What follows belongs to an exercise in optimizing a design on an open flow for small area and a short achievable clock period; a production flow would make more cautious choices.
RTL that was checked went through simulation tests only; none was proved equivalent to the original.
The series may have gaps, and a smaller design here may also do less where the tests do not look.
No functional check of the RTL was part of runs 1 to 4, 7, 8 and 15 to 20.
The clock cells of runs 1 and 11 to 20 come from the design's own scripts or RTL, not from TritonCTS.
The clock input has no modelled driver; a real chip could not lean on it and would need a root buffer or a full tree.
Power and IR drop assume default switching activity.

## design/flow/design.v

```verilog
module full_adder(input a,b,cin,
                  output sum,co);
assign sum=a^b^cin;
assign co=(a&b)|(b&cin)|(cin&a);
endmodule
module half_adder(input a,
                  input b,
                  output sum,
                  output carry);
assign sum=a^b;
assign carry=a&b;
endmodule
module mux2_1(input h,s,e1,e0,
              output d);
assign d=(e1&s)|(e0&h);
endmodule
module acc_ctl(input en,clr,
               output e1,e0);
assign e1=en&~clr;
assign e0=~(en|clr);
endmodule
module booth_enc(input b2,b1,b0,
                 output one,two,neg);
assign one=b1^b0;
assign two=(b2&~b1&~b0)|(~b2&b1&b0);
assign neg=b2&~(b1&b0);
endmodule
module booth_sel(input xj,xj1,one,two,
                 output p);
assign p=(one&xj)|(two&xj1);
endmodule
module mul_16x16(input clk,
                 input [15:0]a,
                 input [15:0]b,
                 output [31:0]c);
reg [15:0]ra,rb;
reg [58:0]s2;      
reg [31:0]p3,p4;
wire [17:-1]bx = {2'b00, rb, 1'b0};
wire one0, two0, neg0;
booth_enc be0(bx[1], bx[0], bx[-1], one0, two0, neg0);
wire [16:-1]bx0 = {neg0, ra ^ {16{neg0}}, neg0};
wire bp0_0 = (one0 & bx0[0]) | (two0 & neg0);
wire bp0_1;
booth_sel bs0_1(bx0[1], bx0[0], one0, two0, bp0_1);
wire bp0_2;
booth_sel bs0_2(bx0[2], bx0[1], one0, two0, bp0_2);
wire bp0_3;
booth_sel bs0_3(bx0[3], bx0[2], one0, two0, bp0_3);
wire bp0_4;
booth_sel bs0_4(bx0[4], bx0[3], one0, two0, bp0_4);
wire bp0_5;
booth_sel bs0_5(bx0[5], bx0[4], one0, two0, bp0_5);
wire bp0_6;
booth_sel bs0_6(bx0[6], bx0[5], one0, two0, bp0_6);
wire bp0_7;
booth_sel bs0_7(bx0[7], bx0[6], one0, two0, bp0_7);
wire bp0_8;
booth_sel bs0_8(bx0[8], bx0[7], one0, two0, bp0_8);
wire bp0_9;
booth_sel bs0_9(bx0[9], bx0[8], one0, two0, bp0_9);
wire bp0_10;
booth_sel bs0_10(bx0[10], bx0[9], one0, two0, bp0_10);
wire bp0_11;
booth_sel bs0_11(bx0[11], bx0[10], one0, two0, bp0_11);
wire bp0_12;
booth_sel bs0_12(bx0[12], bx0[11], one0, two0, bp0_12);
wire bp0_13;
booth_sel bs0_13(bx0[13], bx0[12], one0, two0, bp0_13);
wire bp0_14;
booth_sel bs0_14(bx0[14], bx0[13], one0, two0, bp0_14);
wire bp0_15;
booth_sel bs0_15(bx0[15], bx0[14], one0, two0, bp0_15);
wire bp0_16;
booth_sel bs0_16(bx0[16], bx0[15], one0, two0, bp0_16);
wire sn0 = ~neg0;
wire one1, two1, neg1;
booth_enc be1(bx[3], bx[2], bx[1], one1, two1, neg1);
wire [16:-1]bx1 = {neg1, ra ^ {16{neg1}}, neg1};
wire bp1_0 = (one1 & bx1[0]) | (two1 & neg1);
wire bp1_1;
booth_sel bs1_1(bx1[1], bx1[0], one1, two1, bp1_1);
wire bp1_2;
booth_sel bs1_2(bx1[2], bx1[1], one1, two1, bp1_2);
wire bp1_3;
booth_sel bs1_3(bx1[3], bx1[2], one1, two1, bp1_3);
wire bp1_4;
booth_sel bs1_4(bx1[4], bx1[3], one1, two1, bp1_4);
wire bp1_5;
booth_sel bs1_5(bx1[5], bx1[4], one1, two1, bp1_5);
wire bp1_6;
booth_sel bs1_6(bx1[6], bx1[5], one1, two1, bp1_6);
wire bp1_7;
booth_sel bs1_7(bx1[7], bx1[6], one1, two1, bp1_7);
wire bp1_8;
booth_sel bs1_8(bx1[8], bx1[7], one1, two1, bp1_8);
wire bp1_9;
booth_sel bs1_9(bx1[9], bx1[8], one1, two1, bp1_9);
wire bp1_10;
booth_sel bs1_10(bx1[10], bx1[9], one1, two1, bp1_10);
wire bp1_11;
booth_sel bs1_11(bx1[11], bx1[10], one1, two1, bp1_11);
wire bp1_12;
booth_sel bs1_12(bx1[12], bx1[11], one1, two1, bp1_12);
wire bp1_13;
booth_sel bs1_13(bx1[13], bx1[12], one1, two1, bp1_13);
wire bp1_14;
booth_sel bs1_14(bx1[14], bx1[13], one1, two1, bp1_14);
wire bp1_15;
booth_sel bs1_15(bx1[15], bx1[14], one1, two1, bp1_15);
wire bp1_16;
booth_sel bs1_16(bx1[16], bx1[15], one1, two1, bp1_16);
wire sn1 = ~neg1;
wire one2, two2, neg2;
booth_enc be2(bx[5], bx[4], bx[3], one2, two2, neg2);
wire [16:-1]bx2 = {neg2, ra ^ {16{neg2}}, neg2};
wire bp2_0 = (one2 & bx2[0]) | (two2 & neg2);
wire bp2_1;
booth_sel bs2_1(bx2[1], bx2[0], one2, two2, bp2_1);
wire bp2_2;
booth_sel bs2_2(bx2[2], bx2[1], one2, two2, bp2_2);
wire bp2_3;
booth_sel bs2_3(bx2[3], bx2[2], one2, two2, bp2_3);
wire bp2_4;
booth_sel bs2_4(bx2[4], bx2[3], one2, two2, bp2_4);
wire bp2_5;
booth_sel bs2_5(bx2[5], bx2[4], one2, two2, bp2_5);
wire bp2_6;
booth_sel bs2_6(bx2[6], bx2[5], one2, two2, bp2_6);
wire bp2_7;
booth_sel bs2_7(bx2[7], bx2[6], one2, two2, bp2_7);
wire bp2_8;
booth_sel bs2_8(bx2[8], bx2[7], one2, two2, bp2_8);
wire bp2_9;
booth_sel bs2_9(bx2[9], bx2[8], one2, two2, bp2_9);
wire bp2_10;
booth_sel bs2_10(bx2[10], bx2[9], one2, two2, bp2_10);
wire bp2_11;
booth_sel bs2_11(bx2[11], bx2[10], one2, two2, bp2_11);
wire bp2_12;
booth_sel bs2_12(bx2[12], bx2[11], one2, two2, bp2_12);
wire bp2_13;
booth_sel bs2_13(bx2[13], bx2[12], one2, two2, bp2_13);
wire bp2_14;
booth_sel bs2_14(bx2[14], bx2[13], one2, two2, bp2_14);
wire bp2_15;
booth_sel bs2_15(bx2[15], bx2[14], one2, two2, bp2_15);
wire bp2_16;
booth_sel bs2_16(bx2[16], bx2[15], one2, two2, bp2_16);
wire sn2 = ~neg2;
wire one3, two3, neg3;
booth_enc be3(bx[7], bx[6], bx[5], one3, two3, neg3);
wire [16:-1]bx3 = {neg3, ra ^ {16{neg3}}, neg3};
wire bp3_0 = (one3 & bx3[0]) | (two3 & neg3);
wire bp3_1;
booth_sel bs3_1(bx3[1], bx3[0], one3, two3, bp3_1);
wire bp3_2;
booth_sel bs3_2(bx3[2], bx3[1], one3, two3, bp3_2);
wire bp3_3;
booth_sel bs3_3(bx3[3], bx3[2], one3, two3, bp3_3);
wire bp3_4;
booth_sel bs3_4(bx3[4], bx3[3], one3, two3, bp3_4);
wire bp3_5;
booth_sel bs3_5(bx3[5], bx3[4], one3, two3, bp3_5);
wire bp3_6;
booth_sel bs3_6(bx3[6], bx3[5], one3, two3, bp3_6);
wire bp3_7;
booth_sel bs3_7(bx3[7], bx3[6], one3, two3, bp3_7);
wire bp3_8;
booth_sel bs3_8(bx3[8], bx3[7], one3, two3, bp3_8);
wire bp3_9;
booth_sel bs3_9(bx3[9], bx3[8], one3, two3, bp3_9);
wire bp3_10;
booth_sel bs3_10(bx3[10], bx3[9], one3, two3, bp3_10);
wire bp3_11;
booth_sel bs3_11(bx3[11], bx3[10], one3, two3, bp3_11);
wire bp3_12;
booth_sel bs3_12(bx3[12], bx3[11], one3, two3, bp3_12);
wire bp3_13;
booth_sel bs3_13(bx3[13], bx3[12], one3, two3, bp3_13);
wire bp3_14;
booth_sel bs3_14(bx3[14], bx3[13], one3, two3, bp3_14);
wire bp3_15;
booth_sel bs3_15(bx3[15], bx3[14], one3, two3, bp3_15);
wire bp3_16;
booth_sel bs3_16(bx3[16], bx3[15], one3, two3, bp3_16);
wire sn3 = ~neg3;
wire one4, two4, neg4;
booth_enc be4(bx[9], bx[8], bx[7], one4, two4, neg4);
wire [16:-1]bx4 = {neg4, ra ^ {16{neg4}}, neg4};
wire bp4_0 = (one4 & bx4[0]) | (two4 & neg4);
wire bp4_1;
booth_sel bs4_1(bx4[1], bx4[0], one4, two4, bp4_1);
wire bp4_2;
booth_sel bs4_2(bx4[2], bx4[1], one4, two4, bp4_2);
wire bp4_3;
booth_sel bs4_3(bx4[3], bx4[2], one4, two4, bp4_3);
wire bp4_4;
booth_sel bs4_4(bx4[4], bx4[3], one4, two4, bp4_4);
wire bp4_5;
booth_sel bs4_5(bx4[5], bx4[4], one4, two4, bp4_5);
wire bp4_6;
booth_sel bs4_6(bx4[6], bx4[5], one4, two4, bp4_6);
wire bp4_7;
booth_sel bs4_7(bx4[7], bx4[6], one4, two4, bp4_7);
wire bp4_8;
booth_sel bs4_8(bx4[8], bx4[7], one4, two4, bp4_8);
wire bp4_9;
booth_sel bs4_9(bx4[9], bx4[8], one4, two4, bp4_9);
wire bp4_10;
booth_sel bs4_10(bx4[10], bx4[9], one4, two4, bp4_10);
wire bp4_11;
booth_sel bs4_11(bx4[11], bx4[10], one4, two4, bp4_11);
wire bp4_12;
booth_sel bs4_12(bx4[12], bx4[11], one4, two4, bp4_12);
wire bp4_13;
booth_sel bs4_13(bx4[13], bx4[12], one4, two4, bp4_13);
wire bp4_14;
booth_sel bs4_14(bx4[14], bx4[13], one4, two4, bp4_14);
wire bp4_15;
booth_sel bs4_15(bx4[15], bx4[14], one4, two4, bp4_15);
wire bp4_16;
booth_sel bs4_16(bx4[16], bx4[15], one4, two4, bp4_16);
wire sn4 = ~neg4;
wire one5, two5, neg5;
booth_enc be5(bx[11], bx[10], bx[9], one5, two5, neg5);
wire [16:-1]bx5 = {neg5, ra ^ {16{neg5}}, neg5};
wire bp5_0 = (one5 & bx5[0]) | (two5 & neg5);
wire bp5_1;
booth_sel bs5_1(bx5[1], bx5[0], one5, two5, bp5_1);
wire bp5_2;
booth_sel bs5_2(bx5[2], bx5[1], one5, two5, bp5_2);
wire bp5_3;
booth_sel bs5_3(bx5[3], bx5[2], one5, two5, bp5_3);
wire bp5_4;
booth_sel bs5_4(bx5[4], bx5[3], one5, two5, bp5_4);
wire bp5_5;
booth_sel bs5_5(bx5[5], bx5[4], one5, two5, bp5_5);
wire bp5_6;
booth_sel bs5_6(bx5[6], bx5[5], one5, two5, bp5_6);
wire bp5_7;
booth_sel bs5_7(bx5[7], bx5[6], one5, two5, bp5_7);
wire bp5_8;
booth_sel bs5_8(bx5[8], bx5[7], one5, two5, bp5_8);
wire bp5_9;
booth_sel bs5_9(bx5[9], bx5[8], one5, two5, bp5_9);
wire bp5_10;
booth_sel bs5_10(bx5[10], bx5[9], one5, two5, bp5_10);
wire bp5_11;
booth_sel bs5_11(bx5[11], bx5[10], one5, two5, bp5_11);
wire bp5_12;
booth_sel bs5_12(bx5[12], bx5[11], one5, two5, bp5_12);
wire bp5_13;
booth_sel bs5_13(bx5[13], bx5[12], one5, two5, bp5_13);
wire bp5_14;
booth_sel bs5_14(bx5[14], bx5[13], one5, two5, bp5_14);
wire bp5_15;
booth_sel bs5_15(bx5[15], bx5[14], one5, two5, bp5_15);
wire bp5_16;
booth_sel bs5_16(bx5[16], bx5[15], one5, two5, bp5_16);
wire sn5 = ~neg5;
wire one6, two6, neg6;
booth_enc be6(bx[13], bx[12], bx[11], one6, two6, neg6);
wire [16:-1]bx6 = {neg6, ra ^ {16{neg6}}, neg6};
wire bp6_0 = (one6 & bx6[0]) | (two6 & neg6);
wire bp6_1;
booth_sel bs6_1(bx6[1], bx6[0], one6, two6, bp6_1);
wire bp6_2;
booth_sel bs6_2(bx6[2], bx6[1], one6, two6, bp6_2);
wire bp6_3;
booth_sel bs6_3(bx6[3], bx6[2], one6, two6, bp6_3);
wire bp6_4;
booth_sel bs6_4(bx6[4], bx6[3], one6, two6, bp6_4);
wire bp6_5;
booth_sel bs6_5(bx6[5], bx6[4], one6, two6, bp6_5);
wire bp6_6;
booth_sel bs6_6(bx6[6], bx6[5], one6, two6, bp6_6);
wire bp6_7;
booth_sel bs6_7(bx6[7], bx6[6], one6, two6, bp6_7);
wire bp6_8;
booth_sel bs6_8(bx6[8], bx6[7], one6, two6, bp6_8);
wire bp6_9;
booth_sel bs6_9(bx6[9], bx6[8], one6, two6, bp6_9);
wire bp6_10;
booth_sel bs6_10(bx6[10], bx6[9], one6, two6, bp6_10);
wire bp6_11;
booth_sel bs6_11(bx6[11], bx6[10], one6, two6, bp6_11);
wire bp6_12;
booth_sel bs6_12(bx6[12], bx6[11], one6, two6, bp6_12);
wire bp6_13;
booth_sel bs6_13(bx6[13], bx6[12], one6, two6, bp6_13);
wire bp6_14;
booth_sel bs6_14(bx6[14], bx6[13], one6, two6, bp6_14);
wire bp6_15;
booth_sel bs6_15(bx6[15], bx6[14], one6, two6, bp6_15);
wire bp6_16;
booth_sel bs6_16(bx6[16], bx6[15], one6, two6, bp6_16);
wire sn6 = ~neg6;
wire one7, two7, neg7;
booth_enc be7(bx[15], bx[14], bx[13], one7, two7, neg7);
wire [16:-1]bx7 = {neg7, ra ^ {16{neg7}}, neg7};
wire bp7_0 = (one7 & bx7[0]) | (two7 & neg7);
wire bp7_1;
booth_sel bs7_1(bx7[1], bx7[0], one7, two7, bp7_1);
wire bp7_2;
booth_sel bs7_2(bx7[2], bx7[1], one7, two7, bp7_2);
wire bp7_3;
booth_sel bs7_3(bx7[3], bx7[2], one7, two7, bp7_3);
wire bp7_4;
booth_sel bs7_4(bx7[4], bx7[3], one7, two7, bp7_4);
wire bp7_5;
booth_sel bs7_5(bx7[5], bx7[4], one7, two7, bp7_5);
wire bp7_6;
booth_sel bs7_6(bx7[6], bx7[5], one7, two7, bp7_6);
wire bp7_7;
booth_sel bs7_7(bx7[7], bx7[6], one7, two7, bp7_7);
wire bp7_8;
booth_sel bs7_8(bx7[8], bx7[7], one7, two7, bp7_8);
wire bp7_9;
booth_sel bs7_9(bx7[9], bx7[8], one7, two7, bp7_9);
wire bp7_10;
booth_sel bs7_10(bx7[10], bx7[9], one7, two7, bp7_10);
wire bp7_11;
booth_sel bs7_11(bx7[11], bx7[10], one7, two7, bp7_11);
wire bp7_12;
booth_sel bs7_12(bx7[12], bx7[11], one7, two7, bp7_12);
wire bp7_13;
booth_sel bs7_13(bx7[13], bx7[12], one7, two7, bp7_13);
wire bp7_14;
booth_sel bs7_14(bx7[14], bx7[13], one7, two7, bp7_14);
wire bp7_15;
booth_sel bs7_15(bx7[15], bx7[14], one7, two7, bp7_15);
wire bp7_16;
booth_sel bs7_16(bx7[16], bx7[15], one7, two7, bp7_16);
wire sn7 = ~neg7;
wire b8_0 = rb[15] & ra[0];
wire b8_1 = rb[15] & ra[1];
wire b8_2 = rb[15] & ra[2];
wire b8_3 = rb[15] & ra[3];
wire b8_4 = rb[15] & ra[4];
wire b8_5 = rb[15] & ra[5];
wire b8_6 = rb[15] & ra[6];
wire b8_7 = rb[15] & ra[7];
wire b8_8 = rb[15] & ra[8];
wire b8_9 = rb[15] & ra[9];
wire b8_10 = rb[15] & ra[10];
wire b8_11 = rb[15] & ra[11];
wire b8_12 = rb[15] & ra[12];
wire b8_13 = rb[15] & ra[13];
wire b8_14 = rb[15] & ra[14];
wire b8_15 = rb[15] & ra[15];
wire s1, c2;
half_adder ha2(1'b1, b8_1, s1, c2);
wire s3, c4;
half_adder ha4(1'b1, b8_2, s3, c4);
wire s5, c6;
half_adder ha6(neg5, bp0_10, s5, c6);
wire s7, c8;
half_adder ha8(bp0_11, bp1_9, s7, c8);
wire s9, c10;
full_adder fa10(neg6, bp0_12, bp1_10, s9, c10);
wire s11, c12;
half_adder ha12(bp2_8, bp3_6, s11, c12);
wire s13, c14;
full_adder fa14(bp0_13, bp1_11, bp2_9, s13, c14);
wire s15, c16;
half_adder ha16(bp3_7, bp4_5, s15, c16);
wire s17, c18;
full_adder fa18(neg7, bp0_14, bp1_12, s17, c18);
wire s19, c20;
full_adder fa20(bp2_10, bp3_8, bp4_6, s19, c20);
wire s21, c22;
half_adder ha22(bp5_4, bp6_2, s21, c22);
wire s23, c24;
full_adder fa24(bp0_15, bp1_13, bp2_11, s23, c24);
wire s25, c26;
full_adder fa26(bp3_9, bp4_7, bp5_5, s25, c26);
wire s27, c28;
half_adder ha28(bp6_3, bp7_1, s27, c28);
wire s29, c30;
full_adder fa30(b8_0, bp0_16, bp1_14, s29, c30);
wire s31, c32;
full_adder fa32(bp2_12, bp3_10, bp4_8, s31, c32);
wire s33, c34;
full_adder fa34(bp5_6, bp6_4, bp7_2, s33, c34);
wire s35, c36;
full_adder fa36(sn0, s1, bp1_15, s35, c36);
wire s37, c38;
full_adder fa38(bp2_13, bp3_11, bp4_9, s37, c38);
wire s39, c40;
full_adder fa40(bp5_7, bp6_5, bp7_3, s39, c40);
wire s41, c42;
full_adder fa42(c2, s3, bp1_16, s41, c42);
wire s43, c44;
full_adder fa44(bp2_14, bp3_12, bp4_10, s43, c44);
wire s45, c46;
full_adder fa46(bp5_8, bp6_6, bp7_4, s45, c46);
wire s47, c48;
full_adder fa48(b8_3, sn1, c4, s47, c48);
wire s49, c50;
full_adder fa50(bp2_15, bp3_13, bp4_11, s49, c50);
wire s51, c52;
full_adder fa52(bp5_9, bp6_7, bp7_5, s51, c52);
wire s53, c54;
full_adder fa54(1'b1, b8_4, bp2_16, s53, c54);
wire s55, c56;
full_adder fa56(bp3_14, bp4_12, bp5_10, s55, c56);
wire s57, c58;
half_adder ha58(bp6_8, bp7_6, s57, c58);
wire s59, c60;
full_adder fa60(b8_5, sn2, bp3_15, s59, c60);
wire s61, c62;
full_adder fa62(bp4_13, bp5_11, bp6_9, s61, c62);
wire s63, c64;
full_adder fa64(1'b1, b8_6, bp3_16, s63, c64);
wire s65, c66;
half_adder ha66(bp4_14, bp5_12, s65, c66);
wire s67, c68;
full_adder fa68(b8_7, sn3, bp4_15, s67, c68);
wire s69, c70;
half_adder ha70(1'b1, b8_8, s69, c70);
wire s71, c72;
half_adder ha72(neg3, bp0_6, s71, c72);
wire s73, c74;
half_adder ha74(bp0_7, bp1_5, s73, c74);
wire s75, c76;
full_adder fa76(neg4, bp0_8, bp1_6, s75, c76);
wire s77, c78;
half_adder ha78(bp2_4, bp3_2, s77, c78);
wire s79, c80;
full_adder fa80(bp0_9, bp1_7, bp2_5, s79, c80);
wire s81, c82;
half_adder ha82(bp3_3, bp4_1, s81, c82);
wire s83, c84;
full_adder fa84(bp1_8, bp2_6, bp3_4, s83, c84);
wire s85, c86;
full_adder fa86(bp4_2, bp5_0, s5, s85, c86);
wire s87, c88;
full_adder fa88(bp2_7, bp3_5, bp4_3, s87, c88);
wire s89, c90;
full_adder fa90(bp5_1, c6, s7, s89, c90);
wire s91, c92;
full_adder fa92(bp4_4, bp5_2, bp6_0, s91, c92);
wire s93, c94;
full_adder fa94(c8, s11, s9, s93, c94);
wire s95, c96;
full_adder fa96(bp5_3, bp6_1, c12, s95, c96);
wire s97, c98;
full_adder fa98(s15, c10, s13, s97, c98);
wire s99, c100;
full_adder fa100(bp7_0, c16, s21, s99, c100);
wire s101, c102;
full_adder fa102(c14, s17, s19, s101, c102);
wire s103, c104;
full_adder fa104(c22, s27, c18, s103, c104);
wire s105, c106;
full_adder fa106(c20, s23, s25, s105, c106);
wire s107, c108;
full_adder fa108(c28, c24, c26, s107, c108);
wire s109, c110;
full_adder fa110(s29, s31, s33, s109, c110);
wire s111, c112;
full_adder fa112(c30, c32, c34, s111, c112);
wire s113, c114;
full_adder fa114(s35, s37, s39, s113, c114);
wire s115, c116;
full_adder fa116(c36, c38, c40, s115, c116);
wire s117, c118;
full_adder fa118(s41, s43, s45, s117, c118);
wire s119, c120;
full_adder fa120(s47, c42, c44, s119, c120);
wire s121, c122;
full_adder fa122(c46, s49, s51, s121, c122);
wire s123, c124;
full_adder fa124(s57, c48, s53, s123, c124);
wire s125, c126;
full_adder fa126(c50, c52, s55, s125, c126);
wire s127, c128;
full_adder fa128(bp7_7, c58, c54, s127, c128);
wire s129, c130;
full_adder fa130(s59, c56, s61, s129, c130);
wire s131, c132;
full_adder fa132(bp6_10, bp7_8, s65, s131, c132);
wire s133, c134;
full_adder fa134(c60, s63, c62, s133, c134);
wire s135, c136;
full_adder fa136(bp5_13, bp6_11, bp7_9, s135, c136);
wire s137, c138;
full_adder fa138(c66, c64, s67, s137, c138);
wire s139, c140;
full_adder fa140(s69, bp4_16, bp5_14, s139, c140);
wire s141, c142;
full_adder fa142(bp6_12, bp7_10, c68, s141, c142);
wire s143, c144;
full_adder fa144(b8_9, sn4, c70, s143, c144);
wire s145, c146;
full_adder fa146(bp5_15, bp6_13, bp7_11, s145, c146);
wire s147, c148;
full_adder fa148(1'b1, b8_10, bp5_16, s147, c148);
wire s149, c150;
half_adder ha150(bp6_14, bp7_12, s149, c150);
wire s151, c152;
full_adder fa152(b8_11, sn5, bp6_15, s151, c152);
wire s153, c154;
half_adder ha154(1'b1, b8_12, s153, c154);
wire s155, c156;
half_adder ha156(neg2, bp0_4, s155, c156);
wire s157, c158;
half_adder ha158(bp0_5, bp1_3, s157, c158);
wire s159, c160;
full_adder fa160(bp1_4, bp2_2, bp3_0, s159, c160);
wire s161, c162;
full_adder fa162(bp2_3, bp3_1, c72, s161, c162);
wire s163, c164;
full_adder fa164(bp4_0, c74, s77, s163, c164);
wire s165, c166;
full_adder fa166(c78, s81, c76, s165, c166);
wire s167, c168;
full_adder fa168(c82, c80, s83, s167, c168);
wire s169, c170;
full_adder fa170(c84, s87, c86, s169, c170);
wire s171, c172;
full_adder fa172(c88, s91, c90, s171, c172);
wire s173, c174;
full_adder fa174(c92, s95, c94, s173, c174);
wire s175, c176;
full_adder fa176(c96, s99, c98, s175, c176);
wire s177, c178;
full_adder fa178(c100, s103, c102, s177, c178);
wire s179, c180;
full_adder fa180(c104, c106, s107, s179, c180);
wire s181, c182;
full_adder fa182(c108, c110, s111, s181, c182);
wire s183, c184;
full_adder fa184(c112, c114, s115, s183, c184);
wire s185, c186;
full_adder fa186(c116, s119, c118, s185, c186);
wire s187, c188;
full_adder fa188(c120, s123, c122, s187, c188);
wire s189, c190;
full_adder fa190(c124, s127, c126, s189, c190);
wire s191, c192;
full_adder fa192(s131, c128, c130, s191, c192);
wire s193, c194;
full_adder fa194(s135, c132, c134, s193, c194);
wire s195, c196;
full_adder fa196(c136, s139, s141, s195, c196);
wire s197, c198;
full_adder fa198(s143, c140, s145, s197, c198);
wire s199, c200;
full_adder fa200(s149, c144, s147, s199, c200);
wire s201, c202;
full_adder fa202(bp7_13, c150, c148, s201, c202);
wire s203, c204;
full_adder fa204(s153, bp6_16, bp7_14, s203, c204);
wire s205, c206;
full_adder fa206(b8_13, sn6, c154, s205, c206);
wire s207, c208;
half_adder ha208(1'b1, b8_14, s207, c208);
wire s209, c210;
half_adder ha210(neg1, bp0_2, s209, c210);
wire s211, c212;
half_adder ha212(bp0_3, bp1_1, s211, c212);
wire s213, c214;
full_adder fa214(bp1_2, bp2_0, s155, s213, c214);
wire s215, c216;
full_adder fa216(bp2_1, c156, s157, s215, c216);
wire s217, c218;
full_adder fa218(c158, s71, s159, s217, c218);
wire s219, c220;
full_adder fa220(s73, c160, s161, s219, c220);
wire s221, c222;
full_adder fa222(s75, c162, s163, s221, c222);
wire s223, c224;
full_adder fa224(s79, c164, s165, s223, c224);
wire s225, c226;
full_adder fa226(s85, c166, s167, s225, c226);
wire s227, c228;
full_adder fa228(s89, c168, s169, s227, c228);
wire s229, c230;
full_adder fa230(s93, c170, s171, s229, c230);
wire s231, c232;
full_adder fa232(s97, c172, s173, s231, c232);
wire s233, c234;
full_adder fa234(s101, c174, s175, s233, c234);
wire s235, c236;
full_adder fa236(s105, c176, s177, s235, c236);
wire s237, c238;
full_adder fa238(s109, c178, s179, s237, c238);
wire s239, c240;
full_adder fa240(s113, c180, s181, s239, c240);
wire s241, c242;
full_adder fa242(s117, c182, s183, s241, c242);
wire s243, c244;
full_adder fa244(s121, c184, s185, s243, c244);
wire s245, c246;
full_adder fa246(s125, c186, s187, s245, c246);
wire s247, c248;
full_adder fa248(s129, c188, s189, s247, c248);
wire s249, c250;
full_adder fa250(s133, c190, s191, s249, c250);
wire s251, c252;
full_adder fa252(s137, c192, s193, s251, c252);
wire s253, c254;
full_adder fa254(c138, s195, c194, s253, c254);
wire s255, c256;
full_adder fa256(c142, s197, c196, s255, c256);
wire s257, c258;
full_adder fa258(c146, s199, c198, s257, c258);
wire s259, c260;
full_adder fa260(s151, c200, s201, s259, c260);
wire s261, c262;
full_adder fa262(c152, s203, c202, s261, c262);
wire s263, c264;
full_adder fa264(bp7_15, s205, c204, s263, c264);
wire s265, c266;
full_adder fa266(s207, bp7_16, c206, s265, c266);
wire s267, c268;
full_adder fa268(b8_15, sn7, c208, s267, c268);
wire s269, c270;
half_adder ha270(neg0, bp0_0, s269, c270);
wire s271, c272;
half_adder ha272(bp0_1, c270, s271, c272);
wire s273, c274;
full_adder fa274(bp1_0, s209, c272, s273, c274);
wire s275, c276;
full_adder fa276(c210, s211, c274, s275, c276);
wire s277, c278;
full_adder fa278(c212, s213, c276, s277, c278);
wire s279, c280;
full_adder fa280(c214, s215, c278, s279, c280);
wire [58:0]s2_d;
assign s2_d[0] = s269;    
assign s2_d[1] = s271;    
assign s2_d[2] = s273;    
assign s2_d[3] = s275;    
assign s2_d[4] = s277;    
assign s2_d[5] = s279;    
assign s2_d[6] = c216;    
assign s2_d[7] = s217;    
assign s2_d[8] = c280;    
assign s2_d[9] = c218;    
assign s2_d[10] = s219;    
assign s2_d[11] = c220;    
assign s2_d[12] = s221;    
assign s2_d[13] = c222;    
assign s2_d[14] = s223;    
assign s2_d[15] = c224;    
assign s2_d[16] = s225;    
assign s2_d[17] = c226;    
assign s2_d[18] = s227;    
assign s2_d[19] = c228;    
assign s2_d[20] = s229;    
assign s2_d[21] = c230;    
assign s2_d[22] = s231;    
assign s2_d[23] = c232;    
assign s2_d[24] = s233;    
assign s2_d[25] = c234;    
assign s2_d[26] = s235;    
assign s2_d[27] = c236;    
assign s2_d[28] = s237;    
assign s2_d[29] = c238;    
assign s2_d[30] = s239;    
assign s2_d[31] = c240;    
assign s2_d[32] = s241;    
assign s2_d[33] = c242;    
assign s2_d[34] = s243;    
assign s2_d[35] = c244;    
assign s2_d[36] = s245;    
assign s2_d[37] = c246;    
assign s2_d[38] = s247;    
assign s2_d[39] = c248;    
assign s2_d[40] = s249;    
assign s2_d[41] = c250;    
assign s2_d[42] = s251;    
assign s2_d[43] = c252;    
assign s2_d[44] = s253;    
assign s2_d[45] = c254;    
assign s2_d[46] = s255;    
assign s2_d[47] = c256;    
assign s2_d[48] = s257;    
assign s2_d[49] = c258;    
assign s2_d[50] = s259;    
assign s2_d[51] = c260;    
assign s2_d[52] = s261;    
assign s2_d[53] = c262;    
assign s2_d[54] = s263;    
assign s2_d[55] = c264;    
assign s2_d[56] = s265;    
assign s2_d[57] = c266;    
assign s2_d[58] = s267;    
wire [31:0]x3 = {s2[57], s2[55], s2[53], s2[51], s2[49], s2[47], s2[45], s2[43], s2[41], s2[39], s2[37], s2[35], s2[33], s2[31], s2[29], s2[27], s2[25], s2[23], s2[21], s2[19], s2[17], s2[15], s2[13], s2[11], s2[9], s2[6], s2[5], s2[4], s2[3], s2[2], s2[1], s2[0]};
wire [31:0]y3 = {s2[58], s2[56], s2[54], s2[52], s2[50], s2[48], s2[46], s2[44], s2[42], s2[40], s2[38], s2[36], s2[34], s2[32], s2[30], s2[28], s2[26], s2[24], s2[22], s2[20], s2[18], s2[16], s2[14], s2[12], s2[10], s2[7], 1'b0, 1'b0, 1'b0, 1'b0, 1'b0, 1'b0};
wire kg0 = s2[6] & s2[7];
wire kp0 = s2[6] ^ s2[7];
wire kg1 = s2[9] & s2[10];
wire kp1 = s2[9] ^ s2[10];
wire kg2 = s2[11] & s2[12];
wire kp2 = s2[11] ^ s2[12];
wire kg3 = s2[13] & s2[14];
wire kp3 = s2[13] ^ s2[14];
wire kg4 = s2[15] & s2[16];
wire kp4 = s2[15] ^ s2[16];
wire kg5 = s2[17] & s2[18];
wire kp5 = s2[17] ^ s2[18];
wire kg6 = s2[19] & s2[20];
wire kp6 = s2[19] ^ s2[20];
wire kg7 = s2[21] & s2[22];
wire kp7 = s2[21] ^ s2[22];
wire kg8 = s2[23] & s2[24];
wire kp8 = s2[23] ^ s2[24];
wire kg9 = s2[25] & s2[26];
wire kp9 = s2[25] ^ s2[26];
wire kg10 = s2[27] & s2[28];
wire kp10 = s2[27] ^ s2[28];
wire kg11 = s2[29] & s2[30];
wire kp11 = s2[29] ^ s2[30];
wire kg12 = s2[31] & s2[32];
wire kp12 = s2[31] ^ s2[32];
wire kg13 = s2[33] & s2[34];
wire kp13 = s2[33] ^ s2[34];
wire kg14 = s2[35] & s2[36];
wire kp14 = s2[35] ^ s2[36];
wire kg15 = s2[37] & s2[38];
wire kp15 = s2[37] ^ s2[38];
wire kg16 = s2[39] & s2[40];
wire kp16 = s2[39] ^ s2[40];
wire kg17 = s2[41] & s2[42];
wire kp17 = s2[41] ^ s2[42];
wire kg18 = s2[43] & s2[44];
wire kp18 = s2[43] ^ s2[44];
wire kg19 = s2[45] & s2[46];
wire kp19 = s2[45] ^ s2[46];
wire kg20 = s2[47] & s2[48];
wire kp20 = s2[47] ^ s2[48];
wire kg21 = s2[49] & s2[50];
wire kp21 = s2[49] ^ s2[50];
wire kg22 = s2[51] & s2[52];
wire kp22 = s2[51] ^ s2[52];
wire kg23 = s2[53] & s2[54];
wire kp23 = s2[53] ^ s2[54];
wire kg24 = s2[55] & s2[56];
wire kp24 = s2[55] ^ s2[56];
wire kg25 = s2[57] & s2[58];
wire kp25 = s2[57] ^ s2[58];
wire kg0c = kg0 | (kp0 & s2[8]);
wire kG1 = kg1 | (kp1 & kg0c);
wire kP1 = kp1 & kp0;
wire kG2 = kg3 | (kp3 & kg2);
wire kP2 = kp3 & kp2;
wire kG3 = kg5 | (kp5 & kg4);
wire kP3 = kp5 & kp4;
wire kG4 = kg7 | (kp7 & kg6);
wire kP4 = kp7 & kp6;
wire kG5 = kg9 | (kp9 & kg8);
wire kP5 = kp9 & kp8;
wire kG6 = kg11 | (kp11 & kg10);
wire kP6 = kp11 & kp10;
wire kG7 = kg13 | (kp13 & kg12);
wire kP7 = kp13 & kp12;
wire kG8 = kg15 | (kp15 & kg14);
wire kP8 = kp15 & kp14;
wire kG9 = kg17 | (kp17 & kg16);
wire kP9 = kp17 & kp16;
wire kG10 = kg19 | (kp19 & kg18);
wire kP10 = kp19 & kp18;
wire kG11 = kg21 | (kp21 & kg20);
wire kP11 = kp21 & kp20;
wire kG12 = kg23 | (kp23 & kg22);
wire kP12 = kp23 & kp22;
wire kG13 = kg25 | (kp25 & kg24);
wire kP13 = kp25 & kp24;
wire kG14 = kG2 | (kP2 & kG1);
wire kP14 = kP2 & kP1;
wire kG15 = kG4 | (kP4 & kG3);
wire kP15 = kP4 & kP3;
wire kG16 = kG6 | (kP6 & kG5);
wire kP16 = kP6 & kP5;
wire kG17 = kG8 | (kP8 & kG7);
wire kP17 = kP8 & kP7;
wire kG18 = kG10 | (kP10 & kG9);
wire kP18 = kP10 & kP9;
wire kG19 = kG12 | (kP12 & kG11);
wire kP19 = kP12 & kP11;
wire kG20 = kG15 | (kP15 & kG14);
wire kP20 = kP15 & kP14;
wire kG21 = kG17 | (kP17 & kG16);
wire kP21 = kP17 & kP16;
wire kG22 = kG19 | (kP19 & kG18);
wire kP22 = kP19 & kP18;
wire kG23 = kG21 | (kP21 & kG20);
wire kP23 = kP21 & kP20;
wire kG24 = kG22 | (kP22 & kG23);
wire kP24 = kP22 & kP23;
wire kG25 = kG16 | (kP16 & kG20);
wire kP25 = kP16 & kP20;
wire kG26 = kG18 | (kP18 & kG23);
wire kP26 = kP18 & kP23;
wire kG27 = kG3 | (kP3 & kG14);
wire kP27 = kP3 & kP14;
wire kG28 = kG5 | (kP5 & kG20);
wire kP28 = kP5 & kP20;
wire kG29 = kG7 | (kP7 & kG25);
wire kP29 = kP7 & kP25;
wire kG30 = kG9 | (kP9 & kG23);
wire kP30 = kP9 & kP23;
wire kG31 = kG11 | (kP11 & kG26);
wire kP31 = kP11 & kP26;
wire kG32 = kG13 | (kP13 & kG24);
wire kP32 = kP13 & kP24;
wire kG33 = kg2 | (kp2 & kG1);
wire kP33 = kp2 & kP1;
wire kG34 = kg4 | (kp4 & kG14);
wire kP34 = kp4 & kP14;
wire kG35 = kg6 | (kp6 & kG27);
wire kP35 = kp6 & kP27;
wire kG36 = kg8 | (kp8 & kG20);
wire kP36 = kp8 & kP20;
wire kG37 = kg10 | (kp10 & kG28);
wire kP37 = kp10 & kP28;
wire kG38 = kg12 | (kp12 & kG25);
wire kP38 = kp12 & kP25;
wire kG39 = kg14 | (kp14 & kG29);
wire kP39 = kp14 & kP29;
wire kG40 = kg16 | (kp16 & kG23);
wire kP40 = kp16 & kP23;
wire kG41 = kg18 | (kp18 & kG30);
wire kP41 = kp18 & kP30;
wire kG42 = kg20 | (kp20 & kG26);
wire kP42 = kp20 & kP26;
wire kG43 = kg22 | (kp22 & kG31);
wire kP43 = kp22 & kP31;
wire kG44 = kg24 | (kp24 & kG24);
wire kP44 = kp24 & kP24;
wire [31:0]p3_d = {(kp25 ^ kG44), (kp24 ^ kG24), (kp23 ^ kG43), (kp22 ^ kG31), (kp21 ^ kG42), (kp20 ^ kG26), (kp19 ^ kG41), (kp18 ^ kG30), (kp17 ^ kG40), (kp16 ^ kG23), (kp15 ^ kG39), (kp14 ^ kG29), (kp13 ^ kG38), (kp12 ^ kG25), (kp11 ^ kG37), (kp10 ^ kG28), (kp9 ^ kG36), (kp8 ^ kG20), (kp7 ^ kG35), (kp6 ^ kG27), (kp5 ^ kG34), (kp4 ^ kG14), (kp3 ^ kG33), (kp2 ^ kG1), (kp1 ^ kg0c), (kp0 ^ s2[8]), s2[5], s2[4], s2[3], s2[2], s2[1], s2[0]};
always @(posedge clk)
 begin
  ra<=a;
  rb<=b;
  s2<=s2_d;
  p3<=p3_d;
  p4<=p3;
 end
assign c=p4;
endmodule
module accumulator(input clk,en,clr,
                   input [31:0]a,
                   output [39:0]c);
reg [39:0]acc;
wire [39:0]b={8'b0,a};
wire [39:0]g0=acc&b;
wire [39:0]p0=acc^b;
wire gg1 = g0[1] | (p0[1] & g0[0]);
wire pp1 = p0[1] & p0[0];
wire gg2 = g0[3] | (p0[3] & g0[2]);
wire pp2 = p0[3] & p0[2];
wire gg3 = g0[5] | (p0[5] & g0[4]);
wire pp3 = p0[5] & p0[4];
wire gg4 = g0[7] | (p0[7] & g0[6]);
wire pp4 = p0[7] & p0[6];
wire gg5 = g0[9] | (p0[9] & g0[8]);
wire pp5 = p0[9] & p0[8];
wire gg6 = g0[11] | (p0[11] & g0[10]);
wire pp6 = p0[11] & p0[10];
wire gg7 = g0[13] | (p0[13] & g0[12]);
wire pp7 = p0[13] & p0[12];
wire gg8 = g0[15] | (p0[15] & g0[14]);
wire pp8 = p0[15] & p0[14];
wire gg9 = g0[17] | (p0[17] & g0[16]);
wire pp9 = p0[17] & p0[16];
wire gg10 = g0[19] | (p0[19] & g0[18]);
wire pp10 = p0[19] & p0[18];
wire gg11 = g0[21] | (p0[21] & g0[20]);
wire pp11 = p0[21] & p0[20];
wire gg12 = g0[23] | (p0[23] & g0[22]);
wire pp12 = p0[23] & p0[22];
wire gg13 = g0[25] | (p0[25] & g0[24]);
wire pp13 = p0[25] & p0[24];
wire gg14 = g0[27] | (p0[27] & g0[26]);
wire pp14 = p0[27] & p0[26];
wire gg15 = g0[29] | (p0[29] & g0[28]);
wire pp15 = p0[29] & p0[28];
wire gg16 = g0[31] | (p0[31] & g0[30]);
wire pp16 = p0[31] & p0[30];
wire gg17 = g0[33] | (p0[33] & g0[32]);
wire pp17 = p0[33] & p0[32];
wire gg18 = g0[35] | (p0[35] & g0[34]);
wire pp18 = p0[35] & p0[34];
wire gg19 = g0[37] | (p0[37] & g0[36]);
wire pp19 = p0[37] & p0[36];
wire gg20 = g0[39] | (p0[39] & g0[38]);
wire pp20 = p0[39] & p0[38];
wire gg21 = gg2 | (pp2 & gg1);
wire pp21 = pp2 & pp1;
wire gg22 = gg4 | (pp4 & gg3);
wire pp22 = pp4 & pp3;
wire gg23 = gg6 | (pp6 & gg5);
wire pp23 = pp6 & pp5;
wire gg24 = gg8 | (pp8 & gg7);
wire pp24 = pp8 & pp7;
wire gg25 = gg10 | (pp10 & gg9);
wire pp25 = pp10 & pp9;
wire gg26 = gg12 | (pp12 & gg11);
wire pp26 = pp12 & pp11;
wire gg27 = gg14 | (pp14 & gg13);
wire pp27 = pp14 & pp13;
wire gg28 = gg16 | (pp16 & gg15);
wire pp28 = pp16 & pp15;
wire gg29 = gg18 | (pp18 & gg17);
wire pp29 = pp18 & pp17;
wire gg30 = gg20 | (pp20 & gg19);
wire pp30 = pp20 & pp19;
wire gg31 = gg22 | (pp22 & gg21);
wire pp31 = pp22 & pp21;
wire gg32 = gg24 | (pp24 & gg23);
wire pp32 = pp24 & pp23;
wire gg33 = gg26 | (pp26 & gg25);
wire pp33 = pp26 & pp25;
wire gg34 = gg28 | (pp28 & gg27);
wire pp34 = pp28 & pp27;
wire gg35 = gg30 | (pp30 & gg29);
wire pp35 = pp30 & pp29;
wire gg36 = gg32 | (pp32 & gg31);
wire pp36 = pp32 & pp31;
wire gg37 = gg34 | (pp34 & gg33);
wire pp37 = pp34 & pp33;
wire gg38 = gg37 | (pp37 & gg36);
wire pp38 = pp37 & pp36;
wire gg39 = gg33 | (pp33 & gg36);
wire pp39 = pp33 & pp36;
wire gg40 = gg35 | (pp35 & gg38);
wire pp40 = pp35 & pp38;
wire gg41 = gg23 | (pp23 & gg31);
wire pp41 = pp23 & pp31;
wire gg42 = gg25 | (pp25 & gg36);
wire pp42 = pp25 & pp36;
wire gg43 = gg27 | (pp27 & gg39);
wire pp43 = pp27 & pp39;
wire gg44 = gg29 | (pp29 & gg38);
wire pp44 = pp29 & pp38;
wire gg45 = gg3 | (pp3 & gg21);
wire pp45 = pp3 & pp21;
wire gg46 = gg5 | (pp5 & gg31);
wire pp46 = pp5 & pp31;
wire gg47 = gg7 | (pp7 & gg41);
wire pp47 = pp7 & pp41;
wire gg48 = gg9 | (pp9 & gg36);
wire pp48 = pp9 & pp36;
wire gg49 = gg11 | (pp11 & gg42);
wire pp49 = pp11 & pp42;
wire gg50 = gg13 | (pp13 & gg39);
wire pp50 = pp13 & pp39;
wire gg51 = gg15 | (pp15 & gg43);
wire pp51 = pp15 & pp43;
wire gg52 = gg17 | (pp17 & gg38);
wire pp52 = pp17 & pp38;
wire gg53 = gg19 | (pp19 & gg44);
wire pp53 = pp19 & pp44;
wire gg54 = g0[2] | (p0[2] & gg1);
wire pp54 = p0[2] & pp1;
wire gg55 = g0[4] | (p0[4] & gg21);
wire pp55 = p0[4] & pp21;
wire gg56 = g0[6] | (p0[6] & gg45);
wire pp56 = p0[6] & pp45;
wire gg57 = g0[8] | (p0[8] & gg31);
wire pp57 = p0[8] & pp31;
wire gg58 = g0[10] | (p0[10] & gg46);
wire pp58 = p0[10] & pp46;
wire gg59 = g0[12] | (p0[12] & gg41);
wire pp59 = p0[12] & pp41;
wire gg60 = g0[14] | (p0[14] & gg47);
wire pp60 = p0[14] & pp47;
wire gg61 = g0[16] | (p0[16] & gg36);
wire pp61 = p0[16] & pp36;
wire gg62 = g0[18] | (p0[18] & gg48);
wire pp62 = p0[18] & pp48;
wire gg63 = g0[20] | (p0[20] & gg42);
wire pp63 = p0[20] & pp42;
wire gg64 = g0[22] | (p0[22] & gg49);
wire pp64 = p0[22] & pp49;
wire gg65 = g0[24] | (p0[24] & gg39);
wire pp65 = p0[24] & pp39;
wire gg66 = g0[26] | (p0[26] & gg50);
wire pp66 = p0[26] & pp50;
wire gg67 = g0[28] | (p0[28] & gg43);
wire pp67 = p0[28] & pp43;
wire gg68 = g0[30] | (p0[30] & gg51);
wire pp68 = p0[30] & pp51;
wire gg69 = g0[32] | (p0[32] & gg38);
wire pp69 = p0[32] & pp38;
wire gg70 = g0[34] | (p0[34] & gg52);
wire pp70 = p0[34] & pp52;
wire gg71 = g0[36] | (p0[36] & gg44);
wire pp71 = p0[36] & pp44;
wire gg72 = g0[38] | (p0[38] & gg53);
wire pp72 = p0[38] & pp53;
wire [39:0]cy={gg72, gg53, gg71, gg44, gg70, gg52, gg69, gg38, gg68, gg51, gg67, gg43, gg66, gg50, gg65, gg39, gg64, gg49, gg63, gg42, gg62, gg48, gg61, gg36, gg60, gg47, gg59, gg41, gg58, gg46, gg57, gg31, gg56, gg45, gg55, gg21, gg54, gg1, g0[0], 1'b0};
wire [39:0]sum=p0^cy;
wire [39:0]d;
wire [7:0]e1,e0;     
genvar i;
generate
 for (i=0;i<8;i=i+1)
  begin : ctl
   acc_ctl k(en,clr,e1[i],e0[i]);
  end
endgenerate
generate
 for (i=0;i<40;i=i+1)
  begin : sel
   mux2_1 m(acc[i],sum[i],e1[i/5],e0[i/5],d[i]);
  end
endgenerate
always @(posedge clk)
  acc <= d;
assign c = acc;
endmodule
module mac_unit(input clk,en,clr,
                input [15:0]a,b,
                output [39:0]c);
wire [31:0]temp1;
mul_16x16 m1(clk,a,b,temp1);
accumulator a1(clk,en,clr,temp1,c);
endmodule
```

## design/flow/flow/run.sh

```bash
#!/bin/bash
# The standard layout (standard.sh), with these changes:
#  - every port gets a buf_1 buffer (ORFS's buffer_ports with -buffer_cell);
#  - after CTS (flow/clocktree.tcl) the clock tree is rebuilt as two balanced
#    levels of inverters (4 inv_8 on the clock port, 8 inv_16 driving the flip-flops);
#  - setup repair aims for 9.70 ns of slack at the design's clock period, and
#    does not remove buffers (so every port keeps its buffer).
# ORFS writes each step's full log under orfs/logs/; make's own output goes to standard.log.
export BUFFER_PORTS_ARGS="-buffer_cell sky130_fd_sc_hd__buf_1"
export PRE_RESIZE_TCL=$PWD/flow/sizes.tcl
export POST_CTS_TCL=$PWD/flow/clocktree.tcl
export SETUP_SLACK_MARGIN=9.70
export SKIP_BUFFER_REMOVAL=1
bash standard.sh > standard.log 2>&1
```

## design/flow/flow/clocktree.tcl

```tcl
set block [ord::get_db_block]
set db [ord::get_db]
set leafm [$db findMaster sky130_fd_sc_hd__inv_16]
set rootm [$db findMaster sky130_fd_sc_hd__inv_8]
set clk_net [$block findNet clk]

set ffs {}
foreach inst [$block getInsts] {
  if {[string match "sky130_fd_sc_hd__df*" [[$inst getMaster] getName]]} {
    lappend ffs $inst
  }
}
# remove the CTS buffers, its dummy loads, and its nets
set old_nets {}
foreach inst [$block getInsts] {
  if {[string match "clkload*" [$inst getName]]} {
    odb::dbInst_destroy $inst
  } elseif {[string match "clkbuf_*_clk" [$inst getName]]} {
    set onet [[$inst findITerm X] getNet]
    if {$onet != "NULL"} { lappend old_nets $onet }
    odb::dbInst_destroy $inst
  }
}
foreach ff $ffs {
  set it [$ff findITerm CLK]
  set n [$it getNet]
  if {$n != "NULL" && [$n getName] != "clk"} { $it disconnect }
}
foreach n $old_nets {
  if {[llength [$n getITerms]] == 0} { odb::dbNet_destroy $n }
}
if {[llength [$clk_net getITerms]] != 0} { error "clock port still drives cells" }

proc ffx {ff} { return [lindex [$ff getLocation] 0] }
proc ffy {ff} { return [lindex [$ff getLocation] 1] }
proc split2 {l axis} {
  set s [lsort -command [list apply {{axis a b} {expr {[ff$axis $a] - [ff$axis $b]}}} $axis] $l]
  set h [expr {[llength $s] / 2}]
  return [list [lrange $s 0 [expr {$h - 1}]] [lrange $s $h end]]
}
proc centroid {l} {
  set sx 0; set sy 0
  foreach ff $l { set sx [expr {$sx + [ffx $ff]}]; set sy [expr {$sy + [ffy $ff]}] }
  return [list [expr {$sx / [llength $l]}] [expr {$sy / [llength $l]}]]
}
proc add_buf {block master name loc in_net out_name} {
  set buf [odb::dbInst_create $block $master $name]
  $buf setLocation {*}$loc
  $buf setPlacementStatus PLACED
  [$buf findITerm A] connect $in_net
  set net [odb::dbNet_create $block $out_name]
  $net setSigType CLOCK
  [$buf findITerm Y] connect $net
  return $net
}
set quads {}
foreach half [split2 $ffs x] { lappend quads {*}[split2 $half y] }
set k 0
foreach q $quads {
  set rnet [add_buf $block $rootm "clkroot_$k" [centroid $q] $clk_net "clknet_root_$k"]
  set j 0
  foreach part [split2 $q x] {
    set lnet [add_buf $block $leafm "clkleaf_${k}_$j" [centroid $part] $rnet "clknet_leaf_${k}_$j"]
    foreach ff $part { [$ff findITerm CLK] connect $lnet }
    puts "clock inverter clkleaf_${k}_$j drives [llength $part] flip-flops"
    incr j
  }
  incr k
}

detailed_placement
check_placement -verbose
estimate_parasitics -placement
report_clock_skew
```

## design/flow/flow/sizes.tcl

```tcl
# Sizes of the output buffers (made by buffer_ports, named output*) and of the
# accumulator flip-flops that drive them.
foreach inst [get_cells {output*}] {
  replace_cell $inst sky130_fd_sc_hd__buf_2
}
foreach inst [get_cells {a1.acc*}] {
  replace_cell $inst sky130_fd_sc_hd__dfxtp_2
}
# the input buffers of en and clr, which drive the accumulator's control gates
foreach port {en clr} {
  foreach inst [get_cells -of_objects [get_nets $port]] {
    replace_cell $inst sky130_fd_sc_hd__buf_2
  }
}
foreach inst [get_cells {m1.ra* m1.rb*}] {
  replace_cell $inst sky130_fd_sc_hd__dfxtp_2
}
```

## design/flow/standard.sh

```bash
#!/bin/bash
# synth_recipe.tcl (not shown) runs the flow's synth.tcl, then flattens the netlist and writes it again
# the make line also repeats each setting of config.mk as NAME=value (left out here)
make -C /OpenROAD-flow-scripts/flow DESIGN_CONFIG=/design/flow/config.mk WORK_HOME=/design/flow/orfs CLKGATE_MAP_FILE= SYNTH_SCRIPT=/design/flow/synth_recipe.tcl "${@:-finish}"
```

## design/flow/config.mk

```make
export PLATFORM = sky130hd
export DESIGN_NAME = mac_unit
export DESIGN_NICKNAME = mac_unit
export VERILOG_FILES = /design/flow/design.v
export SDC_FILE = /design/flow/constraint.sdc
export NUM_CORES = 4
export LEC_CHECK = 0
export CAP_MARGIN = 20
export CORE_MARGIN = 2
export CORE_UTILIZATION = 40
export SLEW_MARGIN = 20
export SYNTH_HIERARCHICAL = 1
export SYNTH_MINIMUM_KEEP_SIZE = 0
```

## design/flow/constraint.sdc

```tcl
create_clock -name core_clock -period 13.5 [get_ports {clk}]
set_input_delay 2.7000 -clock core_clock [delete_from_list [all_inputs] [get_ports {clk}]]
set_output_delay 2.7000 -clock core_clock [all_outputs]
set_load 0.01 [all_outputs]
```

run_1/clk_routes.png
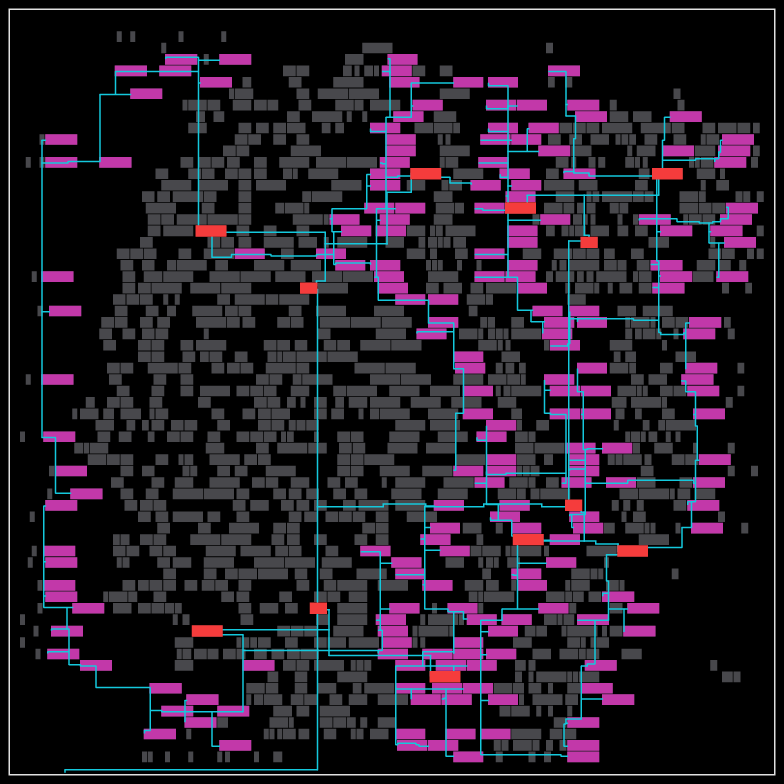
clock drivers: in red, count 12. clock wires: in cyan, length 2200 µm. flip-flops: in magenta, count 195.
There are 13 routed clock nets.

run_1/metal_density.png
Scale bar: 50 µm. 36 x 36 tiles, from dark purple (low) to yellow (high), scaled to the fullest tile. Values are wire area over tile area, all layers added.
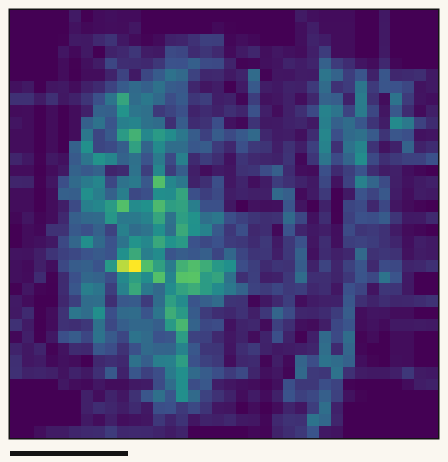
The fullest tile reaches 0.76. The densest ninth of the die: centre. The emptiest ninth of the die: south-east. 17% of the tiles are nearly empty. 4.0% of the tiles are over half the peak.
drt wl/cell: 16.8 µm
routed via count: 7982
final wirelength: 26100 µm
GRT Total Usage: 16.3%

==> qor.txt, run 1 <==
cell mode on critical path: fa_1
CP cell instances: ha_1 > nor2b_4 > xor2_1 > a22o_1 > fa_1 > fa_1 > fa_1 > fa_1
Clock Skews: 17.9 ps
Tot Pwr: 2.61 mW
delay-heaviest family, CP: adder cells
pin count of the biggest net entering global routing: 26
worst-case reg-to-reg path depth: 8
Mean Syn Cell Area: 11.6 µm²
Worst Path Buf+Inv: 0
busiest grt layer: met2
clk slew on worst S/H paths: 80 ps
FFs & Latches: 195
met2 GRT Util: 25.7%
Synth top area share: 30.9%
most frequent cells in the layout: a22o_1, fa_1, xor2_1
Routability Congestion: 0.856
FP Rows: 65
crit path max fanout: 21
RSZ-0062 raised after global routing: false
WHS Endpoint: m1.p4[19]$_DFF_P_
leading cell type in the layout, fill and taps excluded: a22o_1
setup TNS: 0 ps
initial antenna violation count: 0
Met2 Wirelength: 11600 µm
biggest area consumer among synthesized cells: dfxtp_1
dominant kind of cell: multi-input combinational cells
invs w/o clock: 71
CTS sink cnt: 195
worst r2r src: m1.rb[9]$_DFF_P_
global routing usage on met1: 23.8%
first-pass GRT wire length: 43000 µm
met3 usage: 2.47%
placed insts: 1541
Final Cell Area: 0.0137 mm²
Mapped Cells: 1089
critical path type: reg -> reg
sequential share of cell area: 29.2%
CP arrival: 3680 ps
Worst path slowest cell: nor2b_4
Sw Share: 41.6%
core area: 0.0313 mm²
Routed met3 length: 1400 µm
Clock power frac: 10.3%
power density over the cells: 190 mW/mm²
Ys Warns: 8
RR Endpoint: m1.s2[30]$_DFF_P_
multi-input gates: 802
IO buf count: 74
status: finished clean
wl on met1: 12800 µm
seq pwr: 0.960 mW
run_1/by_instance.png
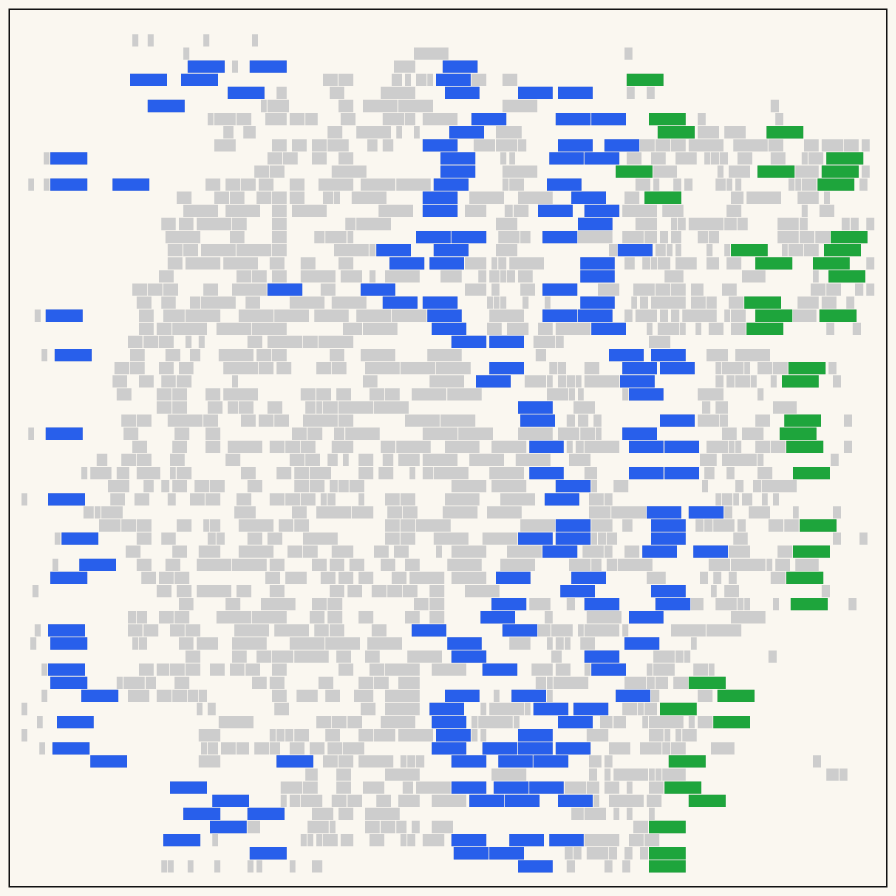
m1: in blue, sequential cells 155, where all over the die. a1: in green, sequential cells 40, where a column on the right.
Cell Count, Final, Fillers Out: 1553
DIE AREA: 0.0330 mm²
Finished Core Util: 43.7%

[run 1: synthesized netlist by cell type (all sizes together)]
cell	count
a2111oi	1
a211oi	3
a21boi	1
a21o	1
a21oi	30
a22o	168
a22oi	2
a311oi	2
a31oi	1
a41oi	1
and2	17
and3	1
buf	25
clkbuf	17
conb	2
dfxtp	195
fa	146
ha	89
inv	59
nand2	40
nand2b	14
nand3	5
nand4	6
nor2	19
nor2b	25
nor3	4
nor4	2
o2111ai	1
o211ai	6
o21a	3
o21ai	29
o21bai	1
o22ai	9
or2	2
or2b	1
or3	1
xnor2	15
xor2	145
[run 1: Yosys stat by module, one instance, submodules excluded, excerpt]
module       area, µm²  times used  cells  flops+latches
booth_sel         8.76         128      1              0
half_adder        12.5          24      1              0
booth_enc         41.3           8      5              0
acc_ctl           17.5           8      2              0
mul_16x16         5700           1    494            155
mux2_1            8.76          40      1              0
accumulator       2380           1    231             40
full_adder        20.0         116      1              0
[run 1: logic make-up (layout without fill, tap and decap cells)]
group	after synthesis	after routing	share of synthesized area [%]
fa+ha+maj	235	235	31.9
compound gates	259	259	16.4
buf+inv	101	154	3.41
simple gates	137	137	6.24
other cells	2	11	0.0594
flops	195	195	30.9
xor+xnor	160	160	11.1
## Run 2: files that changed since run 1, shown whole
removed: design/flow/flow/clocktree.tcl
==> design/flow/design.v <==
module full_adder(input a,b,cin,
                  output sum,co);
assign sum=a^b^cin;
assign co=(a&b)|(b&cin)|(cin&a);
endmodule
module half_adder(input a,
                  input b,
                  output sum,
                  output carry);
assign sum=a^b;
assign carry=a&b;
endmodule
module half_adder_n(input a_n,
                    input b_n,
                    output sum_n,
                    output carry_n);
xnor2 x(a_n,b_n,sum_n);
or2 o(a_n,b_n,carry_n);
endmodule
module xnor2(input a,b, output y);
assign y=~(a^b);
endmodule
module or2(input a,b, output y);
assign y=a|b;
endmodule
module mux2_1(input h,s,en,clr,
              output d);
assign d=~clr&(en?s:h);
endmodule
module mul_16x16(input clk,
                 input [15:0]a,
                 input [15:0]b,
                 output [31:0]c);
reg [15:0]ra,rb;
reg [60:0]s2;      
reg [31:0]p3,p4;
wire pn0_0 = ~(ra[0] & rb[0]);    
wire pn0_1 = ~(ra[0] & rb[1]);    
wire pn0_2 = ~(ra[0] & rb[2]);    
wire pn0_3 = ~(ra[0] & rb[3]);    
wire pn0_4 = ~(ra[0] & rb[4]);    
wire pn0_5 = ~(ra[0] & rb[5]);    
wire pn0_6 = ~(ra[0] & rb[6]);    
wire pn0_7 = ~(ra[0] & rb[7]);    
wire pn0_8 = ~(ra[0] & rb[8]);    
wire pn0_9 = ~(ra[0] & rb[9]);    
wire pn0_10 = ~(ra[0] & rb[10]);    
wire pn0_11 = ~(ra[0] & rb[11]);    
wire pn0_12 = ~(ra[0] & rb[12]);    
wire pn0_13 = ~(ra[0] & rb[13]);    
wire pn0_14 = ~(ra[0] & rb[14]);    
wire pn0_15 = ~(ra[0] & rb[15]);    
wire pn1_0 = ~(ra[1] & rb[0]);    
wire pn1_1 = ~(ra[1] & rb[1]);    
wire pn1_2 = ~(ra[1] & rb[2]);    
wire pn1_3 = ~(ra[1] & rb[3]);    
wire pn1_4 = ~(ra[1] & rb[4]);    
wire pn1_5 = ~(ra[1] & rb[5]);    
wire pn1_6 = ~(ra[1] & rb[6]);    
wire pn1_7 = ~(ra[1] & rb[7]);    
wire pn1_8 = ~(ra[1] & rb[8]);    
wire pn1_9 = ~(ra[1] & rb[9]);    
wire pn1_10 = ~(ra[1] & rb[10]);    
wire pn1_11 = ~(ra[1] & rb[11]);    
wire pn1_12 = ~(ra[1] & rb[12]);    
wire pn1_13 = ~(ra[1] & rb[13]);    
wire pn1_14 = ~(ra[1] & rb[14]);    
wire pn1_15 = ~(ra[1] & rb[15]);    
wire pn2_0 = ~(ra[2] & rb[0]);    
wire pn2_1 = ~(ra[2] & rb[1]);    
wire pn2_2 = ~(ra[2] & rb[2]);    
wire pn2_3 = ~(ra[2] & rb[3]);    
wire pn2_4 = ~(ra[2] & rb[4]);    
wire pn2_5 = ~(ra[2] & rb[5]);    
wire pn2_6 = ~(ra[2] & rb[6]);    
wire pn2_7 = ~(ra[2] & rb[7]);    
wire pn2_8 = ~(ra[2] & rb[8]);    
wire pn2_9 = ~(ra[2] & rb[9]);    
wire pn2_10 = ~(ra[2] & rb[10]);    
wire pn2_11 = ~(ra[2] & rb[11]);    
wire pn2_12 = ~(ra[2] & rb[12]);    
wire pn2_13 = ~(ra[2] & rb[13]);    
wire pn2_14 = ~(ra[2] & rb[14]);    
wire pn2_15 = ~(ra[2] & rb[15]);    
wire pn3_0 = ~(ra[3] & rb[0]);    
wire pn3_1 = ~(ra[3] & rb[1]);    
wire pn3_2 = ~(ra[3] & rb[2]);    
wire pn3_3 = ~(ra[3] & rb[3]);    
wire pn3_4 = ~(ra[3] & rb[4]);    
wire pn3_5 = ~(ra[3] & rb[5]);    
wire pn3_6 = ~(ra[3] & rb[6]);    
wire pn3_7 = ~(ra[3] & rb[7]);    
wire pn3_8 = ~(ra[3] & rb[8]);    
wire pn3_9 = ~(ra[3] & rb[9]);    
wire pn3_10 = ~(ra[3] & rb[10]);    
wire pn3_11 = ~(ra[3] & rb[11]);    
wire pn3_12 = ~(ra[3] & rb[12]);    
wire pn3_13 = ~(ra[3] & rb[13]);    
wire pn3_14 = ~(ra[3] & rb[14]);    
wire pn3_15 = ~(ra[3] & rb[15]);    
wire pn4_0 = ~(ra[4] & rb[0]);    
wire pn4_1 = ~(ra[4] & rb[1]);    
wire pn4_2 = ~(ra[4] & rb[2]);    
wire pn4_3 = ~(ra[4] & rb[3]);    
wire pn4_4 = ~(ra[4] & rb[4]);    
wire pn4_5 = ~(ra[4] & rb[5]);    
wire pn4_6 = ~(ra[4] & rb[6]);    
wire pn4_7 = ~(ra[4] & rb[7]);    
wire pn4_8 = ~(ra[4] & rb[8]);    
wire pn4_9 = ~(ra[4] & rb[9]);    
wire pn4_10 = ~(ra[4] & rb[10]);    
wire pn4_11 = ~(ra[4] & rb[11]);    
wire pn4_12 = ~(ra[4] & rb[12]);    
wire pn4_13 = ~(ra[4] & rb[13]);    
wire pn4_14 = ~(ra[4] & rb[14]);    
wire pn4_15 = ~(ra[4] & rb[15]);    
wire pn5_0 = ~(ra[5] & rb[0]);    
wire pn5_1 = ~(ra[5] & rb[1]);    
wire pn5_2 = ~(ra[5] & rb[2]);    
wire pn5_3 = ~(ra[5] & rb[3]);    
wire pn5_4 = ~(ra[5] & rb[4]);    
wire pn5_5 = ~(ra[5] & rb[5]);    
wire pn5_6 = ~(ra[5] & rb[6]);    
wire pn5_7 = ~(ra[5] & rb[7]);    
wire pn5_8 = ~(ra[5] & rb[8]);    
wire pn5_9 = ~(ra[5] & rb[9]);    
wire pn5_10 = ~(ra[5] & rb[10]);    
wire pn5_11 = ~(ra[5] & rb[11]);    
wire pn5_12 = ~(ra[5] & rb[12]);    
wire pn5_13 = ~(ra[5] & rb[13]);    
wire pn5_14 = ~(ra[5] & rb[14]);    
wire pn5_15 = ~(ra[5] & rb[15]);    
wire pn6_0 = ~(ra[6] & rb[0]);    
wire pn6_1 = ~(ra[6] & rb[1]);    
wire pn6_2 = ~(ra[6] & rb[2]);    
wire pn6_3 = ~(ra[6] & rb[3]);    
wire pn6_4 = ~(ra[6] & rb[4]);    
wire pn6_5 = ~(ra[6] & rb[5]);    
wire pn6_6 = ~(ra[6] & rb[6]);    
wire pn6_7 = ~(ra[6] & rb[7]);    
wire pn6_8 = ~(ra[6] & rb[8]);    
wire pn6_9 = ~(ra[6] & rb[9]);    
wire pn6_10 = ~(ra[6] & rb[10]);    
wire pn6_11 = ~(ra[6] & rb[11]);    
wire pn6_12 = ~(ra[6] & rb[12]);    
wire pn6_13 = ~(ra[6] & rb[13]);    
wire pn6_14 = ~(ra[6] & rb[14]);    
wire pn6_15 = ~(ra[6] & rb[15]);    
wire pn7_0 = ~(ra[7] & rb[0]);    
wire pn7_1 = ~(ra[7] & rb[1]);    
wire pn7_2 = ~(ra[7] & rb[2]);    
wire pn7_3 = ~(ra[7] & rb[3]);    
wire pn7_4 = ~(ra[7] & rb[4]);    
wire pn7_5 = ~(ra[7] & rb[5]);    
wire pn7_6 = ~(ra[7] & rb[6]);    
wire pn7_7 = ~(ra[7] & rb[7]);    
wire pn7_8 = ~(ra[7] & rb[8]);    
wire pn7_9 = ~(ra[7] & rb[9]);    
wire pn7_10 = ~(ra[7] & rb[10]);    
wire pn7_11 = ~(ra[7] & rb[11]);    
wire pn7_12 = ~(ra[7] & rb[12]);    
wire pn7_13 = ~(ra[7] & rb[13]);    
wire pn7_14 = ~(ra[7] & rb[14]);    
wire pn7_15 = ~(ra[7] & rb[15]);    
wire pn8_0 = ~(ra[8] & rb[0]);    
wire pn8_1 = ~(ra[8] & rb[1]);    
wire pn8_2 = ~(ra[8] & rb[2]);    
wire pn8_3 = ~(ra[8] & rb[3]);    
wire pn8_4 = ~(ra[8] & rb[4]);    
wire pn8_5 = ~(ra[8] & rb[5]);    
wire pn8_6 = ~(ra[8] & rb[6]);    
wire pn8_7 = ~(ra[8] & rb[7]);    
wire pn8_8 = ~(ra[8] & rb[8]);    
wire pn8_9 = ~(ra[8] & rb[9]);    
wire pn8_10 = ~(ra[8] & rb[10]);    
wire pn8_11 = ~(ra[8] & rb[11]);    
wire pn8_12 = ~(ra[8] & rb[12]);    
wire pn8_13 = ~(ra[8] & rb[13]);    
wire pn8_14 = ~(ra[8] & rb[14]);    
wire pn8_15 = ~(ra[8] & rb[15]);    
wire pn9_0 = ~(ra[9] & rb[0]);    
wire pn9_1 = ~(ra[9] & rb[1]);    
wire pn9_2 = ~(ra[9] & rb[2]);    
wire pn9_3 = ~(ra[9] & rb[3]);    
wire pn9_4 = ~(ra[9] & rb[4]);    
wire pn9_5 = ~(ra[9] & rb[5]);    
wire pn9_6 = ~(ra[9] & rb[6]);    
wire pn9_7 = ~(ra[9] & rb[7]);    
wire pn9_8 = ~(ra[9] & rb[8]);    
wire pn9_9 = ~(ra[9] & rb[9]);    
wire pn9_10 = ~(ra[9] & rb[10]);    
wire pn9_11 = ~(ra[9] & rb[11]);    
wire pn9_12 = ~(ra[9] & rb[12]);    
wire pn9_13 = ~(ra[9] & rb[13]);    
wire pn9_14 = ~(ra[9] & rb[14]);    
wire pn9_15 = ~(ra[9] & rb[15]);    
wire pn10_0 = ~(ra[10] & rb[0]);    
wire pn10_1 = ~(ra[10] & rb[1]);    
wire pn10_2 = ~(ra[10] & rb[2]);    
wire pn10_3 = ~(ra[10] & rb[3]);    
wire pn10_4 = ~(ra[10] & rb[4]);    
wire pn10_5 = ~(ra[10] & rb[5]);    
wire pn10_6 = ~(ra[10] & rb[6]);    
wire pn10_7 = ~(ra[10] & rb[7]);    
wire pn10_8 = ~(ra[10] & rb[8]);    
wire pn10_9 = ~(ra[10] & rb[9]);    
wire pn10_10 = ~(ra[10] & rb[10]);    
wire pn10_11 = ~(ra[10] & rb[11]);    
wire pn10_12 = ~(ra[10] & rb[12]);    
wire pn10_13 = ~(ra[10] & rb[13]);    
wire pn10_14 = ~(ra[10] & rb[14]);    
wire pn10_15 = ~(ra[10] & rb[15]);    
wire pn11_0 = ~(ra[11] & rb[0]);    
wire pn11_1 = ~(ra[11] & rb[1]);    
wire pn11_2 = ~(ra[11] & rb[2]);    
wire pn11_3 = ~(ra[11] & rb[3]);    
wire pn11_4 = ~(ra[11] & rb[4]);    
wire pn11_5 = ~(ra[11] & rb[5]);    
wire pn11_6 = ~(ra[11] & rb[6]);    
wire pn11_7 = ~(ra[11] & rb[7]);    
wire pn11_8 = ~(ra[11] & rb[8]);    
wire pn11_9 = ~(ra[11] & rb[9]);    
wire pn11_10 = ~(ra[11] & rb[10]);    
wire pn11_11 = ~(ra[11] & rb[11]);    
wire pn11_12 = ~(ra[11] & rb[12]);    
wire pn11_13 = ~(ra[11] & rb[13]);    
wire pn11_14 = ~(ra[11] & rb[14]);    
wire pn11_15 = ~(ra[11] & rb[15]);    
wire pn12_0 = ~(ra[12] & rb[0]);    
wire pn12_1 = ~(ra[12] & rb[1]);    
wire pn12_2 = ~(ra[12] & rb[2]);    
wire pn12_3 = ~(ra[12] & rb[3]);    
wire pn12_4 = ~(ra[12] & rb[4]);    
wire pn12_5 = ~(ra[12] & rb[5]);    
wire pn12_6 = ~(ra[12] & rb[6]);    
wire pn12_7 = ~(ra[12] & rb[7]);    
wire pn12_8 = ~(ra[12] & rb[8]);    
wire pn12_9 = ~(ra[12] & rb[9]);    
wire pn12_10 = ~(ra[12] & rb[10]);    
wire pn12_11 = ~(ra[12] & rb[11]);    
wire pn12_12 = ~(ra[12] & rb[12]);    
wire pn12_13 = ~(ra[12] & rb[13]);    
wire pn12_14 = ~(ra[12] & rb[14]);    
wire pn12_15 = ~(ra[12] & rb[15]);    
wire pn13_0 = ~(ra[13] & rb[0]);    
wire pn13_1 = ~(ra[13] & rb[1]);    
wire pn13_2 = ~(ra[13] & rb[2]);    
wire pn13_3 = ~(ra[13] & rb[3]);    
wire pn13_4 = ~(ra[13] & rb[4]);    
wire pn13_5 = ~(ra[13] & rb[5]);    
wire pn13_6 = ~(ra[13] & rb[6]);    
wire pn13_7 = ~(ra[13] & rb[7]);    
wire pn13_8 = ~(ra[13] & rb[8]);    
wire pn13_9 = ~(ra[13] & rb[9]);    
wire pn13_10 = ~(ra[13] & rb[10]);    
wire pn13_11 = ~(ra[13] & rb[11]);    
wire pn13_12 = ~(ra[13] & rb[12]);    
wire pn13_13 = ~(ra[13] & rb[13]);    
wire pn13_14 = ~(ra[13] & rb[14]);    
wire pn13_15 = ~(ra[13] & rb[15]);    
wire pn14_0 = ~(ra[14] & rb[0]);    
wire pn14_1 = ~(ra[14] & rb[1]);    
wire pn14_2 = ~(ra[14] & rb[2]);    
wire pn14_3 = ~(ra[14] & rb[3]);    
wire pn14_4 = ~(ra[14] & rb[4]);    
wire pn14_5 = ~(ra[14] & rb[5]);    
wire pn14_6 = ~(ra[14] & rb[6]);    
wire pn14_7 = ~(ra[14] & rb[7]);    
wire pn14_8 = ~(ra[14] & rb[8]);    
wire pn14_9 = ~(ra[14] & rb[9]);    
wire pn14_10 = ~(ra[14] & rb[10]);    
wire pn14_11 = ~(ra[14] & rb[11]);    
wire pn14_12 = ~(ra[14] & rb[12]);    
wire pn14_13 = ~(ra[14] & rb[13]);    
wire pn14_14 = ~(ra[14] & rb[14]);    
wire pn14_15 = ~(ra[14] & rb[15]);    
wire pn15_0 = ~(ra[15] & rb[0]);    
wire pn15_1 = ~(ra[15] & rb[1]);    
wire pn15_2 = ~(ra[15] & rb[2]);    
wire pn15_3 = ~(ra[15] & rb[3]);    
wire pn15_4 = ~(ra[15] & rb[4]);    
wire pn15_5 = ~(ra[15] & rb[5]);    
wire pn15_6 = ~(ra[15] & rb[6]);    
wire pn15_7 = ~(ra[15] & rb[7]);    
wire pn15_8 = ~(ra[15] & rb[8]);    
wire pn15_9 = ~(ra[15] & rb[9]);    
wire pn15_10 = ~(ra[15] & rb[10]);    
wire pn15_11 = ~(ra[15] & rb[11]);    
wire pn15_12 = ~(ra[15] & rb[12]);    
wire pn15_13 = ~(ra[15] & rb[13]);    
wire pn15_14 = ~(ra[15] & rb[14]);    
wire pn15_15 = ~(ra[15] & rb[15]);    
wire s1, c2;
half_adder_n ha2(pn0_13, pn1_12, s1, c2);
wire s3, c4;
full_adder fa4(pn0_14, pn1_13, pn2_12, s3, c4);
wire s5, c6;
half_adder_n ha6(pn3_11, pn4_10, s5, c6);
wire s7, c8;
full_adder fa8(pn0_15, pn1_14, pn2_13, s7, c8);
wire s9, c10;
full_adder fa10(pn3_12, pn4_11, pn5_10, s9, c10);
wire s11, c12;
half_adder_n ha12(pn6_9, pn7_8, s11, c12);
wire s13, c14;
full_adder fa14(pn1_15, pn2_14, pn3_13, s13, c14);
wire s15, c16;
full_adder fa16(pn4_12, pn5_11, pn6_10, s15, c16);
wire s17, c18;
half_adder_n ha18(pn7_9, pn8_8, s17, c18);
wire s19, c20;
full_adder fa20(pn2_15, pn3_14, pn4_13, s19, c20);
wire s21, c22;
full_adder fa22(pn5_12, pn6_11, pn7_10, s21, c22);
wire s23, c24;
full_adder fa24(pn3_15, pn4_14, pn5_13, s23, c24);
wire s25, c26;
half_adder_n ha26(pn0_9, pn1_8, s25, c26);
wire s27, c28;
full_adder fa28(pn0_10, pn1_9, pn2_8, s27, c28);
wire s29, c30;
half_adder_n ha30(pn3_7, pn4_6, s29, c30);
wire s31, c32;
full_adder fa32(pn0_11, pn1_10, pn2_9, s31, c32);
wire s33, c34;
full_adder fa34(pn3_8, pn4_7, pn5_6, s33, c34);
wire s35, c36;
half_adder_n ha36(pn6_5, pn7_4, s35, c36);
wire s37, c38;
full_adder fa38(pn0_12, pn1_11, pn2_10, s37, c38);
wire s39, c40;
full_adder fa40(pn3_9, pn4_8, pn5_7, s39, c40);
wire s41, c42;
full_adder fa42(pn6_6, pn7_5, pn8_4, s41, c42);
wire s43, c44;
half_adder_n ha44(pn9_3, pn10_2, s43, c44);
wire s45, c46;
full_adder fa46(pn2_11, pn3_10, pn4_9, s45, c46);
wire s47, c48;
full_adder fa48(pn5_8, pn6_7, pn7_6, s47, c48);
wire s49, c50;
full_adder fa50(pn8_5, pn9_4, pn10_3, s49, c50);
wire s51, c52;
full_adder fa52(pn11_2, pn12_1, pn13_0, s51, c52);
wire s53, c54;
full_adder fa54(pn5_9, pn6_8, pn7_7, s53, c54);
wire s55, c56;
full_adder fa56(pn8_6, pn9_5, pn10_4, s55, c56);
wire s57, c58;
full_adder fa58(pn11_3, pn12_2, pn13_1, s57, c58);
wire s59, c60;
full_adder fa60(pn14_0, c2, s5, s59, c60);
wire s61, c62;
full_adder fa62(pn8_7, pn9_6, pn10_5, s61, c62);
wire s63, c64;
full_adder fa64(pn11_4, pn12_3, pn13_2, s63, c64);
wire s65, c66;
full_adder fa66(pn14_1, pn15_0, c6, s65, c66);
wire s67, c68;
full_adder fa68(s11, c4, s7, s67, c68);
wire s69, c70;
full_adder fa70(pn9_7, pn10_6, pn11_5, s69, c70);
wire s71, c72;
full_adder fa72(pn12_4, pn13_3, pn14_2, s71, c72);
wire s73, c74;
full_adder fa74(pn15_1, c12, s17, s73, c74);
wire s75, c76;
full_adder fa76(c8, c10, s13, s75, c76);
wire s77, c78;
full_adder fa78(pn8_9, pn9_8, pn10_7, s77, c78);
wire s79, c80;
full_adder fa80(pn11_6, pn12_5, pn13_4, s79, c80);
wire s81, c82;
full_adder fa82(pn14_3, pn15_2, c18, s81, c82);
wire s83, c84;
full_adder fa84(c14, c16, s19, s83, c84);
wire s85, c86;
full_adder fa86(pn6_12, pn7_11, pn8_10, s85, c86);
wire s87, c88;
full_adder fa88(pn9_9, pn10_8, pn11_7, s87, c88);
wire s89, c90;
full_adder fa90(pn12_6, pn13_5, pn14_4, s89, c90);
wire s91, c92;
full_adder fa92(pn15_3, c20, c22, s91, c92);
wire s93, c94;
full_adder fa94(pn4_15, pn5_14, pn6_13, s93, c94);
wire s95, c96;
full_adder fa96(pn7_12, pn8_11, pn9_10, s95, c96);
wire s97, c98;
full_adder fa98(pn10_9, pn11_8, pn12_7, s97, c98);
wire s99, c100;
full_adder fa100(pn13_6, pn14_5, pn15_4, s99, c100);
wire s101, c102;
full_adder fa102(pn5_15, pn6_14, pn7_13, s101, c102);
wire s103, c104;
full_adder fa104(pn8_12, pn9_11, pn10_10, s103, c104);
wire s105, c106;
full_adder fa106(pn11_9, pn12_8, pn13_7, s105, c106);
wire s107, c108;
full_adder fa108(pn6_15, pn7_14, pn8_13, s107, c108);
wire s109, c110;
full_adder fa110(pn9_12, pn10_11, pn11_10, s109, c110);
wire s111, c112;
full_adder fa112(pn7_15, pn8_14, pn9_13, s111, c112);
wire s113, c114;
half_adder_n ha114(pn0_6, pn1_5, s113, c114);
wire s115, c116;
full_adder fa116(pn0_7, pn1_6, pn2_5, s115, c116);
wire s117, c118;
half_adder_n ha118(pn3_4, pn4_3, s117, c118);
wire s119, c120;
full_adder fa120(pn0_8, pn1_7, pn2_6, s119, c120);
wire s121, c122;
full_adder fa122(pn3_5, pn4_4, pn5_3, s121, c122);
wire s123, c124;
half_adder_n ha124(pn6_2, pn7_1, s123, c124);
wire s125, c126;
full_adder fa126(pn2_7, pn3_6, pn4_5, s125, c126);
wire s127, c128;
full_adder fa128(pn5_4, pn6_3, pn7_2, s127, c128);
wire s129, c130;
full_adder fa130(pn8_1, pn9_0, s25, s129, c130);
wire s131, c132;
full_adder fa132(pn5_5, pn6_4, pn7_3, s131, c132);
wire s133, c134;
full_adder fa134(pn8_2, pn9_1, pn10_0, s133, c134);
wire s135, c136;
full_adder fa136(c26, s29, s27, s135, c136);
wire s137, c138;
full_adder fa138(pn8_3, pn9_2, pn10_1, s137, c138);
wire s139, c140;
full_adder fa140(pn11_0, c30, s35, s139, c140);
wire s141, c142;
full_adder fa142(c28, s31, s33, s141, c142);
wire s143, c144;
full_adder fa144(pn11_1, pn12_0, c36, s143, c144);
wire s145, c146;
full_adder fa146(s43, c32, c34, s145, c146);
wire s147, c148;
full_adder fa148(s37, s39, s41, s147, c148);
wire s149, c150;
full_adder fa150(c44, s1, c38, s149, c150);
wire s151, c152;
full_adder fa152(c40, c42, s45, s151, c152);
wire s153, c154;
full_adder fa154(s47, s49, s51, s153, c154);
wire s155, c156;
full_adder fa156(c46, c48, c50, s155, c156);
wire s157, c158;
full_adder fa158(c52, s53, s55, s157, c158);
wire s159, c160;
full_adder fa160(s57, s3, s59, s159, c160);
wire s161, c162;
full_adder fa162(c54, c56, c58, s161, c162);
wire s163, c164;
full_adder fa164(s61, s63, s9, s163, c164);
wire s165, c166;
full_adder fa166(c60, s65, s67, s165, c166);
wire s167, c168;
full_adder fa168(c62, c64, s69, s167, c168);
wire s169, c170;
full_adder fa170(s71, s15, c66, s169, c170);
wire s171, c172;
full_adder fa172(s73, c68, s75, s171, c172);
wire s173, c174;
full_adder fa174(c70, c72, s77, s173, c174);
wire s175, c176;
full_adder fa176(s79, s21, c74, s175, c176);
wire s177, c178;
full_adder fa178(s81, c76, s83, s177, c178);
wire s179, c180;
full_adder fa180(c78, c80, s85, s179, c180);
wire s181, c182;
full_adder fa182(s87, s89, s23, s181, c182);
wire s183, c184;
full_adder fa184(c82, c84, s91, s183, c184);
wire s185, c186;
full_adder fa186(c86, c88, c90, s185, c186);
wire s187, c188;
full_adder fa188(s93, s95, s97, s187, c188);
wire s189, c190;
full_adder fa190(s99, c24, c92, s189, c190);
wire s191, c192;
full_adder fa192(pn14_6, pn15_5, c94, s191, c192);
wire s193, c194;
full_adder fa194(c96, c98, c100, s193, c194);
wire s195, c196;
full_adder fa196(s101, s103, s105, s195, c196);
wire s197, c198;
full_adder fa198(pn12_9, pn13_8, pn14_7, s197, c198);
wire s199, c200;
full_adder fa200(pn15_6, c102, c104, s199, c200);
wire s201, c202;
full_adder fa202(c106, s107, s109, s201, c202);
wire s203, c204;
full_adder fa204(pn10_12, pn11_11, pn12_10, s203, c204);
wire s205, c206;
full_adder fa206(pn13_9, pn14_8, pn15_7, s205, c206);
wire s207, c208;
full_adder fa208(c108, c110, s111, s207, c208);
wire s209, c210;
full_adder fa210(pn8_15, pn9_14, pn10_13, s209, c210);
wire s211, c212;
full_adder fa212(pn11_12, pn12_11, pn13_10, s211, c212);
wire s213, c214;
full_adder fa214(pn14_9, pn15_8, c112, s213, c214);
wire s215, c216;
full_adder fa216(pn9_15, pn10_14, pn11_13, s215, c216);
wire s217, c218;
full_adder fa218(pn12_12, pn13_11, pn14_10, s217, c218);
wire s219, c220;
full_adder fa220(pn10_15, pn11_14, pn12_13, s219, c220);
wire s221, c222;
half_adder_n ha222(pn0_4, pn1_3, s221, c222);
wire s223, c224;
full_adder fa224(pn0_5, pn1_4, pn2_3, s223, c224);
wire s225, c226;
half_adder_n ha226(pn3_2, pn4_1, s225, c226);
wire s227, c228;
full_adder fa228(pn2_4, pn3_3, pn4_2, s227, c228);
wire s229, c230;
full_adder fa230(pn5_1, pn6_0, s113, s229, c230);
wire s231, c232;
full_adder fa232(pn5_2, pn6_1, pn7_0, s231, c232);
wire s233, c234;
full_adder fa234(c114, s117, s115, s233, c234);
wire s235, c236;
full_adder fa236(pn8_0, c118, s123, s235, c236);
wire s237, c238;
full_adder fa238(c116, s119, s121, s237, c238);
wire s239, c240;
full_adder fa240(c124, c120, c122, s239, c240);
wire s241, c242;
full_adder fa242(s125, s127, s129, s241, c242);
wire s243, c244;
full_adder fa244(c126, c128, s131, s243, c244);
wire s245, c246;
full_adder fa246(s133, c130, s135, s245, c246);
wire s247, c248;
full_adder fa248(c132, c134, s137, s247, c248);
wire s249, c250;
full_adder fa250(s139, c136, s141, s249, c250);
wire s251, c252;
full_adder fa252(c138, c140, s143, s251, c252);
wire s253, c254;
full_adder fa254(c142, s145, s147, s253, c254);
wire s255, c256;
full_adder fa256(c144, c146, c148, s255, c256);
wire s257, c258;
full_adder fa258(s149, s151, s153, s257, c258);
wire s259, c260;
full_adder fa260(c150, c152, c154, s259, c260);
wire s261, c262;
full_adder fa262(s155, s157, s159, s261, c262);
wire s263, c264;
full_adder fa264(c156, c158, s161, s263, c264);
wire s265, c266;
full_adder fa266(s163, c160, s165, s265, c266);
wire s267, c268;
full_adder fa268(c162, c164, s167, s267, c268);
wire s269, c270;
full_adder fa270(s169, c166, s171, s269, c270);
wire s271, c272;
full_adder fa272(c168, s173, c170, s271, c272);
wire s273, c274;
full_adder fa274(s175, c172, s177, s273, c274);
wire s275, c276;
full_adder fa276(c174, s179, s181, s275, c276);
wire s277, c278;
full_adder fa278(c176, c178, s183, s277, c278);
wire s279, c280;
full_adder fa280(c180, c182, s185, s279, c280);
wire s281, c282;
full_adder fa282(s187, c184, s189, s281, c282);
wire s283, c284;
full_adder fa284(c186, c188, s191, s283, c284);
wire s285, c286;
full_adder fa286(s193, s195, c190, s285, c286);
wire s287, c288;
full_adder fa288(s197, c192, c194, s287, c288);
wire s289, c290;
full_adder fa290(c196, s199, s201, s289, c290);
wire s291, c292;
full_adder fa292(c198, s203, s205, s291, c292);
wire s293, c294;
full_adder fa294(c200, c202, s207, s293, c294);
wire s295, c296;
full_adder fa296(c204, c206, s209, s295, c296);
wire s297, c298;
full_adder fa298(s211, c208, s213, s297, c298);
wire s299, c300;
full_adder fa300(pn15_9, c210, c212, s299, c300);
wire s301, c302;
full_adder fa302(s215, s217, c214, s301, c302);
wire s303, c304;
full_adder fa304(pn13_12, pn14_11, pn15_10, s303, c304);
wire s305, c306;
full_adder fa306(c216, c218, s219, s305, c306);
wire s307, c308;
full_adder fa308(pn11_15, pn12_14, pn13_13, s307, c308);
wire s309, c310;
full_adder fa310(pn14_12, pn15_11, c220, s309, c310);
wire s311, c312;
full_adder fa312(pn12_15, pn13_14, pn14_13, s311, c312);
wire s313, c314;
half_adder_n ha314(pn0_3, pn1_2, s313, c314);
wire s315, c316;
full_adder fa316(pn2_2, pn3_1, pn4_0, s315, c316);
wire s317, c318;
full_adder fa318(pn5_0, c222, s225, s317, c318);
wire s319, c320;
full_adder fa320(c226, c224, s227, s319, c320);
wire s321, c322;
full_adder fa322(c228, s231, c230, s321, c322);
wire s323, c324;
full_adder fa324(c232, s235, c234, s323, c324);
wire s325, c326;
full_adder fa326(c236, c238, s239, s325, c326);
wire s327, c328;
full_adder fa328(c240, s243, c242, s327, c328);
wire s329, c330;
full_adder fa330(c244, s247, c246, s329, c330);
wire s331, c332;
full_adder fa332(c248, s251, c250, s331, c332);
wire s333, c334;
full_adder fa334(c252, c254, s255, s333, c334);
wire s335, c336;
full_adder fa336(c256, c258, s259, s335, c336);
wire s337, c338;
full_adder fa338(c260, s263, c262, s337, c338);
wire s339, c340;
full_adder fa340(c264, s267, c266, s339, c340);
wire s341, c342;
full_adder fa342(c268, s271, c270, s341, c342);
wire s343, c344;
full_adder fa344(s275, c272, c274, s343, c344);
wire s345, c346;
full_adder fa346(c276, s279, c278, s345, c346);
wire s347, c348;
full_adder fa348(c280, s283, c282, s347, c348);
wire s349, c350;
full_adder fa350(c284, s287, s289, s349, c350);
wire s351, c352;
full_adder fa352(s291, c288, c290, s351, c352);
wire s353, c354;
full_adder fa354(c292, s295, c294, s353, c354);
wire s355, c356;
full_adder fa356(c296, s299, c298, s355, c356);
wire s357, c358;
full_adder fa358(s303, c300, s305, s357, c358);
wire s359, c360;
full_adder fa360(c304, s307, c306, s359, c360);
wire s361, c362;
full_adder fa362(pn15_12, c308, s311, s361, c362);
wire s363, c364;
full_adder fa364(pn13_15, pn14_14, pn15_13, s363, c364);
wire s365, c366;
half_adder_n ha366(pn0_2, pn1_1, s365, c366);
wire s367, c368;
full_adder fa368(pn2_1, pn3_0, s313, s367, c368);
wire s369, c370;
full_adder fa370(c314, s221, s315, s369, c370);
wire s371, c372;
full_adder fa372(c316, s223, s317, s371, c372);
wire s373, c374;
full_adder fa374(c318, s229, s319, s373, c374);
wire s375, c376;
full_adder fa376(c320, s233, s321, s375, c376);
wire s377, c378;
full_adder fa378(s237, c322, s323, s377, c378);
wire s379, c380;
full_adder fa380(s241, c324, s325, s379, c380);
wire s381, c382;
full_adder fa382(c326, s245, s327, s381, c382);
wire s383, c384;
full_adder fa384(s249, c328, s329, s383, c384);
wire s385, c386;
full_adder fa386(s253, c330, s331, s385, c386);
wire s387, c388;
full_adder fa388(s257, c332, s333, s387, c388);
wire s389, c390;
full_adder fa390(s261, c334, s335, s389, c390);
wire s391, c392;
full_adder fa392(c336, s265, s337, s391, c392);
wire s393, c394;
full_adder fa394(s269, c338, s339, s393, c394);
wire s395, c396;
full_adder fa396(s273, c340, s341, s395, c396);
wire s397, c398;
full_adder fa398(s277, c342, s343, s397, c398);
wire s399, c400;
full_adder fa400(s281, c344, s345, s399, c400);
wire s401, c402;
full_adder fa402(s285, c346, s347, s401, c402);
wire s403, c404;
full_adder fa404(s349, c286, c348, s403, c404);
wire s405, c406;
full_adder fa406(s293, c350, s351, s405, c406);
wire s407, c408;
full_adder fa408(s297, c352, s353, s407, c408);
wire s409, c410;
full_adder fa410(s301, c354, s355, s409, c410);
wire s411, c412;
full_adder fa412(s357, c302, c356, s411, c412);
wire s413, c414;
full_adder fa414(s309, c358, s359, s413, c414);
wire s415, c416;
full_adder fa416(s361, c310, c360, s415, c416);
wire s417, c418;
full_adder fa418(s363, c312, c362, s417, c418);
wire s419, c420;
full_adder fa420(pn14_15, pn15_14, c364, s419, c420);
wire [60:0]s2_d;
assign s2_d[0] = pn0_0;    
assign s2_d[1] = pn0_1;    
assign s2_d[2] = pn1_0;    
assign s2_d[3] = s365;    
assign s2_d[4] = pn2_0;    
assign s2_d[5] = c366;    
assign s2_d[6] = s367;    
assign s2_d[7] = c368;    
assign s2_d[8] = s369;    
assign s2_d[9] = c370;    
assign s2_d[10] = s371;    
assign s2_d[11] = c372;    
assign s2_d[12] = s373;    
assign s2_d[13] = c374;    
assign s2_d[14] = s375;    
assign s2_d[15] = c376;    
assign s2_d[16] = s377;    
assign s2_d[17] = c378;    
assign s2_d[18] = s379;    
assign s2_d[19] = c380;    
assign s2_d[20] = s381;    
assign s2_d[21] = c382;    
assign s2_d[22] = s383;    
assign s2_d[23] = c384;    
assign s2_d[24] = s385;    
assign s2_d[25] = c386;    
assign s2_d[26] = s387;    
assign s2_d[27] = c388;    
assign s2_d[28] = s389;    
assign s2_d[29] = c390;    
assign s2_d[30] = s391;    
assign s2_d[31] = c392;    
assign s2_d[32] = s393;    
assign s2_d[33] = c394;    
assign s2_d[34] = s395;    
assign s2_d[35] = c396;    
assign s2_d[36] = s397;    
assign s2_d[37] = c398;    
assign s2_d[38] = s399;    
assign s2_d[39] = c400;    
assign s2_d[40] = s401;    
assign s2_d[41] = c402;    
assign s2_d[42] = s403;    
assign s2_d[43] = c404;    
assign s2_d[44] = s405;    
assign s2_d[45] = c406;    
assign s2_d[46] = s407;    
assign s2_d[47] = c408;    
assign s2_d[48] = s409;    
assign s2_d[49] = c410;    
assign s2_d[50] = s411;    
assign s2_d[51] = c412;    
assign s2_d[52] = s413;    
assign s2_d[53] = c414;    
assign s2_d[54] = s415;    
assign s2_d[55] = c416;    
assign s2_d[56] = s417;    
assign s2_d[57] = c418;    
assign s2_d[58] = s419;    
assign s2_d[59] = c420;    
assign s2_d[60] = pn15_15;    
wire [31:0]x3 = {1'b1, s2[59], s2[57], s2[55], s2[53], s2[51], s2[49], s2[47], s2[45], s2[43], s2[41], s2[39], s2[37], s2[35], s2[33], s2[31], s2[29], s2[27], s2[25], s2[23], s2[21], s2[19], s2[17], s2[15], s2[13], s2[11], s2[9], s2[7], s2[5], s2[3], s2[1], s2[0]};
wire [31:0]y3 = {1'b1, s2[60], s2[58], s2[56], s2[54], s2[52], s2[50], s2[48], s2[46], s2[44], s2[42], s2[40], s2[38], s2[36], s2[34], s2[32], s2[30], s2[28], s2[26], s2[24], s2[22], s2[20], s2[18], s2[16], s2[14], s2[12], s2[10], s2[8], s2[6], s2[4], s2[2], 1'b1};
always @(posedge clk)
 begin
  ra<=a;
  rb<=b;
  s2<=s2_d;
  p3<=~(x3+y3+32'd1);    
  p4<=p3;
 end
assign c=p4;
endmodule
module accumulator(input clk,en,clr,
                   input [31:0]a,
                   output [39:0]c);
reg [39:0]acc;
wire [39:0]sum=acc+{8'b0,a};
wire [39:0]d;
genvar i;
generate
 for (i=0;i<40;i=i+1)
  begin : sel
   mux2_1 m(acc[i],sum[i],en,clr,d[i]);
  end
endgenerate
always @(posedge clk)
  acc <= d;
assign c = acc;
endmodule
module mac_unit(input clk,en,clr,
                input [15:0]a,b,
                output [39:0]c);
wire [31:0]temp1;
mul_16x16 m1(clk,a,b,temp1);
accumulator a1(clk,en,clr,temp1,c);
endmodule
==> design/flow/flow/run.sh <==
#!/bin/bash
# The standard layout (standard.sh), with these changes:
#  - every port gets a buf_1 buffer (ORFS's buffer_ports with -buffer_cell);
#  - before the resize step (flow/sizes.tcl) the output buffers become buf_2 and the
#    accumulator flip-flops that drive them dfxtp_2;
#  - setup repair aims for 9.70 ns of slack at the design's clock period, and
#    does not remove buffers (so every port keeps its buffer).
# ORFS writes each step's full log under orfs/logs/; make's own output goes to standard.log.
export BUFFER_PORTS_ARGS="-buffer_cell sky130_fd_sc_hd__buf_1"
export PRE_RESIZE_TCL=$PWD/flow/sizes.tcl
export SETUP_SLACK_MARGIN=9.70
export SKIP_BUFFER_REMOVAL=1
bash standard.sh > standard.log 2>&1
==> design/flow/flow/sizes.tcl <==
# Sizes of the output buffers (made by buffer_ports, named output*) and of the
# accumulator flip-flops that drive them.
foreach inst [get_cells {output*}] {
  replace_cell $inst sky130_fd_sc_hd__buf_2
}
foreach inst [get_cells {a1.acc*}] {
  replace_cell $inst sky130_fd_sc_hd__dfxtp_2
}
==> design/flow/config.mk <==
export PLATFORM = sky130hd
export DESIGN_NAME = mac_unit
export DESIGN_NICKNAME = mac_unit
export VERILOG_FILES = /design/flow/design.v
export SDC_FILE = /design/flow/constraint.sdc
export NUM_CORES = 4
export LEC_CHECK = 0
export CAP_MARGIN = 20
export CORE_MARGIN = 2
export CORE_UTILIZATION = 40
export CTS_BUF_LIST = sky130_fd_sc_hd__clkbuf_16
export CTS_CLUSTER_DIAMETER = 200
export CTS_CLUSTER_SIZE = 40
export SLEW_MARGIN = 20
export SYNTH_HIERARCHICAL = 1
export SYNTH_MINIMUM_KEEP_SIZE = 0
run_2/clk_routes.png
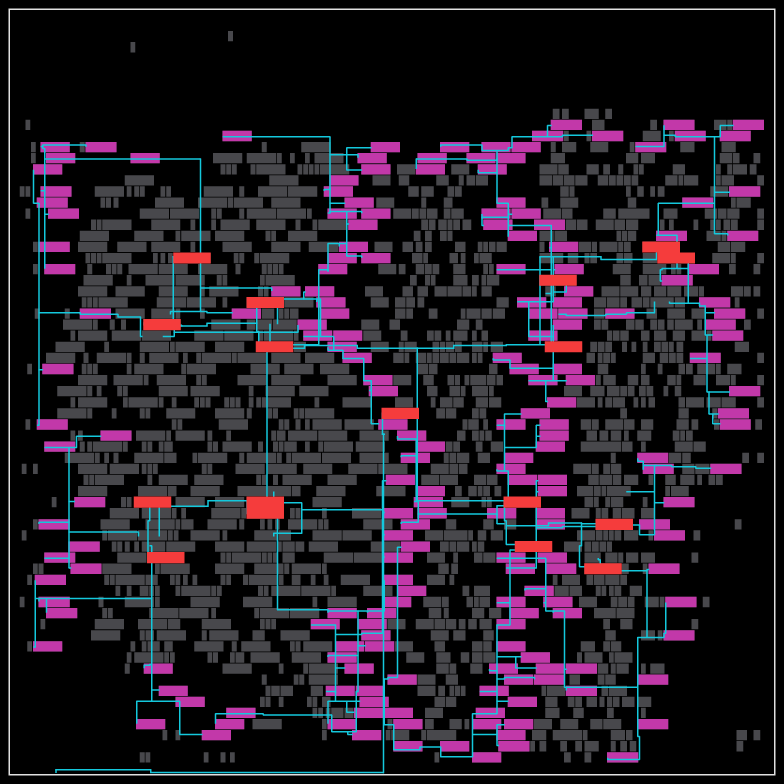
clock wires: in cyan, length 2600 µm. clock drivers: in red, count 17. flip-flops: in magenta, count 197.
There are 18 routed clock nets.

run_2/wires.png
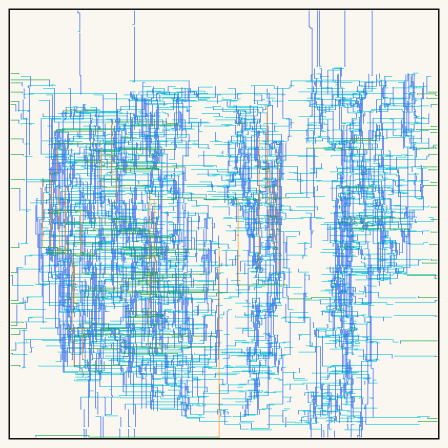
metal 1: in cyan, wire length 14000 µm. metal 3: in green, wire length 1970 µm. metal 4: in orange, wire length 700 µm. metal 2: in blue, wire length 14100 µm.
final wirelength: 30800 µm
GRT Total Usage: 18.4%
drt wl/cell: 17.0 µm
routed via count: 9455

==> qor.txt, run 2 <==
status: finished clean
CP cell instances: nand2_1 > fa_1 > fa_1 > fa_1 > fa_1 > fa_1
FP Rows: 67
Cell Count, Final, Fillers Out: 1812
global routing usage on met1: 25.1%
Final Cell Area: 0.0148 mm²
Worst path slowest cell: dfxtp_1
clk slew on worst S/H paths: 80 ps
Finished Core Util: 44.3%
Synth async-reset ratio: 0%
delay-heaviest family, CP: adder cells
core area: 0.0333 mm²
number of flops mapped to enable cells by yosys: 0
top-count cell post-synth: nand2_1
Mapped Cells: 1335
Synth Flop Type: dfxtp_1
most frequent cells after synthesis: nand2_1, dfxtp_1, fa_1
Synth top area share: 29.3%
crit path max fanout: 16
first-pass GRT wire length: 51600 µm
wl on met1: 14000 µm
setup TNS: 0 ps
power density over the cells: 226 mW/mm²
busiest grt layer: met2
Worst Path Buf+Inv: 0
Routed met3 length: 1970 µm
run_2/clock_tree.png
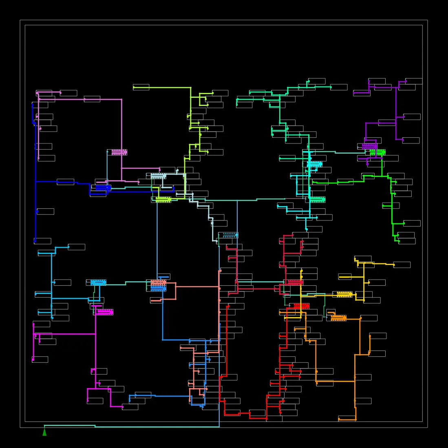
FFs & Latches: 197
htree depth: 4
CTS sink cnt: 197
root buffer cell: clkbuf_16
CTS buffer count: 17

run_2/by_instance.png
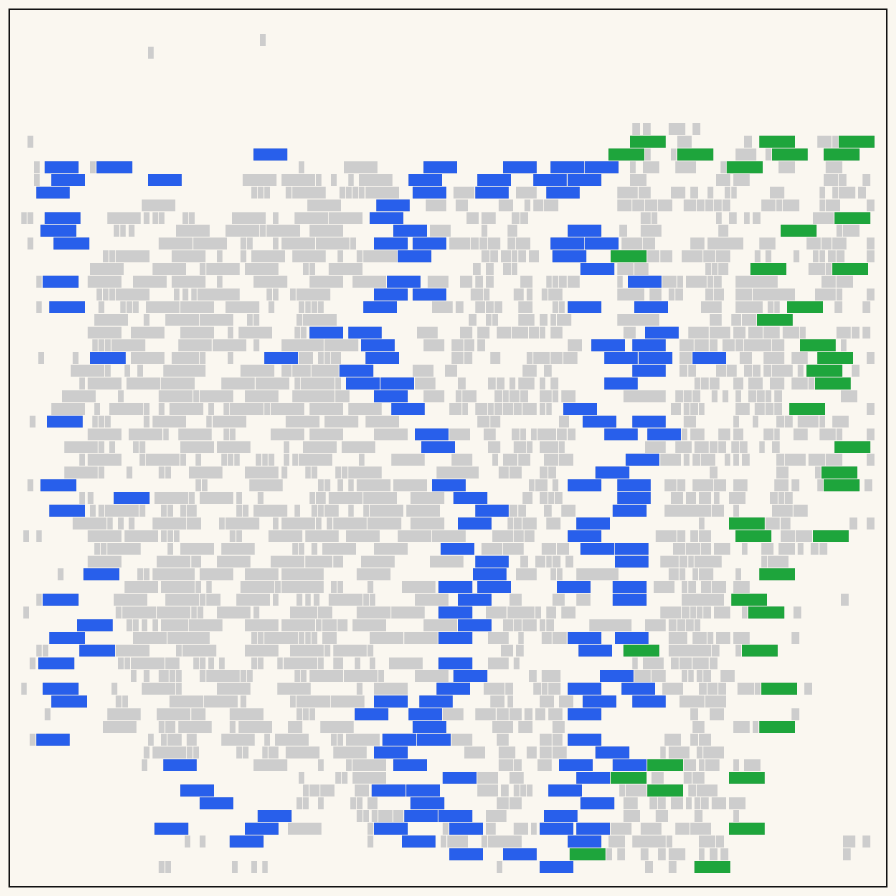
m1: in blue, sequential cells 157, where all over the die. a1: in green, sequential cells 40, where a column on the right.

-- run 2: cells by family after synthesis --
family          Yosys count  synth area share, %
buf+inv                  99                 2.83
compound gates          211                 10.7
xor+xnor                 74                 4.82
flops                   197                 29.3
simple gates            454                 14.1
mux                      41                 3.06
fa+ha+maj               259                 35.1
-- run 2: area by class of cell --
cell class | count | area share [%]
multi-input combinational | 1039 | 61.7
sequential | 197 | 27.2
tap | 448 | 3.80
clock buffer | 17 | 2.88
timing repair buffer | 75 | 2.29
clock inverter | 15 | 1.53
inverter | 21 | 0.534
-- run 2: worst reg2reg max path, stage by stage, from the launching register on --
cell	delay, ps
dfxtp_1	820
nand2_1	200
fa_1	560
fa_1	570
fa_1	470
fa_1	570
fa_1	400
-- run 2: where the power goes --
part           internal [mW]  total, mW  leakage (nW)  switching (mW)
combinational          0.805       1.86          3.91            1.06
clock                  0.264      0.549         0.310           0.285
sequential             0.813      0.924          1.67           0.111
total                   1.88       3.33          5.89            1.45
-- run 2: timing repair --
item,4_1_cts,5_1_grt
hold buffers,0,0
endpoints found under the setup margin,12,14
resized for setup,7,12
gates cloned,0,0
==> run 3, diff against run 2 <==
--- a/design/flow/config.mk
+++ b/design/flow/config.mk
@@ -10,6 +10,4 @@
 export CORE_UTILIZATION = 40
 export CTS_BUF_LIST = sky130_fd_sc_hd__clkbuf_16
-export CTS_CLUSTER_DIAMETER = 200
-export CTS_CLUSTER_SIZE = 40
 export SLEW_MARGIN = 20
 export SYNTH_HIERARCHICAL = 1
run_3/metal_density.png
Scale bar: 50 µm. 37 x 37 tiles, from dark purple (low) to yellow (high), scaled to the fullest tile. Values are wire area over tile area, all layers added.
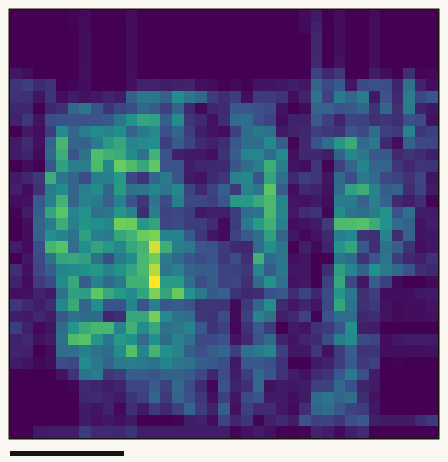
The mean over all tiles is 0.14. The fullest tile reaches 0.70. The emptiest ninth of the die: north. 8.5% of the tiles are over half the peak. 21% of the tiles are nearly empty.

==> qor.txt, run 3 <==
Mapped Cells: 1335
top-count cell post-synth: nand2_1
Flop pwr share: 27.7%
Synth Flop Type: dfxtp_1
status: finished clean
crit path max fanout: 16
WHS Endpoint: m1.p4[14]$_DFF_P_
most frequent cells in the layout: nand2_1, fa_1, dfxtp_1
IO buf count: 74
Synth top area share: 29.3%
CP cell instances: nand2_1 > fa_1 > fa_1 > fa_1 > fa_1 > fa_1
FP Rows: 67
P_clk: 0.549 mW
Mean Syn Cell Area: 10.1 µm²
Clock power frac: 16.5%
simple-gate share of the synthesized area: 14.1%
CTS buffer count: 17
Tot Pwr: 3.33 mW
DIE AREA: 0.0351 mm²
htree depth: 4
Synth Area in XOR/XNOR: 4.82%
delay-heaviest family, CP: adder cells
critical path type: reg -> reg
Ys Warns: 8
P_comb: 1.86 mW
Routability Congestion: 0.874
Cell Count, Final, Fillers Out: 1812
setup TNS: 0 ps
internal power: 1.88 mW
Hold Buf Count CTS: 0
final wirelength: 30800 µm
placed insts: 1780
seq pwr: 0.924 mW
initial antenna violation count: 0
CP arrival: 4030 ps
PostCTS Resize Cnt: 7
Post-Synth Adder-Cell Area: 35.1%
Sw Share: 43.5%
Finished Core Util: 44.3%
Synth async-reset ratio: 0%
pin count of the biggest net entering global routing: 41
largest family of logic cells by synthesized area: adder cells
worst-case reg-to-reg path depth: 6
first-pass GRT wire length: 51600 µm
Worst Path Buf+Inv: 0
routed via count: 9455
power density over the cells: 226 mW/mm²
GRT Total Usage: 18.4%
Psw: 1.45 mW
-- run 3: how the worst max path moves through the flow --
stage	slack, ps	depth (start not counted)	from	to
after global routing	9700	6	m1.ra[13]$_DFF_P_	m1.s2[36]$_DFF_P_
after detailed placement	9570	7	m1.ra[0]$_DFF_P_	m1.s2[32]$_DFF_P_
after CTS	9680	7	m1.rb[13]$_DFF_P_	m1.s2[32]$_DFF_P_
after floorplan	9870	9	m1.rb[11]$_DFF_P_	m1.s2[36]$_DFF_P_
final	9790	6	m1.rb[6]$_DFF_P_	m1.s2[36]$_DFF_P_
after global placement	9660	7	m1.ra[2]$_DFF_P_	m1.s2[36]$_DFF_P_
-- run 3: layout make-up --
cell class	instances	area, µm²	share of cell area (%)
clock buffers	17	425	2.88
clock inverters	15	225	1.53
inverters	21	78.8	0.534
multi-input cells	1039	9110	61.7
flip-flops and latches	197	4020	27.2
well taps	448	561	3.80
repair buffers	75	338	2.29
-- run 3: per-layer routing --
layer	part of all wire, %	vias up	global-route usage (%)
met4	2.3	0	5.37
li1	-	4437	-
met2	46	306	29.1
met5	0	-	0
met3	6.4	46	4.60
met1	45	4666	25.1
==> run 4, diff against run 3 <==
--- a/design/flow/design.v
+++ b/design/flow/design.v
@@ -33,5 +33,5 @@
                  output [31:0]c);
 reg [15:0]ra,rb;
-reg [60:0]s2;      
+reg [55:0]s2;      
 reg [31:0]p3,p4;
 wire pn0_0 = ~(ra[0] & rb[0]);    
@@ -711,68 +711,211 @@
 wire s419, c420;
 full_adder fa420(pn14_15, pn15_14, c364, s419, c420);
-wire [60:0]s2_d;
+wire s421, c422;
+half_adder_n ha422(pn0_1, pn1_0, s421, c422);
+wire s423, c424;
+full_adder fa424(pn2_0, s365, c422, s423, c424);
+wire s425, c426;
+full_adder fa426(c366, s367, c424, s425, c426);
+wire s427, c428;
+full_adder fa428(c368, s369, c426, s427, c428);
+wire s429, c430;
+full_adder fa430(c370, s371, c428, s429, c430);
+wire s431, c432;
+full_adder fa432(c372, s373, c430, s431, c432);
+wire [55:0]s2_d;
 assign s2_d[0] = pn0_0;    
-assign s2_d[1] = pn0_1;    
-assign s2_d[2] = pn1_0;    
-assign s2_d[3] = s365;    
-assign s2_d[4] = pn2_0;    
-assign s2_d[5] = c366;    
-assign s2_d[6] = s367;    
-assign s2_d[7] = c368;    
-assign s2_d[8] = s369;    
-assign s2_d[9] = c370;    
-assign s2_d[10] = s371;    
-assign s2_d[11] = c372;    
-assign s2_d[12] = s373;    
-assign s2_d[13] = c374;    
-assign s2_d[14] = s375;    
-assign s2_d[15] = c376;    
-assign s2_d[16] = s377;    
-assign s2_d[17] = c378;    
-assign s2_d[18] = s379;    
-assign s2_d[19] = c380;    
-assign s2_d[20] = s381;    
-assign s2_d[21] = c382;    
-assign s2_d[22] = s383;    
-assign s2_d[23] = c384;    
-assign s2_d[24] = s385;    
-assign s2_d[25] = c386;    
-assign s2_d[26] = s387;    
-assign s2_d[27] = c388;    
-assign s2_d[28] = s389;    
-assign s2_d[29] = c390;    
-assign s2_d[30] = s391;    
-assign s2_d[31] = c392;    
-assign s2_d[32] = s393;    
-assign s2_d[33] = c394;    
-assign s2_d[34] = s395;    
-assign s2_d[35] = c396;    
-assign s2_d[36] = s397;    
-assign s2_d[37] = c398;    
-assign s2_d[38] = s399;    
-assign s2_d[39] = c400;    
-assign s2_d[40] = s401;    
-assign s2_d[41] = c402;    
-assign s2_d[42] = s403;    
-assign s2_d[43] = c404;    
-assign s2_d[44] = s405;    
-assign s2_d[45] = c406;    
-assign s2_d[46] = s407;    
-assign s2_d[47] = c408;    
-assign s2_d[48] = s409;    
-assign s2_d[49] = c410;    
-assign s2_d[50] = s411;    
-assign s2_d[51] = c412;    
-assign s2_d[52] = s413;    
-assign s2_d[53] = c414;    
-assign s2_d[54] = s415;    
-assign s2_d[55] = c416;    
-assign s2_d[56] = s417;    
-assign s2_d[57] = c418;    
-assign s2_d[58] = s419;    
-assign s2_d[59] = c420;    
-assign s2_d[60] = pn15_15;    
-wire [31:0]x3 = {1'b1, s2[59], s2[57], s2[55], s2[53], s2[51], s2[49], s2[47], s2[45], s2[43], s2[41], s2[39], s2[37], s2[35], s2[33], s2[31], s2[29], s2[27], s2[25], s2[23], s2[21], s2[19], s2[17], s2[15], s2[13], s2[11], s2[9], s2[7], s2[5], s2[3], s2[1], s2[0]};
-wire [31:0]y3 = {1'b1, s2[60], s2[58], s2[56], s2[54], s2[52], s2[50], s2[48], s2[46], s2[44], s2[42], s2[40], s2[38], s2[36], s2[34], s2[32], s2[30], s2[28], s2[26], s2[24], s2[22], s2[20], s2[18], s2[16], s2[14], s2[12], s2[10], s2[8], s2[6], s2[4], s2[2], 1'b1};
+assign s2_d[1] = s421;    
+assign s2_d[2] = s423;    
+assign s2_d[3] = s425;    
+assign s2_d[4] = s427;    
+assign s2_d[5] = s429;    
+assign s2_d[6] = s431;    
+assign s2_d[7] = c374;    
+assign s2_d[8] = s375;    
+assign s2_d[9] = c432;    
+assign s2_d[10] = c376;    
+assign s2_d[11] = s377;    
+assign s2_d[12] = c378;    
+assign s2_d[13] = s379;    
+assign s2_d[14] = c380;    
+assign s2_d[15] = s381;    
+assign s2_d[16] = c382;    
+assign s2_d[17] = s383;    
+assign s2_d[18] = c384;    
+assign s2_d[19] = s385;    
+assign s2_d[20] = c386;    
+assign s2_d[21] = s387;    
+assign s2_d[22] = c388;    
+assign s2_d[23] = s389;    
+assign s2_d[24] = c390;    
+assign s2_d[25] = s391;    
+assign s2_d[26] = c392;    
+assign s2_d[27] = s393;    
+assign s2_d[28] = c394;    
+assign s2_d[29] = s395;    
+assign s2_d[30] = c396;    
+assign s2_d[31] = s397;    
+assign s2_d[32] = c398;    
+assign s2_d[33] = s399;    
+assign s2_d[34] = c400;    
+assign s2_d[35] = s401;    
+assign s2_d[36] = c402;    
+assign s2_d[37] = s403;    
+assign s2_d[38] = c404;    
+assign s2_d[39] = s405;    
+assign s2_d[40] = c406;    
+assign s2_d[41] = s407;    
+assign s2_d[42] = c408;    
+assign s2_d[43] = s409;    
+assign s2_d[44] = c410;    
+assign s2_d[45] = s411;    
+assign s2_d[46] = c412;    
+assign s2_d[47] = s413;    
+assign s2_d[48] = c414;    
+assign s2_d[49] = s415;    
+assign s2_d[50] = c416;    
+assign s2_d[51] = s417;    
+assign s2_d[52] = c418;    
+assign s2_d[53] = s419;    
+assign s2_d[54] = c420;    
+assign s2_d[55] = pn15_15;    
+wire [31:0]x3 = {1'b1, s2[54], s2[52], s2[50], s2[48], s2[46], s2[44], s2[42], s2[40], s2[38], s2[36], s2[34], s2[32], s2[30], s2[28], s2[26], s2[24], s2[22], s2[20], s2[18], s2[16], s2[14], s2[12], s2[10], s2[7], s2[6], s2[5], s2[4], s2[3], s2[2], s2[1], s2[0]};
+wire [31:0]y3 = {1'b1, s2[55], s2[53], s2[51], s2[49], s2[47], s2[45], s2[43], s2[41], s2[39], s2[37], s2[35], s2[33], s2[31], s2[29], s2[27], s2[25], s2[23], s2[21], s2[19], s2[17], s2[15], s2[13], s2[11], s2[8], 1'b1, 1'b1, 1'b1, 1'b1, 1'b1, 1'b1, 1'b1};
+wire kg0 = s2[7] & s2[8];
+wire kp0 = s2[7] ^ s2[8];
+wire kg1 = s2[10] & s2[11];
+wire kp1 = s2[10] ^ s2[11];
+wire kg2 = s2[12] & s2[13];
+wire kp2 = s2[12] ^ s2[13];
+wire kg3 = s2[14] & s2[15];
+wire kp3 = s2[14] ^ s2[15];
+wire kg4 = s2[16] & s2[17];
+wire kp4 = s2[16] ^ s2[17];
+wire kg5 = s2[18] & s2[19];
+wire kp5 = s2[18] ^ s2[19];
+wire kg6 = s2[20] & s2[21];
+wire kp6 = s2[20] ^ s2[21];
+wire kg7 = s2[22] & s2[23];
+wire kp7 = s2[22] ^ s2[23];
+wire kg8 = s2[24] & s2[25];
+wire kp8 = s2[24] ^ s2[25];
+wire kg9 = s2[26] & s2[27];
+wire kp9 = s2[26] ^ s2[27];
+wire kg10 = s2[28] & s2[29];
+wire kp10 = s2[28] ^ s2[29];
+wire kg11 = s2[30] & s2[31];
+wire kp11 = s2[30] ^ s2[31];
+wire kg12 = s2[32] & s2[33];
+wire kp12 = s2[32] ^ s2[33];
+wire kg13 = s2[34] & s2[35];
+wire kp13 = s2[34] ^ s2[35];
+wire kg14 = s2[36] & s2[37];
+wire kp14 = s2[36] ^ s2[37];
+wire kg15 = s2[38] & s2[39];
+wire kp15 = s2[38] ^ s2[39];
+wire kg16 = s2[40] & s2[41];
+wire kp16 = s2[40] ^ s2[41];
+wire kg17 = s2[42] & s2[43];
+wire kp17 = s2[42] ^ s2[43];
+wire kg18 = s2[44] & s2[45];
+wire kp18 = s2[44] ^ s2[45];
+wire kg19 = s2[46] & s2[47];
+wire kp19 = s2[46] ^ s2[47];
+wire kg20 = s2[48] & s2[49];
+wire kp20 = s2[48] ^ s2[49];
+wire kg21 = s2[50] & s2[51];
+wire kp21 = s2[50] ^ s2[51];
+wire kg22 = s2[52] & s2[53];
+wire kp22 = s2[52] ^ s2[53];
+wire kg23 = s2[54] & s2[55];
+wire kp23 = s2[54] ^ s2[55];
+wire kg24 = 1'b1 & 1'b1;
+wire kp24 = 1'b1 ^ 1'b1;
+wire kg0c = kg0 | (kp0 & s2[9]);
+wire kG1 = kg1 | (kp1 & kg0c);
+wire kP1 = kp1 & kp0;
+wire kG2 = kg3 | (kp3 & kg2);
+wire kP2 = kp3 & kp2;
+wire kG3 = kg5 | (kp5 & kg4);
+wire kP3 = kp5 & kp4;
+wire kG4 = kg7 | (kp7 & kg6);
+wire kP4 = kp7 & kp6;
+wire kG5 = kg9 | (kp9 & kg8);
+wire kP5 = kp9 & kp8;
+wire kG6 = kg11 | (kp11 & kg10);
+wire kP6 = kp11 & kp10;
+wire kG7 = kg13 | (kp13 & kg12);
+wire kP7 = kp13 & kp12;
+wire kG8 = kg15 | (kp15 & kg14);
+wire kP8 = kp15 & kp14;
+wire kG9 = kg17 | (kp17 & kg16);
+wire kP9 = kp17 & kp16;
+wire kG10 = kg19 | (kp19 & kg18);
+wire kP10 = kp19 & kp18;
+wire kG11 = kg21 | (kp21 & kg20);
+wire kP11 = kp21 & kp20;
+wire kG12 = kg23 | (kp23 & kg22);
+wire kP12 = kp23 & kp22;
+wire kG13 = kG2 | (kP2 & kG1);
+wire kP13 = kP2 & kP1;
+wire kG14 = kG4 | (kP4 & kG3);
+wire kP14 = kP4 & kP3;
+wire kG15 = kG6 | (kP6 & kG5);
+wire kP15 = kP6 & kP5;
+wire kG16 = kG8 | (kP8 & kG7);
+wire kP16 = kP8 & kP7;
+wire kG17 = kG10 | (kP10 & kG9);
+wire kP17 = kP10 & kP9;
+wire kG18 = kG12 | (kP12 & kG11);
+wire kP18 = kP12 & kP11;
+wire kG19 = kG14 | (kP14 & kG13);
+wire kP19 = kP14 & kP13;
+wire kG20 = kG16 | (kP16 & kG15);
+wire kP20 = kP16 & kP15;
+wire kG21 = kG18 | (kP18 & kG17);
+wire kP21 = kP18 & kP17;
+wire kG22 = kG20 | (kP20 & kG19);
+wire kP22 = kP20 & kP19;
+wire kG23 = kG21 | (kP21 & kG22);
+wire kP23 = kP21 & kP22;
+wire kG24 = kG15 | (kP15 & kG19);
+wire kP24 = kP15 & kP19;
+wire kG25 = kG17 | (kP17 & kG22);
+wire kP25 = kP17 & kP22;
+wire kG26 = kG3 | (kP3 & kG13);
+wire kP26 = kP3 & kP13;
+wire kG27 = kG5 | (kP5 & kG19);
+wire kP27 = kP5 & kP19;
+wire kG28 = kG7 | (kP7 & kG24);
+wire kP28 = kP7 & kP24;
+wire kG29 = kG9 | (kP9 & kG22);
+wire kP29 = kP9 & kP22;
+wire kG30 = kG11 | (kP11 & kG25);
+wire kP30 = kP11 & kP25;
+wire kG31 = kg2 | (kp2 & kG1);
+wire kP31 = kp2 & kP1;
+wire kG32 = kg4 | (kp4 & kG13);
+wire kP32 = kp4 & kP13;
+wire kG33 = kg6 | (kp6 & kG26);
+wire kP33 = kp6 & kP26;
+wire kG34 = kg8 | (kp8 & kG19);
+wire kP34 = kp8 & kP19;
+wire kG35 = kg10 | (kp10 & kG27);
+wire kP35 = kp10 & kP27;
+wire kG36 = kg12 | (kp12 & kG24);
+wire kP36 = kp12 & kP24;
+wire kG37 = kg14 | (kp14 & kG28);
+wire kP37 = kp14 & kP28;
+wire kG38 = kg16 | (kp16 & kG22);
+wire kP38 = kp16 & kP22;
+wire kG39 = kg18 | (kp18 & kG29);
+wire kP39 = kp18 & kP29;
+wire kG40 = kg20 | (kp20 & kG25);
+wire kP40 = kp20 & kP25;
+wire kG41 = kg22 | (kp22 & kG30);
+wire kP41 = kp22 & kP30;
+wire kG42 = kg24 | (kp24 & kG23);
+wire kP42 = kp24 & kP23;
+wire [31:0]p3_d = {(kp24 ^ kG23), (kp23 ^ kG41), (kp22 ^ kG30), (kp21 ^ kG40), (kp20 ^ kG25), (kp19 ^ kG39), (kp18 ^ kG29), (kp17 ^ kG38), (kp16 ^ kG22), (kp15 ^ kG37), (kp14 ^ kG28), (kp13 ^ kG36), (kp12 ^ kG24), (kp11 ^ kG35), (kp10 ^ kG27), (kp9 ^ kG34), (kp8 ^ kG19), (kp7 ^ kG33), (kp6 ^ kG26), (kp5 ^ kG32), (kp4 ^ kG13), (kp3 ^ kG31), (kp2 ^ kG1), (kp1 ^ kg0c), (kp0 ^ s2[9]), s2[6], s2[5], s2[4], s2[3], s2[2], s2[1], s2[0]};
 always @(posedge clk)
  begin
@@ -780,5 +923,5 @@
   rb<=b;
   s2<=s2_d;
-  p3<=~(x3+y3+32'd1);    
+  p3<=~p3_d;    
   p4<=p3;
  end
@@ -789,5 +932,153 @@
                    output [39:0]c);
 reg [39:0]acc;
-wire [39:0]sum=acc+{8'b0,a};
+wire [39:0]b={8'b0,a};
+wire [39:0]g0=acc&b;
+wire [39:0]p0=acc^b;
+wire gg1 = g0[1] | (p0[1] & g0[0]);
+wire pp1 = p0[1] & p0[0];
+wire gg2 = g0[3] | (p0[3] & g0[2]);
+wire pp2 = p0[3] & p0[2];
+wire gg3 = g0[5] | (p0[5] & g0[4]);
+wire pp3 = p0[5] & p0[4];
+wire gg4 = g0[7] | (p0[7] & g0[6]);
+wire pp4 = p0[7] & p0[6];
+wire gg5 = g0[9] | (p0[9] & g0[8]);
+wire pp5 = p0[9] & p0[8];
+wire gg6 = g0[11] | (p0[11] & g0[10]);
+wire pp6 = p0[11] & p0[10];
+wire gg7 = g0[13] | (p0[13] & g0[12]);
+wire pp7 = p0[13] & p0[12];
+wire gg8 = g0[15] | (p0[15] & g0[14]);
+wire pp8 = p0[15] & p0[14];
+wire gg9 = g0[17] | (p0[17] & g0[16]);
+wire pp9 = p0[17] & p0[16];
+wire gg10 = g0[19] | (p0[19] & g0[18]);
+wire pp10 = p0[19] & p0[18];
+wire gg11 = g0[21] | (p0[21] & g0[20]);
+wire pp11 = p0[21] & p0[20];
+wire gg12 = g0[23] | (p0[23] & g0[22]);
+wire pp12 = p0[23] & p0[22];
+wire gg13 = g0[25] | (p0[25] & g0[24]);
+wire pp13 = p0[25] & p0[24];
+wire gg14 = g0[27] | (p0[27] & g0[26]);
+wire pp14 = p0[27] & p0[26];
+wire gg15 = g0[29] | (p0[29] & g0[28]);
+wire pp15 = p0[29] & p0[28];
+wire gg16 = g0[31] | (p0[31] & g0[30]);
+wire pp16 = p0[31] & p0[30];
+wire gg17 = g0[33] | (p0[33] & g0[32]);
+wire pp17 = p0[33] & p0[32];
+wire gg18 = g0[35] | (p0[35] & g0[34]);
+wire pp18 = p0[35] & p0[34];
+wire gg19 = g0[37] | (p0[37] & g0[36]);
+wire pp19 = p0[37] & p0[36];
+wire gg20 = g0[39] | (p0[39] & g0[38]);
+wire pp20 = p0[39] & p0[38];
+wire gg21 = gg2 | (pp2 & gg1);
+wire pp21 = pp2 & pp1;
+wire gg22 = gg4 | (pp4 & gg3);
+wire pp22 = pp4 & pp3;
+wire gg23 = gg6 | (pp6 & gg5);
+wire pp23 = pp6 & pp5;
+wire gg24 = gg8 | (pp8 & gg7);
+wire pp24 = pp8 & pp7;
+wire gg25 = gg10 | (pp10 & gg9);
+wire pp25 = pp10 & pp9;
+wire gg26 = gg12 | (pp12 & gg11);
+wire pp26 = pp12 & pp11;
+wire gg27 = gg14 | (pp14 & gg13);
+wire pp27 = pp14 & pp13;
+wire gg28 = gg16 | (pp16 & gg15);
+wire pp28 = pp16 & pp15;
+wire gg29 = gg18 | (pp18 & gg17);
+wire pp29 = pp18 & pp17;
+wire gg30 = gg20 | (pp20 & gg19);
+wire pp30 = pp20 & pp19;
+wire gg31 = gg22 | (pp22 & gg21);
+wire pp31 = pp22 & pp21;
+wire gg32 = gg24 | (pp24 & gg23);
+wire pp32 = pp24 & pp23;
+wire gg33 = gg26 | (pp26 & gg25);
+wire pp33 = pp26 & pp25;
+wire gg34 = gg28 | (pp28 & gg27);
+wire pp34 = pp28 & pp27;
+wire gg35 = gg30 | (pp30 & gg29);
+wire pp35 = pp30 & pp29;
+wire gg36 = gg32 | (pp32 & gg31);
+wire pp36 = pp32 & pp31;
+wire gg37 = gg34 | (pp34 & gg33);
+wire pp37 = pp34 & pp33;
+wire gg38 = gg37 | (pp37 & gg36);
+wire pp38 = pp37 & pp36;
+wire gg39 = gg33 | (pp33 & gg36);
+wire pp39 = pp33 & pp36;
+wire gg40 = gg35 | (pp35 & gg38);
+wire pp40 = pp35 & pp38;
+wire gg41 = gg23 | (pp23 & gg31);
+wire pp41 = pp23 & pp31;
+wire gg42 = gg25 | (pp25 & gg36);
+wire pp42 = pp25 & pp36;
+wire gg43 = gg27 | (pp27 & gg39);
+wire pp43 = pp27 & pp39;
+wire gg44 = gg29 | (pp29 & gg38);
+wire pp44 = pp29 & pp38;
+wire gg45 = gg3 | (pp3 & gg21);
+wire pp45 = pp3 & pp21;
+wire gg46 = gg5 | (pp5 & gg31);
+wire pp46 = pp5 & pp31;
+wire gg47 = gg7 | (pp7 & gg41);
+wire pp47 = pp7 & pp41;
+wire gg48 = gg9 | (pp9 & gg36);
+wire pp48 = pp9 & pp36;
+wire gg49 = gg11 | (pp11 & gg42);
+wire pp49 = pp11 & pp42;
+wire gg50 = gg13 | (pp13 & gg39);
+wire pp50 = pp13 & pp39;
+wire gg51 = gg15 | (pp15 & gg43);
+wire pp51 = pp15 & pp43;
+wire gg52 = gg17 | (pp17 & gg38);
+wire pp52 = pp17 & pp38;
+wire gg53 = gg19 | (pp19 & gg44);
+wire pp53 = pp19 & pp44;
+wire gg54 = g0[2] | (p0[2] & gg1);
+wire pp54 = p0[2] & pp1;
+wire gg55 = g0[4] | (p0[4] & gg21);
+wire pp55 = p0[4] & pp21;
+wire gg56 = g0[6] | (p0[6] & gg45);
+wire pp56 = p0[6] & pp45;
+wire gg57 = g0[8] | (p0[8] & gg31);
+wire pp57 = p0[8] & pp31;
+wire gg58 = g0[10] | (p0[10] & gg46);
+wire pp58 = p0[10] & pp46;
+wire gg59 = g0[12] | (p0[12] & gg41);
+wire pp59 = p0[12] & pp41;
+wire gg60 = g0[14] | (p0[14] & gg47);
+wire pp60 = p0[14] & pp47;
+wire gg61 = g0[16] | (p0[16] & gg36);
+wire pp61 = p0[16] & pp36;
+wire gg62 = g0[18] | (p0[18] & gg48);
+wire pp62 = p0[18] & pp48;
+wire gg63 = g0[20] | (p0[20] & gg42);
+wire pp63 = p0[20] & pp42;
+wire gg64 = g0[22] | (p0[22] & gg49);
+wire pp64 = p0[22] & pp49;
+wire gg65 = g0[24] | (p0[24] & gg39);
+wire pp65 = p0[24] & pp39;
+wire gg66 = g0[26] | (p0[26] & gg50);
+wire pp66 = p0[26] & pp50;
+wire gg67 = g0[28] | (p0[28] & gg43);
+wire pp67 = p0[28] & pp43;
+wire gg68 = g0[30] | (p0[30] & gg51);
+wire pp68 = p0[30] & pp51;
+wire gg69 = g0[32] | (p0[32] & gg38);
+wire pp69 = p0[32] & pp38;
+wire gg70 = g0[34] | (p0[34] & gg52);
+wire pp70 = p0[34] & pp52;
+wire gg71 = g0[36] | (p0[36] & gg44);
+wire pp71 = p0[36] & pp44;
+wire gg72 = g0[38] | (p0[38] & gg53);
+wire pp72 = p0[38] & pp53;
+wire [39:0]cy={gg72, gg53, gg71, gg44, gg70, gg52, gg69, gg38, gg68, gg51, gg67, gg43, gg66, gg50, gg65, gg39, gg64, gg49, gg63, gg42, gg62, gg48, gg61, gg36, gg60, gg47, gg59, gg41, gg58, gg46, gg57, gg31, gg56, gg45, gg55, gg21, gg54, gg1, g0[0], 1'b0};
+wire [39:0]sum=p0^cy;
 wire [39:0]d;
 genvar i;
--- a/design/flow/config.mk
+++ b/design/flow/config.mk
@@ -9,5 +9,5 @@
 export CORE_MARGIN = 2
 export CORE_UTILIZATION = 40
-export CTS_BUF_LIST = sky130_fd_sc_hd__clkbuf_16
+export CTS_BUF_LIST = sky130_fd_sc_hd__clkbuf_8
 export SLEW_MARGIN = 20
 export SYNTH_HIERARCHICAL = 1
run_4/clk_routes.png
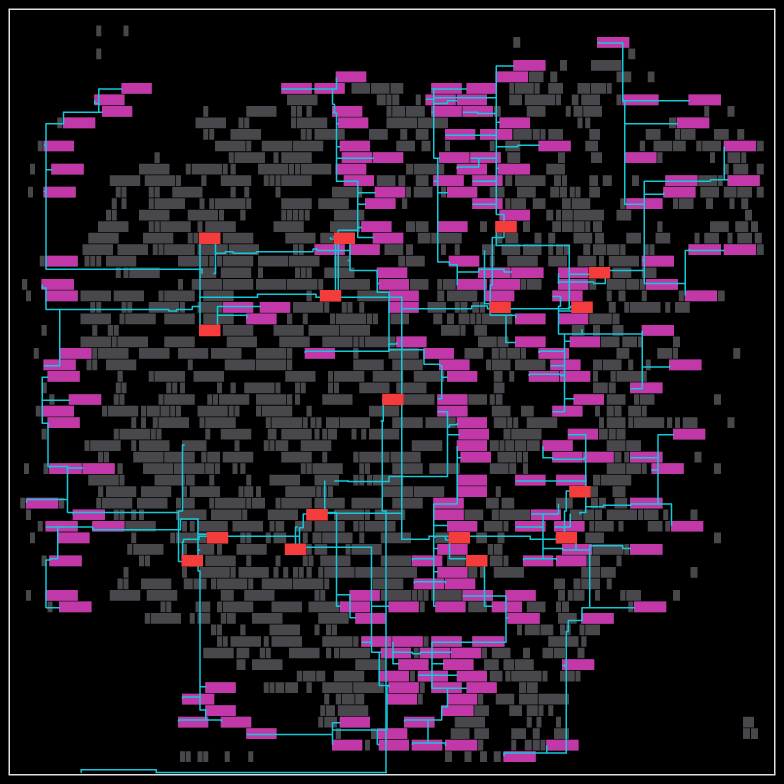
flip-flops: in magenta, count 192. clock wires: in cyan, length 2430 µm. clock drivers: in red, count 17.
Position of the flops: all over the die. There are 18 routed clock nets.

run_4/metal_density.png
Scale bar: 50 µm. 36 x 36 tiles, from dark purple (low) to yellow (high), scaled to the fullest tile. Values are wire area over tile area, all layers added.
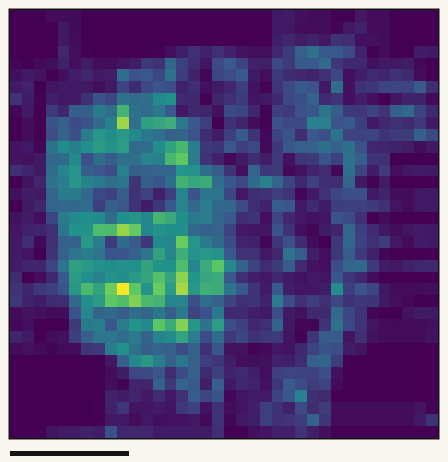
The mean over all tiles is 0.13. The emptiest ninth of the die: south-east. 6.8% of the tiles are over half the peak.

==> qor.txt, run 4 <==
status: finished clean
dominant kind of cell: multi-input combinational cells
sequential share of cell area: 29.2%
first-pass GRT wire length: 44700 µm
Synth async-reset ratio: 0%
crit path max fanout: 4
pin count of the biggest net entering global routing: 41
drt wl/cell: 16.8 µm
most frequent cells in the layout: nand2_1, fa_1, dfxtp_1
Clock power frac: 14.3%
top-count cell post-synth: nand2_1
multi-input gates: 815
Hold Buf Count CTS: 0
Clock-cell share: 2.92%
CTS sink cnt: 192
Mean Syn Cell Area: 10.9 µm²
core area: 0.0306 mm²
Register Area: 0.00393 mm²
initial antenna violation count: 0
clock buf count: 17
most frequent cells after synthesis: nand2_1, fa_1, dfxtp_1
Worst Path Buf+Inv: 1
delay-heaviest family, CP: flip-flops
biggest area consumer among synthesized cells: fa_1
invs w/o clock: 60
worst-case reg-to-reg path depth: 7
final wirelength: 26300 µm
Repair and plain buffers: 75
Synth Flop Type: dfxtp_1
Worst path slowest cell: dfxtp_2
Psw: 1.08 mW
worst r2r src: m1.ra[0]$_DFF_P_
Ys Warns: 8
IO buf count: 74
FP Rows: 64
Well Taps: 396
root buffer cell: clkbuf_8
P_comb: 1.31 mW
Sw Share: 41.1%
clk slew on worst S/H paths: 120 ps
power density over the cells: 196 mW/mm²
CP Depth: 1
Clock Skews: 17.0 ps
Mapped Cells: 1139
fraction of area in multi-input gates: 60.0%
critical path type: reg -> out
seq pwr: 0.949 mW
routed via count: 7772
Routability Congestion: 0.838
run_4/wires.png
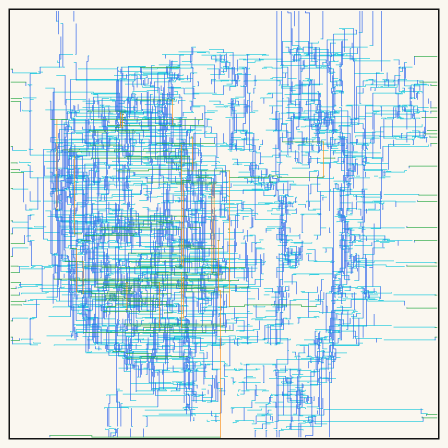
metal 3: in green, wire length 2040 µm. metal 1: in cyan, wire length 11900 µm. metal 4: in orange, wire length 520 µm. metal 2: in blue, wire length 11900 µm.

run_4/by_instance.png
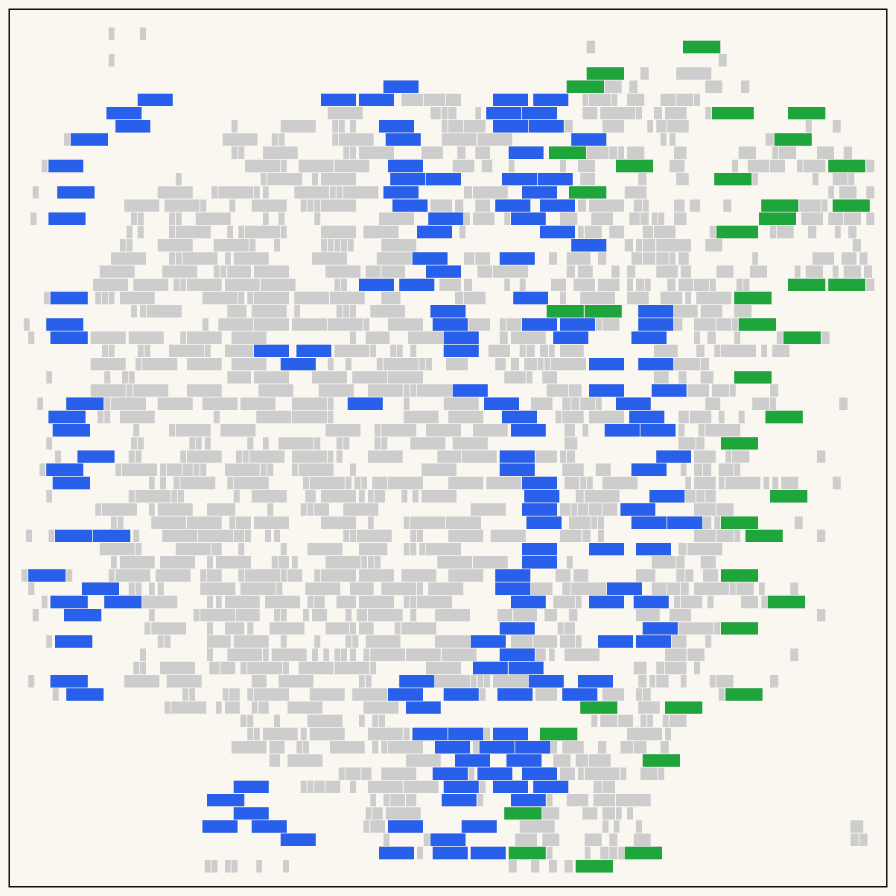
a1: in green, sequential cells 40. m1: in blue, sequential cells 152, where all over the die.
Finished Core Util: 44.0%
DIE AREA: 0.0325 mm²
Cell Count, Final, Fillers Out: 1570

==> run 4: metrics by stage <==
step,total power [mW],util (%)
after floorplan,1.91,-
after global placement,2.21,42.2
after detailed placement,2.29,42.6
after CTS,2.67,43.9
after global routing,2.94,44.0
final,2.63,44.0
==> run 4: logic make-up after synthesis <==
| family | after synthesis | share of synthesized area (%) |
|---|---|---|
| simple gates | 374 | 12.3 |
| fa+ha+maj | 286 | 42.6 |
| flops | 192 | 30.9 |
| buf+inv | 132 | 4.22 |
| compound gates | 69 | 3.50 |
| xor+xnor | 46 | 3.24 |
| mux | 40 | 3.22 |
==> run 4: path summary, 6_finish.rpt <==
| check | end | slack (ps) |
|---|---|---|
| max | c[20] | 9800 |
| min | m1.p4[26]$_DFF_P_ | 330 |
| max reg2reg | m1.s2[29]$_DFF_P_ | 9820 |
| min reg2reg | m1.p4[26]$_DFF_P_ | 330 |
==> run 4: metal layers <==
| metal | global-route usage, % | share of wire, % | vias up |
|---|---|---|---|
| met5 | 0 | 0 | - |
| met4 | 4.55 | 2.0 | 0 |
| met3 | 5.34 | 7.7 | 45 |
| met2 | 27.7 | 45 | 259 |
| met1 | 23.1 | 45 | 3885 |
| li1 | - | - | 3583 |
==> run 5, diff against run 4 <==
--- a/design/flow/design.v
+++ b/design/flow/design.v
@@ -24,7 +24,7 @@
 assign y=a|b;
 endmodule
-module mux2_1(input h,s,en,clr,
+module mux2_1(input h,s,e1,e0,
               output d);
-assign d=~clr&(en?s:h);
+assign d=(e1&s)|(e0&h);
 endmodule
 module mul_16x16(input clk,
@@ -1082,9 +1082,11 @@
 wire [39:0]sum=p0^cy;
 wire [39:0]d;
+wire e1=en&~clr;     
+wire e0=~(en|clr);   
 genvar i;
 generate
  for (i=0;i<40;i=i+1)
   begin : sel
-   mux2_1 m(acc[i],sum[i],en,clr,d[i]);
+   mux2_1 m(acc[i],sum[i],e1,e0,d[i]);
   end
 endgenerate
run_5/wires.png
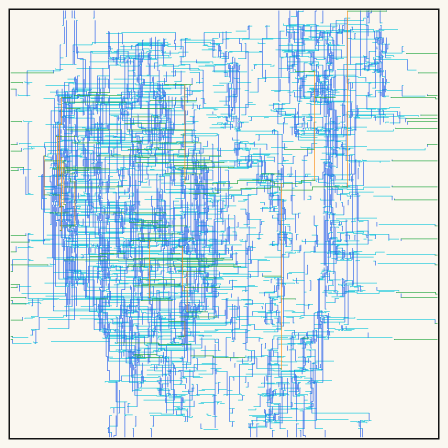
metal 2: in blue, wire length 12100 µm. metal 3: in green, wire length 1630 µm. metal 1: in cyan, wire length 11600 µm. metal 4: in orange, wire length 445 µm.
drt wl/cell: 16.8 µm
final wirelength: 25800 µm

run_5/clock_tree.png
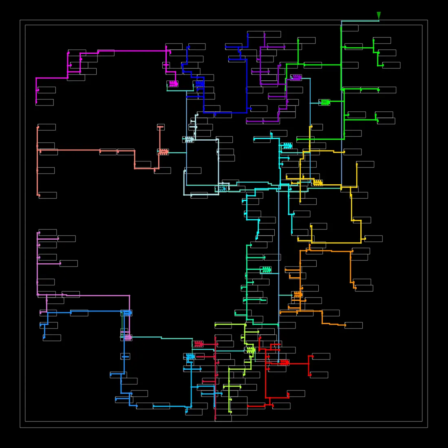
CTS sink cnt: 192
root buffer cell: clkbuf_8

==> qor.txt, run 5 <==
status: finished clean
Routed met3 length: 1630 µm
multiplexer area fraction after synthesis: 0%
htree depth: 4
Post-Synth Adder-Cell Area: 43.2%
initial antenna violation count: 0
leading cell type in the layout, fill and taps excluded: nand2_1
top-count cell post-synth: nand2_1
most frequent cells after synthesis: nand2_1, fa_1, dfxtp_1
met3 usage: 3.24%
GRT Total Usage: 17.5%
setup TNS: 0 ps
CTS buffer count: 17
delay-heaviest family, CP: flip-flops
first-pass GRT wire length: 42900 µm
biggest area consumer among synthesized cells: fa_1
number of flops mapped to enable cells by yosys: 0
WHS Endpoint: m1.p4[19]$_DFF_P_
Clock Skews: 22.2 ps
worst reg-to-reg setup slack: 9820 ps
Mean Syn Cell Area: 11.1 µm²
Worst path slowest cell: dfxtp_2
FP Rows: 64
Final Cell Area: 0.0133 mm²
Synth top area share: 37.4%
simple-gate share of the synthesized area: 11.4%
RSZ-0062 raised after global routing: false
CP cell instances: buf_2
routed via count: 7599
Register Area: 0.00392 mm²
RR Endpoint: m1.s2[31]$_DFF_P_
most frequent cells in the layout: nand2_1, fa_1, dfxtp_1
Ys Warns: 8
Synth async-reset ratio: 0%
global routing usage on met1: 23.6%
Synth Area in Compound Gates: 6.41%
CP arrival: 1020 ps
Max Used Layer: met4
PostCTS Resize Cnt: 15
critical path type: reg -> out
wl on met1: 11600 µm
busiest grt layer: met2
largest family of logic cells by synthesized area: adder cells
IO buf count: 74
met2 GRT Util: 29.1%
Mapped Cells: 1101
Worst Path Buf+Inv: 1
Synth Flop Type: dfxtp_1
CP Depth: 1
crit path max fanout: 4
Met2 Wirelength: 12100 µm
area occupied by multi-input gates: 0.00789 mm²
run_5/clk_routes.png
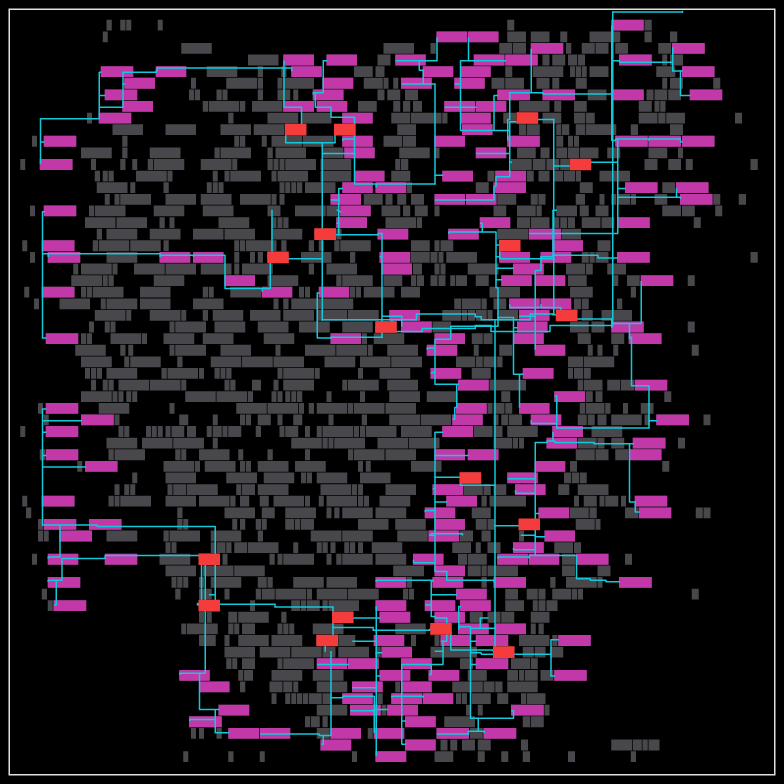
clock wires: in cyan, length 2380 µm. clock drivers: in red, count 17. flip-flops: in magenta, count 192.
There are 18 routed clock nets. Position of the flops: all over the die.

run_5/by_instance.png
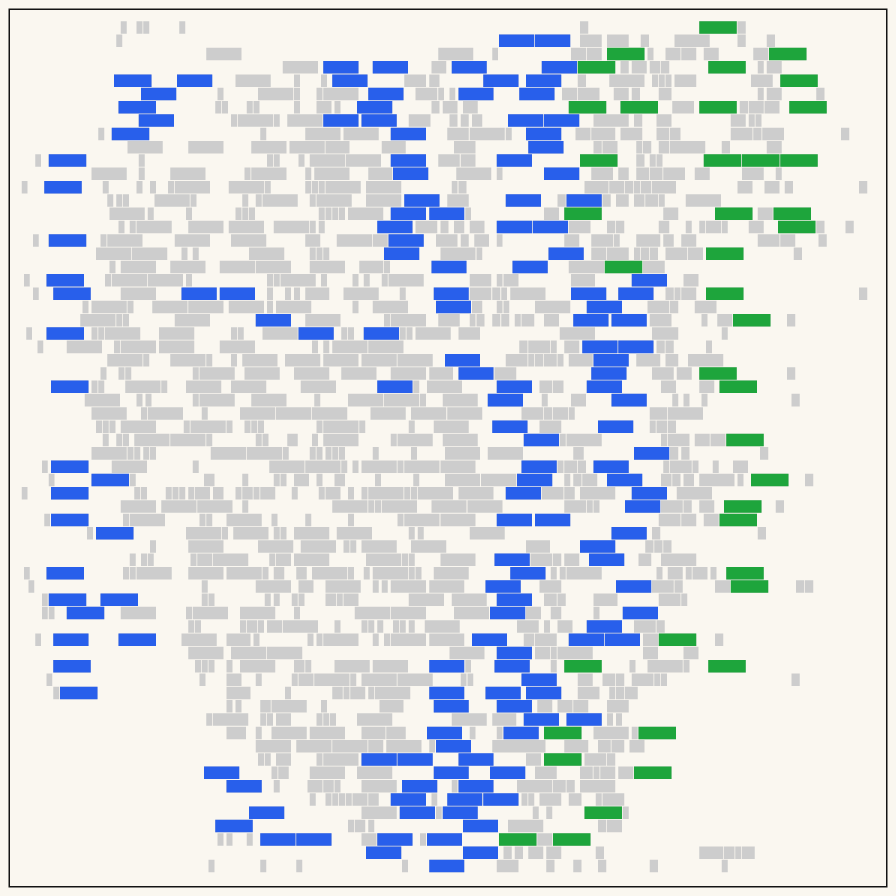
a1: in green, sequential cells 40, where a column on the right. m1: in blue, sequential cells 152.
DIE AREA: 0.0320 mm²
Cell Count, Final, Fillers Out: 1532
Finished Core Util: 43.7%

-- run 5: cell types whose count changed after synthesis --
cell and delta:
nor2b_1 +1, nor2_1 -39, a22o_1 +40, mux2i_1 -40
-- run 5: cell type report --
cell class	instances	area share, %
Clock buffer	21	2.18
Clock inverter	11	0.886
Inverter	60	1.70
Multi-Input combinational cell	777	59.4
Sequential cell	192	29.5
Tap cell	396	3.73
Timing Repair Buffer	75	2.53
-- run 5: logic make-up after synthesis --
logic type | after synthesis
and+or+nand+nor | 336
adders and majority gates | 286
DFF | 192
buffers and inverters | 132
AOI/OAI and AO/OA | 109
xor gates and xnor gates | 46
-- run 5: Yosys stat by module (local to each module, per instance), a selection --
module / cell area [µm²] / cells inside / times used
accumulator: 2390 / 233 / 1
full_adder: 20.0 / 1 / 200
mul_16x16: 5270 / 596 / 1
mux2_1: 8.76 / 1 / 40
or2: 6.26 / 1 / 16
xnor2: 8.76 / 1 / 16
-- run 5: power by group --
| group | internal (mW) | switching, mW | leakage (nW) |
|---|---|---|---|
| registers | 0.802 | 0.135 | 1.62 |
| logic | 0.568 | 0.651 | 3.45 |
| clock network | 0.171 | 0.213 | 0.213 |
| total | 1.54 | 0.999 | 5.28 |
==> run 6, diff against run 5 <==
--- a/design/flow/flow/run.sh
+++ b/design/flow/flow/run.sh
@@ -2,6 +2,4 @@
 # The standard layout (standard.sh), with these changes:
 #  - every port gets a buf_1 buffer (ORFS's buffer_ports with -buffer_cell);
-#  - before the resize step (flow/sizes.tcl) the output buffers become buf_2 and the
-#    accumulator flip-flops that drive them dfxtp_2;
 #  - setup repair aims for 9.70 ns of slack at the design's clock period, and
 #    does not remove buffers (so every port keeps its buffer).
==> design/flow/flow/sizes.tcl (replaced) <==
# Sizes of the output buffers (made by buffer_ports, named output*), of the
# accumulator flip-flops that drive them, and of the operand flip-flops.
foreach inst [get_cells {output*}] {
  replace_cell $inst sky130_fd_sc_hd__buf_2
}
foreach inst [get_cells {a1.acc*}] {
  replace_cell $inst sky130_fd_sc_hd__dfxtp_2
}
foreach inst [get_cells {m1.ra* m1.rb*}] {
  replace_cell $inst sky130_fd_sc_hd__dfxtp_2
}
run_6/wires.png
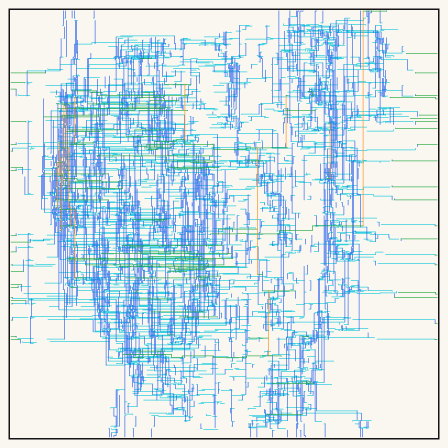
metal 4: in orange, wire length 443 µm. metal 1: in cyan, wire length 11500 µm. metal 3: in green, wire length 1790 µm. metal 2: in blue, wire length 11900 µm.

run_6/clock_tree.png
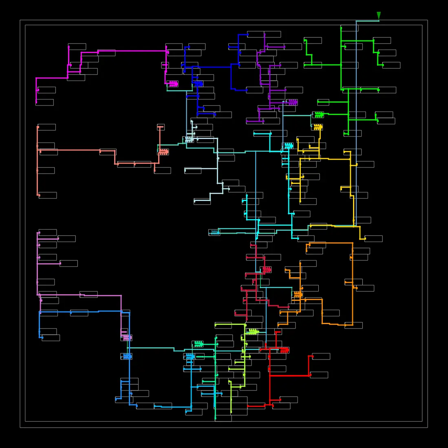
FFs & Latches: 192

==> qor.txt, run 6 <==
busiest grt layer: met2
final wirelength: 25600 µm
placed insts: 1500
Tot Pwr: 2.52 mW
status: finished clean
CP cell instances: buf_2
P_comb: 1.22 mW
Clock Skews: 20.4 ps
Combinational Power Share: 48.5%
Ys Warns: 8
internal power: 1.52 mW
most frequent cells in the layout: nand2_1, fa_1, dfxtp_1
number of flops mapped to enable cells by yosys: 0
most frequent cells after synthesis: nand2_1, fa_1, dfxtp_1
Synth async-reset ratio: 0%
first-pass GRT wire length: 43000 µm
FP Rows: 64
GRT Total Usage: 17.5%
pin count of the biggest net entering global routing: 41
Psw: 0.999 mW
htree depth: 4
Mapped Cells: 1101
Routability Congestion: 0.825
wl on met1: 11500 µm
setup TNS: 0 ps
CTS sink cnt: 192
RSZ-0062 raised after global routing: false
Routed met3 length: 1790 µm
DIE AREA: 0.0320 mm²
routed via count: 7563
met2 GRT Util: 28.7%
drt wl/cell: 16.7 µm
run_6/metal_density.png
Scale bar: 50 µm. 36 x 36 tiles, from dark purple (low) to yellow (high), scaled to the fullest tile. Values are wire area over tile area, all layers added.
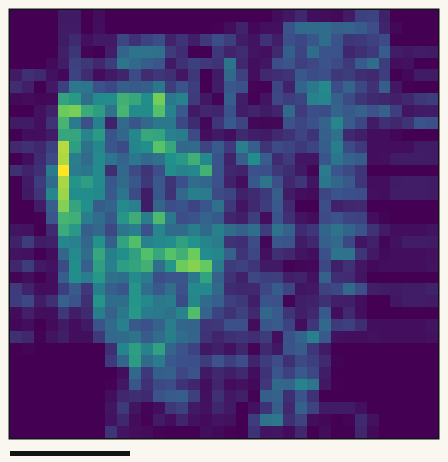
5.4% of the tiles are over half the peak. The emptiest ninth of the die: south-east. 22% of the tiles are nearly empty. The fullest tile reaches 0.71.

run_6/by_instance.png
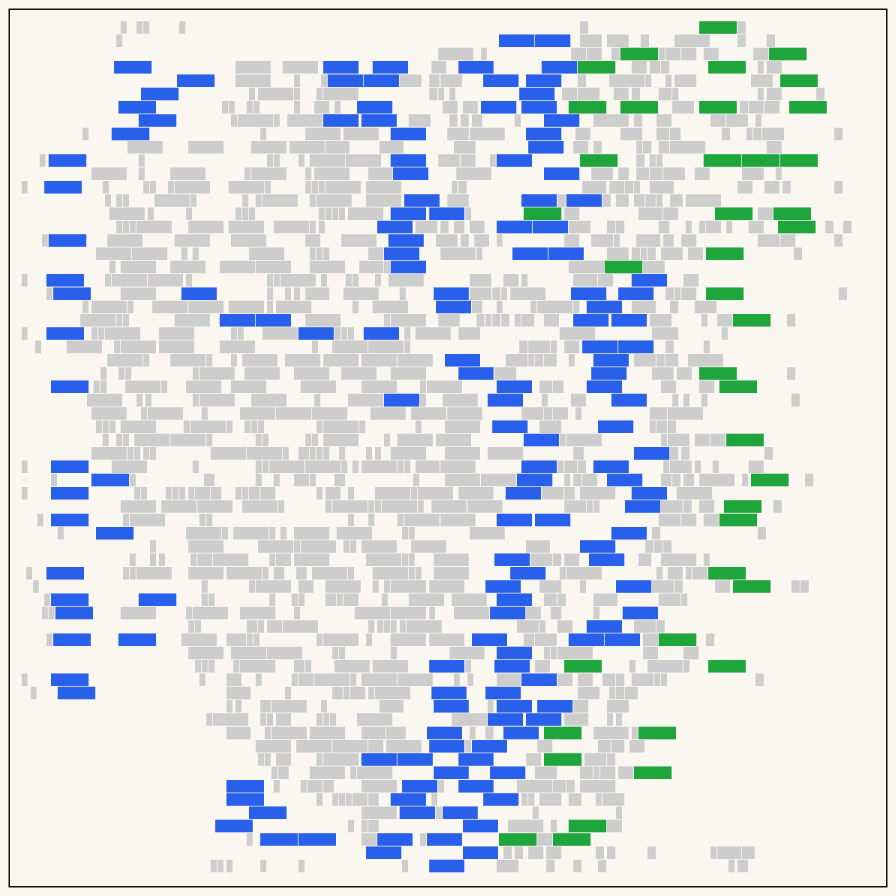
m1: in blue, sequential cells 152, where all over the die. a1: in green, sequential cells 40.

[run 6: layout make-up]
cell class,count,area [µm²]
clock inverter,12,96.3
sequential,192,3930
multi-input combinational,777,7890
tap,396,495
timing repair buffer,75,335
clock buffer,20,275
fill,2799,17100
inverter,60,225
[run 6: cell families (layout without fill, tap and decap cells)]
family | count (synthesis) | count (layout) | synth area share, %
and+or+nand+nor | 336 | 336 | 11.4
adders and majority gates | 286 | 286 | 43.2
DFF | 192 | 192 | 31.4
buffers and inverters | 132 | 167 | 4.29
AOI/OAI and AO/OA | 109 | 109 | 6.41
xor gates and xnor gates | 46 | 46 | 3.29
[run 6: path summary, 6_finish.rpt]
path,startpoint,endpoint,slack [ps],cells past startpoint
setup / recovery,a1.acc[12]$_DFF_P_,c[12],9790,1
hold / removal,m1.p3[10]$_DFF_P_,m1.p4[10]$_DFF_P_,320,0
setup reg to reg,m1.rb[15]$_DFF_P_,m1.s2[31]$_DFF_P_,9840,7
hold reg to reg,m1.p3[10]$_DFF_P_,m1.p4[10]$_DFF_P_,320,0
==> run 7, diff against run 6 <==
--- a/design/flow/design.v
+++ b/design/flow/design.v
@@ -24,7 +24,7 @@
 assign y=a|b;
 endmodule
-module mux2_1(input h,s,e1,e0,
+module mux2_1(input h,s,en,clr,
               output d);
-assign d=(e1&s)|(e0&h);
+assign d=~clr&(en?s:h);
 endmodule
 module mul_16x16(input clk,
@@ -1082,11 +1082,9 @@
 wire [39:0]sum=p0^cy;
 wire [39:0]d;
-wire e1=en&~clr;     
-wire e0=~(en|clr);   
 genvar i;
 generate
  for (i=0;i<40;i=i+1)
   begin : sel
-   mux2_1 m(acc[i],sum[i],e1,e0,d[i]);
+   mux2_1 m(acc[i],sum[i],en,clr,d[i]);
   end
 endgenerate
--- a/design/flow/flow/sizes.tcl
+++ b/design/flow/flow/sizes.tcl
@@ -8,4 +8,4 @@
 }
 foreach inst [get_cells {m1.ra* m1.rb*}] {
-  replace_cell $inst sky130_fd_sc_hd__dfxtp_2
+  replace_cell $inst sky130_fd_sc_hd__dfxtp_4
 }
run_7/metal_density.png
Scale bar: 50 µm. 36 x 36 tiles, from dark purple (low) to yellow (high), scaled to the fullest tile. Values are wire area over tile area, all layers added.
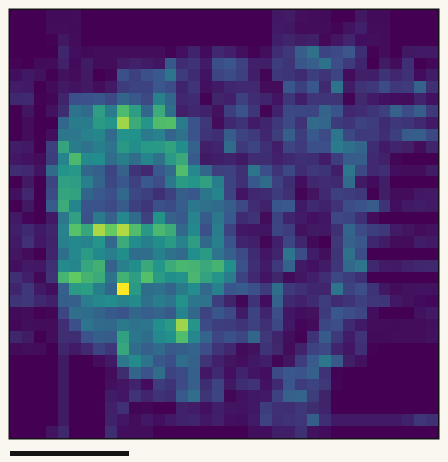
21% of the tiles are nearly empty. The densest ninth of the die: west. The mean over all tiles is 0.13. The fullest tile reaches 0.77. The emptiest ninth of the die: south-east. 6.3% of the tiles are over half the peak.

run_7/clk_routes.png
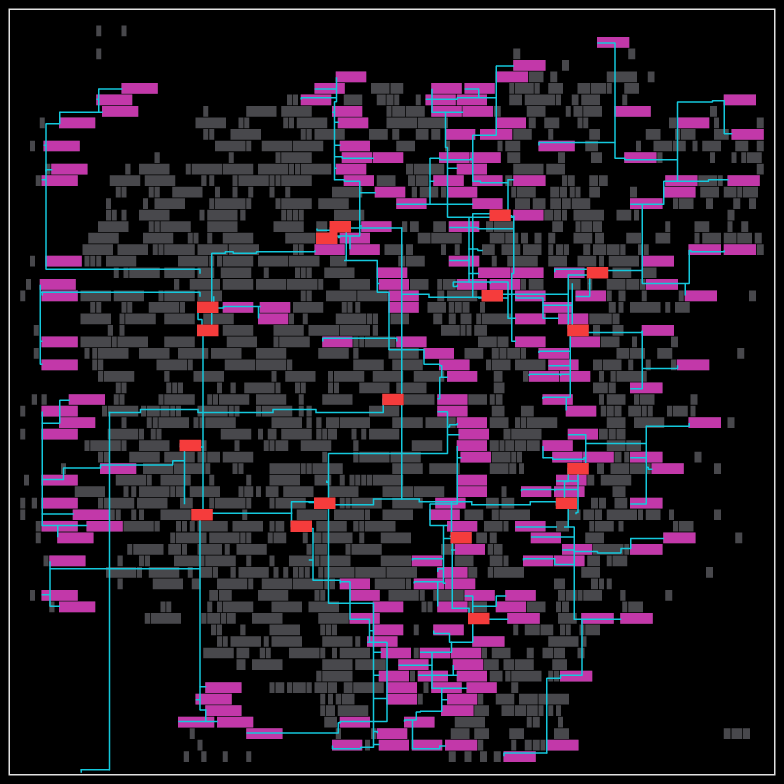
flip-flops: in magenta, count 192. clock drivers: in red, count 17. clock wires: in cyan, length 2480 µm.
Position of the flops: all over the die.

==> qor.txt, run 7 <==
status: finished clean
first-pass GRT wire length: 44400 µm
GRT Total Usage: 17.3%
RR Endpoint: m1.s2[29]$_DFF_P_
worst reg-to-reg setup slack: 9940 ps
Combinational Power Share: 49.8%
internal power: 1.55 mW
Synth async-reset ratio: 0%
Flop pwr share: 36.0%
FFs & Latches: 192
wl on met1: 11600 µm
Sw Share: 40.9%
number of flops mapped to enable cells by yosys: 0
Register Area: 0.00402 mm²
biggest area consumer among synthesized cells: fa_1
most frequent cells after synthesis: nand2_1, fa_1, dfxtp_1
delay-heaviest family, CP: flip-flops
dominant kind of cell: multi-input combinational cells
fraction of area in multi-input gates: 59.6%
Clock Skews: 21.4 ps
Non-clock buffering overhead: 2.49%
WHS Endpoint: m1.p4[30]$_DFF_P_
Well Taps: 396
worst hold path cell count: 0
Synth Flop Type: dfxtp_1
CTS buffer count: 17
routed via count: 7724
Hold Buf Count CTS: 0
invs w/o clock: 60
pin count of the biggest net entering global routing: 41
met3 usage: 5.09%
drt wl/cell: 16.7 µm
Repair and plain buffers: 75
worst r2r src: m1.ra[0]$_DFF_P_
most frequent cells in the layout: nand2_1, fa_1, dfxtp_1
CTS sink cnt: 192
sequential share of cell area: 29.7%
crit path max fanout: 4
multi-input gates: 815
clk slew on worst S/H paths: 120 ps
global routing usage on met1: 22.7%
power density over the cells: 194 mW/mm²
met2 GRT Util: 27.7%
Fillers: 2863
Mapped Cells: 1139
run_7/wires.png
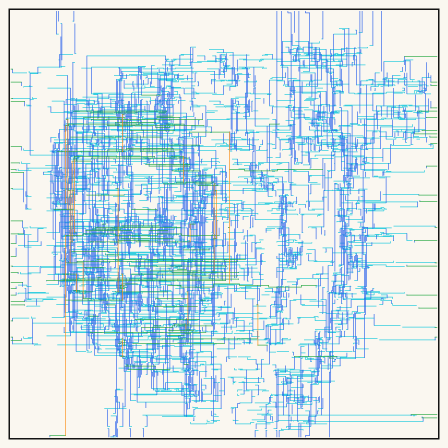
metal 3: in green, wire length 2090 µm. metal 1: in cyan, wire length 11600 µm. metal 2: in blue, wire length 12000 µm. metal 4: in orange, wire length 522 µm.

run_7/clock_tree.png
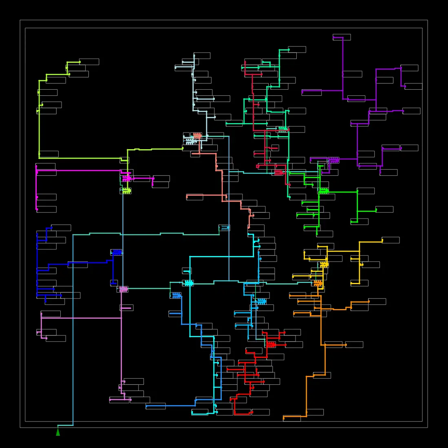

-- run 7: cell types whose count changed after synthesis --
cell     before  now
mux2i_1       0   40
nor2_1       10   49
nor2b_1       2    1
a22o_1       40    0
-- run 7: power groups by stage --
stage / clock [mW] / sequential (mW) / combinational (mW)
detailed placement: 0 / 0.960 / 1.33
global route: 0.414 / 0.976 / 1.54
CTS: 0.392 / 0.947 / 1.33
floorplan: 0 / 0.910 / 1.00
finish: 0.373 / 0.945 / 1.31
global placement: 0 / 0.950 / 1.26
-- run 7: cells by family after synthesis --
family / share of synthesized area (%)
AND/OR/NAND/NOR: 12.3
XOR/XNOR: 3.24
flip-flops: 30.9
adder cells (fa/ha/maj): 42.6
AO/OA/AOI/OAI: 3.50
multiplexers: 3.22
buffers and inverters: 4.22
-- run 7: worst max path at each step --
stage,to,depth (start not counted)
finish,c[24],1
floorplan,m1.s2[31]$_DFF_P_,9
detailed placement,a1.acc[29]$_DFF_P_,4
global placement,a1.acc[35]$_DFF_P_,4
CTS,c[24],1
global route,c[24],1
-- run 7: what timing repair did --
item                                    in CTS  in global routing
gates resized for setup                      0                  2
endpoints found under the setup margin       0                  2
buffers inserted                             0                  0
==> run 8, diff against run 7 <==
--- a/design/flow/flow/sizes.tcl
+++ b/design/flow/flow/sizes.tcl
@@ -8,4 +8,4 @@
 }
 foreach inst [get_cells {m1.ra* m1.rb*}] {
-  replace_cell $inst sky130_fd_sc_hd__dfxtp_4
+  replace_cell $inst sky130_fd_sc_hd__dfxtp_2
 }
run_8/clk_routes.png
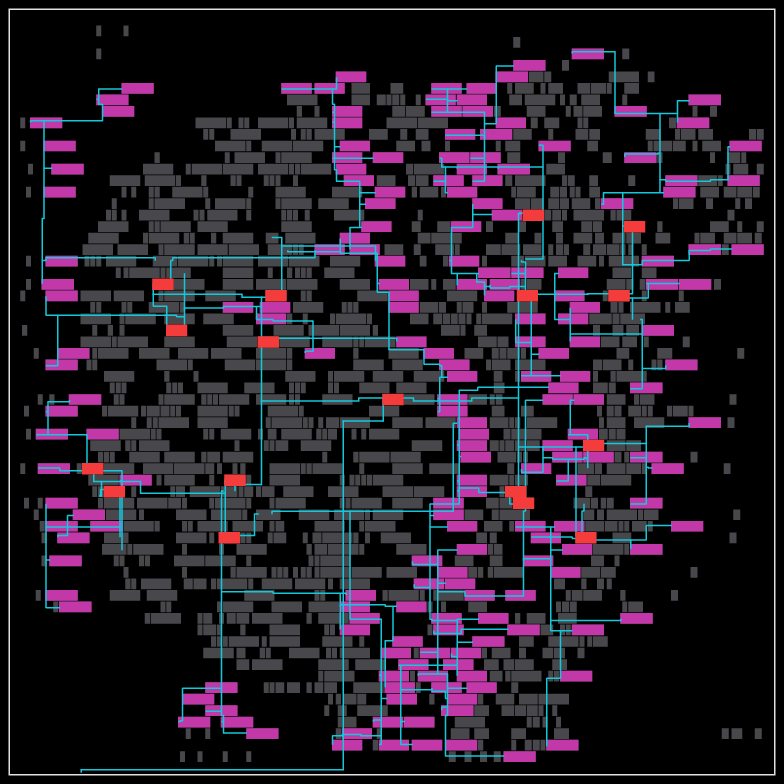
flip-flops: in magenta, count 192. clock wires: in cyan, length 2630 µm. clock drivers: in red, count 17.
There are 18 routed clock nets. Position of the flops: all over the die.

run_8/wires.png
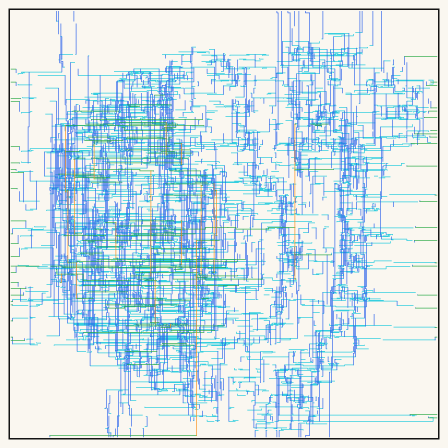
metal 1: in cyan, wire length 11900 µm. metal 3: in green, wire length 1990 µm. metal 2: in blue, wire length 12100 µm. metal 4: in orange, wire length 484 µm.
GRT Total Usage: 17.6%
routed via count: 7764
drt wl/cell: 16.9 µm
final wirelength: 26500 µm

==> qor.txt, run 8 <==
Routed met3 length: 1990 µm
Clock power frac: 15.1%
biggest area consumer among synthesized cells: fa_1
Synth async-reset ratio: 0%
setup bufs post-CTS: 0
RSZ-0062 raised after global routing: false
Met2 Wirelength: 12100 µm
IO buf count: 74
FP Rows: 64
Fillers: 2883
Finished Core Util: 44.1%
Pwr top: combinational cells
Synth top area share: 36.9%
busiest grt layer: met2
global routing usage on met1: 23.4%
DIE AREA: 0.0325 mm²
power density over the cells: 197 mW/mm²
met2 GRT Util: 28.2%
status: finished clean
Worst path slowest cell: dfxtp_2
Hold Buf Count CTS: 0
Ys Warns: 8
leading cell type in the layout, fill and taps excluded: nand2_1
worst-case reg-to-reg path depth: 7
most frequent cells in the layout: nand2_1, fa_1, dfxtp_1
initial antenna violation count: 0
core area: 0.0306 mm²
Mean Syn Cell Area: 10.9 µm²
Cell Count, Final, Fillers Out: 1570
Clock Skews: 27.6 ps
Combinational Power Share: 49.3%
delay-heaviest family, CP: flip-flops
met3 usage: 4.95%
P_comb: 1.31 mW
CP Depth: 1
run_8/clock_tree.png
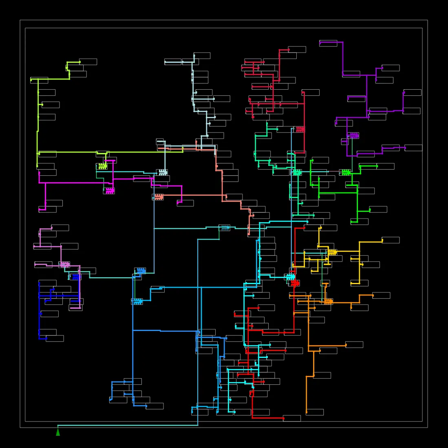

run_8/by_instance.png
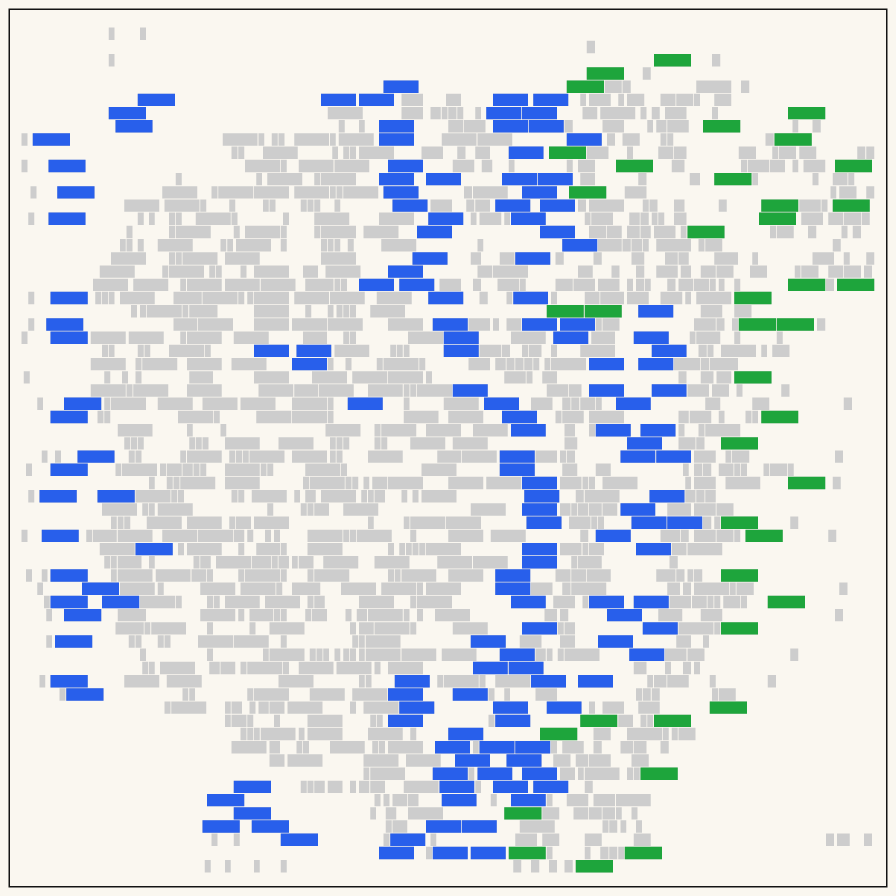
m1: in blue, sequential cells 152, where all over the die. a1: in green, sequential cells 40.

-- run 8: path summary, 6_finish.rpt --
kind,from,endpoint
max,a1.acc[26]$_DFF_P_,c[26]
min,m1.p3[17]$_DFF_P_,m1.p4[17]$_DFF_P_
max reg2reg,m1.rb[15]$_DFF_P_,m1.s2[31]$_DFF_P_
min reg2reg,m1.p3[17]$_DFF_P_,m1.p4[17]$_DFF_P_
-- run 8: worst reg2reg max path, stage by stage, from the launching register on --
cell and delay, ps:
dfxtp_2 610, nand2_1 140, fa_1 580, fa_1 430, fa_1 480, fa_1 400, fa_1 510, fa_1 410
-- run 8: cells by family after synthesis --
logic type / share of synthesized area [%]
AOI/OAI and AO/OA: 3.50
muxes: 3.22
xor gates and xnor gates: 3.24
adders and majority gates: 42.6
DFF: 30.9
and+or+nand+nor: 12.3
buffers and inverters: 4.22
-- run 8: final cells by class --
| class | instances | area, µm² | area share, % |
|---|---|---|---|
| well taps | 396 | 495 | 3.67 |
| clock buffers | 18 | 248 | 1.84 |
| repair buffers | 75 | 338 | 2.50 |
| inverters | 60 | 225 | 1.67 |
| flip-flops and latches | 192 | 3930 | 29.2 |
| clock inverters | 14 | 183 | 1.35 |
| multi-input cells | 815 | 8070 | 59.8 |
==> run 9, diff against run 8 <==
--- a/design/flow/design.v
+++ b/design/flow/design.v
@@ -24,7 +24,7 @@
 assign y=a|b;
 endmodule
-module mux2_1(input h,s,en,clr,
+module mux2_1(input h,s,e1,e0,
               output d);
-assign d=~clr&(en?s:h);
+assign d=(e1&s)|(e0&h);
 endmodule
 module mul_16x16(input clk,
@@ -1082,9 +1082,11 @@
 wire [39:0]sum=p0^cy;
 wire [39:0]d;
+wire e1=en&~clr;     
+wire e0=~(en|clr);   
 genvar i;
 generate
  for (i=0;i<40;i=i+1)
   begin : sel
-   mux2_1 m(acc[i],sum[i],en,clr,d[i]);
+   mux2_1 m(acc[i],sum[i],e1,e0,d[i]);
   end
 endgenerate
--- a/design/flow/flow/run.sh
+++ b/design/flow/flow/run.sh
@@ -2,4 +2,8 @@
 # The standard layout (standard.sh), with these changes:
 #  - every port gets a buf_1 buffer (ORFS's buffer_ports with -buffer_cell);
+#  - before the resize step (flow/sizes.tcl) the output buffers become buf_2 and
+#    the accumulator flip-flops that drive them dfxtp_2;
+#  - after CTS (flow/clocktree.tcl) the clock tree is rebuilt as two balanced
+#    levels of clkbuf_16 buffers (4 on the clock port, 8 driving the flip-flops);
 #  - setup repair aims for 9.70 ns of slack at the design's clock period, and
 #    does not remove buffers (so every port keeps its buffer).
@@ -7,4 +11,5 @@
 export BUFFER_PORTS_ARGS="-buffer_cell sky130_fd_sc_hd__buf_1"
 export PRE_RESIZE_TCL=$PWD/flow/sizes.tcl
+export POST_CTS_TCL=$PWD/flow/clocktree.tcl
 export SETUP_SLACK_MARGIN=9.70
 export SKIP_BUFFER_REMOVAL=1
==> design/flow/flow/clocktree.tcl (new file) <==
# Two-level clock tree in place of the one CTS builds: the clock port drives four
# clkbuf_16 buffers, one per quadrant of the flip-flops, and each of these drives
# two clkbuf_16 buffers, one per half of its quadrant, which drive the flip-flops'
# clock pins. The groups are cut at median coordinates, so every flip-flop's clock
# goes through two equal buffers.
set block [ord::get_db_block]
set db [ord::get_db]
set bufm [$db findMaster sky130_fd_sc_hd__clkbuf_16]
set clk_net [$block findNet clk]

set ffs {}
foreach inst [$block getInsts] {
  if {[string match "sky130_fd_sc_hd__df*" [[$inst getMaster] getName]]} {
    lappend ffs $inst
  }
}
# remove the CTS buffers and their nets
set old_nets {}
foreach inst [$block getInsts] {
  if {[string match "clkbuf_*_clk" [$inst getName]]} {
    set onet [[$inst findITerm X] getNet]
    if {$onet != "NULL"} { lappend old_nets $onet }
    odb::dbInst_destroy $inst
  }
}
foreach ff $ffs {
  set it [$ff findITerm CLK]
  set n [$it getNet]
  if {$n != "NULL" && [$n getName] != "clk"} { $it disconnect }
}
foreach n $old_nets {
  if {[llength [$n getITerms]] == 0} { odb::dbNet_destroy $n }
}
if {[llength [$clk_net getITerms]] != 0} { error "clock port still drives cells" }

proc ffx {ff} { return [lindex [$ff getLocation] 0] }
proc ffy {ff} { return [lindex [$ff getLocation] 1] }
proc split2 {l axis} {
  set s [lsort -command [list apply {{axis a b} {expr {[ff$axis $a] - [ff$axis $b]}}} $axis] $l]
  set h [expr {[llength $s] / 2}]
  return [list [lrange $s 0 [expr {$h - 1}]] [lrange $s $h end]]
}
proc centroid {l} {
  set sx 0; set sy 0
  foreach ff $l { set sx [expr {$sx + [ffx $ff]}]; set sy [expr {$sy + [ffy $ff]}] }
  return [list [expr {$sx / [llength $l]}] [expr {$sy / [llength $l]}]]
}
proc add_buf {name loc in_net out_name} {
  global block bufm
  set buf [odb::dbInst_create $block $bufm $name]
  $buf setLocation {*}$loc
  $buf setPlacementStatus PLACED
  [$buf findITerm A] connect $in_net
  set net [odb::dbNet_create $block $out_name]
  $net setSigType CLOCK
  [$buf findITerm X] connect $net
  return $net
}
set quads {}
foreach half [split2 $ffs x] { lappend quads {*}[split2 $half y] }
set k 0
foreach q $quads {
  set rnet [add_buf "clkroot_$k" [centroid $q] $clk_net "clknet_root_$k"]
  set j 0
  foreach part [split2 $q x] {
    set lnet [add_buf "clkleaf_${k}_$j" [centroid $part] $rnet "clknet_leaf_${k}_$j"]
    foreach ff $part { [$ff findITerm CLK] connect $lnet }
    puts "clock buffer clkleaf_${k}_$j drives [llength $part] flip-flops"
    incr j
  }
  incr k
}

detailed_placement
check_placement -verbose
estimate_parasitics -placement
report_clock_skew
==> design/flow/flow/sizes.tcl (replaced) <==
# Sizes of the output buffers (made by buffer_ports, named output*) and of the
# accumulator flip-flops that drive them.
foreach inst [get_cells {output*}] {
  replace_cell $inst sky130_fd_sc_hd__buf_2
}
foreach inst [get_cells {a1.acc*}] {
  replace_cell $inst sky130_fd_sc_hd__dfxtp_2
}
--- a/design/flow/config.mk
+++ b/design/flow/config.mk
@@ -9,5 +9,4 @@
 export CORE_MARGIN = 2
 export CORE_UTILIZATION = 40
-export CTS_BUF_LIST = sky130_fd_sc_hd__clkbuf_8
 export SLEW_MARGIN = 20
 export SYNTH_HIERARCHICAL = 1
==> qor.txt, run 9 <==
Synth Flop Type: dfxtp_1
IO buf count: 74
IO Count: 75
Die X-Extent: 179 µm
tool error: Error: cts.tcl, 90 can't read "block": no such variable
Synth top area share: 37.4%
Routability Congestion: 0.825
Synth async-reset ratio: 0%
status: aborted with a tool error
Mean Syn Cell Area: 11.1 µm²
Cell variety after synth: 45
Mapped Cells: 1101
placed insts: 1500
Post-DP Area: 0.0128 mm²
DIE HEIGHT: 179 µm
starting density of the core: 40.4%
top cells by area, synth: fa_1, dfxtp_1, nand2_1
Fail Step: clock tree synthesis (4_1_cts)
Seq/Total Area, Yosys: 31.4%
Ys Warns: 8
worst slack at placement: 9470 ps
biggest area consumer among synthesized cells: fa_1
flops & latches, synth: 192
most frequent cells after synthesis: nand2_1, fa_1, dfxtp_1
DP HPWL: 18700 µm
Cell Area, Synth: 0.0122 mm²
FP Rows: 64
CTS sink cnt: 192
top-count cell post-synth: nand2_1
number of flops mapped to enable cells by yosys: 0
==> run 9: changes by cell type after synthesis, sizes merged <==
| cell | before | now |
|---|---|---|
| a22o | 0 | 40 |
| nor2 | 50 | 11 |
| mux2i | 40 | 0 |
| nor2b | 1 | 2 |
==> run 9: cell families after synthesis <==
| kind of cell | synth area share, % |
|---|---|
| and+or+nand+nor | 11.4 |
| adders and majority gates | 43.2 |
| buffers and inverters | 4.29 |
| xor gates and xnor gates | 3.29 |
| AOI/OAI and AO/OA | 6.41 |
| DFF | 31.4 |
==> run 9: power by group through the flow <==
stage	clock network (mW)	logic (mW)	registers (mW)
after detailed placement	0	1.24	0.949
after global placement	0	1.18	0.940
after floorplan	0	0.951	0.898
==> run 9: worst max path at each step <==
stage	end	slack (ps)	startpoint
after detailed placement	a1.acc[0]$_DFF_P_	9470	en
after global placement	a1.acc[28]$_DFF_P_	9490	en
after floorplan	a1.acc[0]$_DFF_P_	9730	en
==> run 9: per-stage QoR <==
step	power, mW	utilization [%]	hold WS [ps]
global placement	2.12	42.0	310
floorplan	1.85	-	310
detailed placement	2.19	42.3	312
==> run 10, diff against run 9 <==
--- a/design/flow/flow/run.sh
+++ b/design/flow/flow/run.sh
@@ -6,5 +6,5 @@
 #  - after CTS (flow/clocktree.tcl) the clock tree is rebuilt as two balanced
 #    levels of clkbuf_16 buffers (4 on the clock port, 8 driving the flip-flops);
-#  - setup repair aims for 9.70 ns of slack at the design's clock period, and
+#  - setup repair aims for 9.90 ns of slack at the design's clock period, and
 #    does not remove buffers (so every port keeps its buffer).
 # ORFS writes each step's full log under orfs/logs/; make's own output goes to standard.log.
@@ -12,5 +12,5 @@
 export PRE_RESIZE_TCL=$PWD/flow/sizes.tcl
 export POST_CTS_TCL=$PWD/flow/clocktree.tcl
-export SETUP_SLACK_MARGIN=9.70
+export SETUP_SLACK_MARGIN=9.90
 export SKIP_BUFFER_REMOVAL=1
 bash standard.sh > standard.log 2>&1
==> qor.txt, run 10 <==
flops & latches, synth: 192
Die X-Extent: 179 µm
Seq/Total Area, Yosys: 31.4%
number of flops mapped to enable cells by yosys: 0
Synth async-reset ratio: 0%
Synth Flop Type: dfxtp_1
Post-DP Area: 0.0128 mm²
FP Rows: 64
Mean Syn Cell Area: 11.1 µm²
DIE HEIGHT: 179 µm
status: aborted with a tool error
tool error: Error: cts.tcl, 90 can't read "block": no such variable
Synth top area share: 37.4%
IO Count: 75
CTS sink cnt: 192
top-count cell post-synth: nand2_1
Routability Congestion: 0.830
IO buf count: 74
DP HPWL: 18700 µm
biggest area consumer among synthesized cells: fa_1
Ys Warns: 8
starting density of the core: 40.4%
Fail Step: clock tree synthesis (4_1_cts)
placed insts: 1499
Cell Area, Synth: 0.0122 mm²
Cell variety after synth: 45
top cells by area, synth: fa_1, dfxtp_1, nand2_1
most frequent cells after synthesis: nand2_1, fa_1, dfxtp_1
Mapped Cells: 1101
==> run 10: power by group through the flow <==
stage,clock network (mW),registers (mW),logic [mW]
floorplan,0,0.898,0.951
global placement,0,0.938,1.20
detailed placement,0,0.948,1.25
==> run 10: kinds of logic after synthesis <==
group,count (synthesis),synth area share (%)
compound gates,109,6.41
xor+xnor,46,3.29
fa+ha+maj,286,43.2
buf+inv,132,4.29
flops,192,31.4
simple gates,336,11.4
==> run 10: worst max-delay path by stage <==
stage | to | start | slack (ps)
2_1_floorplan | m1.s2[29]$_DFF_P_ | m1.rb[10]$_DFF_P_ | 9910
3_3_place_gp | a1.acc[30]$_DFF_P_ | en | 9460
3_5_place_dp | a1.acc[26]$_DFF_P_ | en | 9440
==> run 10: through the flow <==
step	setup slack [ps]	power, mW
2_1_floorplan	9910	1.85
3_3_place_gp	9460	2.13
3_5_place_dp	9440	2.20
==> run 10: Yosys stat by module (local to each module, per instance), a selection <==
module | flip-flops and latches | copies in the design | cells
accumulator | 40 | 1 | 233
full_adder | 0 | 200 | 1
mux2_1 | 0 | 40 | 1
or2 | 0 | 16 | 1
xnor2 | 0 | 16 | 1
mul_16x16 | 152 | 1 | 596
==> run 11, diff against run 10 <==
--- a/design/flow/flow/clocktree.tcl
+++ b/design/flow/flow/clocktree.tcl
@@ -15,8 +15,10 @@
   }
 }
-# remove the CTS buffers and their nets
+# remove the CTS buffers, its dummy loads, and its nets
 set old_nets {}
 foreach inst [$block getInsts] {
-  if {[string match "clkbuf_*_clk" [$inst getName]]} {
+  if {[string match "clkload*" [$inst getName]]} {
+    odb::dbInst_destroy $inst
+  } elseif {[string match "clkbuf_*_clk" [$inst getName]]} {
     set onet [[$inst findITerm X] getNet]
     if {$onet != "NULL"} { lappend old_nets $onet }
@@ -46,6 +48,5 @@
   return [list [expr {$sx / [llength $l]}] [expr {$sy / [llength $l]}]]
 }
-proc add_buf {name loc in_net out_name} {
-  global block bufm
+proc add_buf {block bufm name loc in_net out_name} {
   set buf [odb::dbInst_create $block $bufm $name]
   $buf setLocation {*}$loc
@@ -61,8 +62,8 @@
 set k 0
 foreach q $quads {
-  set rnet [add_buf "clkroot_$k" [centroid $q] $clk_net "clknet_root_$k"]
+  set rnet [add_buf $block $bufm "clkroot_$k" [centroid $q] $clk_net "clknet_root_$k"]
   set j 0
   foreach part [split2 $q x] {
-    set lnet [add_buf "clkleaf_${k}_$j" [centroid $part] $rnet "clknet_leaf_${k}_$j"]
+    set lnet [add_buf $block $bufm "clkleaf_${k}_$j" [centroid $part] $rnet "clknet_leaf_${k}_$j"]
     foreach ff $part { [$ff findITerm CLK] connect $lnet }
     puts "clock buffer clkleaf_${k}_$j drives [llength $part] flip-flops"
run_11/metal_density.png
Scale bar: 50 µm. 36 x 36 tiles, from dark purple (low) to yellow (high), scaled to the fullest tile. Values are wire area over tile area, all layers added.
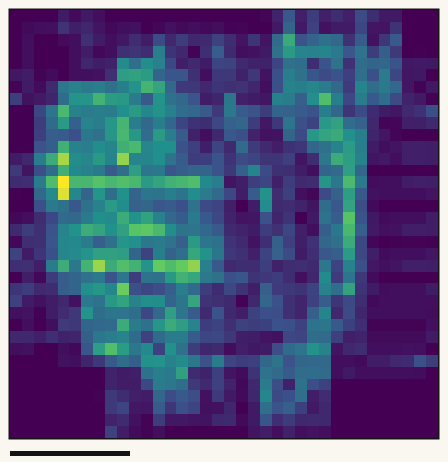
The fullest tile reaches 0.64. The emptiest ninth of the die: south-east. 9.3% of the tiles are over half the peak.
routed via count: 7926
GRT Total Usage: 17.7%

run_11/wires.png
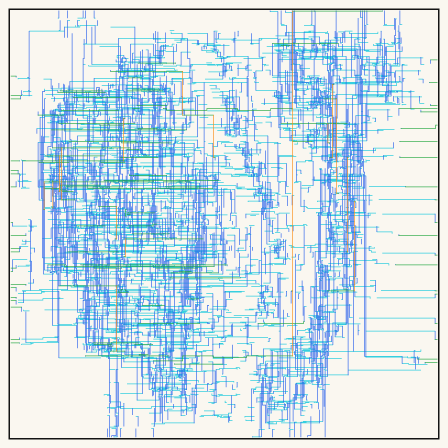
metal 3: in green, wire length 1720 µm. metal 2: in blue, wire length 13400 µm. metal 4: in orange, wire length 460 µm. metal 1: in cyan, wire length 12100 µm.

==> qor.txt, run 11 <==
Cell Count, Final, Fillers Out: 1582
Met2 Wirelength: 13400 µm
RSZ-0062 raised after global routing: false
Synth top area share: 37.4%
delay-heaviest family, CP: adder cells
Max Used Layer: met4
most frequent cells after synthesis: nand2_1, fa_1, dfxtp_1
DIE HEIGHT: 179 µm
Tot Pwr: 2.61 mW
final wirelength: 27600 µm
Worst Path Buf+Inv: 0
capture point of the worst path: m1.s2[31]$_DFF_P_
FP Rows: 64
CP cell instances: nand2_1 > or2_1 > fa_1 > fa_1 > fa_1 > fa_1 > fa_1
drt wl/cell: 17.5 µm
busiest grt layer: met2
Cell variety after synth: 45
Finished Core Util: 46.3%
worst reg-to-reg setup slack: 10010 ps
cell mode on critical path: fa_1
biggest area consumer among synthesized cells: fa_1
Synth async-reset ratio: 0%
RR Endpoint: m1.s2[31]$_DFF_P_
Die X-Extent: 179 µm
setup TNS: 0 ps
status: finished clean
DIE AREA: 0.0320 mm²
Mapped Cells: 1101
number of flops mapped to enable cells by yosys: 0
CP arrival: 3670 ps
run_11/clk_routes.png
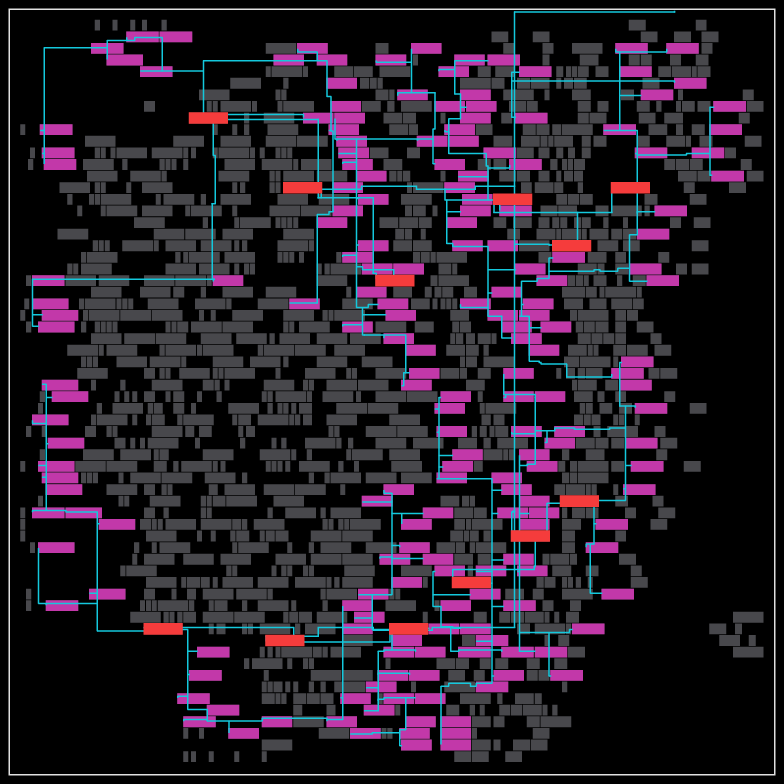
flip-flops: in magenta, count 192. clock wires: in cyan, length 2260 µm. clock drivers: in red, count 12.
There are 13 routed clock nets. Position of the flops: all over the die.

run_11/by_instance.png
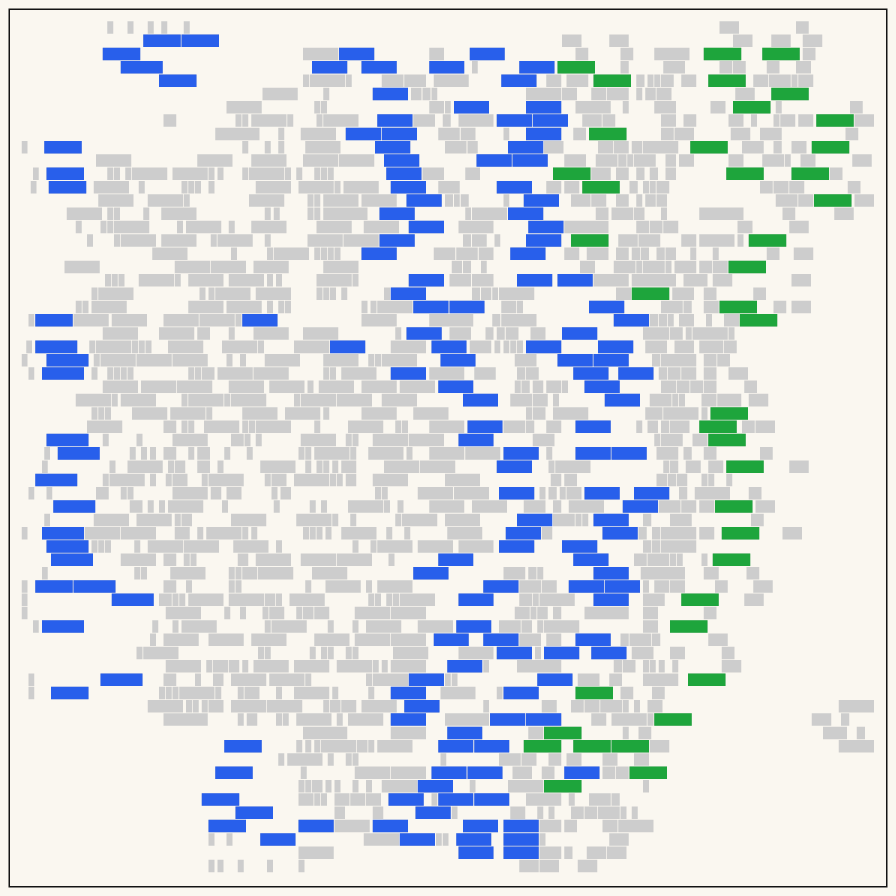
m1: in blue, sequential cells 152, where all over the die. a1: in green, sequential cells 40, where a column on the right.

-- run 11: cell counts after synthesis --
Identical to the previous run, type by type.
-- run 11: worst min path at each step --
stage	to	slack, ps	cells past startpoint
after floorplan	m1.p4[0]$_DFF_P_	310	0
after global placement	m1.p4[23]$_DFF_P_	310	0
after detailed placement	m1.p4[0]$_DFF_P_	310	0
after global routing	m1.p4[18]$_DFF_P_	330	0
final	m1.p4[18]$_DFF_P_	320	0
-- run 11: cells by family (layout without fill, tap and decap cells) --
kind of cell	count (synthesis)	after routing	share of synthesized area, %
buf+inv	132	211	4.29
fa+ha+maj	286	286	43.2
xor+xnor	46	46	3.29
simple gates	336	342	11.4
flops	192	192	31.4
compound gates	109	109	6.41
-- run 11: cell type report --
cell class / instances / area share [%]
plain buffers: 12 / 2.13
well taps: 396 / 3.52
repair buffers: 139 / 7.86
inverters: 60 / 1.60
multi-input cells: 783 / 56.7
flip-flops and latches: 192 / 28.2
-- run 11: report_power, final --
part	internal (mW)	switching, mW	leakage, nW
sequential	0.800	0.120	1.63
clock	0.160	0.167	0.148
combinational	0.657	0.706	3.86
total	1.62	0.993	5.64
==> run 12, diff against run 11 <==
--- a/design/flow/flow/run.sh
+++ b/design/flow/flow/run.sh
@@ -6,5 +6,5 @@
 #  - after CTS (flow/clocktree.tcl) the clock tree is rebuilt as two balanced
 #    levels of clkbuf_16 buffers (4 on the clock port, 8 driving the flip-flops);
-#  - setup repair aims for 9.90 ns of slack at the design's clock period, and
+#  - setup repair aims for 9.70 ns of slack at the design's clock period, and
 #    does not remove buffers (so every port keeps its buffer).
 # ORFS writes each step's full log under orfs/logs/; make's own output goes to standard.log.
@@ -12,5 +12,5 @@
 export PRE_RESIZE_TCL=$PWD/flow/sizes.tcl
 export POST_CTS_TCL=$PWD/flow/clocktree.tcl
-export SETUP_SLACK_MARGIN=9.90
+export SETUP_SLACK_MARGIN=9.70
 export SKIP_BUFFER_REMOVAL=1
 bash standard.sh > standard.log 2>&1
run_12/by_instance.png
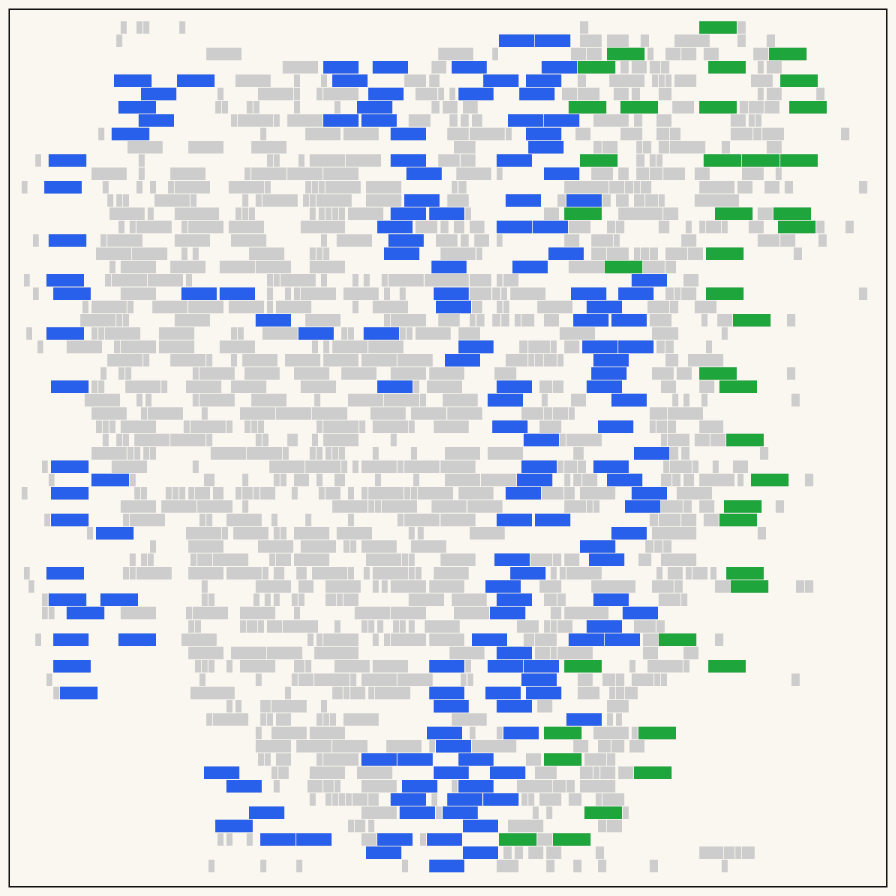
m1: in blue, sequential cells 152. a1: in green, sequential cells 40, where a column on the right.
Finished Core Util: 43.4%
Cell Count, Final, Fillers Out: 1513

run_12/wires.png
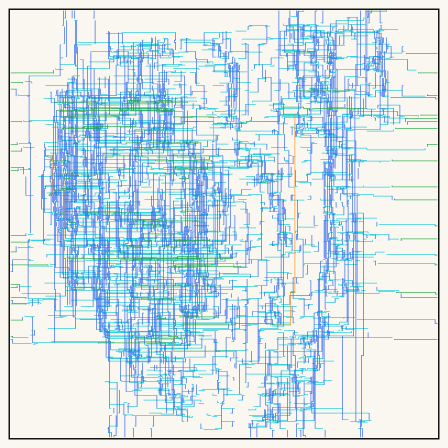
metal 4: in orange, wire length 290 µm. metal 1: in cyan, wire length 11600 µm. metal 2: in blue, wire length 12600 µm. metal 3: in green, wire length 1670 µm.
final wirelength: 26200 µm
routed via count: 7558
drt wl/cell: 17.3 µm
GRT Total Usage: 17.2%

==> qor.txt, run 12 <==
FP Rows: 64
dominant kind of cell: multi-input combinational cells
delay-heaviest family, CP: adder cells
Post-DP Area: 0.0128 mm²
Final Cell Area: 0.0132 mm²
CTS sink cnt: 192
status: finished clean
Flop pwr share: 37.7%
RSZ-0062 raised after global routing: false
DIE HEIGHT: 179 µm
area occupied by multi-input gates: 0.00790 mm²
met2 GRT Util: 29.4%
fraction of area in multi-input gates: 60.0%
biggest area consumer among synthesized cells: fa_1
Worst Setup SP: m1.rb[7]$_DFF_P_
IO Count: 75
P_comb: 1.22 mW
Seq/Total Area, Yosys: 31.4%
top-count cell post-synth: nand2_1
worst hold path cell count: 0
crit path max fanout: 16
setup TNS: 0 ps
IO buf count: 74
seq pwr: 0.937 mW
DIE AREA: 0.0320 mm²
Ys Warns: 8
Worst Path Buf+Inv: 0
CP Depth: 6
most frequent cells in the layout: nand2_1, fa_1, dfxtp_1
internal power: 1.53 mW
pin count of the biggest net entering global routing: 41
Synth async-reset ratio: 0%
Routability Congestion: 0.825
run_12/clk_routes.png
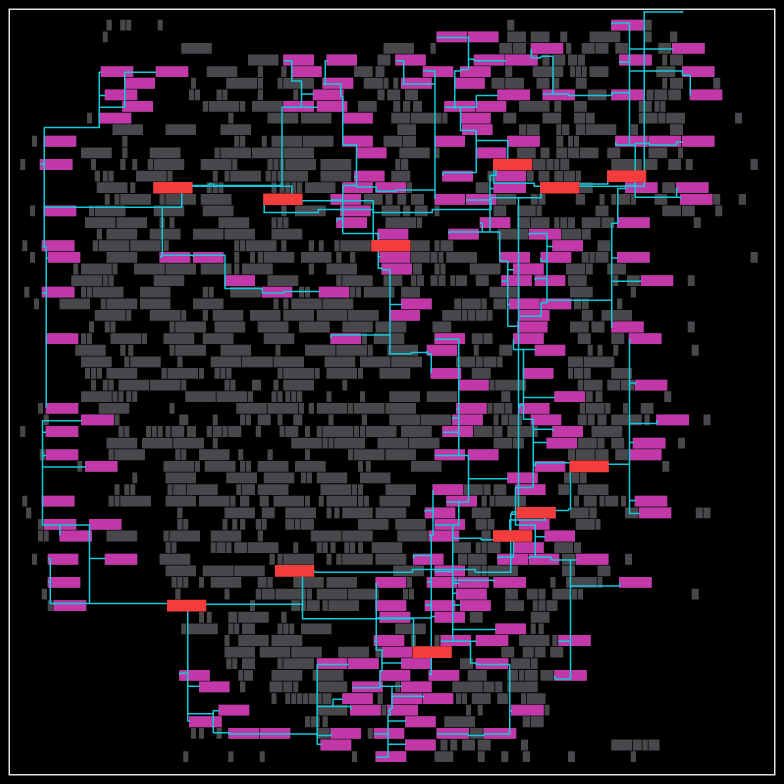
clock wires: in cyan, length 2230 µm. clock drivers: in red, count 12. flip-flops: in magenta, count 192.
There are 13 routed clock nets.
P_clk: 0.326 mW
Clock power frac: 13.1%

run_12/metal_density.png
Scale bar: 50 µm. 36 x 36 tiles, from dark purple (low) to yellow (high), scaled to the fullest tile. Values are wire area over tile area, all layers added.
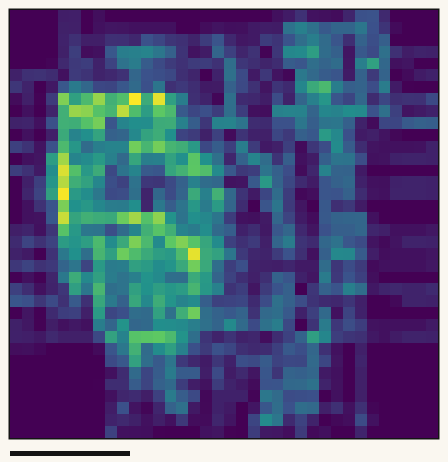
The emptiest ninth of the die: south-east. 18% of the tiles are nearly empty. 12% of the tiles are over half the peak. The mean over all tiles is 0.13. The fullest tile reaches 0.58.

## run 12: cell counts after synthesis
Identical to the previous run, type by type.
## run 12: per-module statistics from Yosys, one instance, submodules excluded, a selection
module	flops+latches	cell area [µm²]	times used	cells
accumulator	40	2390	1	233
full_adder	0	20.0	200	1
mul_16x16	152	5270	1	596
mux2_1	0	8.76	40	1
or2	0	6.26	16	1
xnor2	0	8.76	16	1
## run 12: path summary, 6_finish.rpt
kind,endpoint,slack [ps]
min,m1.p4[18]$_DFF_P_,320
max,m1.s2[31]$_DFF_P_,9790
max reg2reg,m1.s2[31]$_DFF_P_,9790
min reg2reg,m1.p4[18]$_DFF_P_,320
## run 12: metal layers
metal	part of all wire, %	wire length [µm]	vias up
met5	0	0	-
li1	-	-	3484
met2	48	12600	227
met3	6.4	1670	22
met4	1.1	289	0
met1	45	11600	3825
## run 12: cells by family after synthesis
| group | after synthesis | synth area share [%] |
|---|---|---|
| compound gates | 109 | 6.41 |
| simple gates | 336 | 11.4 |
| buf+inv | 132 | 4.29 |
| flops | 192 | 31.4 |
| fa+ha+maj | 286 | 43.2 |
| xor+xnor | 46 | 3.29 |
==> run 13, diff against run 12 <==
--- a/design/flow/flow/run.sh
+++ b/design/flow/flow/run.sh
@@ -2,6 +2,4 @@
 # The standard layout (standard.sh), with these changes:
 #  - every port gets a buf_1 buffer (ORFS's buffer_ports with -buffer_cell);
-#  - before the resize step (flow/sizes.tcl) the output buffers become buf_2 and
-#    the accumulator flip-flops that drive them dfxtp_2;
 #  - after CTS (flow/clocktree.tcl) the clock tree is rebuilt as two balanced
 #    levels of clkbuf_16 buffers (4 on the clock port, 8 driving the flip-flops);
--- a/design/flow/flow/sizes.tcl
+++ b/design/flow/flow/sizes.tcl
@@ -7,2 +7,5 @@
   replace_cell $inst sky130_fd_sc_hd__dfxtp_2
 }
+foreach inst [get_cells {m1.ra* m1.rb*}] {
+  replace_cell $inst sky130_fd_sc_hd__dfxtp_4
+}
run_13/metal_density.png
Scale bar: 50 µm. 36 x 36 tiles, from dark purple (low) to yellow (high), scaled to the fullest tile. Values are wire area over tile area, all layers added.
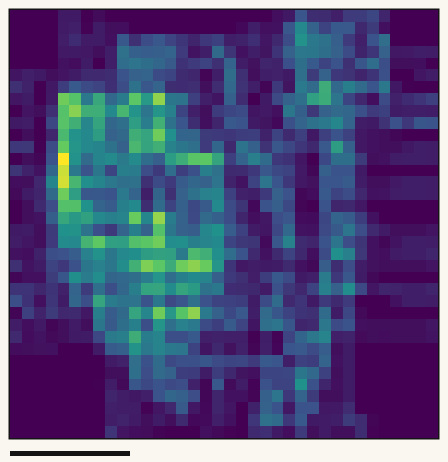
The mean over all tiles is 0.13. The fullest tile reaches 0.68. The emptiest ninth of the die: south-east. 6.9% of the tiles are over half the peak.
drt wl/cell: 17.2 µm
final wirelength: 26000 µm
GRT Total Usage: 17.4%

run_13/wires.png
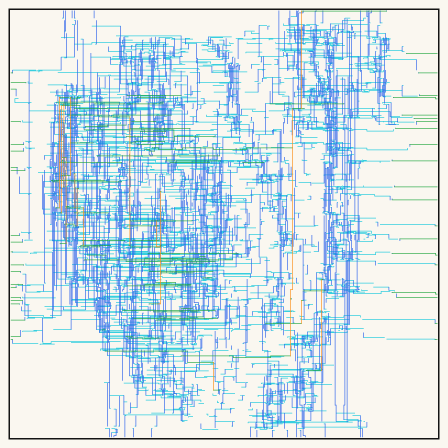
metal 2: in blue, wire length 12300 µm. metal 4: in orange, wire length 558 µm. metal 3: in green, wire length 1700 µm. metal 1: in cyan, wire length 11500 µm.
routed via count: 7482

==> qor.txt, run 13 <==
Tot Pwr: 2.48 mW
simple-gate share of the synthesized area: 11.4%
DIE AREA: 0.0320 mm²
most frequent cells after synthesis: nand2_1, fa_1, dfxtp_1
busiest grt layer: met2
Synth Area in Compound Gates: 6.41%
global routing usage on met1: 23.8%
Seq/Total Area, Yosys: 31.4%
Max Used Layer: met4
initial antenna violation count: 0
Met2 Wirelength: 12300 µm
met2 GRT Util: 28.9%
Mean Syn Cell Area: 11.1 µm²
Cell variety after synth: 45
Post-Synth Adder-Cell Area: 43.2%
Synth Flop Type: dfxtp_1
first-pass GRT wire length: 43400 µm
worst reg-to-reg setup slack: 9970 ps
Routability Congestion: 0.825
delay-heaviest family, CP: simple AND/OR/NAND/NOR gates
Post-DP Area: 0.0130 mm²
Final Cell Area: 0.0133 mm²
RSZ-0062 raised after global routing: false
Fillers: 2820
CTS sink cnt: 192
pin count of the biggest net entering global routing: 41
DIE HEIGHT: 179 µm
critical path type: in -> reg
setup TNS: 0 ps
FP Rows: 64
most frequent cells in the layout: nand2_1, fa_1, dfxtp_1
Worst path slowest cell: nor2b_4
status: finished clean
Synth top area share: 37.4%
run_13/clk_routes.png
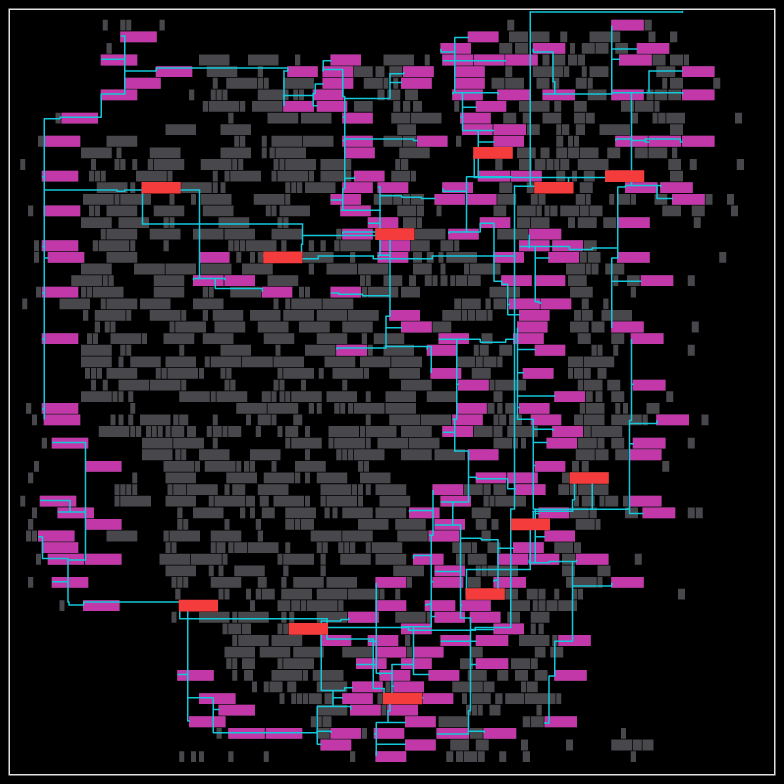
flip-flops: in magenta, count 192. clock drivers: in red, count 12. clock wires: in cyan, length 2240 µm.
There are 13 routed clock nets. Position of the flops: all over the die.
Clock Skews: 24.2 ps
P_clk: 0.327 mW
worst skew pair latency: 300 ps

run_13/by_instance.png
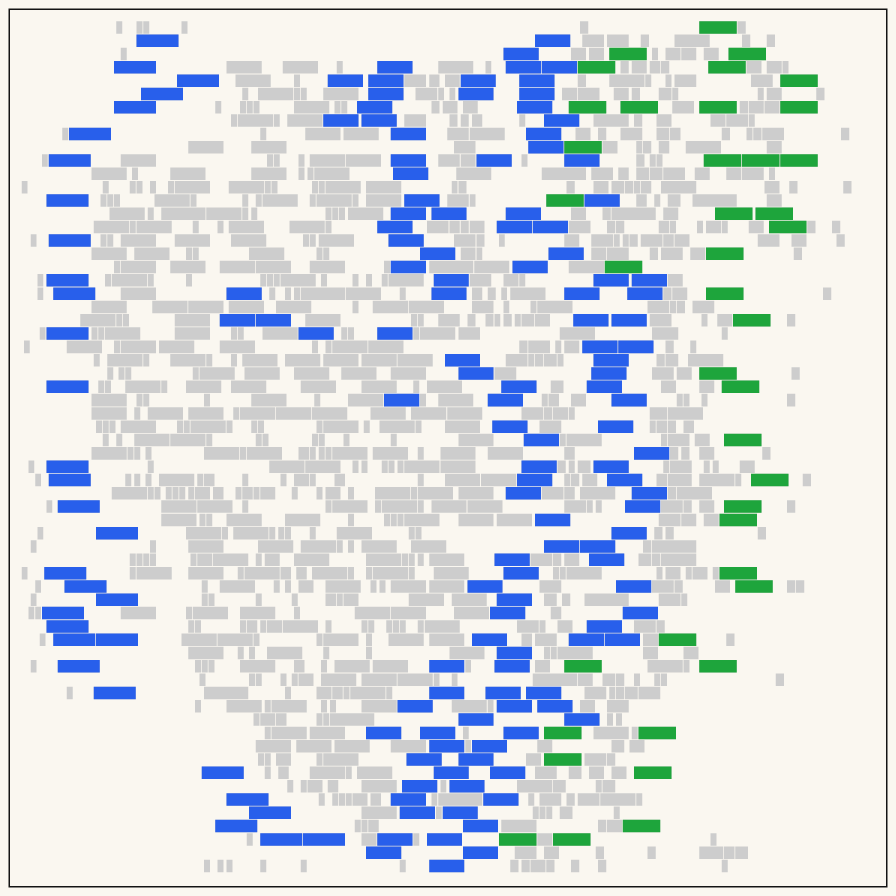
m1: in blue, sequential cells 152. a1: in green, sequential cells 40, where a column on the right.
Finished Core Util: 43.7%

==> run 13: cell count changes in the layout (fill, tap and decap cells not counted) <==
cell	delta
dfxtp_1	-8
dfxtp_2	-24
dfxtp_4	+32
==> run 13: worst paths after layout <==
check | start | endpoint | cells after the start
max reg2reg | m1.rb[15]$_DFF_P_ | m1.s2[31]$_DFF_P_ | 7
max | en | a1.acc[19]$_DFF_P_ | 3
min reg2reg | m1.p3[19]$_DFF_P_ | m1.p4[19]$_DFF_P_ | 0
min | m1.p3[19]$_DFF_P_ | m1.p4[19]$_DFF_P_ | 0
==> run 13: area by class of cell <==
type                       count  area share, %
sequential                   192           30.2
inverter                      60           1.70
multi-input combinational    778           59.5
timing repair buffer          75           2.53
buffer                        12           2.26
tap                          396           3.73
==> run 13: metrics by stage <==
stage                     hold WS (ps)  cells
after floorplan                    310   1101
after global placement             310   1500
after detailed placement           312   1500
after global routing               337   1513
final                              321   1513
==> run 13: report_power, final <==
group          internal [mW]  switching (mW)
Clock                  0.160           0.167
Sequential             0.799           0.135
Combinational          0.568           0.655
Total                   1.53           0.957
==> run 14, diff against run 13 <==
==> design/flow/flow/run.sh (replaced) <==
#!/bin/bash
# The standard layout (standard.sh), with these changes:
#  - every port gets a buf_1 buffer (ORFS's buffer_ports with -buffer_cell);
#  - after CTS (flow/clocktree.tcl) the clock tree is rebuilt as two balanced
#    levels of clkbuf_16 buffers (4 on the clock port, 8 driving the flip-flops);
#  - setup repair aims for 9.80 ns of slack at the design's clock period, and
#    does not remove buffers (so every port keeps its buffer).
# ORFS writes each step's full log under orfs/logs/; make's own output goes to standard.log.
export BUFFER_PORTS_ARGS="-buffer_cell sky130_fd_sc_hd__buf_1"
export PRE_RESIZE_TCL=$PWD/flow/sizes.tcl
export POST_CTS_TCL=$PWD/flow/clocktree.tcl
export SETUP_SLACK_MARGIN=9.80
export SKIP_BUFFER_REMOVAL=1
bash standard.sh > standard.log 2>&1
run_14/clk_routes.png
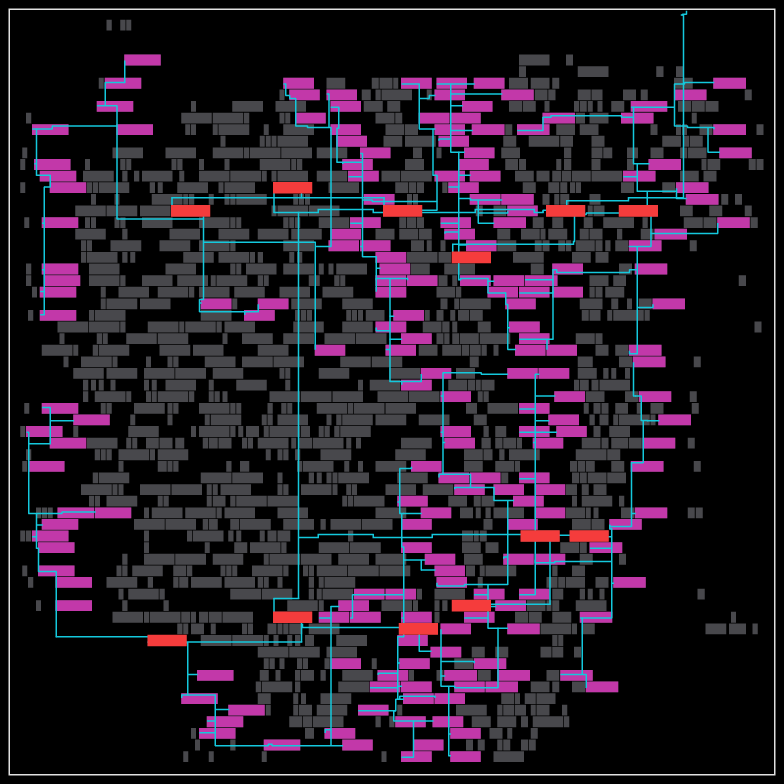
flip-flops: in magenta, count 192. clock drivers: in red, count 12. clock wires: in cyan, length 2210 µm.
There are 13 routed clock nets. Position of the flops: all over the die.
Clock power frac: 12.9%
Clock Skews: 22.9 ps
P_clk: 0.323 mW

run_14/wires.png
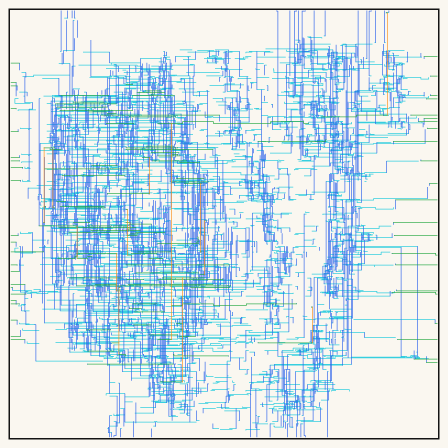
metal 2: in blue, wire length 12300 µm. metal 1: in cyan, wire length 11700 µm. metal 4: in orange, wire length 392 µm. metal 3: in green, wire length 1700 µm.
GRT Total Usage: 17.4%
drt wl/cell: 17.3 µm
routed via count: 7555
final wirelength: 26200 µm

==> qor.txt, run 14 <==
flops & latches, synth: 192
RR Endpoint: m1.s2[29]$_DFF_P_
crit path max fanout: 20
top cells by area, synth: fa_1, dfxtp_1, nand2_1
Routability Congestion: 0.832
Post-Synth Adder-Cell Area: 43.2%
status: finished clean
met3 usage: 2.99%
global routing usage on met1: 24.0%
power density over the cells: 188 mW/mm²
worst reg-to-reg setup slack: 9920 ps
worst-case reg-to-reg path depth: 7
most frequent cells in the layout: nand2_1, fa_1, dfxtp_1
Synth Area in Compound Gates: 6.41%
IO Count: 75
Cell Count, Final, Fillers Out: 1514
DIE AREA: 0.0320 mm²
worst hold path cell count: 0
Routed met3 length: 1700 µm
Mean Syn Cell Area: 11.1 µm²
critical path type: in -> reg
multiplexer area fraction after synthesis: 0%
Tot Pwr: 2.50 mW
DP HPWL: 18700 µm
worst hold path startpoint: m1.p3[17]$_DFF_P_
starting density of the core: 40.4%
worst r2r src: m1.rb[15]$_DFF_P_
Synth async-reset ratio: 0%
delay-heaviest family, CP: simple AND/OR/NAND/NOR gates
Synth Area in XOR/XNOR: 3.29%
IO buf count: 74
Seq/Total Area, Yosys: 31.4%
Met2 Wirelength: 12300 µm
Worst Path Buf+Inv: 1
pin count of the biggest net entering global routing: 41
worst slack at placement: 9440 ps
core area: 0.0303 mm²
run_14/metal_density.png
Scale bar: 50 µm. 36 x 36 tiles, from dark purple (low) to yellow (high), scaled to the fullest tile. Values are wire area over tile area, all layers added.
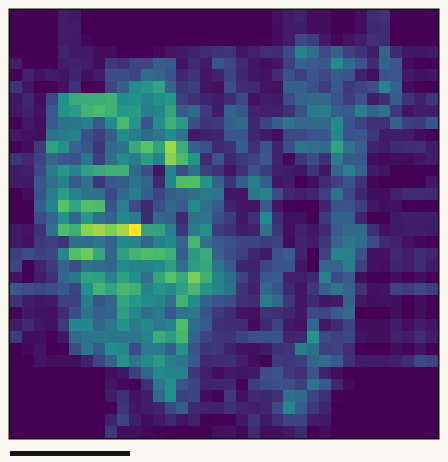
7.6% of the tiles are over half the peak. The mean over all tiles is 0.13. 20% of the tiles are nearly empty.

run_14/by_instance.png
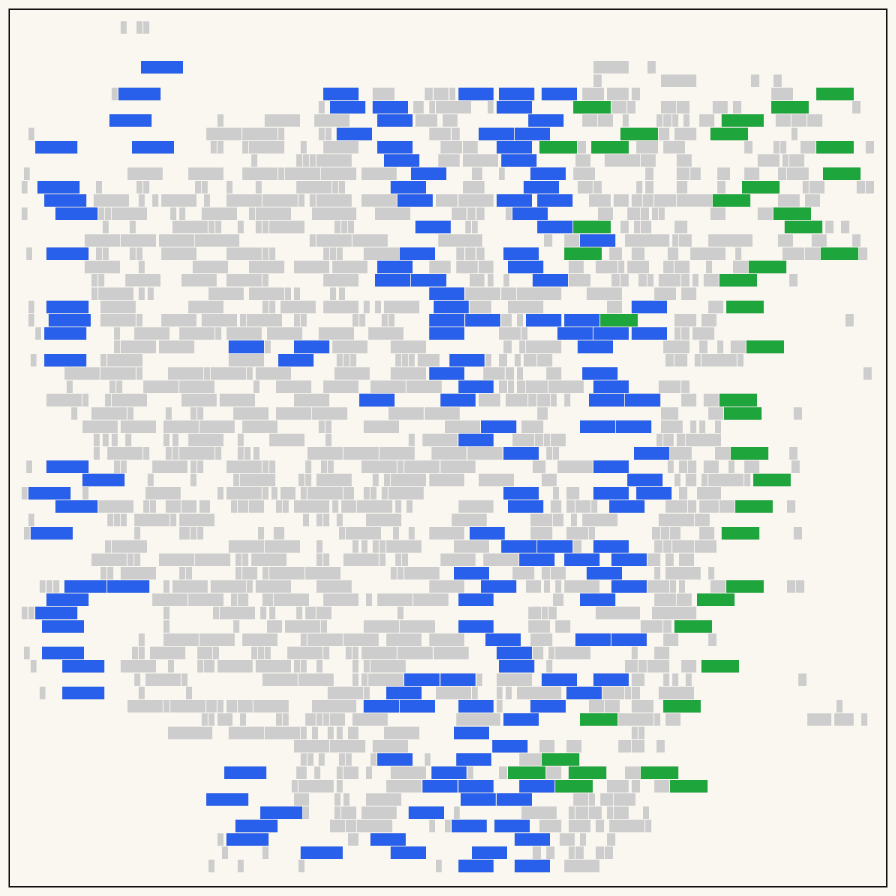
m1: in blue, sequential cells 152, where all over the die. a1: in green, sequential cells 40.

run 14: cell type report:
class                   instances  area [µm²]
plain buffers                  12         300
well taps                     396         495
inverters                      60         225
fillers                      2835       17100
flip-flops and latches        192        4020
multi-input cells             779        7920
repair buffers                 75         338
run 14: stage by stage:
stage | util (%) | instance area [µm²] | hold slack [ps]
final | 43.8 | 13300 | 318
after global routing | 43.8 | 13300 | 324
after detailed placement | 42.7 | 13000 | 312
after global placement | 42.0 | 12700 | 310
after floorplan | - | 12300 | 310
run 14: how the worst max path moves through the flow:
stage,start,to,cells after the start
2_1_floorplan,m1.rb[11]$_DFF_P_,m1.s2[31]$_DFF_P_,9
3_3_place_gp,en,a1.acc[29]$_DFF_P_,3
3_5_place_dp,en,a1.acc[26]$_DFF_P_,3
5_1_grt,en,a1.acc[27]$_DFF_P_,3
6_report,en,a1.acc[25]$_DFF_P_,3
run 14: worst register-to-register path, stage by stage (launching register included):
cell and delay (ps):
dfxtp_4 510, nand2_1 120, fa_1 480, fa_1 570, fa_1 440, fa_1 410, fa_1 510, fa_1 410
run 14: power breakdown:
part	internal [mW]	switching, mW
clock	0.160	0.164
combinational	0.577	0.668
sequential	0.799	0.134
total	1.54	0.965
==> run 15, diff against run 14 <==
--- a/design/flow/design.v
+++ b/design/flow/design.v
@@ -28,4 +28,9 @@
 assign d=(e1&s)|(e0&h);
 endmodule
+module acc_ctl(input en,clr,
+               output e1,e0);
+assign e1=en&~clr;
+assign e0=~(en|clr);
+endmodule
 module mul_16x16(input clk,
                  input [15:0]a,
@@ -1082,11 +1087,16 @@
 wire [39:0]sum=p0^cy;
 wire [39:0]d;
-wire e1=en&~clr;     
-wire e0=~(en|clr);   
+wire [3:0]e1,e0;     
 genvar i;
 generate
+ for (i=0;i<4;i=i+1)
+  begin : ctl
+   acc_ctl k(en,clr,e1[i],e0[i]);
+  end
+endgenerate
+generate
  for (i=0;i<40;i=i+1)
   begin : sel
-   mux2_1 m(acc[i],sum[i],e1,e0,d[i]);
+   mux2_1 m(acc[i],sum[i],e1[i/10],e0[i/10],d[i]);
   end
 endgenerate
==> design/flow/flow/run.sh (replaced) <==
#!/bin/bash
# The standard layout (standard.sh), with these changes:
#  - every port gets a buf_1 buffer (ORFS's buffer_ports with -buffer_cell);
#  - after CTS (flow/clocktree.tcl) the clock tree is rebuilt as two balanced
#    levels of clkbuf_16 buffers (4 on the clock port, 8 driving the flip-flops);
#  - setup repair aims for 9.70 ns of slack at the design's clock period, and
#    does not remove buffers (so every port keeps its buffer).
# ORFS writes each step's full log under orfs/logs/; make's own output goes to standard.log.
export BUFFER_PORTS_ARGS="-buffer_cell sky130_fd_sc_hd__buf_1"
export PRE_RESIZE_TCL=$PWD/flow/sizes.tcl
export POST_CTS_TCL=$PWD/flow/clocktree.tcl
export SETUP_SLACK_MARGIN=9.70
export SKIP_BUFFER_REMOVAL=1
bash standard.sh > standard.log 2>&1
--- a/design/flow/flow/sizes.tcl
+++ b/design/flow/flow/sizes.tcl
@@ -7,4 +7,10 @@
   replace_cell $inst sky130_fd_sc_hd__dfxtp_2
 }
+# the input buffers of en and clr, which drive the accumulator's control gates
+foreach port {en clr} {
+  foreach inst [get_cells -of_objects [get_nets $port]] {
+    replace_cell $inst sky130_fd_sc_hd__buf_2
+  }
+}
 foreach inst [get_cells {m1.ra* m1.rb*}] {
   replace_cell $inst sky130_fd_sc_hd__dfxtp_4
run_15/metal_density.png
Scale bar: 50 µm. 36 x 36 tiles, from dark purple (low) to yellow (high), scaled to the fullest tile. Values are wire area over tile area, all layers added.
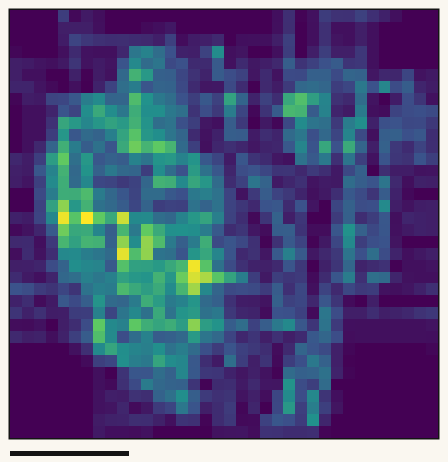
19% of the tiles are nearly empty. The mean over all tiles is 0.13. The fullest tile reaches 0.61. 9.7% of the tiles are over half the peak. The emptiest ninth of the die: south-east. The densest ninth of the die: west.
final wirelength: 25800 µm
GRT Total Usage: 16.7%
routed via count: 7506
drt wl/cell: 17.0 µm

run_15/wires.png
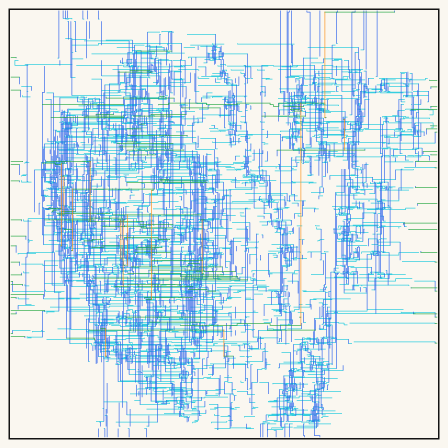
metal 3: in green, wire length 1640 µm. metal 2: in blue, wire length 12000 µm. metal 1: in cyan, wire length 11700 µm. metal 4: in orange, wire length 407 µm.

==> qor.txt, run 15 <==
Cell Area, Synth: 0.0123 mm²
Clock Skews: 28.0 ps
number of flops mapped to enable cells by yosys: 0
pin count of the biggest net entering global routing: 25
core area: 0.0304 mm²
CP Depth: 7
Register Area: 0.00401 mm²
clk slew on worst S/H paths: 110 ps
wl on met1: 11700 µm
top-count cell post-synth: nand2_1
FFs & Latches: 192
Cell variety after synth: 47
Synth Flop Type: dfxtp_1
Routability Congestion: 0.872
multiplexer area fraction after synthesis: 0%
Mapped Cells: 1107
Synth async-reset ratio: 0%
worst skew pair latency: 300 ps
critical path type: reg -> reg
Seq/Total Area, Yosys: 31.2%
DIE AREA: 0.0322 mm²
Post-Synth Adder-Cell Area: 43.0%
IO buf count: 74
crit path max fanout: 16
sequential share of cell area: 30.2%
DIE HEIGHT: 179 µm
delay-heaviest family, CP: adder cells
WHS Endpoint: m1.p4[17]$_DFF_P_
busiest grt layer: met2
Max Used Layer: met4
worst r2r src: m1.ra[1]$_DFF_P_
Synth Area in XOR/XNOR: 3.27%
Fillers: 2869
leading cell type in the layout, fill and taps excluded: nand2_1
biggest area consumer among synthesized cells: fa_1
Mean Syn Cell Area: 11.1 µm²
dominant kind of cell: multi-input combinational cells
Routed met3 length: 1640 µm
status: finished clean
CP arrival: 3720 ps
Worst Setup SP: m1.ra[1]$_DFF_P_
IO Count: 75
most frequent cells in the layout: nand2_1, fa_1, dfxtp_1
Die X-Extent: 179 µm
Worst Path Buf+Inv: 0
area occupied by multi-input gates: 0.00794 mm²
first-pass GRT wire length: 43400 µm
starting density of the core: 40.5%
Cell Count, Final, Fillers Out: 1517
RR Endpoint: m1.s2[29]$_DFF_P_
invs w/o clock: 60
setup TNS: 0 ps
RSZ-0062 raised after global routing: false
FP Rows: 64
run_15/by_instance.png
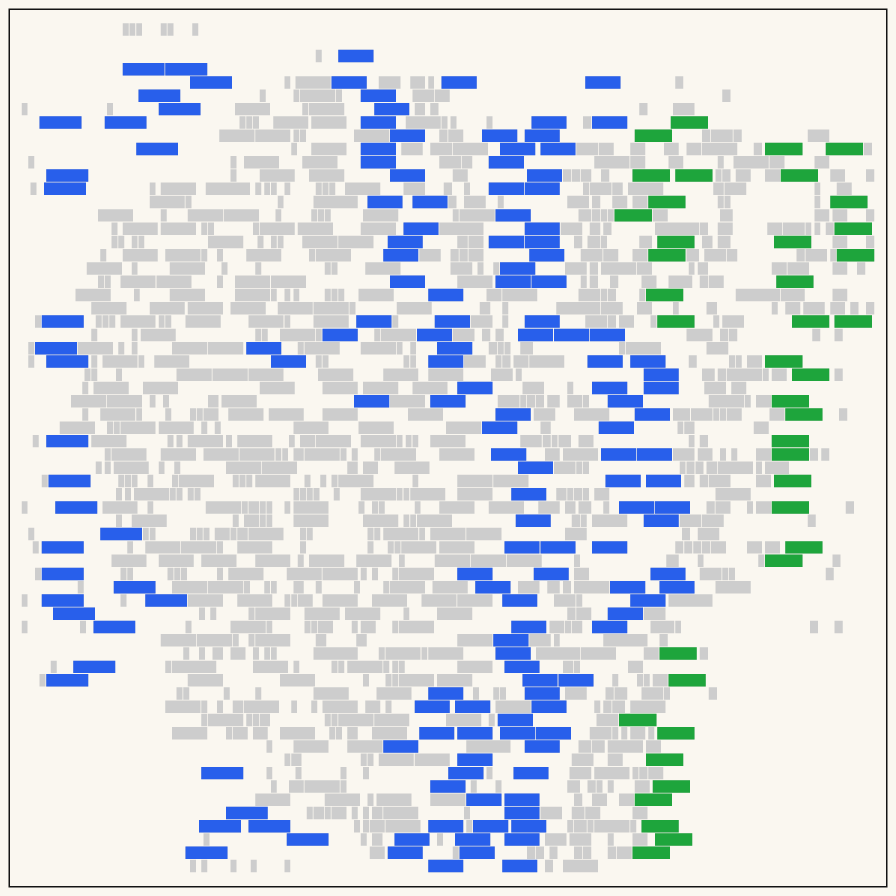
m1: in blue, sequential cells 152. a1: in green, sequential cells 40, where a column on the right.

run_15/clk_routes.png
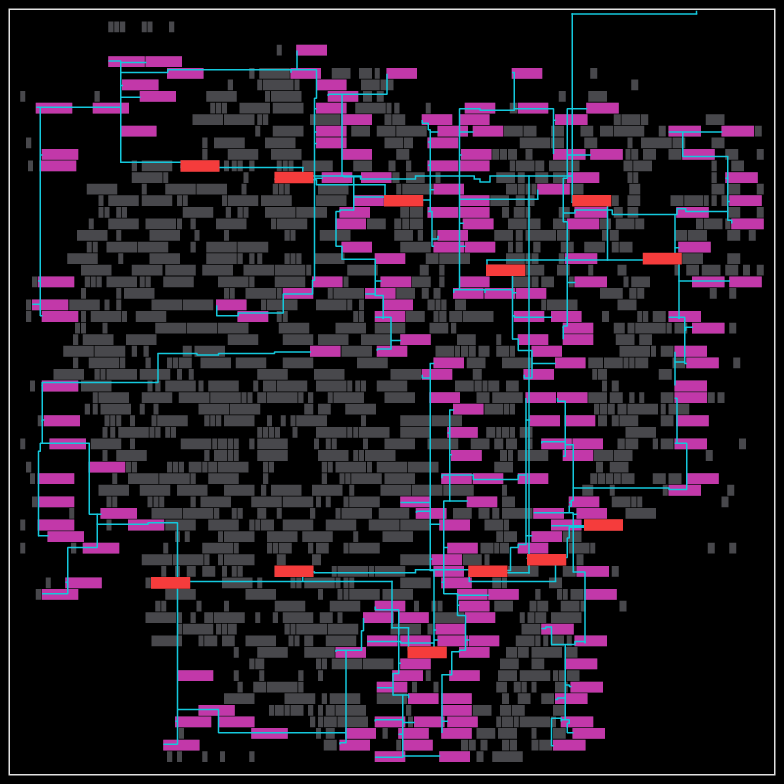
clock wires: in cyan, length 2250 µm. flip-flops: in magenta, count 192. clock drivers: in red, count 12.
There are 13 routed clock nets. Position of the flops: all over the die.

==> run 15: where the power goes <==
| part | total (mW) | switching [mW] | internal, mW | leakage [nW] |
|---|---|---|---|---|
| Combinational | 1.22 | 0.656 | 0.568 | 3.47 |
| Clock | 0.324 | 0.164 | 0.160 | 0.148 |
| Sequential | 0.935 | 0.136 | 0.799 | 1.64 |
==> run 15: modules after synthesis (local to each module, per instance), a selection <==
module | flops+latches | cells
mux2_1 | 0 | 1
full_adder | 0 | 1
xnor2 | 0 | 1
or2 | 0 | 1
acc_ctl | 0 | 2
accumulator | 40 | 231
mul_16x16 | 152 | 596
==> run 15: logic make-up (layout without fill, tap and decap cells) <==
kind of cell,count (synthesis),after routing
AOI/OAI and AO/OA,109,109
xor gates and xnor gates,46,46
adders and majority gates,286,286
buffers and inverters,132,146
DFF,192,192
and+or+nand+nor,342,342
==> run 15: stage by stage <==
step	cell area [µm²]	setup WS (ps)	hold slack, ps	power (mW)	utilization [%]
floorplan	12300	9830	310	1.85	-
global placement	12800	9440	310	2.14	42.0
detailed placement	13000	9730	312	2.19	42.7
global route	13300	9860	337	2.77	43.7
finish	13300	9950	324	2.48	43.7
==> run 16, diff against run 15 <==
==> design/flow/flow/run.sh (replaced) <==
#!/bin/bash
# The standard layout (standard.sh), with these changes:
#  - every port gets a buf_1 buffer (ORFS's buffer_ports with -buffer_cell);
#  - after CTS (flow/clocktree.tcl) the clock tree is rebuilt as two balanced
#    levels of clkbuf_16 buffers (4 on the clock port, 8 driving the flip-flops);
#  - setup repair aims for 9.50 ns of slack at the design's clock period, and
#    does not remove buffers (so every port keeps its buffer).
# ORFS writes each step's full log under orfs/logs/; make's own output goes to standard.log.
export BUFFER_PORTS_ARGS="-buffer_cell sky130_fd_sc_hd__buf_1"
export PRE_RESIZE_TCL=$PWD/flow/sizes.tcl
export POST_CTS_TCL=$PWD/flow/clocktree.tcl
export SETUP_SLACK_MARGIN=9.50
export SKIP_BUFFER_REMOVAL=1
bash standard.sh > standard.log 2>&1
==> qor.txt, run 16 <==
setup TNS: 0 ps
Setup WS post-layout: 9950 ps
DIE HEIGHT: 179 µm
Ys Warns: 8
CTS sink cnt: 192
cell mode on critical path: fa_1
Sw Share: 38.5%
Finished Core Util: 43.7%
Seq/Total Area, Yosys: 31.2%
Post-DP Area: 0.0130 mm²
IO buf count: 74
Clock power frac: 13.1%
number of flops mapped to enable cells by yosys: 0
Mean Syn Cell Area: 11.1 µm²
initial antenna violation count: 0
clk slew on worst S/H paths: 110 ps
delay-heaviest family, CP: adder cells
Tot Pwr: 2.48 mW
pin count of the biggest net entering global routing: 25
leading cell type in the layout, fill and taps excluded: nand2_1
Cell Area, Synth: 0.0123 mm²
RSZ-0062 raised after global routing: false
FP Rows: 64
simple-gate share of the synthesized area: 11.8%
P_clk: 0.324 mW
CP Depth: 7
DP HPWL: 19100 µm
Synth top area share: 37.2%
Die X-Extent: 179 µm
IO Count: 75
most frequent cells in the layout: nand2_1, fa_1, dfxtp_1
Synth Flop Type: dfxtp_1
top cells by area, synth: fa_1, dfxtp_1, nand2_1
final wirelength: 25800 µm
placed insts: 1505
Flop pwr share: 37.6%
largest family of logic cells by synthesized area: adder cells
Cell variety after synth: 47
Psw: 0.956 mW
Cell Count, Final, Fillers Out: 1517
flops & latches, synth: 192
Routability Congestion: 0.872
Synth Area in XOR/XNOR: 3.27%
core area: 0.0304 mm²
status: finished clean
top-count cell post-synth: nand2_1
worst hold slack: 324 ps
Fillers: 2869
drt wl/cell: 17.0 µm
Final Cell Area: 0.0133 mm²
Clock Skews: 28.0 ps
worst hold path cell count: 0
P_comb: 1.22 mW
Synth Area in Compound Gates: 6.38%
Combinational Power Share: 49.3%
critical path type: reg -> reg
GRT Total Usage: 16.7%
routed via count: 7506
worst skew pair latency: 300 ps
Worst path slowest cell: fa_1
-- run 16: logic make-up after synthesis --
| logic type | count (synthesis) |
|---|---|
| AO/OA/AOI/OAI | 109 |
| XOR/XNOR | 46 |
| adder cells (fa/ha/maj) | 286 |
| buffers and inverters | 132 |
| flip-flops | 192 |
| AND/OR/NAND/NOR | 342 |
-- run 16: cell type report --
type                    count  area [µm²]  area share (%)
plain buffers              12         300            2.26
inverters                  60         225            1.69
multi-input cells         783        7940            59.7
flip-flops and latches    192        4010            30.2
well taps                 396         495            3.72
repair buffers             74         330            2.48
-- run 16: final timing paths --
| path | start | to | slack [ps] |
|---|---|---|---|
| setup reg to reg | m1.ra[1]$_DFF_P_ | m1.s2[29]$_DFF_P_ | 9950 |
| setup / recovery | m1.ra[1]$_DFF_P_ | m1.s2[29]$_DFF_P_ | 9950 |
| hold reg to reg | m1.p3[17]$_DFF_P_ | m1.p4[17]$_DFF_P_ | 320 |
| hold / removal | m1.p3[17]$_DFF_P_ | m1.p4[17]$_DFF_P_ | 320 |
-- run 16: routing by layer --
layer,global-route usage [%],share of wire (%)
met4,4.03,1.6
met5,0,0
met3,3.00,6.4
met1,22.6,46
met2,28.0,46
==> run 17, diff against run 16 <==
==> design/flow/flow/run.sh (replaced) <==
#!/bin/bash
# The standard layout (standard.sh), with these changes:
#  - every port gets a buf_1 buffer (ORFS's buffer_ports with -buffer_cell);
#  - after CTS (flow/clocktree.tcl) the clock tree is rebuilt as two balanced
#    levels of clkbuf_16 buffers (4 on the clock port, 8 driving the flip-flops);
#  - setup repair aims for 9.85 ns of slack at the design's clock period, and
#    does not remove buffers (so every port keeps its buffer).
# ORFS writes each step's full log under orfs/logs/; make's own output goes to standard.log.
export BUFFER_PORTS_ARGS="-buffer_cell sky130_fd_sc_hd__buf_1"
export PRE_RESIZE_TCL=$PWD/flow/sizes.tcl
export POST_CTS_TCL=$PWD/flow/clocktree.tcl
export SETUP_SLACK_MARGIN=9.85
export SKIP_BUFFER_REMOVAL=1
bash standard.sh > standard.log 2>&1
--- a/design/flow/flow/sizes.tcl
+++ b/design/flow/flow/sizes.tcl
@@ -2,8 +2,8 @@
 # accumulator flip-flops that drive them.
 foreach inst [get_cells {output*}] {
-  replace_cell $inst sky130_fd_sc_hd__buf_2
+  replace_cell $inst sky130_fd_sc_hd__buf_4
 }
 foreach inst [get_cells {a1.acc*}] {
-  replace_cell $inst sky130_fd_sc_hd__dfxtp_2
+  replace_cell $inst sky130_fd_sc_hd__dfxtp_4
 }
 # the input buffers of en and clr, which drive the accumulator's control gates
run_17/wires.png
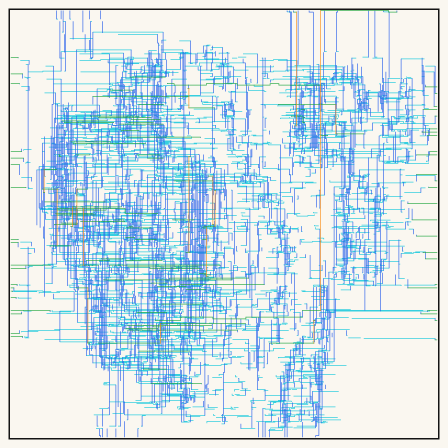
metal 3: in green, wire length 1580 µm. metal 1: in cyan, wire length 11800 µm. metal 4: in orange, wire length 411 µm. metal 2: in blue, wire length 12400 µm.
final wirelength: 26200 µm
routed via count: 7716
GRT Total Usage: 17.0%
drt wl/cell: 16.9 µm

run_17/metal_density.png
Scale bar: 50 µm. 36 x 36 tiles, from dark purple (low) to yellow (high), scaled to the fullest tile. Values are wire area over tile area, all layers added.
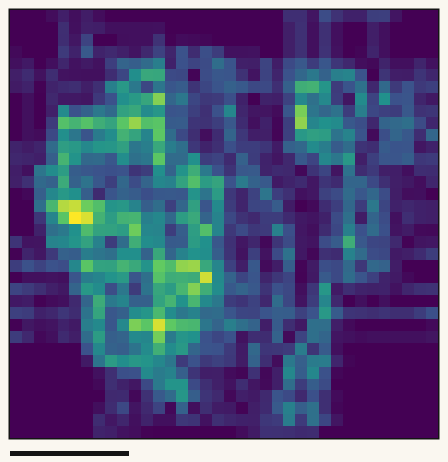
20% of the tiles are nearly empty. 10% of the tiles are over half the peak. The fullest tile reaches 0.61.

==> qor.txt, run 17 <==
first-pass GRT wire length: 44200 µm
Finished Core Util: 45.4%
Ys Warns: 8
critical path type: reg -> reg
power density over the cells: 186 mW/mm²
Final Cell Area: 0.0138 mm²
crit path max fanout: 16
Synth Area in Compound Gates: 6.38%
Worst path slowest cell: fa_1
setup TNS: 0 ps
number of flops mapped to enable cells by yosys: 0
worst hold path cell count: 0
placed insts: 1505
CP Depth: 7
FP Rows: 64
DIE HEIGHT: 179 µm
cell mode on critical path: fa_1
biggest area consumer among synthesized cells: fa_1
largest family of logic cells by synthesized area: adder cells
Cell Area, Synth: 0.0123 mm²
seq pwr: 0.932 mW
Pwr top: combinational cells
P_clk: 0.327 mW
delay-heaviest family, CP: adder cells
busiest grt layer: met2
Psw: 0.979 mW
clk slew on worst S/H paths: 100 ps
met3 usage: 3.18%
CTS sink cnt: 192
initial antenna violation count: 0
Setup WS post-layout: 9960 ps
Flop pwr share: 36.2%
RSZ-0062 raised after global routing: false
Clock Skews: 19.9 ps
IO Count: 75
Mean Syn Cell Area: 11.1 µm²
leading cell type in the layout, fill and taps excluded: nand2_1
CP arrival: 3730 ps
simple-gate share of the synthesized area: 11.8%
status: finished clean
Worst Path Buf+Inv: 0
Cell variety after synth: 47
top cells by area, synth: fa_1, dfxtp_1, nand2_1
worst skew pair latency: 300 ps
run_17/by_instance.png
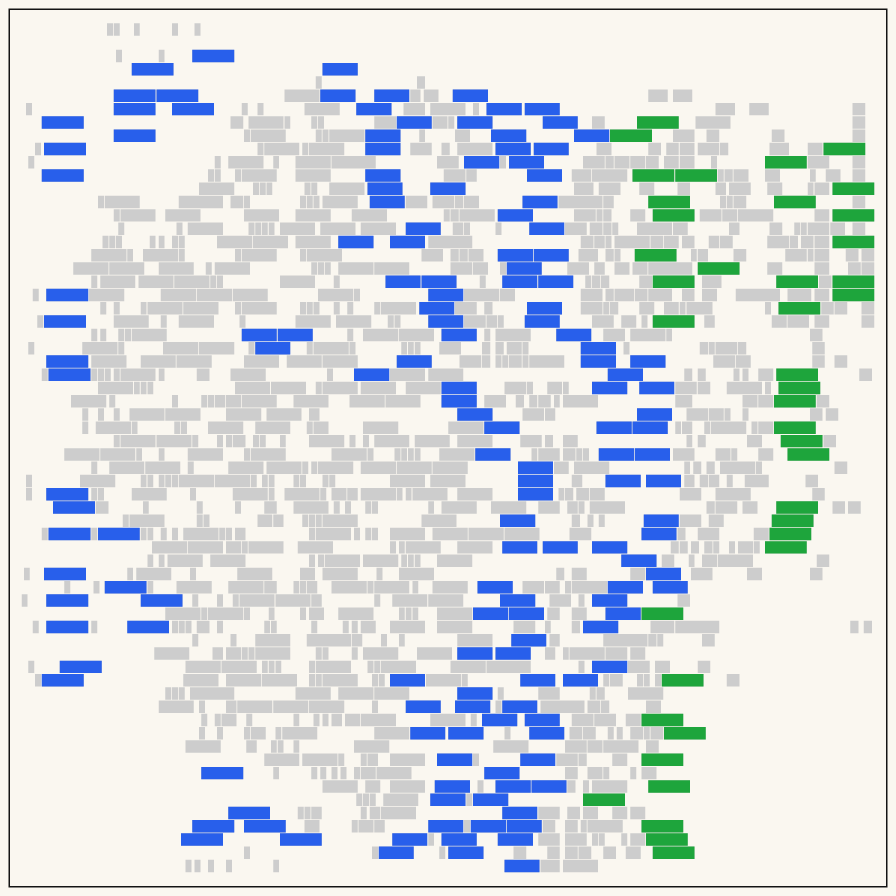
m1: in blue, sequential cells 152. a1: in green, sequential cells 40, where a column on the right.

run_17/clk_routes.png
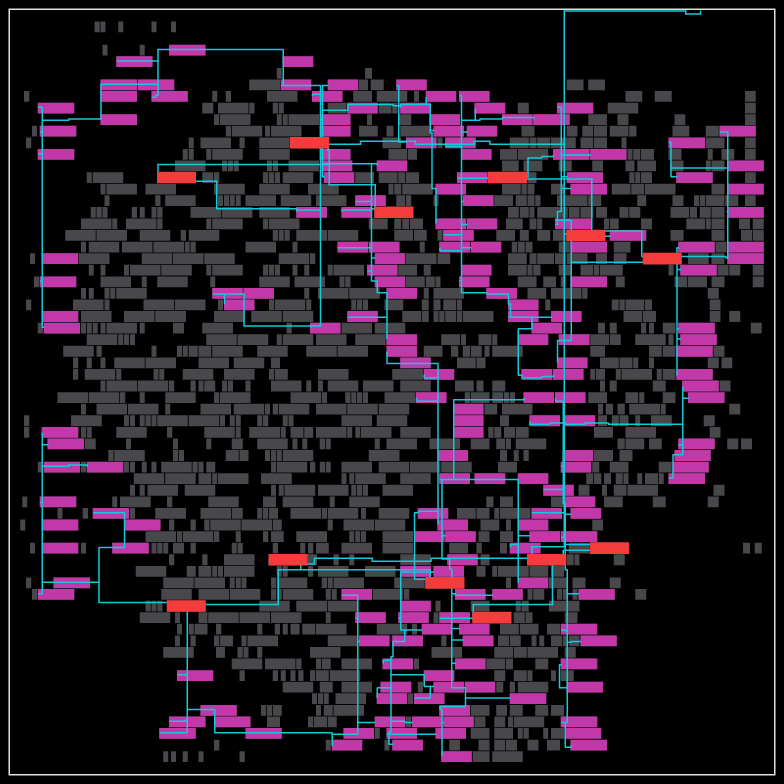
clock wires: in cyan, length 2270 µm. flip-flops: in magenta, count 192. clock drivers: in red, count 12.
Position of the flops: all over the die.

run 17: final cells by class:
type                            instances  area [µm²]
Fill cell                            2781       16600
Multi-Input combinational cell        783        7940
Sequential cell                       192        4110
Timing Repair Buffer                  111         749
Tap cell                              396         495
Buffer                                 12         300
Inverter                               60         225
run 17: kinds of logic (layout without fill, tap and decap cells):
kind of cell               Yosys count  in the layout
xor gates and xnor gates            46             46
adders and majority gates          286            286
and+or+nand+nor                    342            342
AOI/OAI and AO/OA                  109            109
buffers and inverters              132            183
DFF                                192            192
run 17: layer usage:
metal  wire length, µm  vias to the layer above
met1             11800                     3899
met3              1580                       36
li1                  -                     3567
met2             12400                      214
met5                 0                        -
met4               410                        0
run 17: final timing paths:
check / start / to / slack, ps
worst max-delay path: m1.ra[1]$_DFF_P_ / m1.s2[31]$_DFF_P_ / 9960
worst min register to register: m1.p3[17]$_DFF_P_ / m1.p4[17]$_DFF_P_ / 330
worst min-delay path: m1.p3[17]$_DFF_P_ / m1.p4[17]$_DFF_P_ / 330
worst max register to register: m1.ra[1]$_DFF_P_ / m1.s2[31]$_DFF_P_ / 9960
==> run 18, diff against run 17 <==
==> design/flow/flow/run.sh (replaced) <==
#!/bin/bash
# The standard layout (standard.sh), with these changes:
#  - every port gets a buf_1 buffer (ORFS's buffer_ports with -buffer_cell);
#  - after CTS (flow/clocktree.tcl) the clock tree is rebuilt as two balanced
#    levels of clkbuf_16 buffers (4 on the clock port, 8 driving the flip-flops);
#  - setup repair aims for 9.95 ns of slack at the design's clock period, and
#    does not remove buffers (so every port keeps its buffer).
# ORFS writes each step's full log under orfs/logs/; make's own output goes to standard.log.
export BUFFER_PORTS_ARGS="-buffer_cell sky130_fd_sc_hd__buf_1"
export PRE_RESIZE_TCL=$PWD/flow/sizes.tcl
export POST_CTS_TCL=$PWD/flow/clocktree.tcl
export SETUP_SLACK_MARGIN=9.95
export SKIP_BUFFER_REMOVAL=1
bash standard.sh > standard.log 2>&1
run_18/by_instance.png
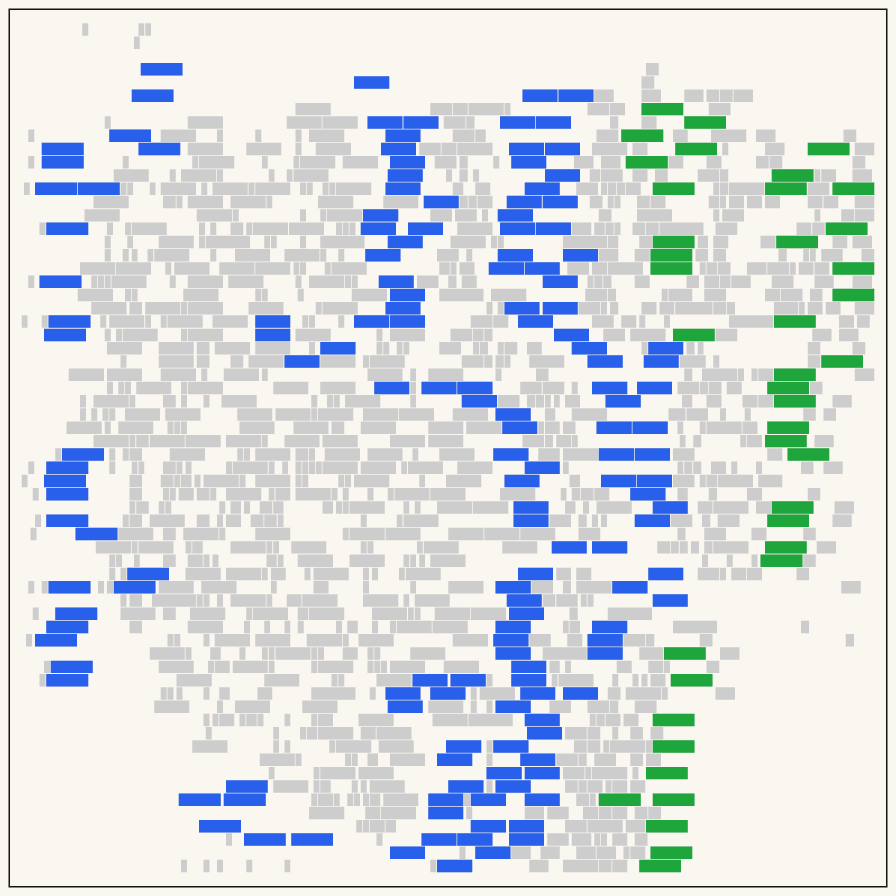
a1: in green, sequential cells 40, where a column on the right. m1: in blue, sequential cells 152, where all over the die.
DIE AREA: 0.0322 mm²
Cell Count, Final, Fillers Out: 1584
Finished Core Util: 46.6%

run_18/metal_density.png
Scale bar: 50 µm. 36 x 36 tiles, from dark purple (low) to yellow (high), scaled to the fullest tile. Values are wire area over tile area, all layers added.
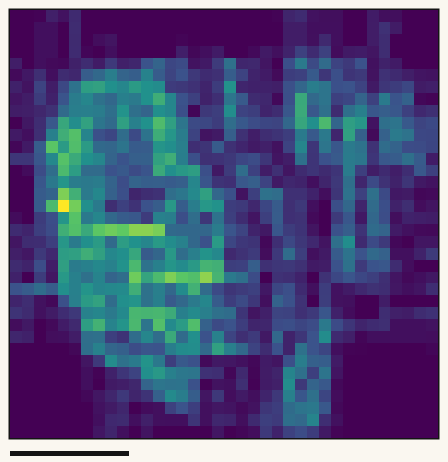
The fullest tile reaches 0.64. The densest ninth of the die: west. The mean over all tiles is 0.13. The emptiest ninth of the die: south-east.

==> qor.txt, run 18 <==
top cells by area, synth: fa_1, dfxtp_1, nand2_1
Worst path slowest cell: dfxtp_4
worst hold path cell count: 0
flops & latches, synth: 192
number of flops mapped to enable cells by yosys: 0
Die X-Extent: 179 µm
Tot Pwr: 2.60 mW
Seq/Total Area, Yosys: 31.2%
DP HPWL: 19600 µm
delay-heaviest family, CP: flip-flops
RSZ-0062 raised after global routing: false
first-pass GRT wire length: 45000 µm
Setup WS post-layout: 10030 ps
setup TNS: 0 ps
global routing usage on met1: 23.8%
RR Endpoint: m1.s2[29]$_DFF_P_
power density over the cells: 183 mW/mm²
WHS Endpoint: m1.p4[16]$_DFF_P_
leading cell type in the layout, fill and taps excluded: nand2_1
crit path max fanout: 2
Mapped Cells: 1107
worst hold slack: 328 ps
busiest grt layer: met2
status: finished clean
multiplexer area fraction after synthesis: 0%
pin count of the biggest net entering global routing: 25
most frequent cells in the layout: nand2_1, fa_1, dfxtp_1
Synth Flop Type: dfxtp_1
top-count cell post-synth: nand2_1
Combinational Power Share: 52.0%
IO buf count: 74
final wirelength: 26600 µm
core area: 0.0304 mm²
worst r2r src: m1.rb[15]$_DFF_P_
Worst Setup SP: a1.acc[23]$_DFF_P_
met3 usage: 2.78%
run_18/clk_routes.png
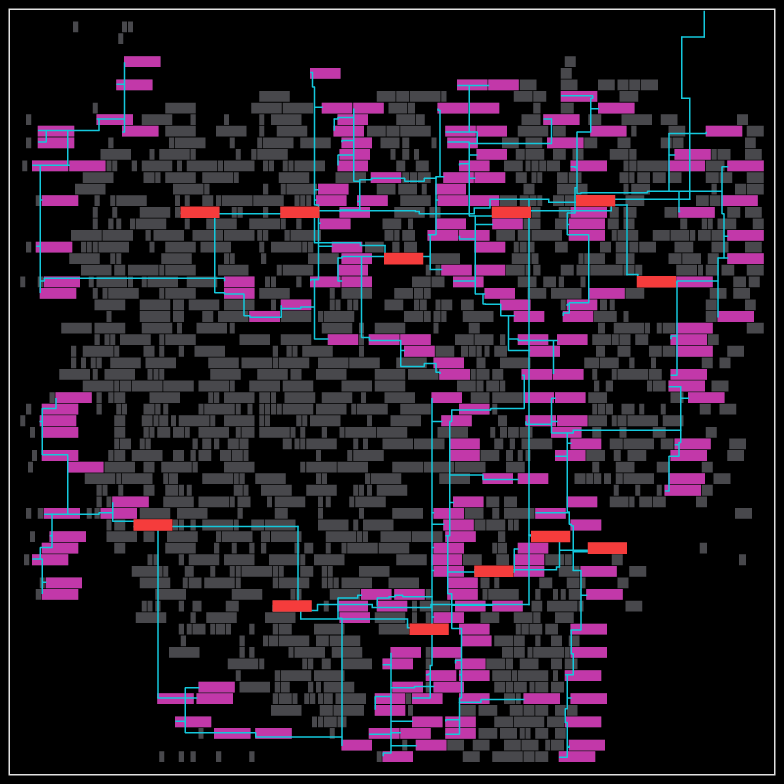
flip-flops: in magenta, count 192. clock drivers: in red, count 12. clock wires: in cyan, length 2180 µm.
Position of the flops: all over the die.
P_clk: 0.322 mW
Clock power frac: 12.4%
Clock Skews: 22.5 ps

run_18/wires.png
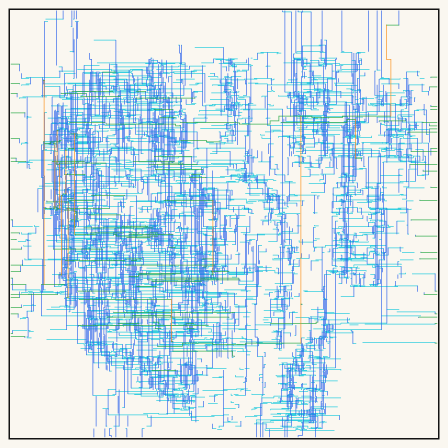
metal 1: in cyan, wire length 12100 µm. metal 3: in green, wire length 1530 µm. metal 4: in orange, wire length 478 µm. metal 2: in blue, wire length 12500 µm.

==> run 18: cell count changes in the layout (fill, tap and decap cells not counted) <==
cell,previous run,this run
buf_6,11,40
a211oi_1,3,2
a211oi_2,0,1
a31oi_1,1,0
a31oi_4,0,1
buf_4,66,67
==> run 18: per-module statistics from Yosys, one instance, submodules excluded, a selection <==
module,copies in the design,flops+latches
mul_16x16,1,152
accumulator,1,40
full_adder,200,0
acc_ctl,4,0
mux2_1,40,0
xnor2,16,0
or2,16,0
==> run 18: power by group through the flow <==
stage	Sequential, mW	Clock, mW	Combinational (mW)
2_1_floorplan	0.898	0	0.952
3_5_place_dp	0.961	0	1.26
6_report	0.926	0.322	1.35
3_3_place_gp	0.943	0	1.20
5_1_grt	0.952	0.358	1.58
==> run 18: final cells by class <==
class / instances / area [µm²] / area share (%)
Inverter: 60 / 225 / 1.59
Tap cell: 396 / 495 / 3.49
Sequential cell: 192 / 4110 / 29.0
Buffer: 12 / 300 / 2.12
Timing Repair Buffer: 141 / 1080 / 7.64
Multi-Input combinational cell: 783 / 7960 / 56.1
==> run 18: worst reg2reg max path: cells and delay by family (launching register included) <==
kind,cells,cell delay [ps]
adders and majority gates,6,2790
DFF,1,410
and+or+nand+nor,1,90
==> run 19, diff against run 18 <==
==> design/flow/flow/run.sh (replaced) <==
#!/bin/bash
# The standard layout (standard.sh), with these changes:
#  - every port gets a buf_1 buffer (ORFS's buffer_ports with -buffer_cell);
#  - after CTS (flow/clocktree.tcl) the clock tree is rebuilt as two balanced
#    levels of clkbuf_16 buffers (4 on the clock port, 8 driving the flip-flops);
#  - setup repair aims for 9.85 ns of slack at the design's clock period, and
#    does not remove buffers (so every port keeps its buffer); it may resize a
#    cell to one of another footprint (MATCH_CELL_FOOTPRINT=0).
# ORFS writes each step's full log under orfs/logs/; make's own output goes to standard.log.
export BUFFER_PORTS_ARGS="-buffer_cell sky130_fd_sc_hd__buf_1"
export PRE_RESIZE_TCL=$PWD/flow/sizes.tcl
export POST_CTS_TCL=$PWD/flow/clocktree.tcl
export SETUP_SLACK_MARGIN=9.85
export SKIP_BUFFER_REMOVAL=1
export MATCH_CELL_FOOTPRINT=0
bash standard.sh > standard.log 2>&1
==> qor.txt, run 19 <==
simple-gate share of the synthesized area: 11.8%
Post-Synth Adder-Cell Area: 43.0%
Clock Skews: 19.9 ps
CTS sink cnt: 192
wl on met1: 11800 µm
Psw: 0.979 mW
initial antenna violation count: 0
top-count cell post-synth: nand2_1
DIE HEIGHT: 179 µm
P_clk: 0.327 mW
leading cell type in the layout, fill and taps excluded: nand2_1
status: finished clean
Synth Area in Compound Gates: 6.38%
number of flops mapped to enable cells by yosys: 0
Seq/Total Area, Yosys: 31.2%
crit path max fanout: 16
Fillers: 2781
Max Used Layer: met4
Ys Warns: 8
Final Cell Area: 0.0138 mm²
Routed met3 length: 1580 µm
Cell variety after synth: 47
global routing usage on met1: 23.3%
Combinational Power Share: 51.1%
busiest grt layer: met2
Setup WS post-layout: 9960 ps
first-pass GRT wire length: 44200 µm
Mapped Cells: 1107
Synth top area share: 37.2%
worst hold slack: 329 ps
biggest area consumer among synthesized cells: fa_1
run 19: cell types whose count changed in the layout (fill, tap and decap cells not counted):
cell / delta
buf_6: -29
buf_4: -1
a211oi_2: -1
a211oi_1: +1
a31oi_4: -1
a31oi_1: +1
run 19: area by class of cell:
cell class	instances	area, µm²	area share (%)
Timing Repair Buffer	111	749	5.42
Inverter	60	225	1.63
Sequential cell	192	4110	29.8
Tap cell	396	495	3.58
Multi-Input combinational cell	783	7940	57.4
Buffer	12	300	2.17
run 19: worst max-delay path: stages, from the launching register on:
cell and delay, ps:
dfxtp_4 490, nand2_1 120, fa_1 460, fa_1 580, fa_1 430, fa_1 390, fa_1 540, fa_1 410
run 19: final timing paths:
check | startpoint | endpoint | slack (ps) | depth (start not counted)
max | m1.ra[1]$_DFF_P_ | m1.s2[31]$_DFF_P_ | 9960 | 7
min reg2reg | m1.p3[17]$_DFF_P_ | m1.p4[17]$_DFF_P_ | 330 | 0
min | m1.p3[17]$_DFF_P_ | m1.p4[17]$_DFF_P_ | 330 | 0
max reg2reg | m1.ra[1]$_DFF_P_ | m1.s2[31]$_DFF_P_ | 9960 | 7
==> run 20, diff against run 19 <==
==> design/flow/flow/run.sh (replaced) <==
#!/bin/bash
# The standard layout (standard.sh), with these changes:
#  - every port gets a buf_1 buffer (ORFS's buffer_ports with -buffer_cell);
#  - after CTS (flow/clocktree.tcl) the clock tree is rebuilt as two balanced
#    levels of inverters (4 inv_8 on the clock port, 8 inv_16 driving the flip-flops);
#  - setup repair aims for 9.70 ns of slack at the design's clock period, and
#    does not remove buffers (so every port keeps its buffer).
# ORFS writes each step's full log under orfs/logs/; make's own output goes to standard.log.
export BUFFER_PORTS_ARGS="-buffer_cell sky130_fd_sc_hd__buf_1"
export PRE_RESIZE_TCL=$PWD/flow/sizes.tcl
export POST_CTS_TCL=$PWD/flow/clocktree.tcl
export SETUP_SLACK_MARGIN=9.70
export SKIP_BUFFER_REMOVAL=1
bash standard.sh > standard.log 2>&1
--- a/design/flow/flow/clocktree.tcl
+++ b/design/flow/flow/clocktree.tcl
@@ -1,10 +1,6 @@
-# Two-level clock tree in place of the one CTS builds: the clock port drives four
-# clkbuf_16 buffers, one per quadrant of the flip-flops, and each of these drives
-# two clkbuf_16 buffers, one per half of its quadrant, which drive the flip-flops'
-# clock pins. The groups are cut at median coordinates, so every flip-flop's clock
-# goes through two equal buffers.
 set block [ord::get_db_block]
 set db [ord::get_db]
-set bufm [$db findMaster sky130_fd_sc_hd__clkbuf_16]
+set leafm [$db findMaster sky130_fd_sc_hd__inv_16]
+set rootm [$db findMaster sky130_fd_sc_hd__inv_8]
 set clk_net [$block findNet clk]
 
@@ -48,6 +44,6 @@
   return [list [expr {$sx / [llength $l]}] [expr {$sy / [llength $l]}]]
 }
-proc add_buf {block bufm name loc in_net out_name} {
-  set buf [odb::dbInst_create $block $bufm $name]
+proc add_buf {block master name loc in_net out_name} {
+  set buf [odb::dbInst_create $block $master $name]
   $buf setLocation {*}$loc
   $buf setPlacementStatus PLACED
@@ -55,5 +51,5 @@
   set net [odb::dbNet_create $block $out_name]
   $net setSigType CLOCK
-  [$buf findITerm X] connect $net
+  [$buf findITerm Y] connect $net
   return $net
 }
@@ -62,10 +58,10 @@
 set k 0
 foreach q $quads {
-  set rnet [add_buf $block $bufm "clkroot_$k" [centroid $q] $clk_net "clknet_root_$k"]
+  set rnet [add_buf $block $rootm "clkroot_$k" [centroid $q] $clk_net "clknet_root_$k"]
   set j 0
   foreach part [split2 $q x] {
-    set lnet [add_buf $block $bufm "clkleaf_${k}_$j" [centroid $part] $rnet "clknet_leaf_${k}_$j"]
+    set lnet [add_buf $block $leafm "clkleaf_${k}_$j" [centroid $part] $rnet "clknet_leaf_${k}_$j"]
     foreach ff $part { [$ff findITerm CLK] connect $lnet }
-    puts "clock buffer clkleaf_${k}_$j drives [llength $part] flip-flops"
+    puts "clock inverter clkleaf_${k}_$j drives [llength $part] flip-flops"
     incr j
   }
--- a/design/flow/flow/sizes.tcl
+++ b/design/flow/flow/sizes.tcl
@@ -2,8 +2,8 @@
 # accumulator flip-flops that drive them.
 foreach inst [get_cells {output*}] {
-  replace_cell $inst sky130_fd_sc_hd__buf_4
+  replace_cell $inst sky130_fd_sc_hd__buf_2
 }
 foreach inst [get_cells {a1.acc*}] {
-  replace_cell $inst sky130_fd_sc_hd__dfxtp_4
+  replace_cell $inst sky130_fd_sc_hd__dfxtp_2
 }
 # the input buffers of en and clr, which drive the accumulator's control gates
run_20/by_instance.png
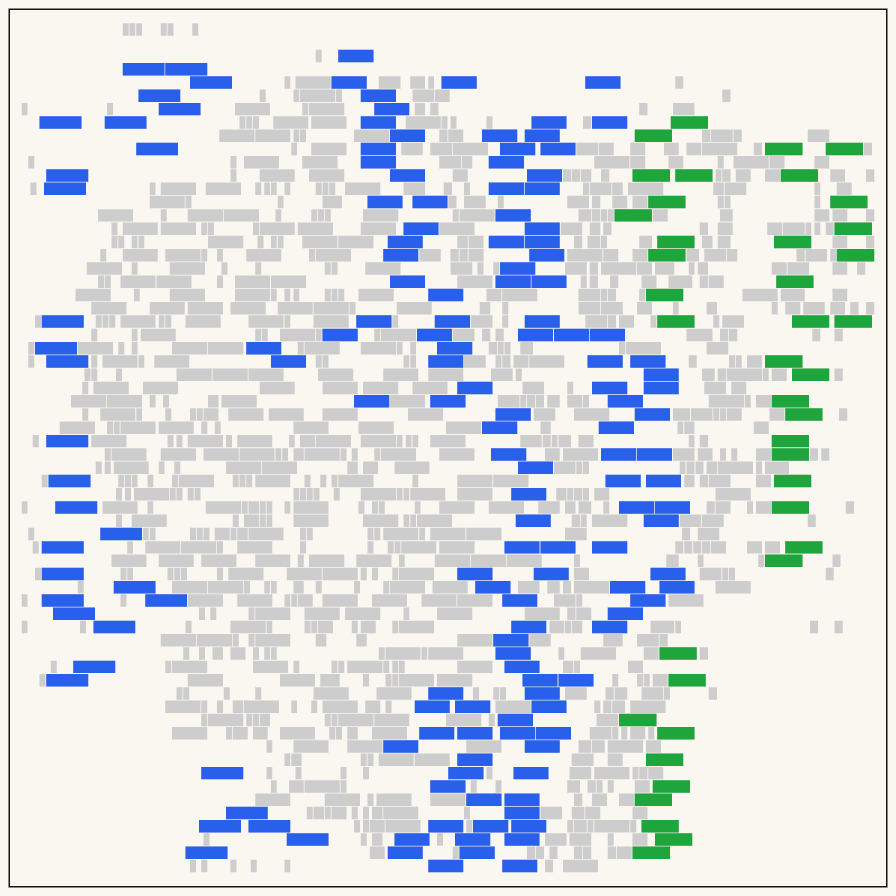
a1: in green, sequential cells 40, where a column on the right. m1: in blue, sequential cells 152.
Cell Count, Final, Fillers Out: 1517
Finished Core Util: 43.4%

run_20/clk_routes.png
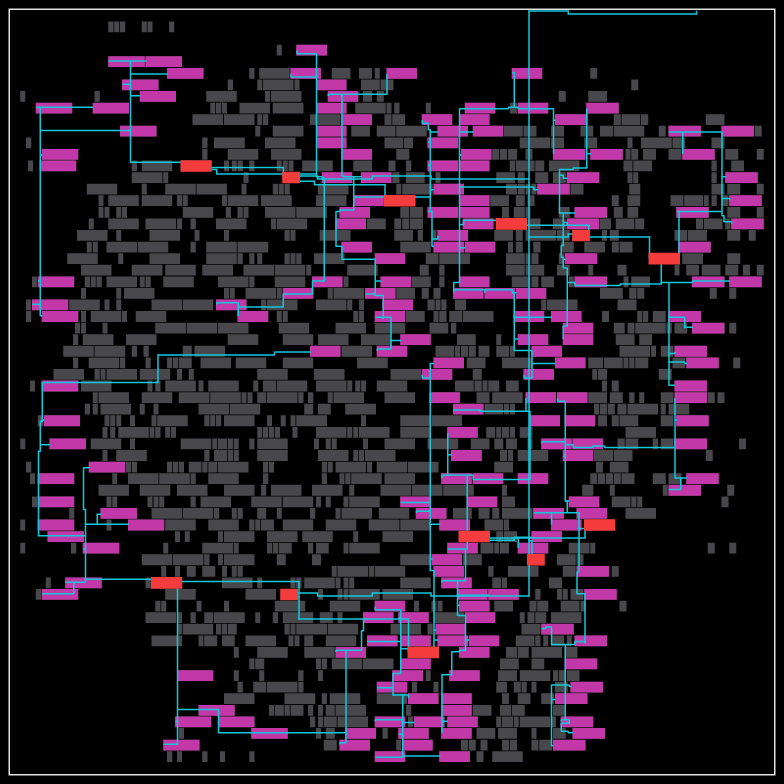
clock drivers: in red, count 12. clock wires: in cyan, length 2220 µm. flip-flops: in magenta, count 192.
Position of the flops: all over the die. There are 13 routed clock nets.
Clock Skews: 20.7 ps
Clock power frac: 11.1%
P_clk: 0.270 mW
worst skew pair latency: 150 ps

==> qor.txt, run 20 <==
max incr delay on CP: 530 ps
IO Count: 75
Ys Warns: 8
Met2 Wirelength: 12100 µm
biggest area consumer among synthesized cells: fa_1
number of flops mapped to enable cells by yosys: 0
Sw Share: 41.5%
setup TNS: 0 ps
internal power: 1.42 mW
clk slew on worst S/H paths: 80 ps
Psw: 1.01 mW
Fillers: 2884
routed via count: 7504
met2 GRT Util: 28.0%
Routability Congestion: 0.872
Post-DP Area: 0.0130 mm²
Worst Path Buf+Inv: 1
delay-heaviest family, CP: simple AND/OR/NAND/NOR gates
top-count cell post-synth: nand2_1
Combinational Power Share: 50.4%
Mapped Cells: 1107
area occupied by multi-input gates: 0.00794 mm²
status: finished clean
Cell Area, Synth: 0.0123 mm²
global routing usage on met1: 22.6%
worst hold slack: 323 ps
DIE AREA: 0.0322 mm²
starting density of the core: 40.5%
Setup WS post-layout: 9920 ps
placed insts: 1505
CP arrival: 3650 ps
most frequent cells after synthesis: nand2_1, fa_1, dfxtp_1
initial antenna violation count: 0
crit path max fanout: 10
DP HPWL: 19100 µm
Cell variety after synth: 47
Synth Flop Type: dfxtp_1
worst hold path cell count: 0
pin count of the biggest net entering global routing: 25
wl on met1: 11700 µm
Flop pwr share: 38.5%
core area: 0.0304 mm²
DIE HEIGHT: 179 µm
P_comb: 1.22 mW
RSZ-0062 raised after global routing: false
CP cell instances: buf_2 > nor2_1 > a22o_1
met3 usage: 3.12%
most frequent cells in the layout: nand2_1, fa_1, dfxtp_1
IO buf count: 74
leading cell type in the layout, fill and taps excluded: nand2_1
run_20/metal_density.png
Scale bar: 50 µm. 36 x 36 tiles, from dark purple (low) to yellow (high), scaled to the fullest tile. Values are wire area over tile area, all layers added.
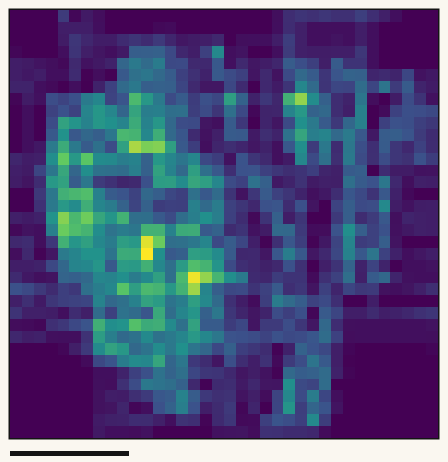
19% of the tiles are nearly empty. The fullest tile reaches 0.63. The emptiest ninth of the die: south-east. The mean over all tiles is 0.13. The densest ninth of the die: west.

run_20/wires.png
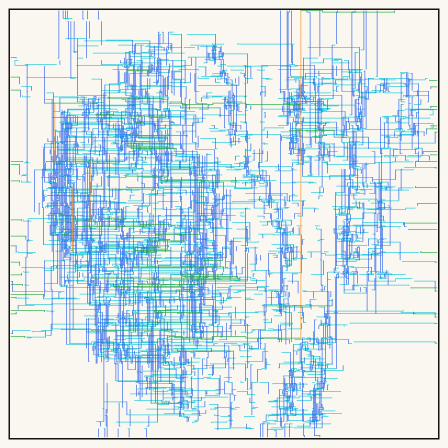
metal 1: in cyan, wire length 11700 µm. metal 4: in orange, wire length 293 µm. metal 3: in green, wire length 1560 µm. metal 2: in blue, wire length 12100 µm.

run 20: cell type report:
cell class	instances	area share [%]
repair buffers	74	2.50
flip-flops and latches	192	30.4
well taps	396	3.75
multi-input cells	783	60.1
inverters	72	3.26
run 20: per-module statistics from Yosys, one instance, submodules excluded, a selection:
module	flip-flops and latches	cells inside	times used	cell area (µm²)
acc_ctl	0	2	4	17.5
accumulator	40	231	1	2380
full_adder	0	1	200	20.0
mul_16x16	152	596	1	5270
mux2_1	0	1	40	8.76
or2	0	1	16	6.26
xnor2	0	1	16	8.76
run 20: worst paths after layout:
kind	from	end	slack (ps)
hold reg to reg	m1.p3[15]$_DFF_P_	m1.p4[15]$_DFF_P_	320
setup reg to reg	m1.rb[15]$_DFF_P_	m1.s2[29]$_DFF_P_	9950
setup / recovery	clr	a1.acc[5]$_DFF_P_	9920
hold / removal	m1.p3[15]$_DFF_P_	m1.p4[15]$_DFF_P_	320
run 20: cell families (layout without fill, tap and decap cells):
logic type	after synthesis	count (layout)	share of synthesized area [%]
flops	192	192	31.2
buf+inv	132	146	4.27
simple gates	342	342	11.8
fa+ha+maj	286	286	43.0
compound gates	109	109	6.38
xor+xnor	46	46	3.27

-- afterwards: timing with drivers on the ports --
No port has a modelled driver above. Below, the same layouts with a new extraction and two added sets of constraints.
Step 1 (the two cells are an assumption about what drives the block):
set clk [get_ports {clk}]
set_driving_cell -lib_cell sky130_fd_sc_hd__clkbuf_16 $clk
set_driving_cell -lib_cell sky130_fd_sc_hd__buf_2 [delete_from_list [all_inputs] $clk]
Step 2 times the ports against the registers' clock, not the clock port: input delays grow and output delays shrink by t, the midpoint of the rising clock arrivals with the driver on.
Slacks: no drivers / after step 1 / after step 2; pairs: no drivers / after step 1.
run	shift t [ns]	slack for setup (ns)	worst hold slack (ns)
run 1	0.279	9.841 / 9.841 / 9.841	0.316 / 0.316 / 0.316
run 2	0.488	9.791 / 9.779 / 9.626	0.329 / 0.329 / 0.329
run 3	0.488	9.791 / 9.779 / 9.626	0.329 / 0.329 / 0.329
run 4	0.506	9.797 / 9.757 / 9.615	0.326 / 0.326 / 0.326
run 5	0.518	9.777 / 9.733 / 9.495	0.319 / 0.319 / 0.319
run 6	0.506	9.794 / 9.750 / 9.501	0.323 / 0.323 / 0.323
run 7	0.514	9.784 / 9.737 / 9.640	0.325 / 0.325 / 0.325
run 8	0.520	9.789 / 9.747 / 9.641	0.335 / 0.335 / 0.335
run 11	0.388	10.009 / 9.943 / 9.753	0.316 / 0.316 / 0.316
run 12	0.381	9.787 / 9.787 / 9.688	0.317 / 0.317 / 0.317
run 13	0.380	9.970 / 9.889 / 9.661	0.321 / 0.321 / 0.321
run 14	0.388	9.827 / 9.889 / 9.506	0.318 / 0.318 / 0.318
run 15	0.384	9.948 / 9.880 / 9.760	0.324 / 0.324 / 0.324
run 16	0.384	9.948 / 9.880 / 9.760	0.324 / 0.324 / 0.324
run 17	0.385	9.958 / 9.916 / 9.731	0.329 / 0.329 / 0.329
run 18	0.381	10.030 / 9.935 / 9.736	0.328 / 0.328 / 0.328
run 19	0.385	9.958 / 9.916 / 9.731	0.329 / 0.329 / 0.329
run 20	0.279	9.923 / 9.952 / 9.759	0.323 / 0.323 / 0.323
After both steps every run listed still meets setup and hold. For run 14, which loses most, drivers alone change the setup slack by +0.062 ns; drivers and shift together by -0.321 ns.
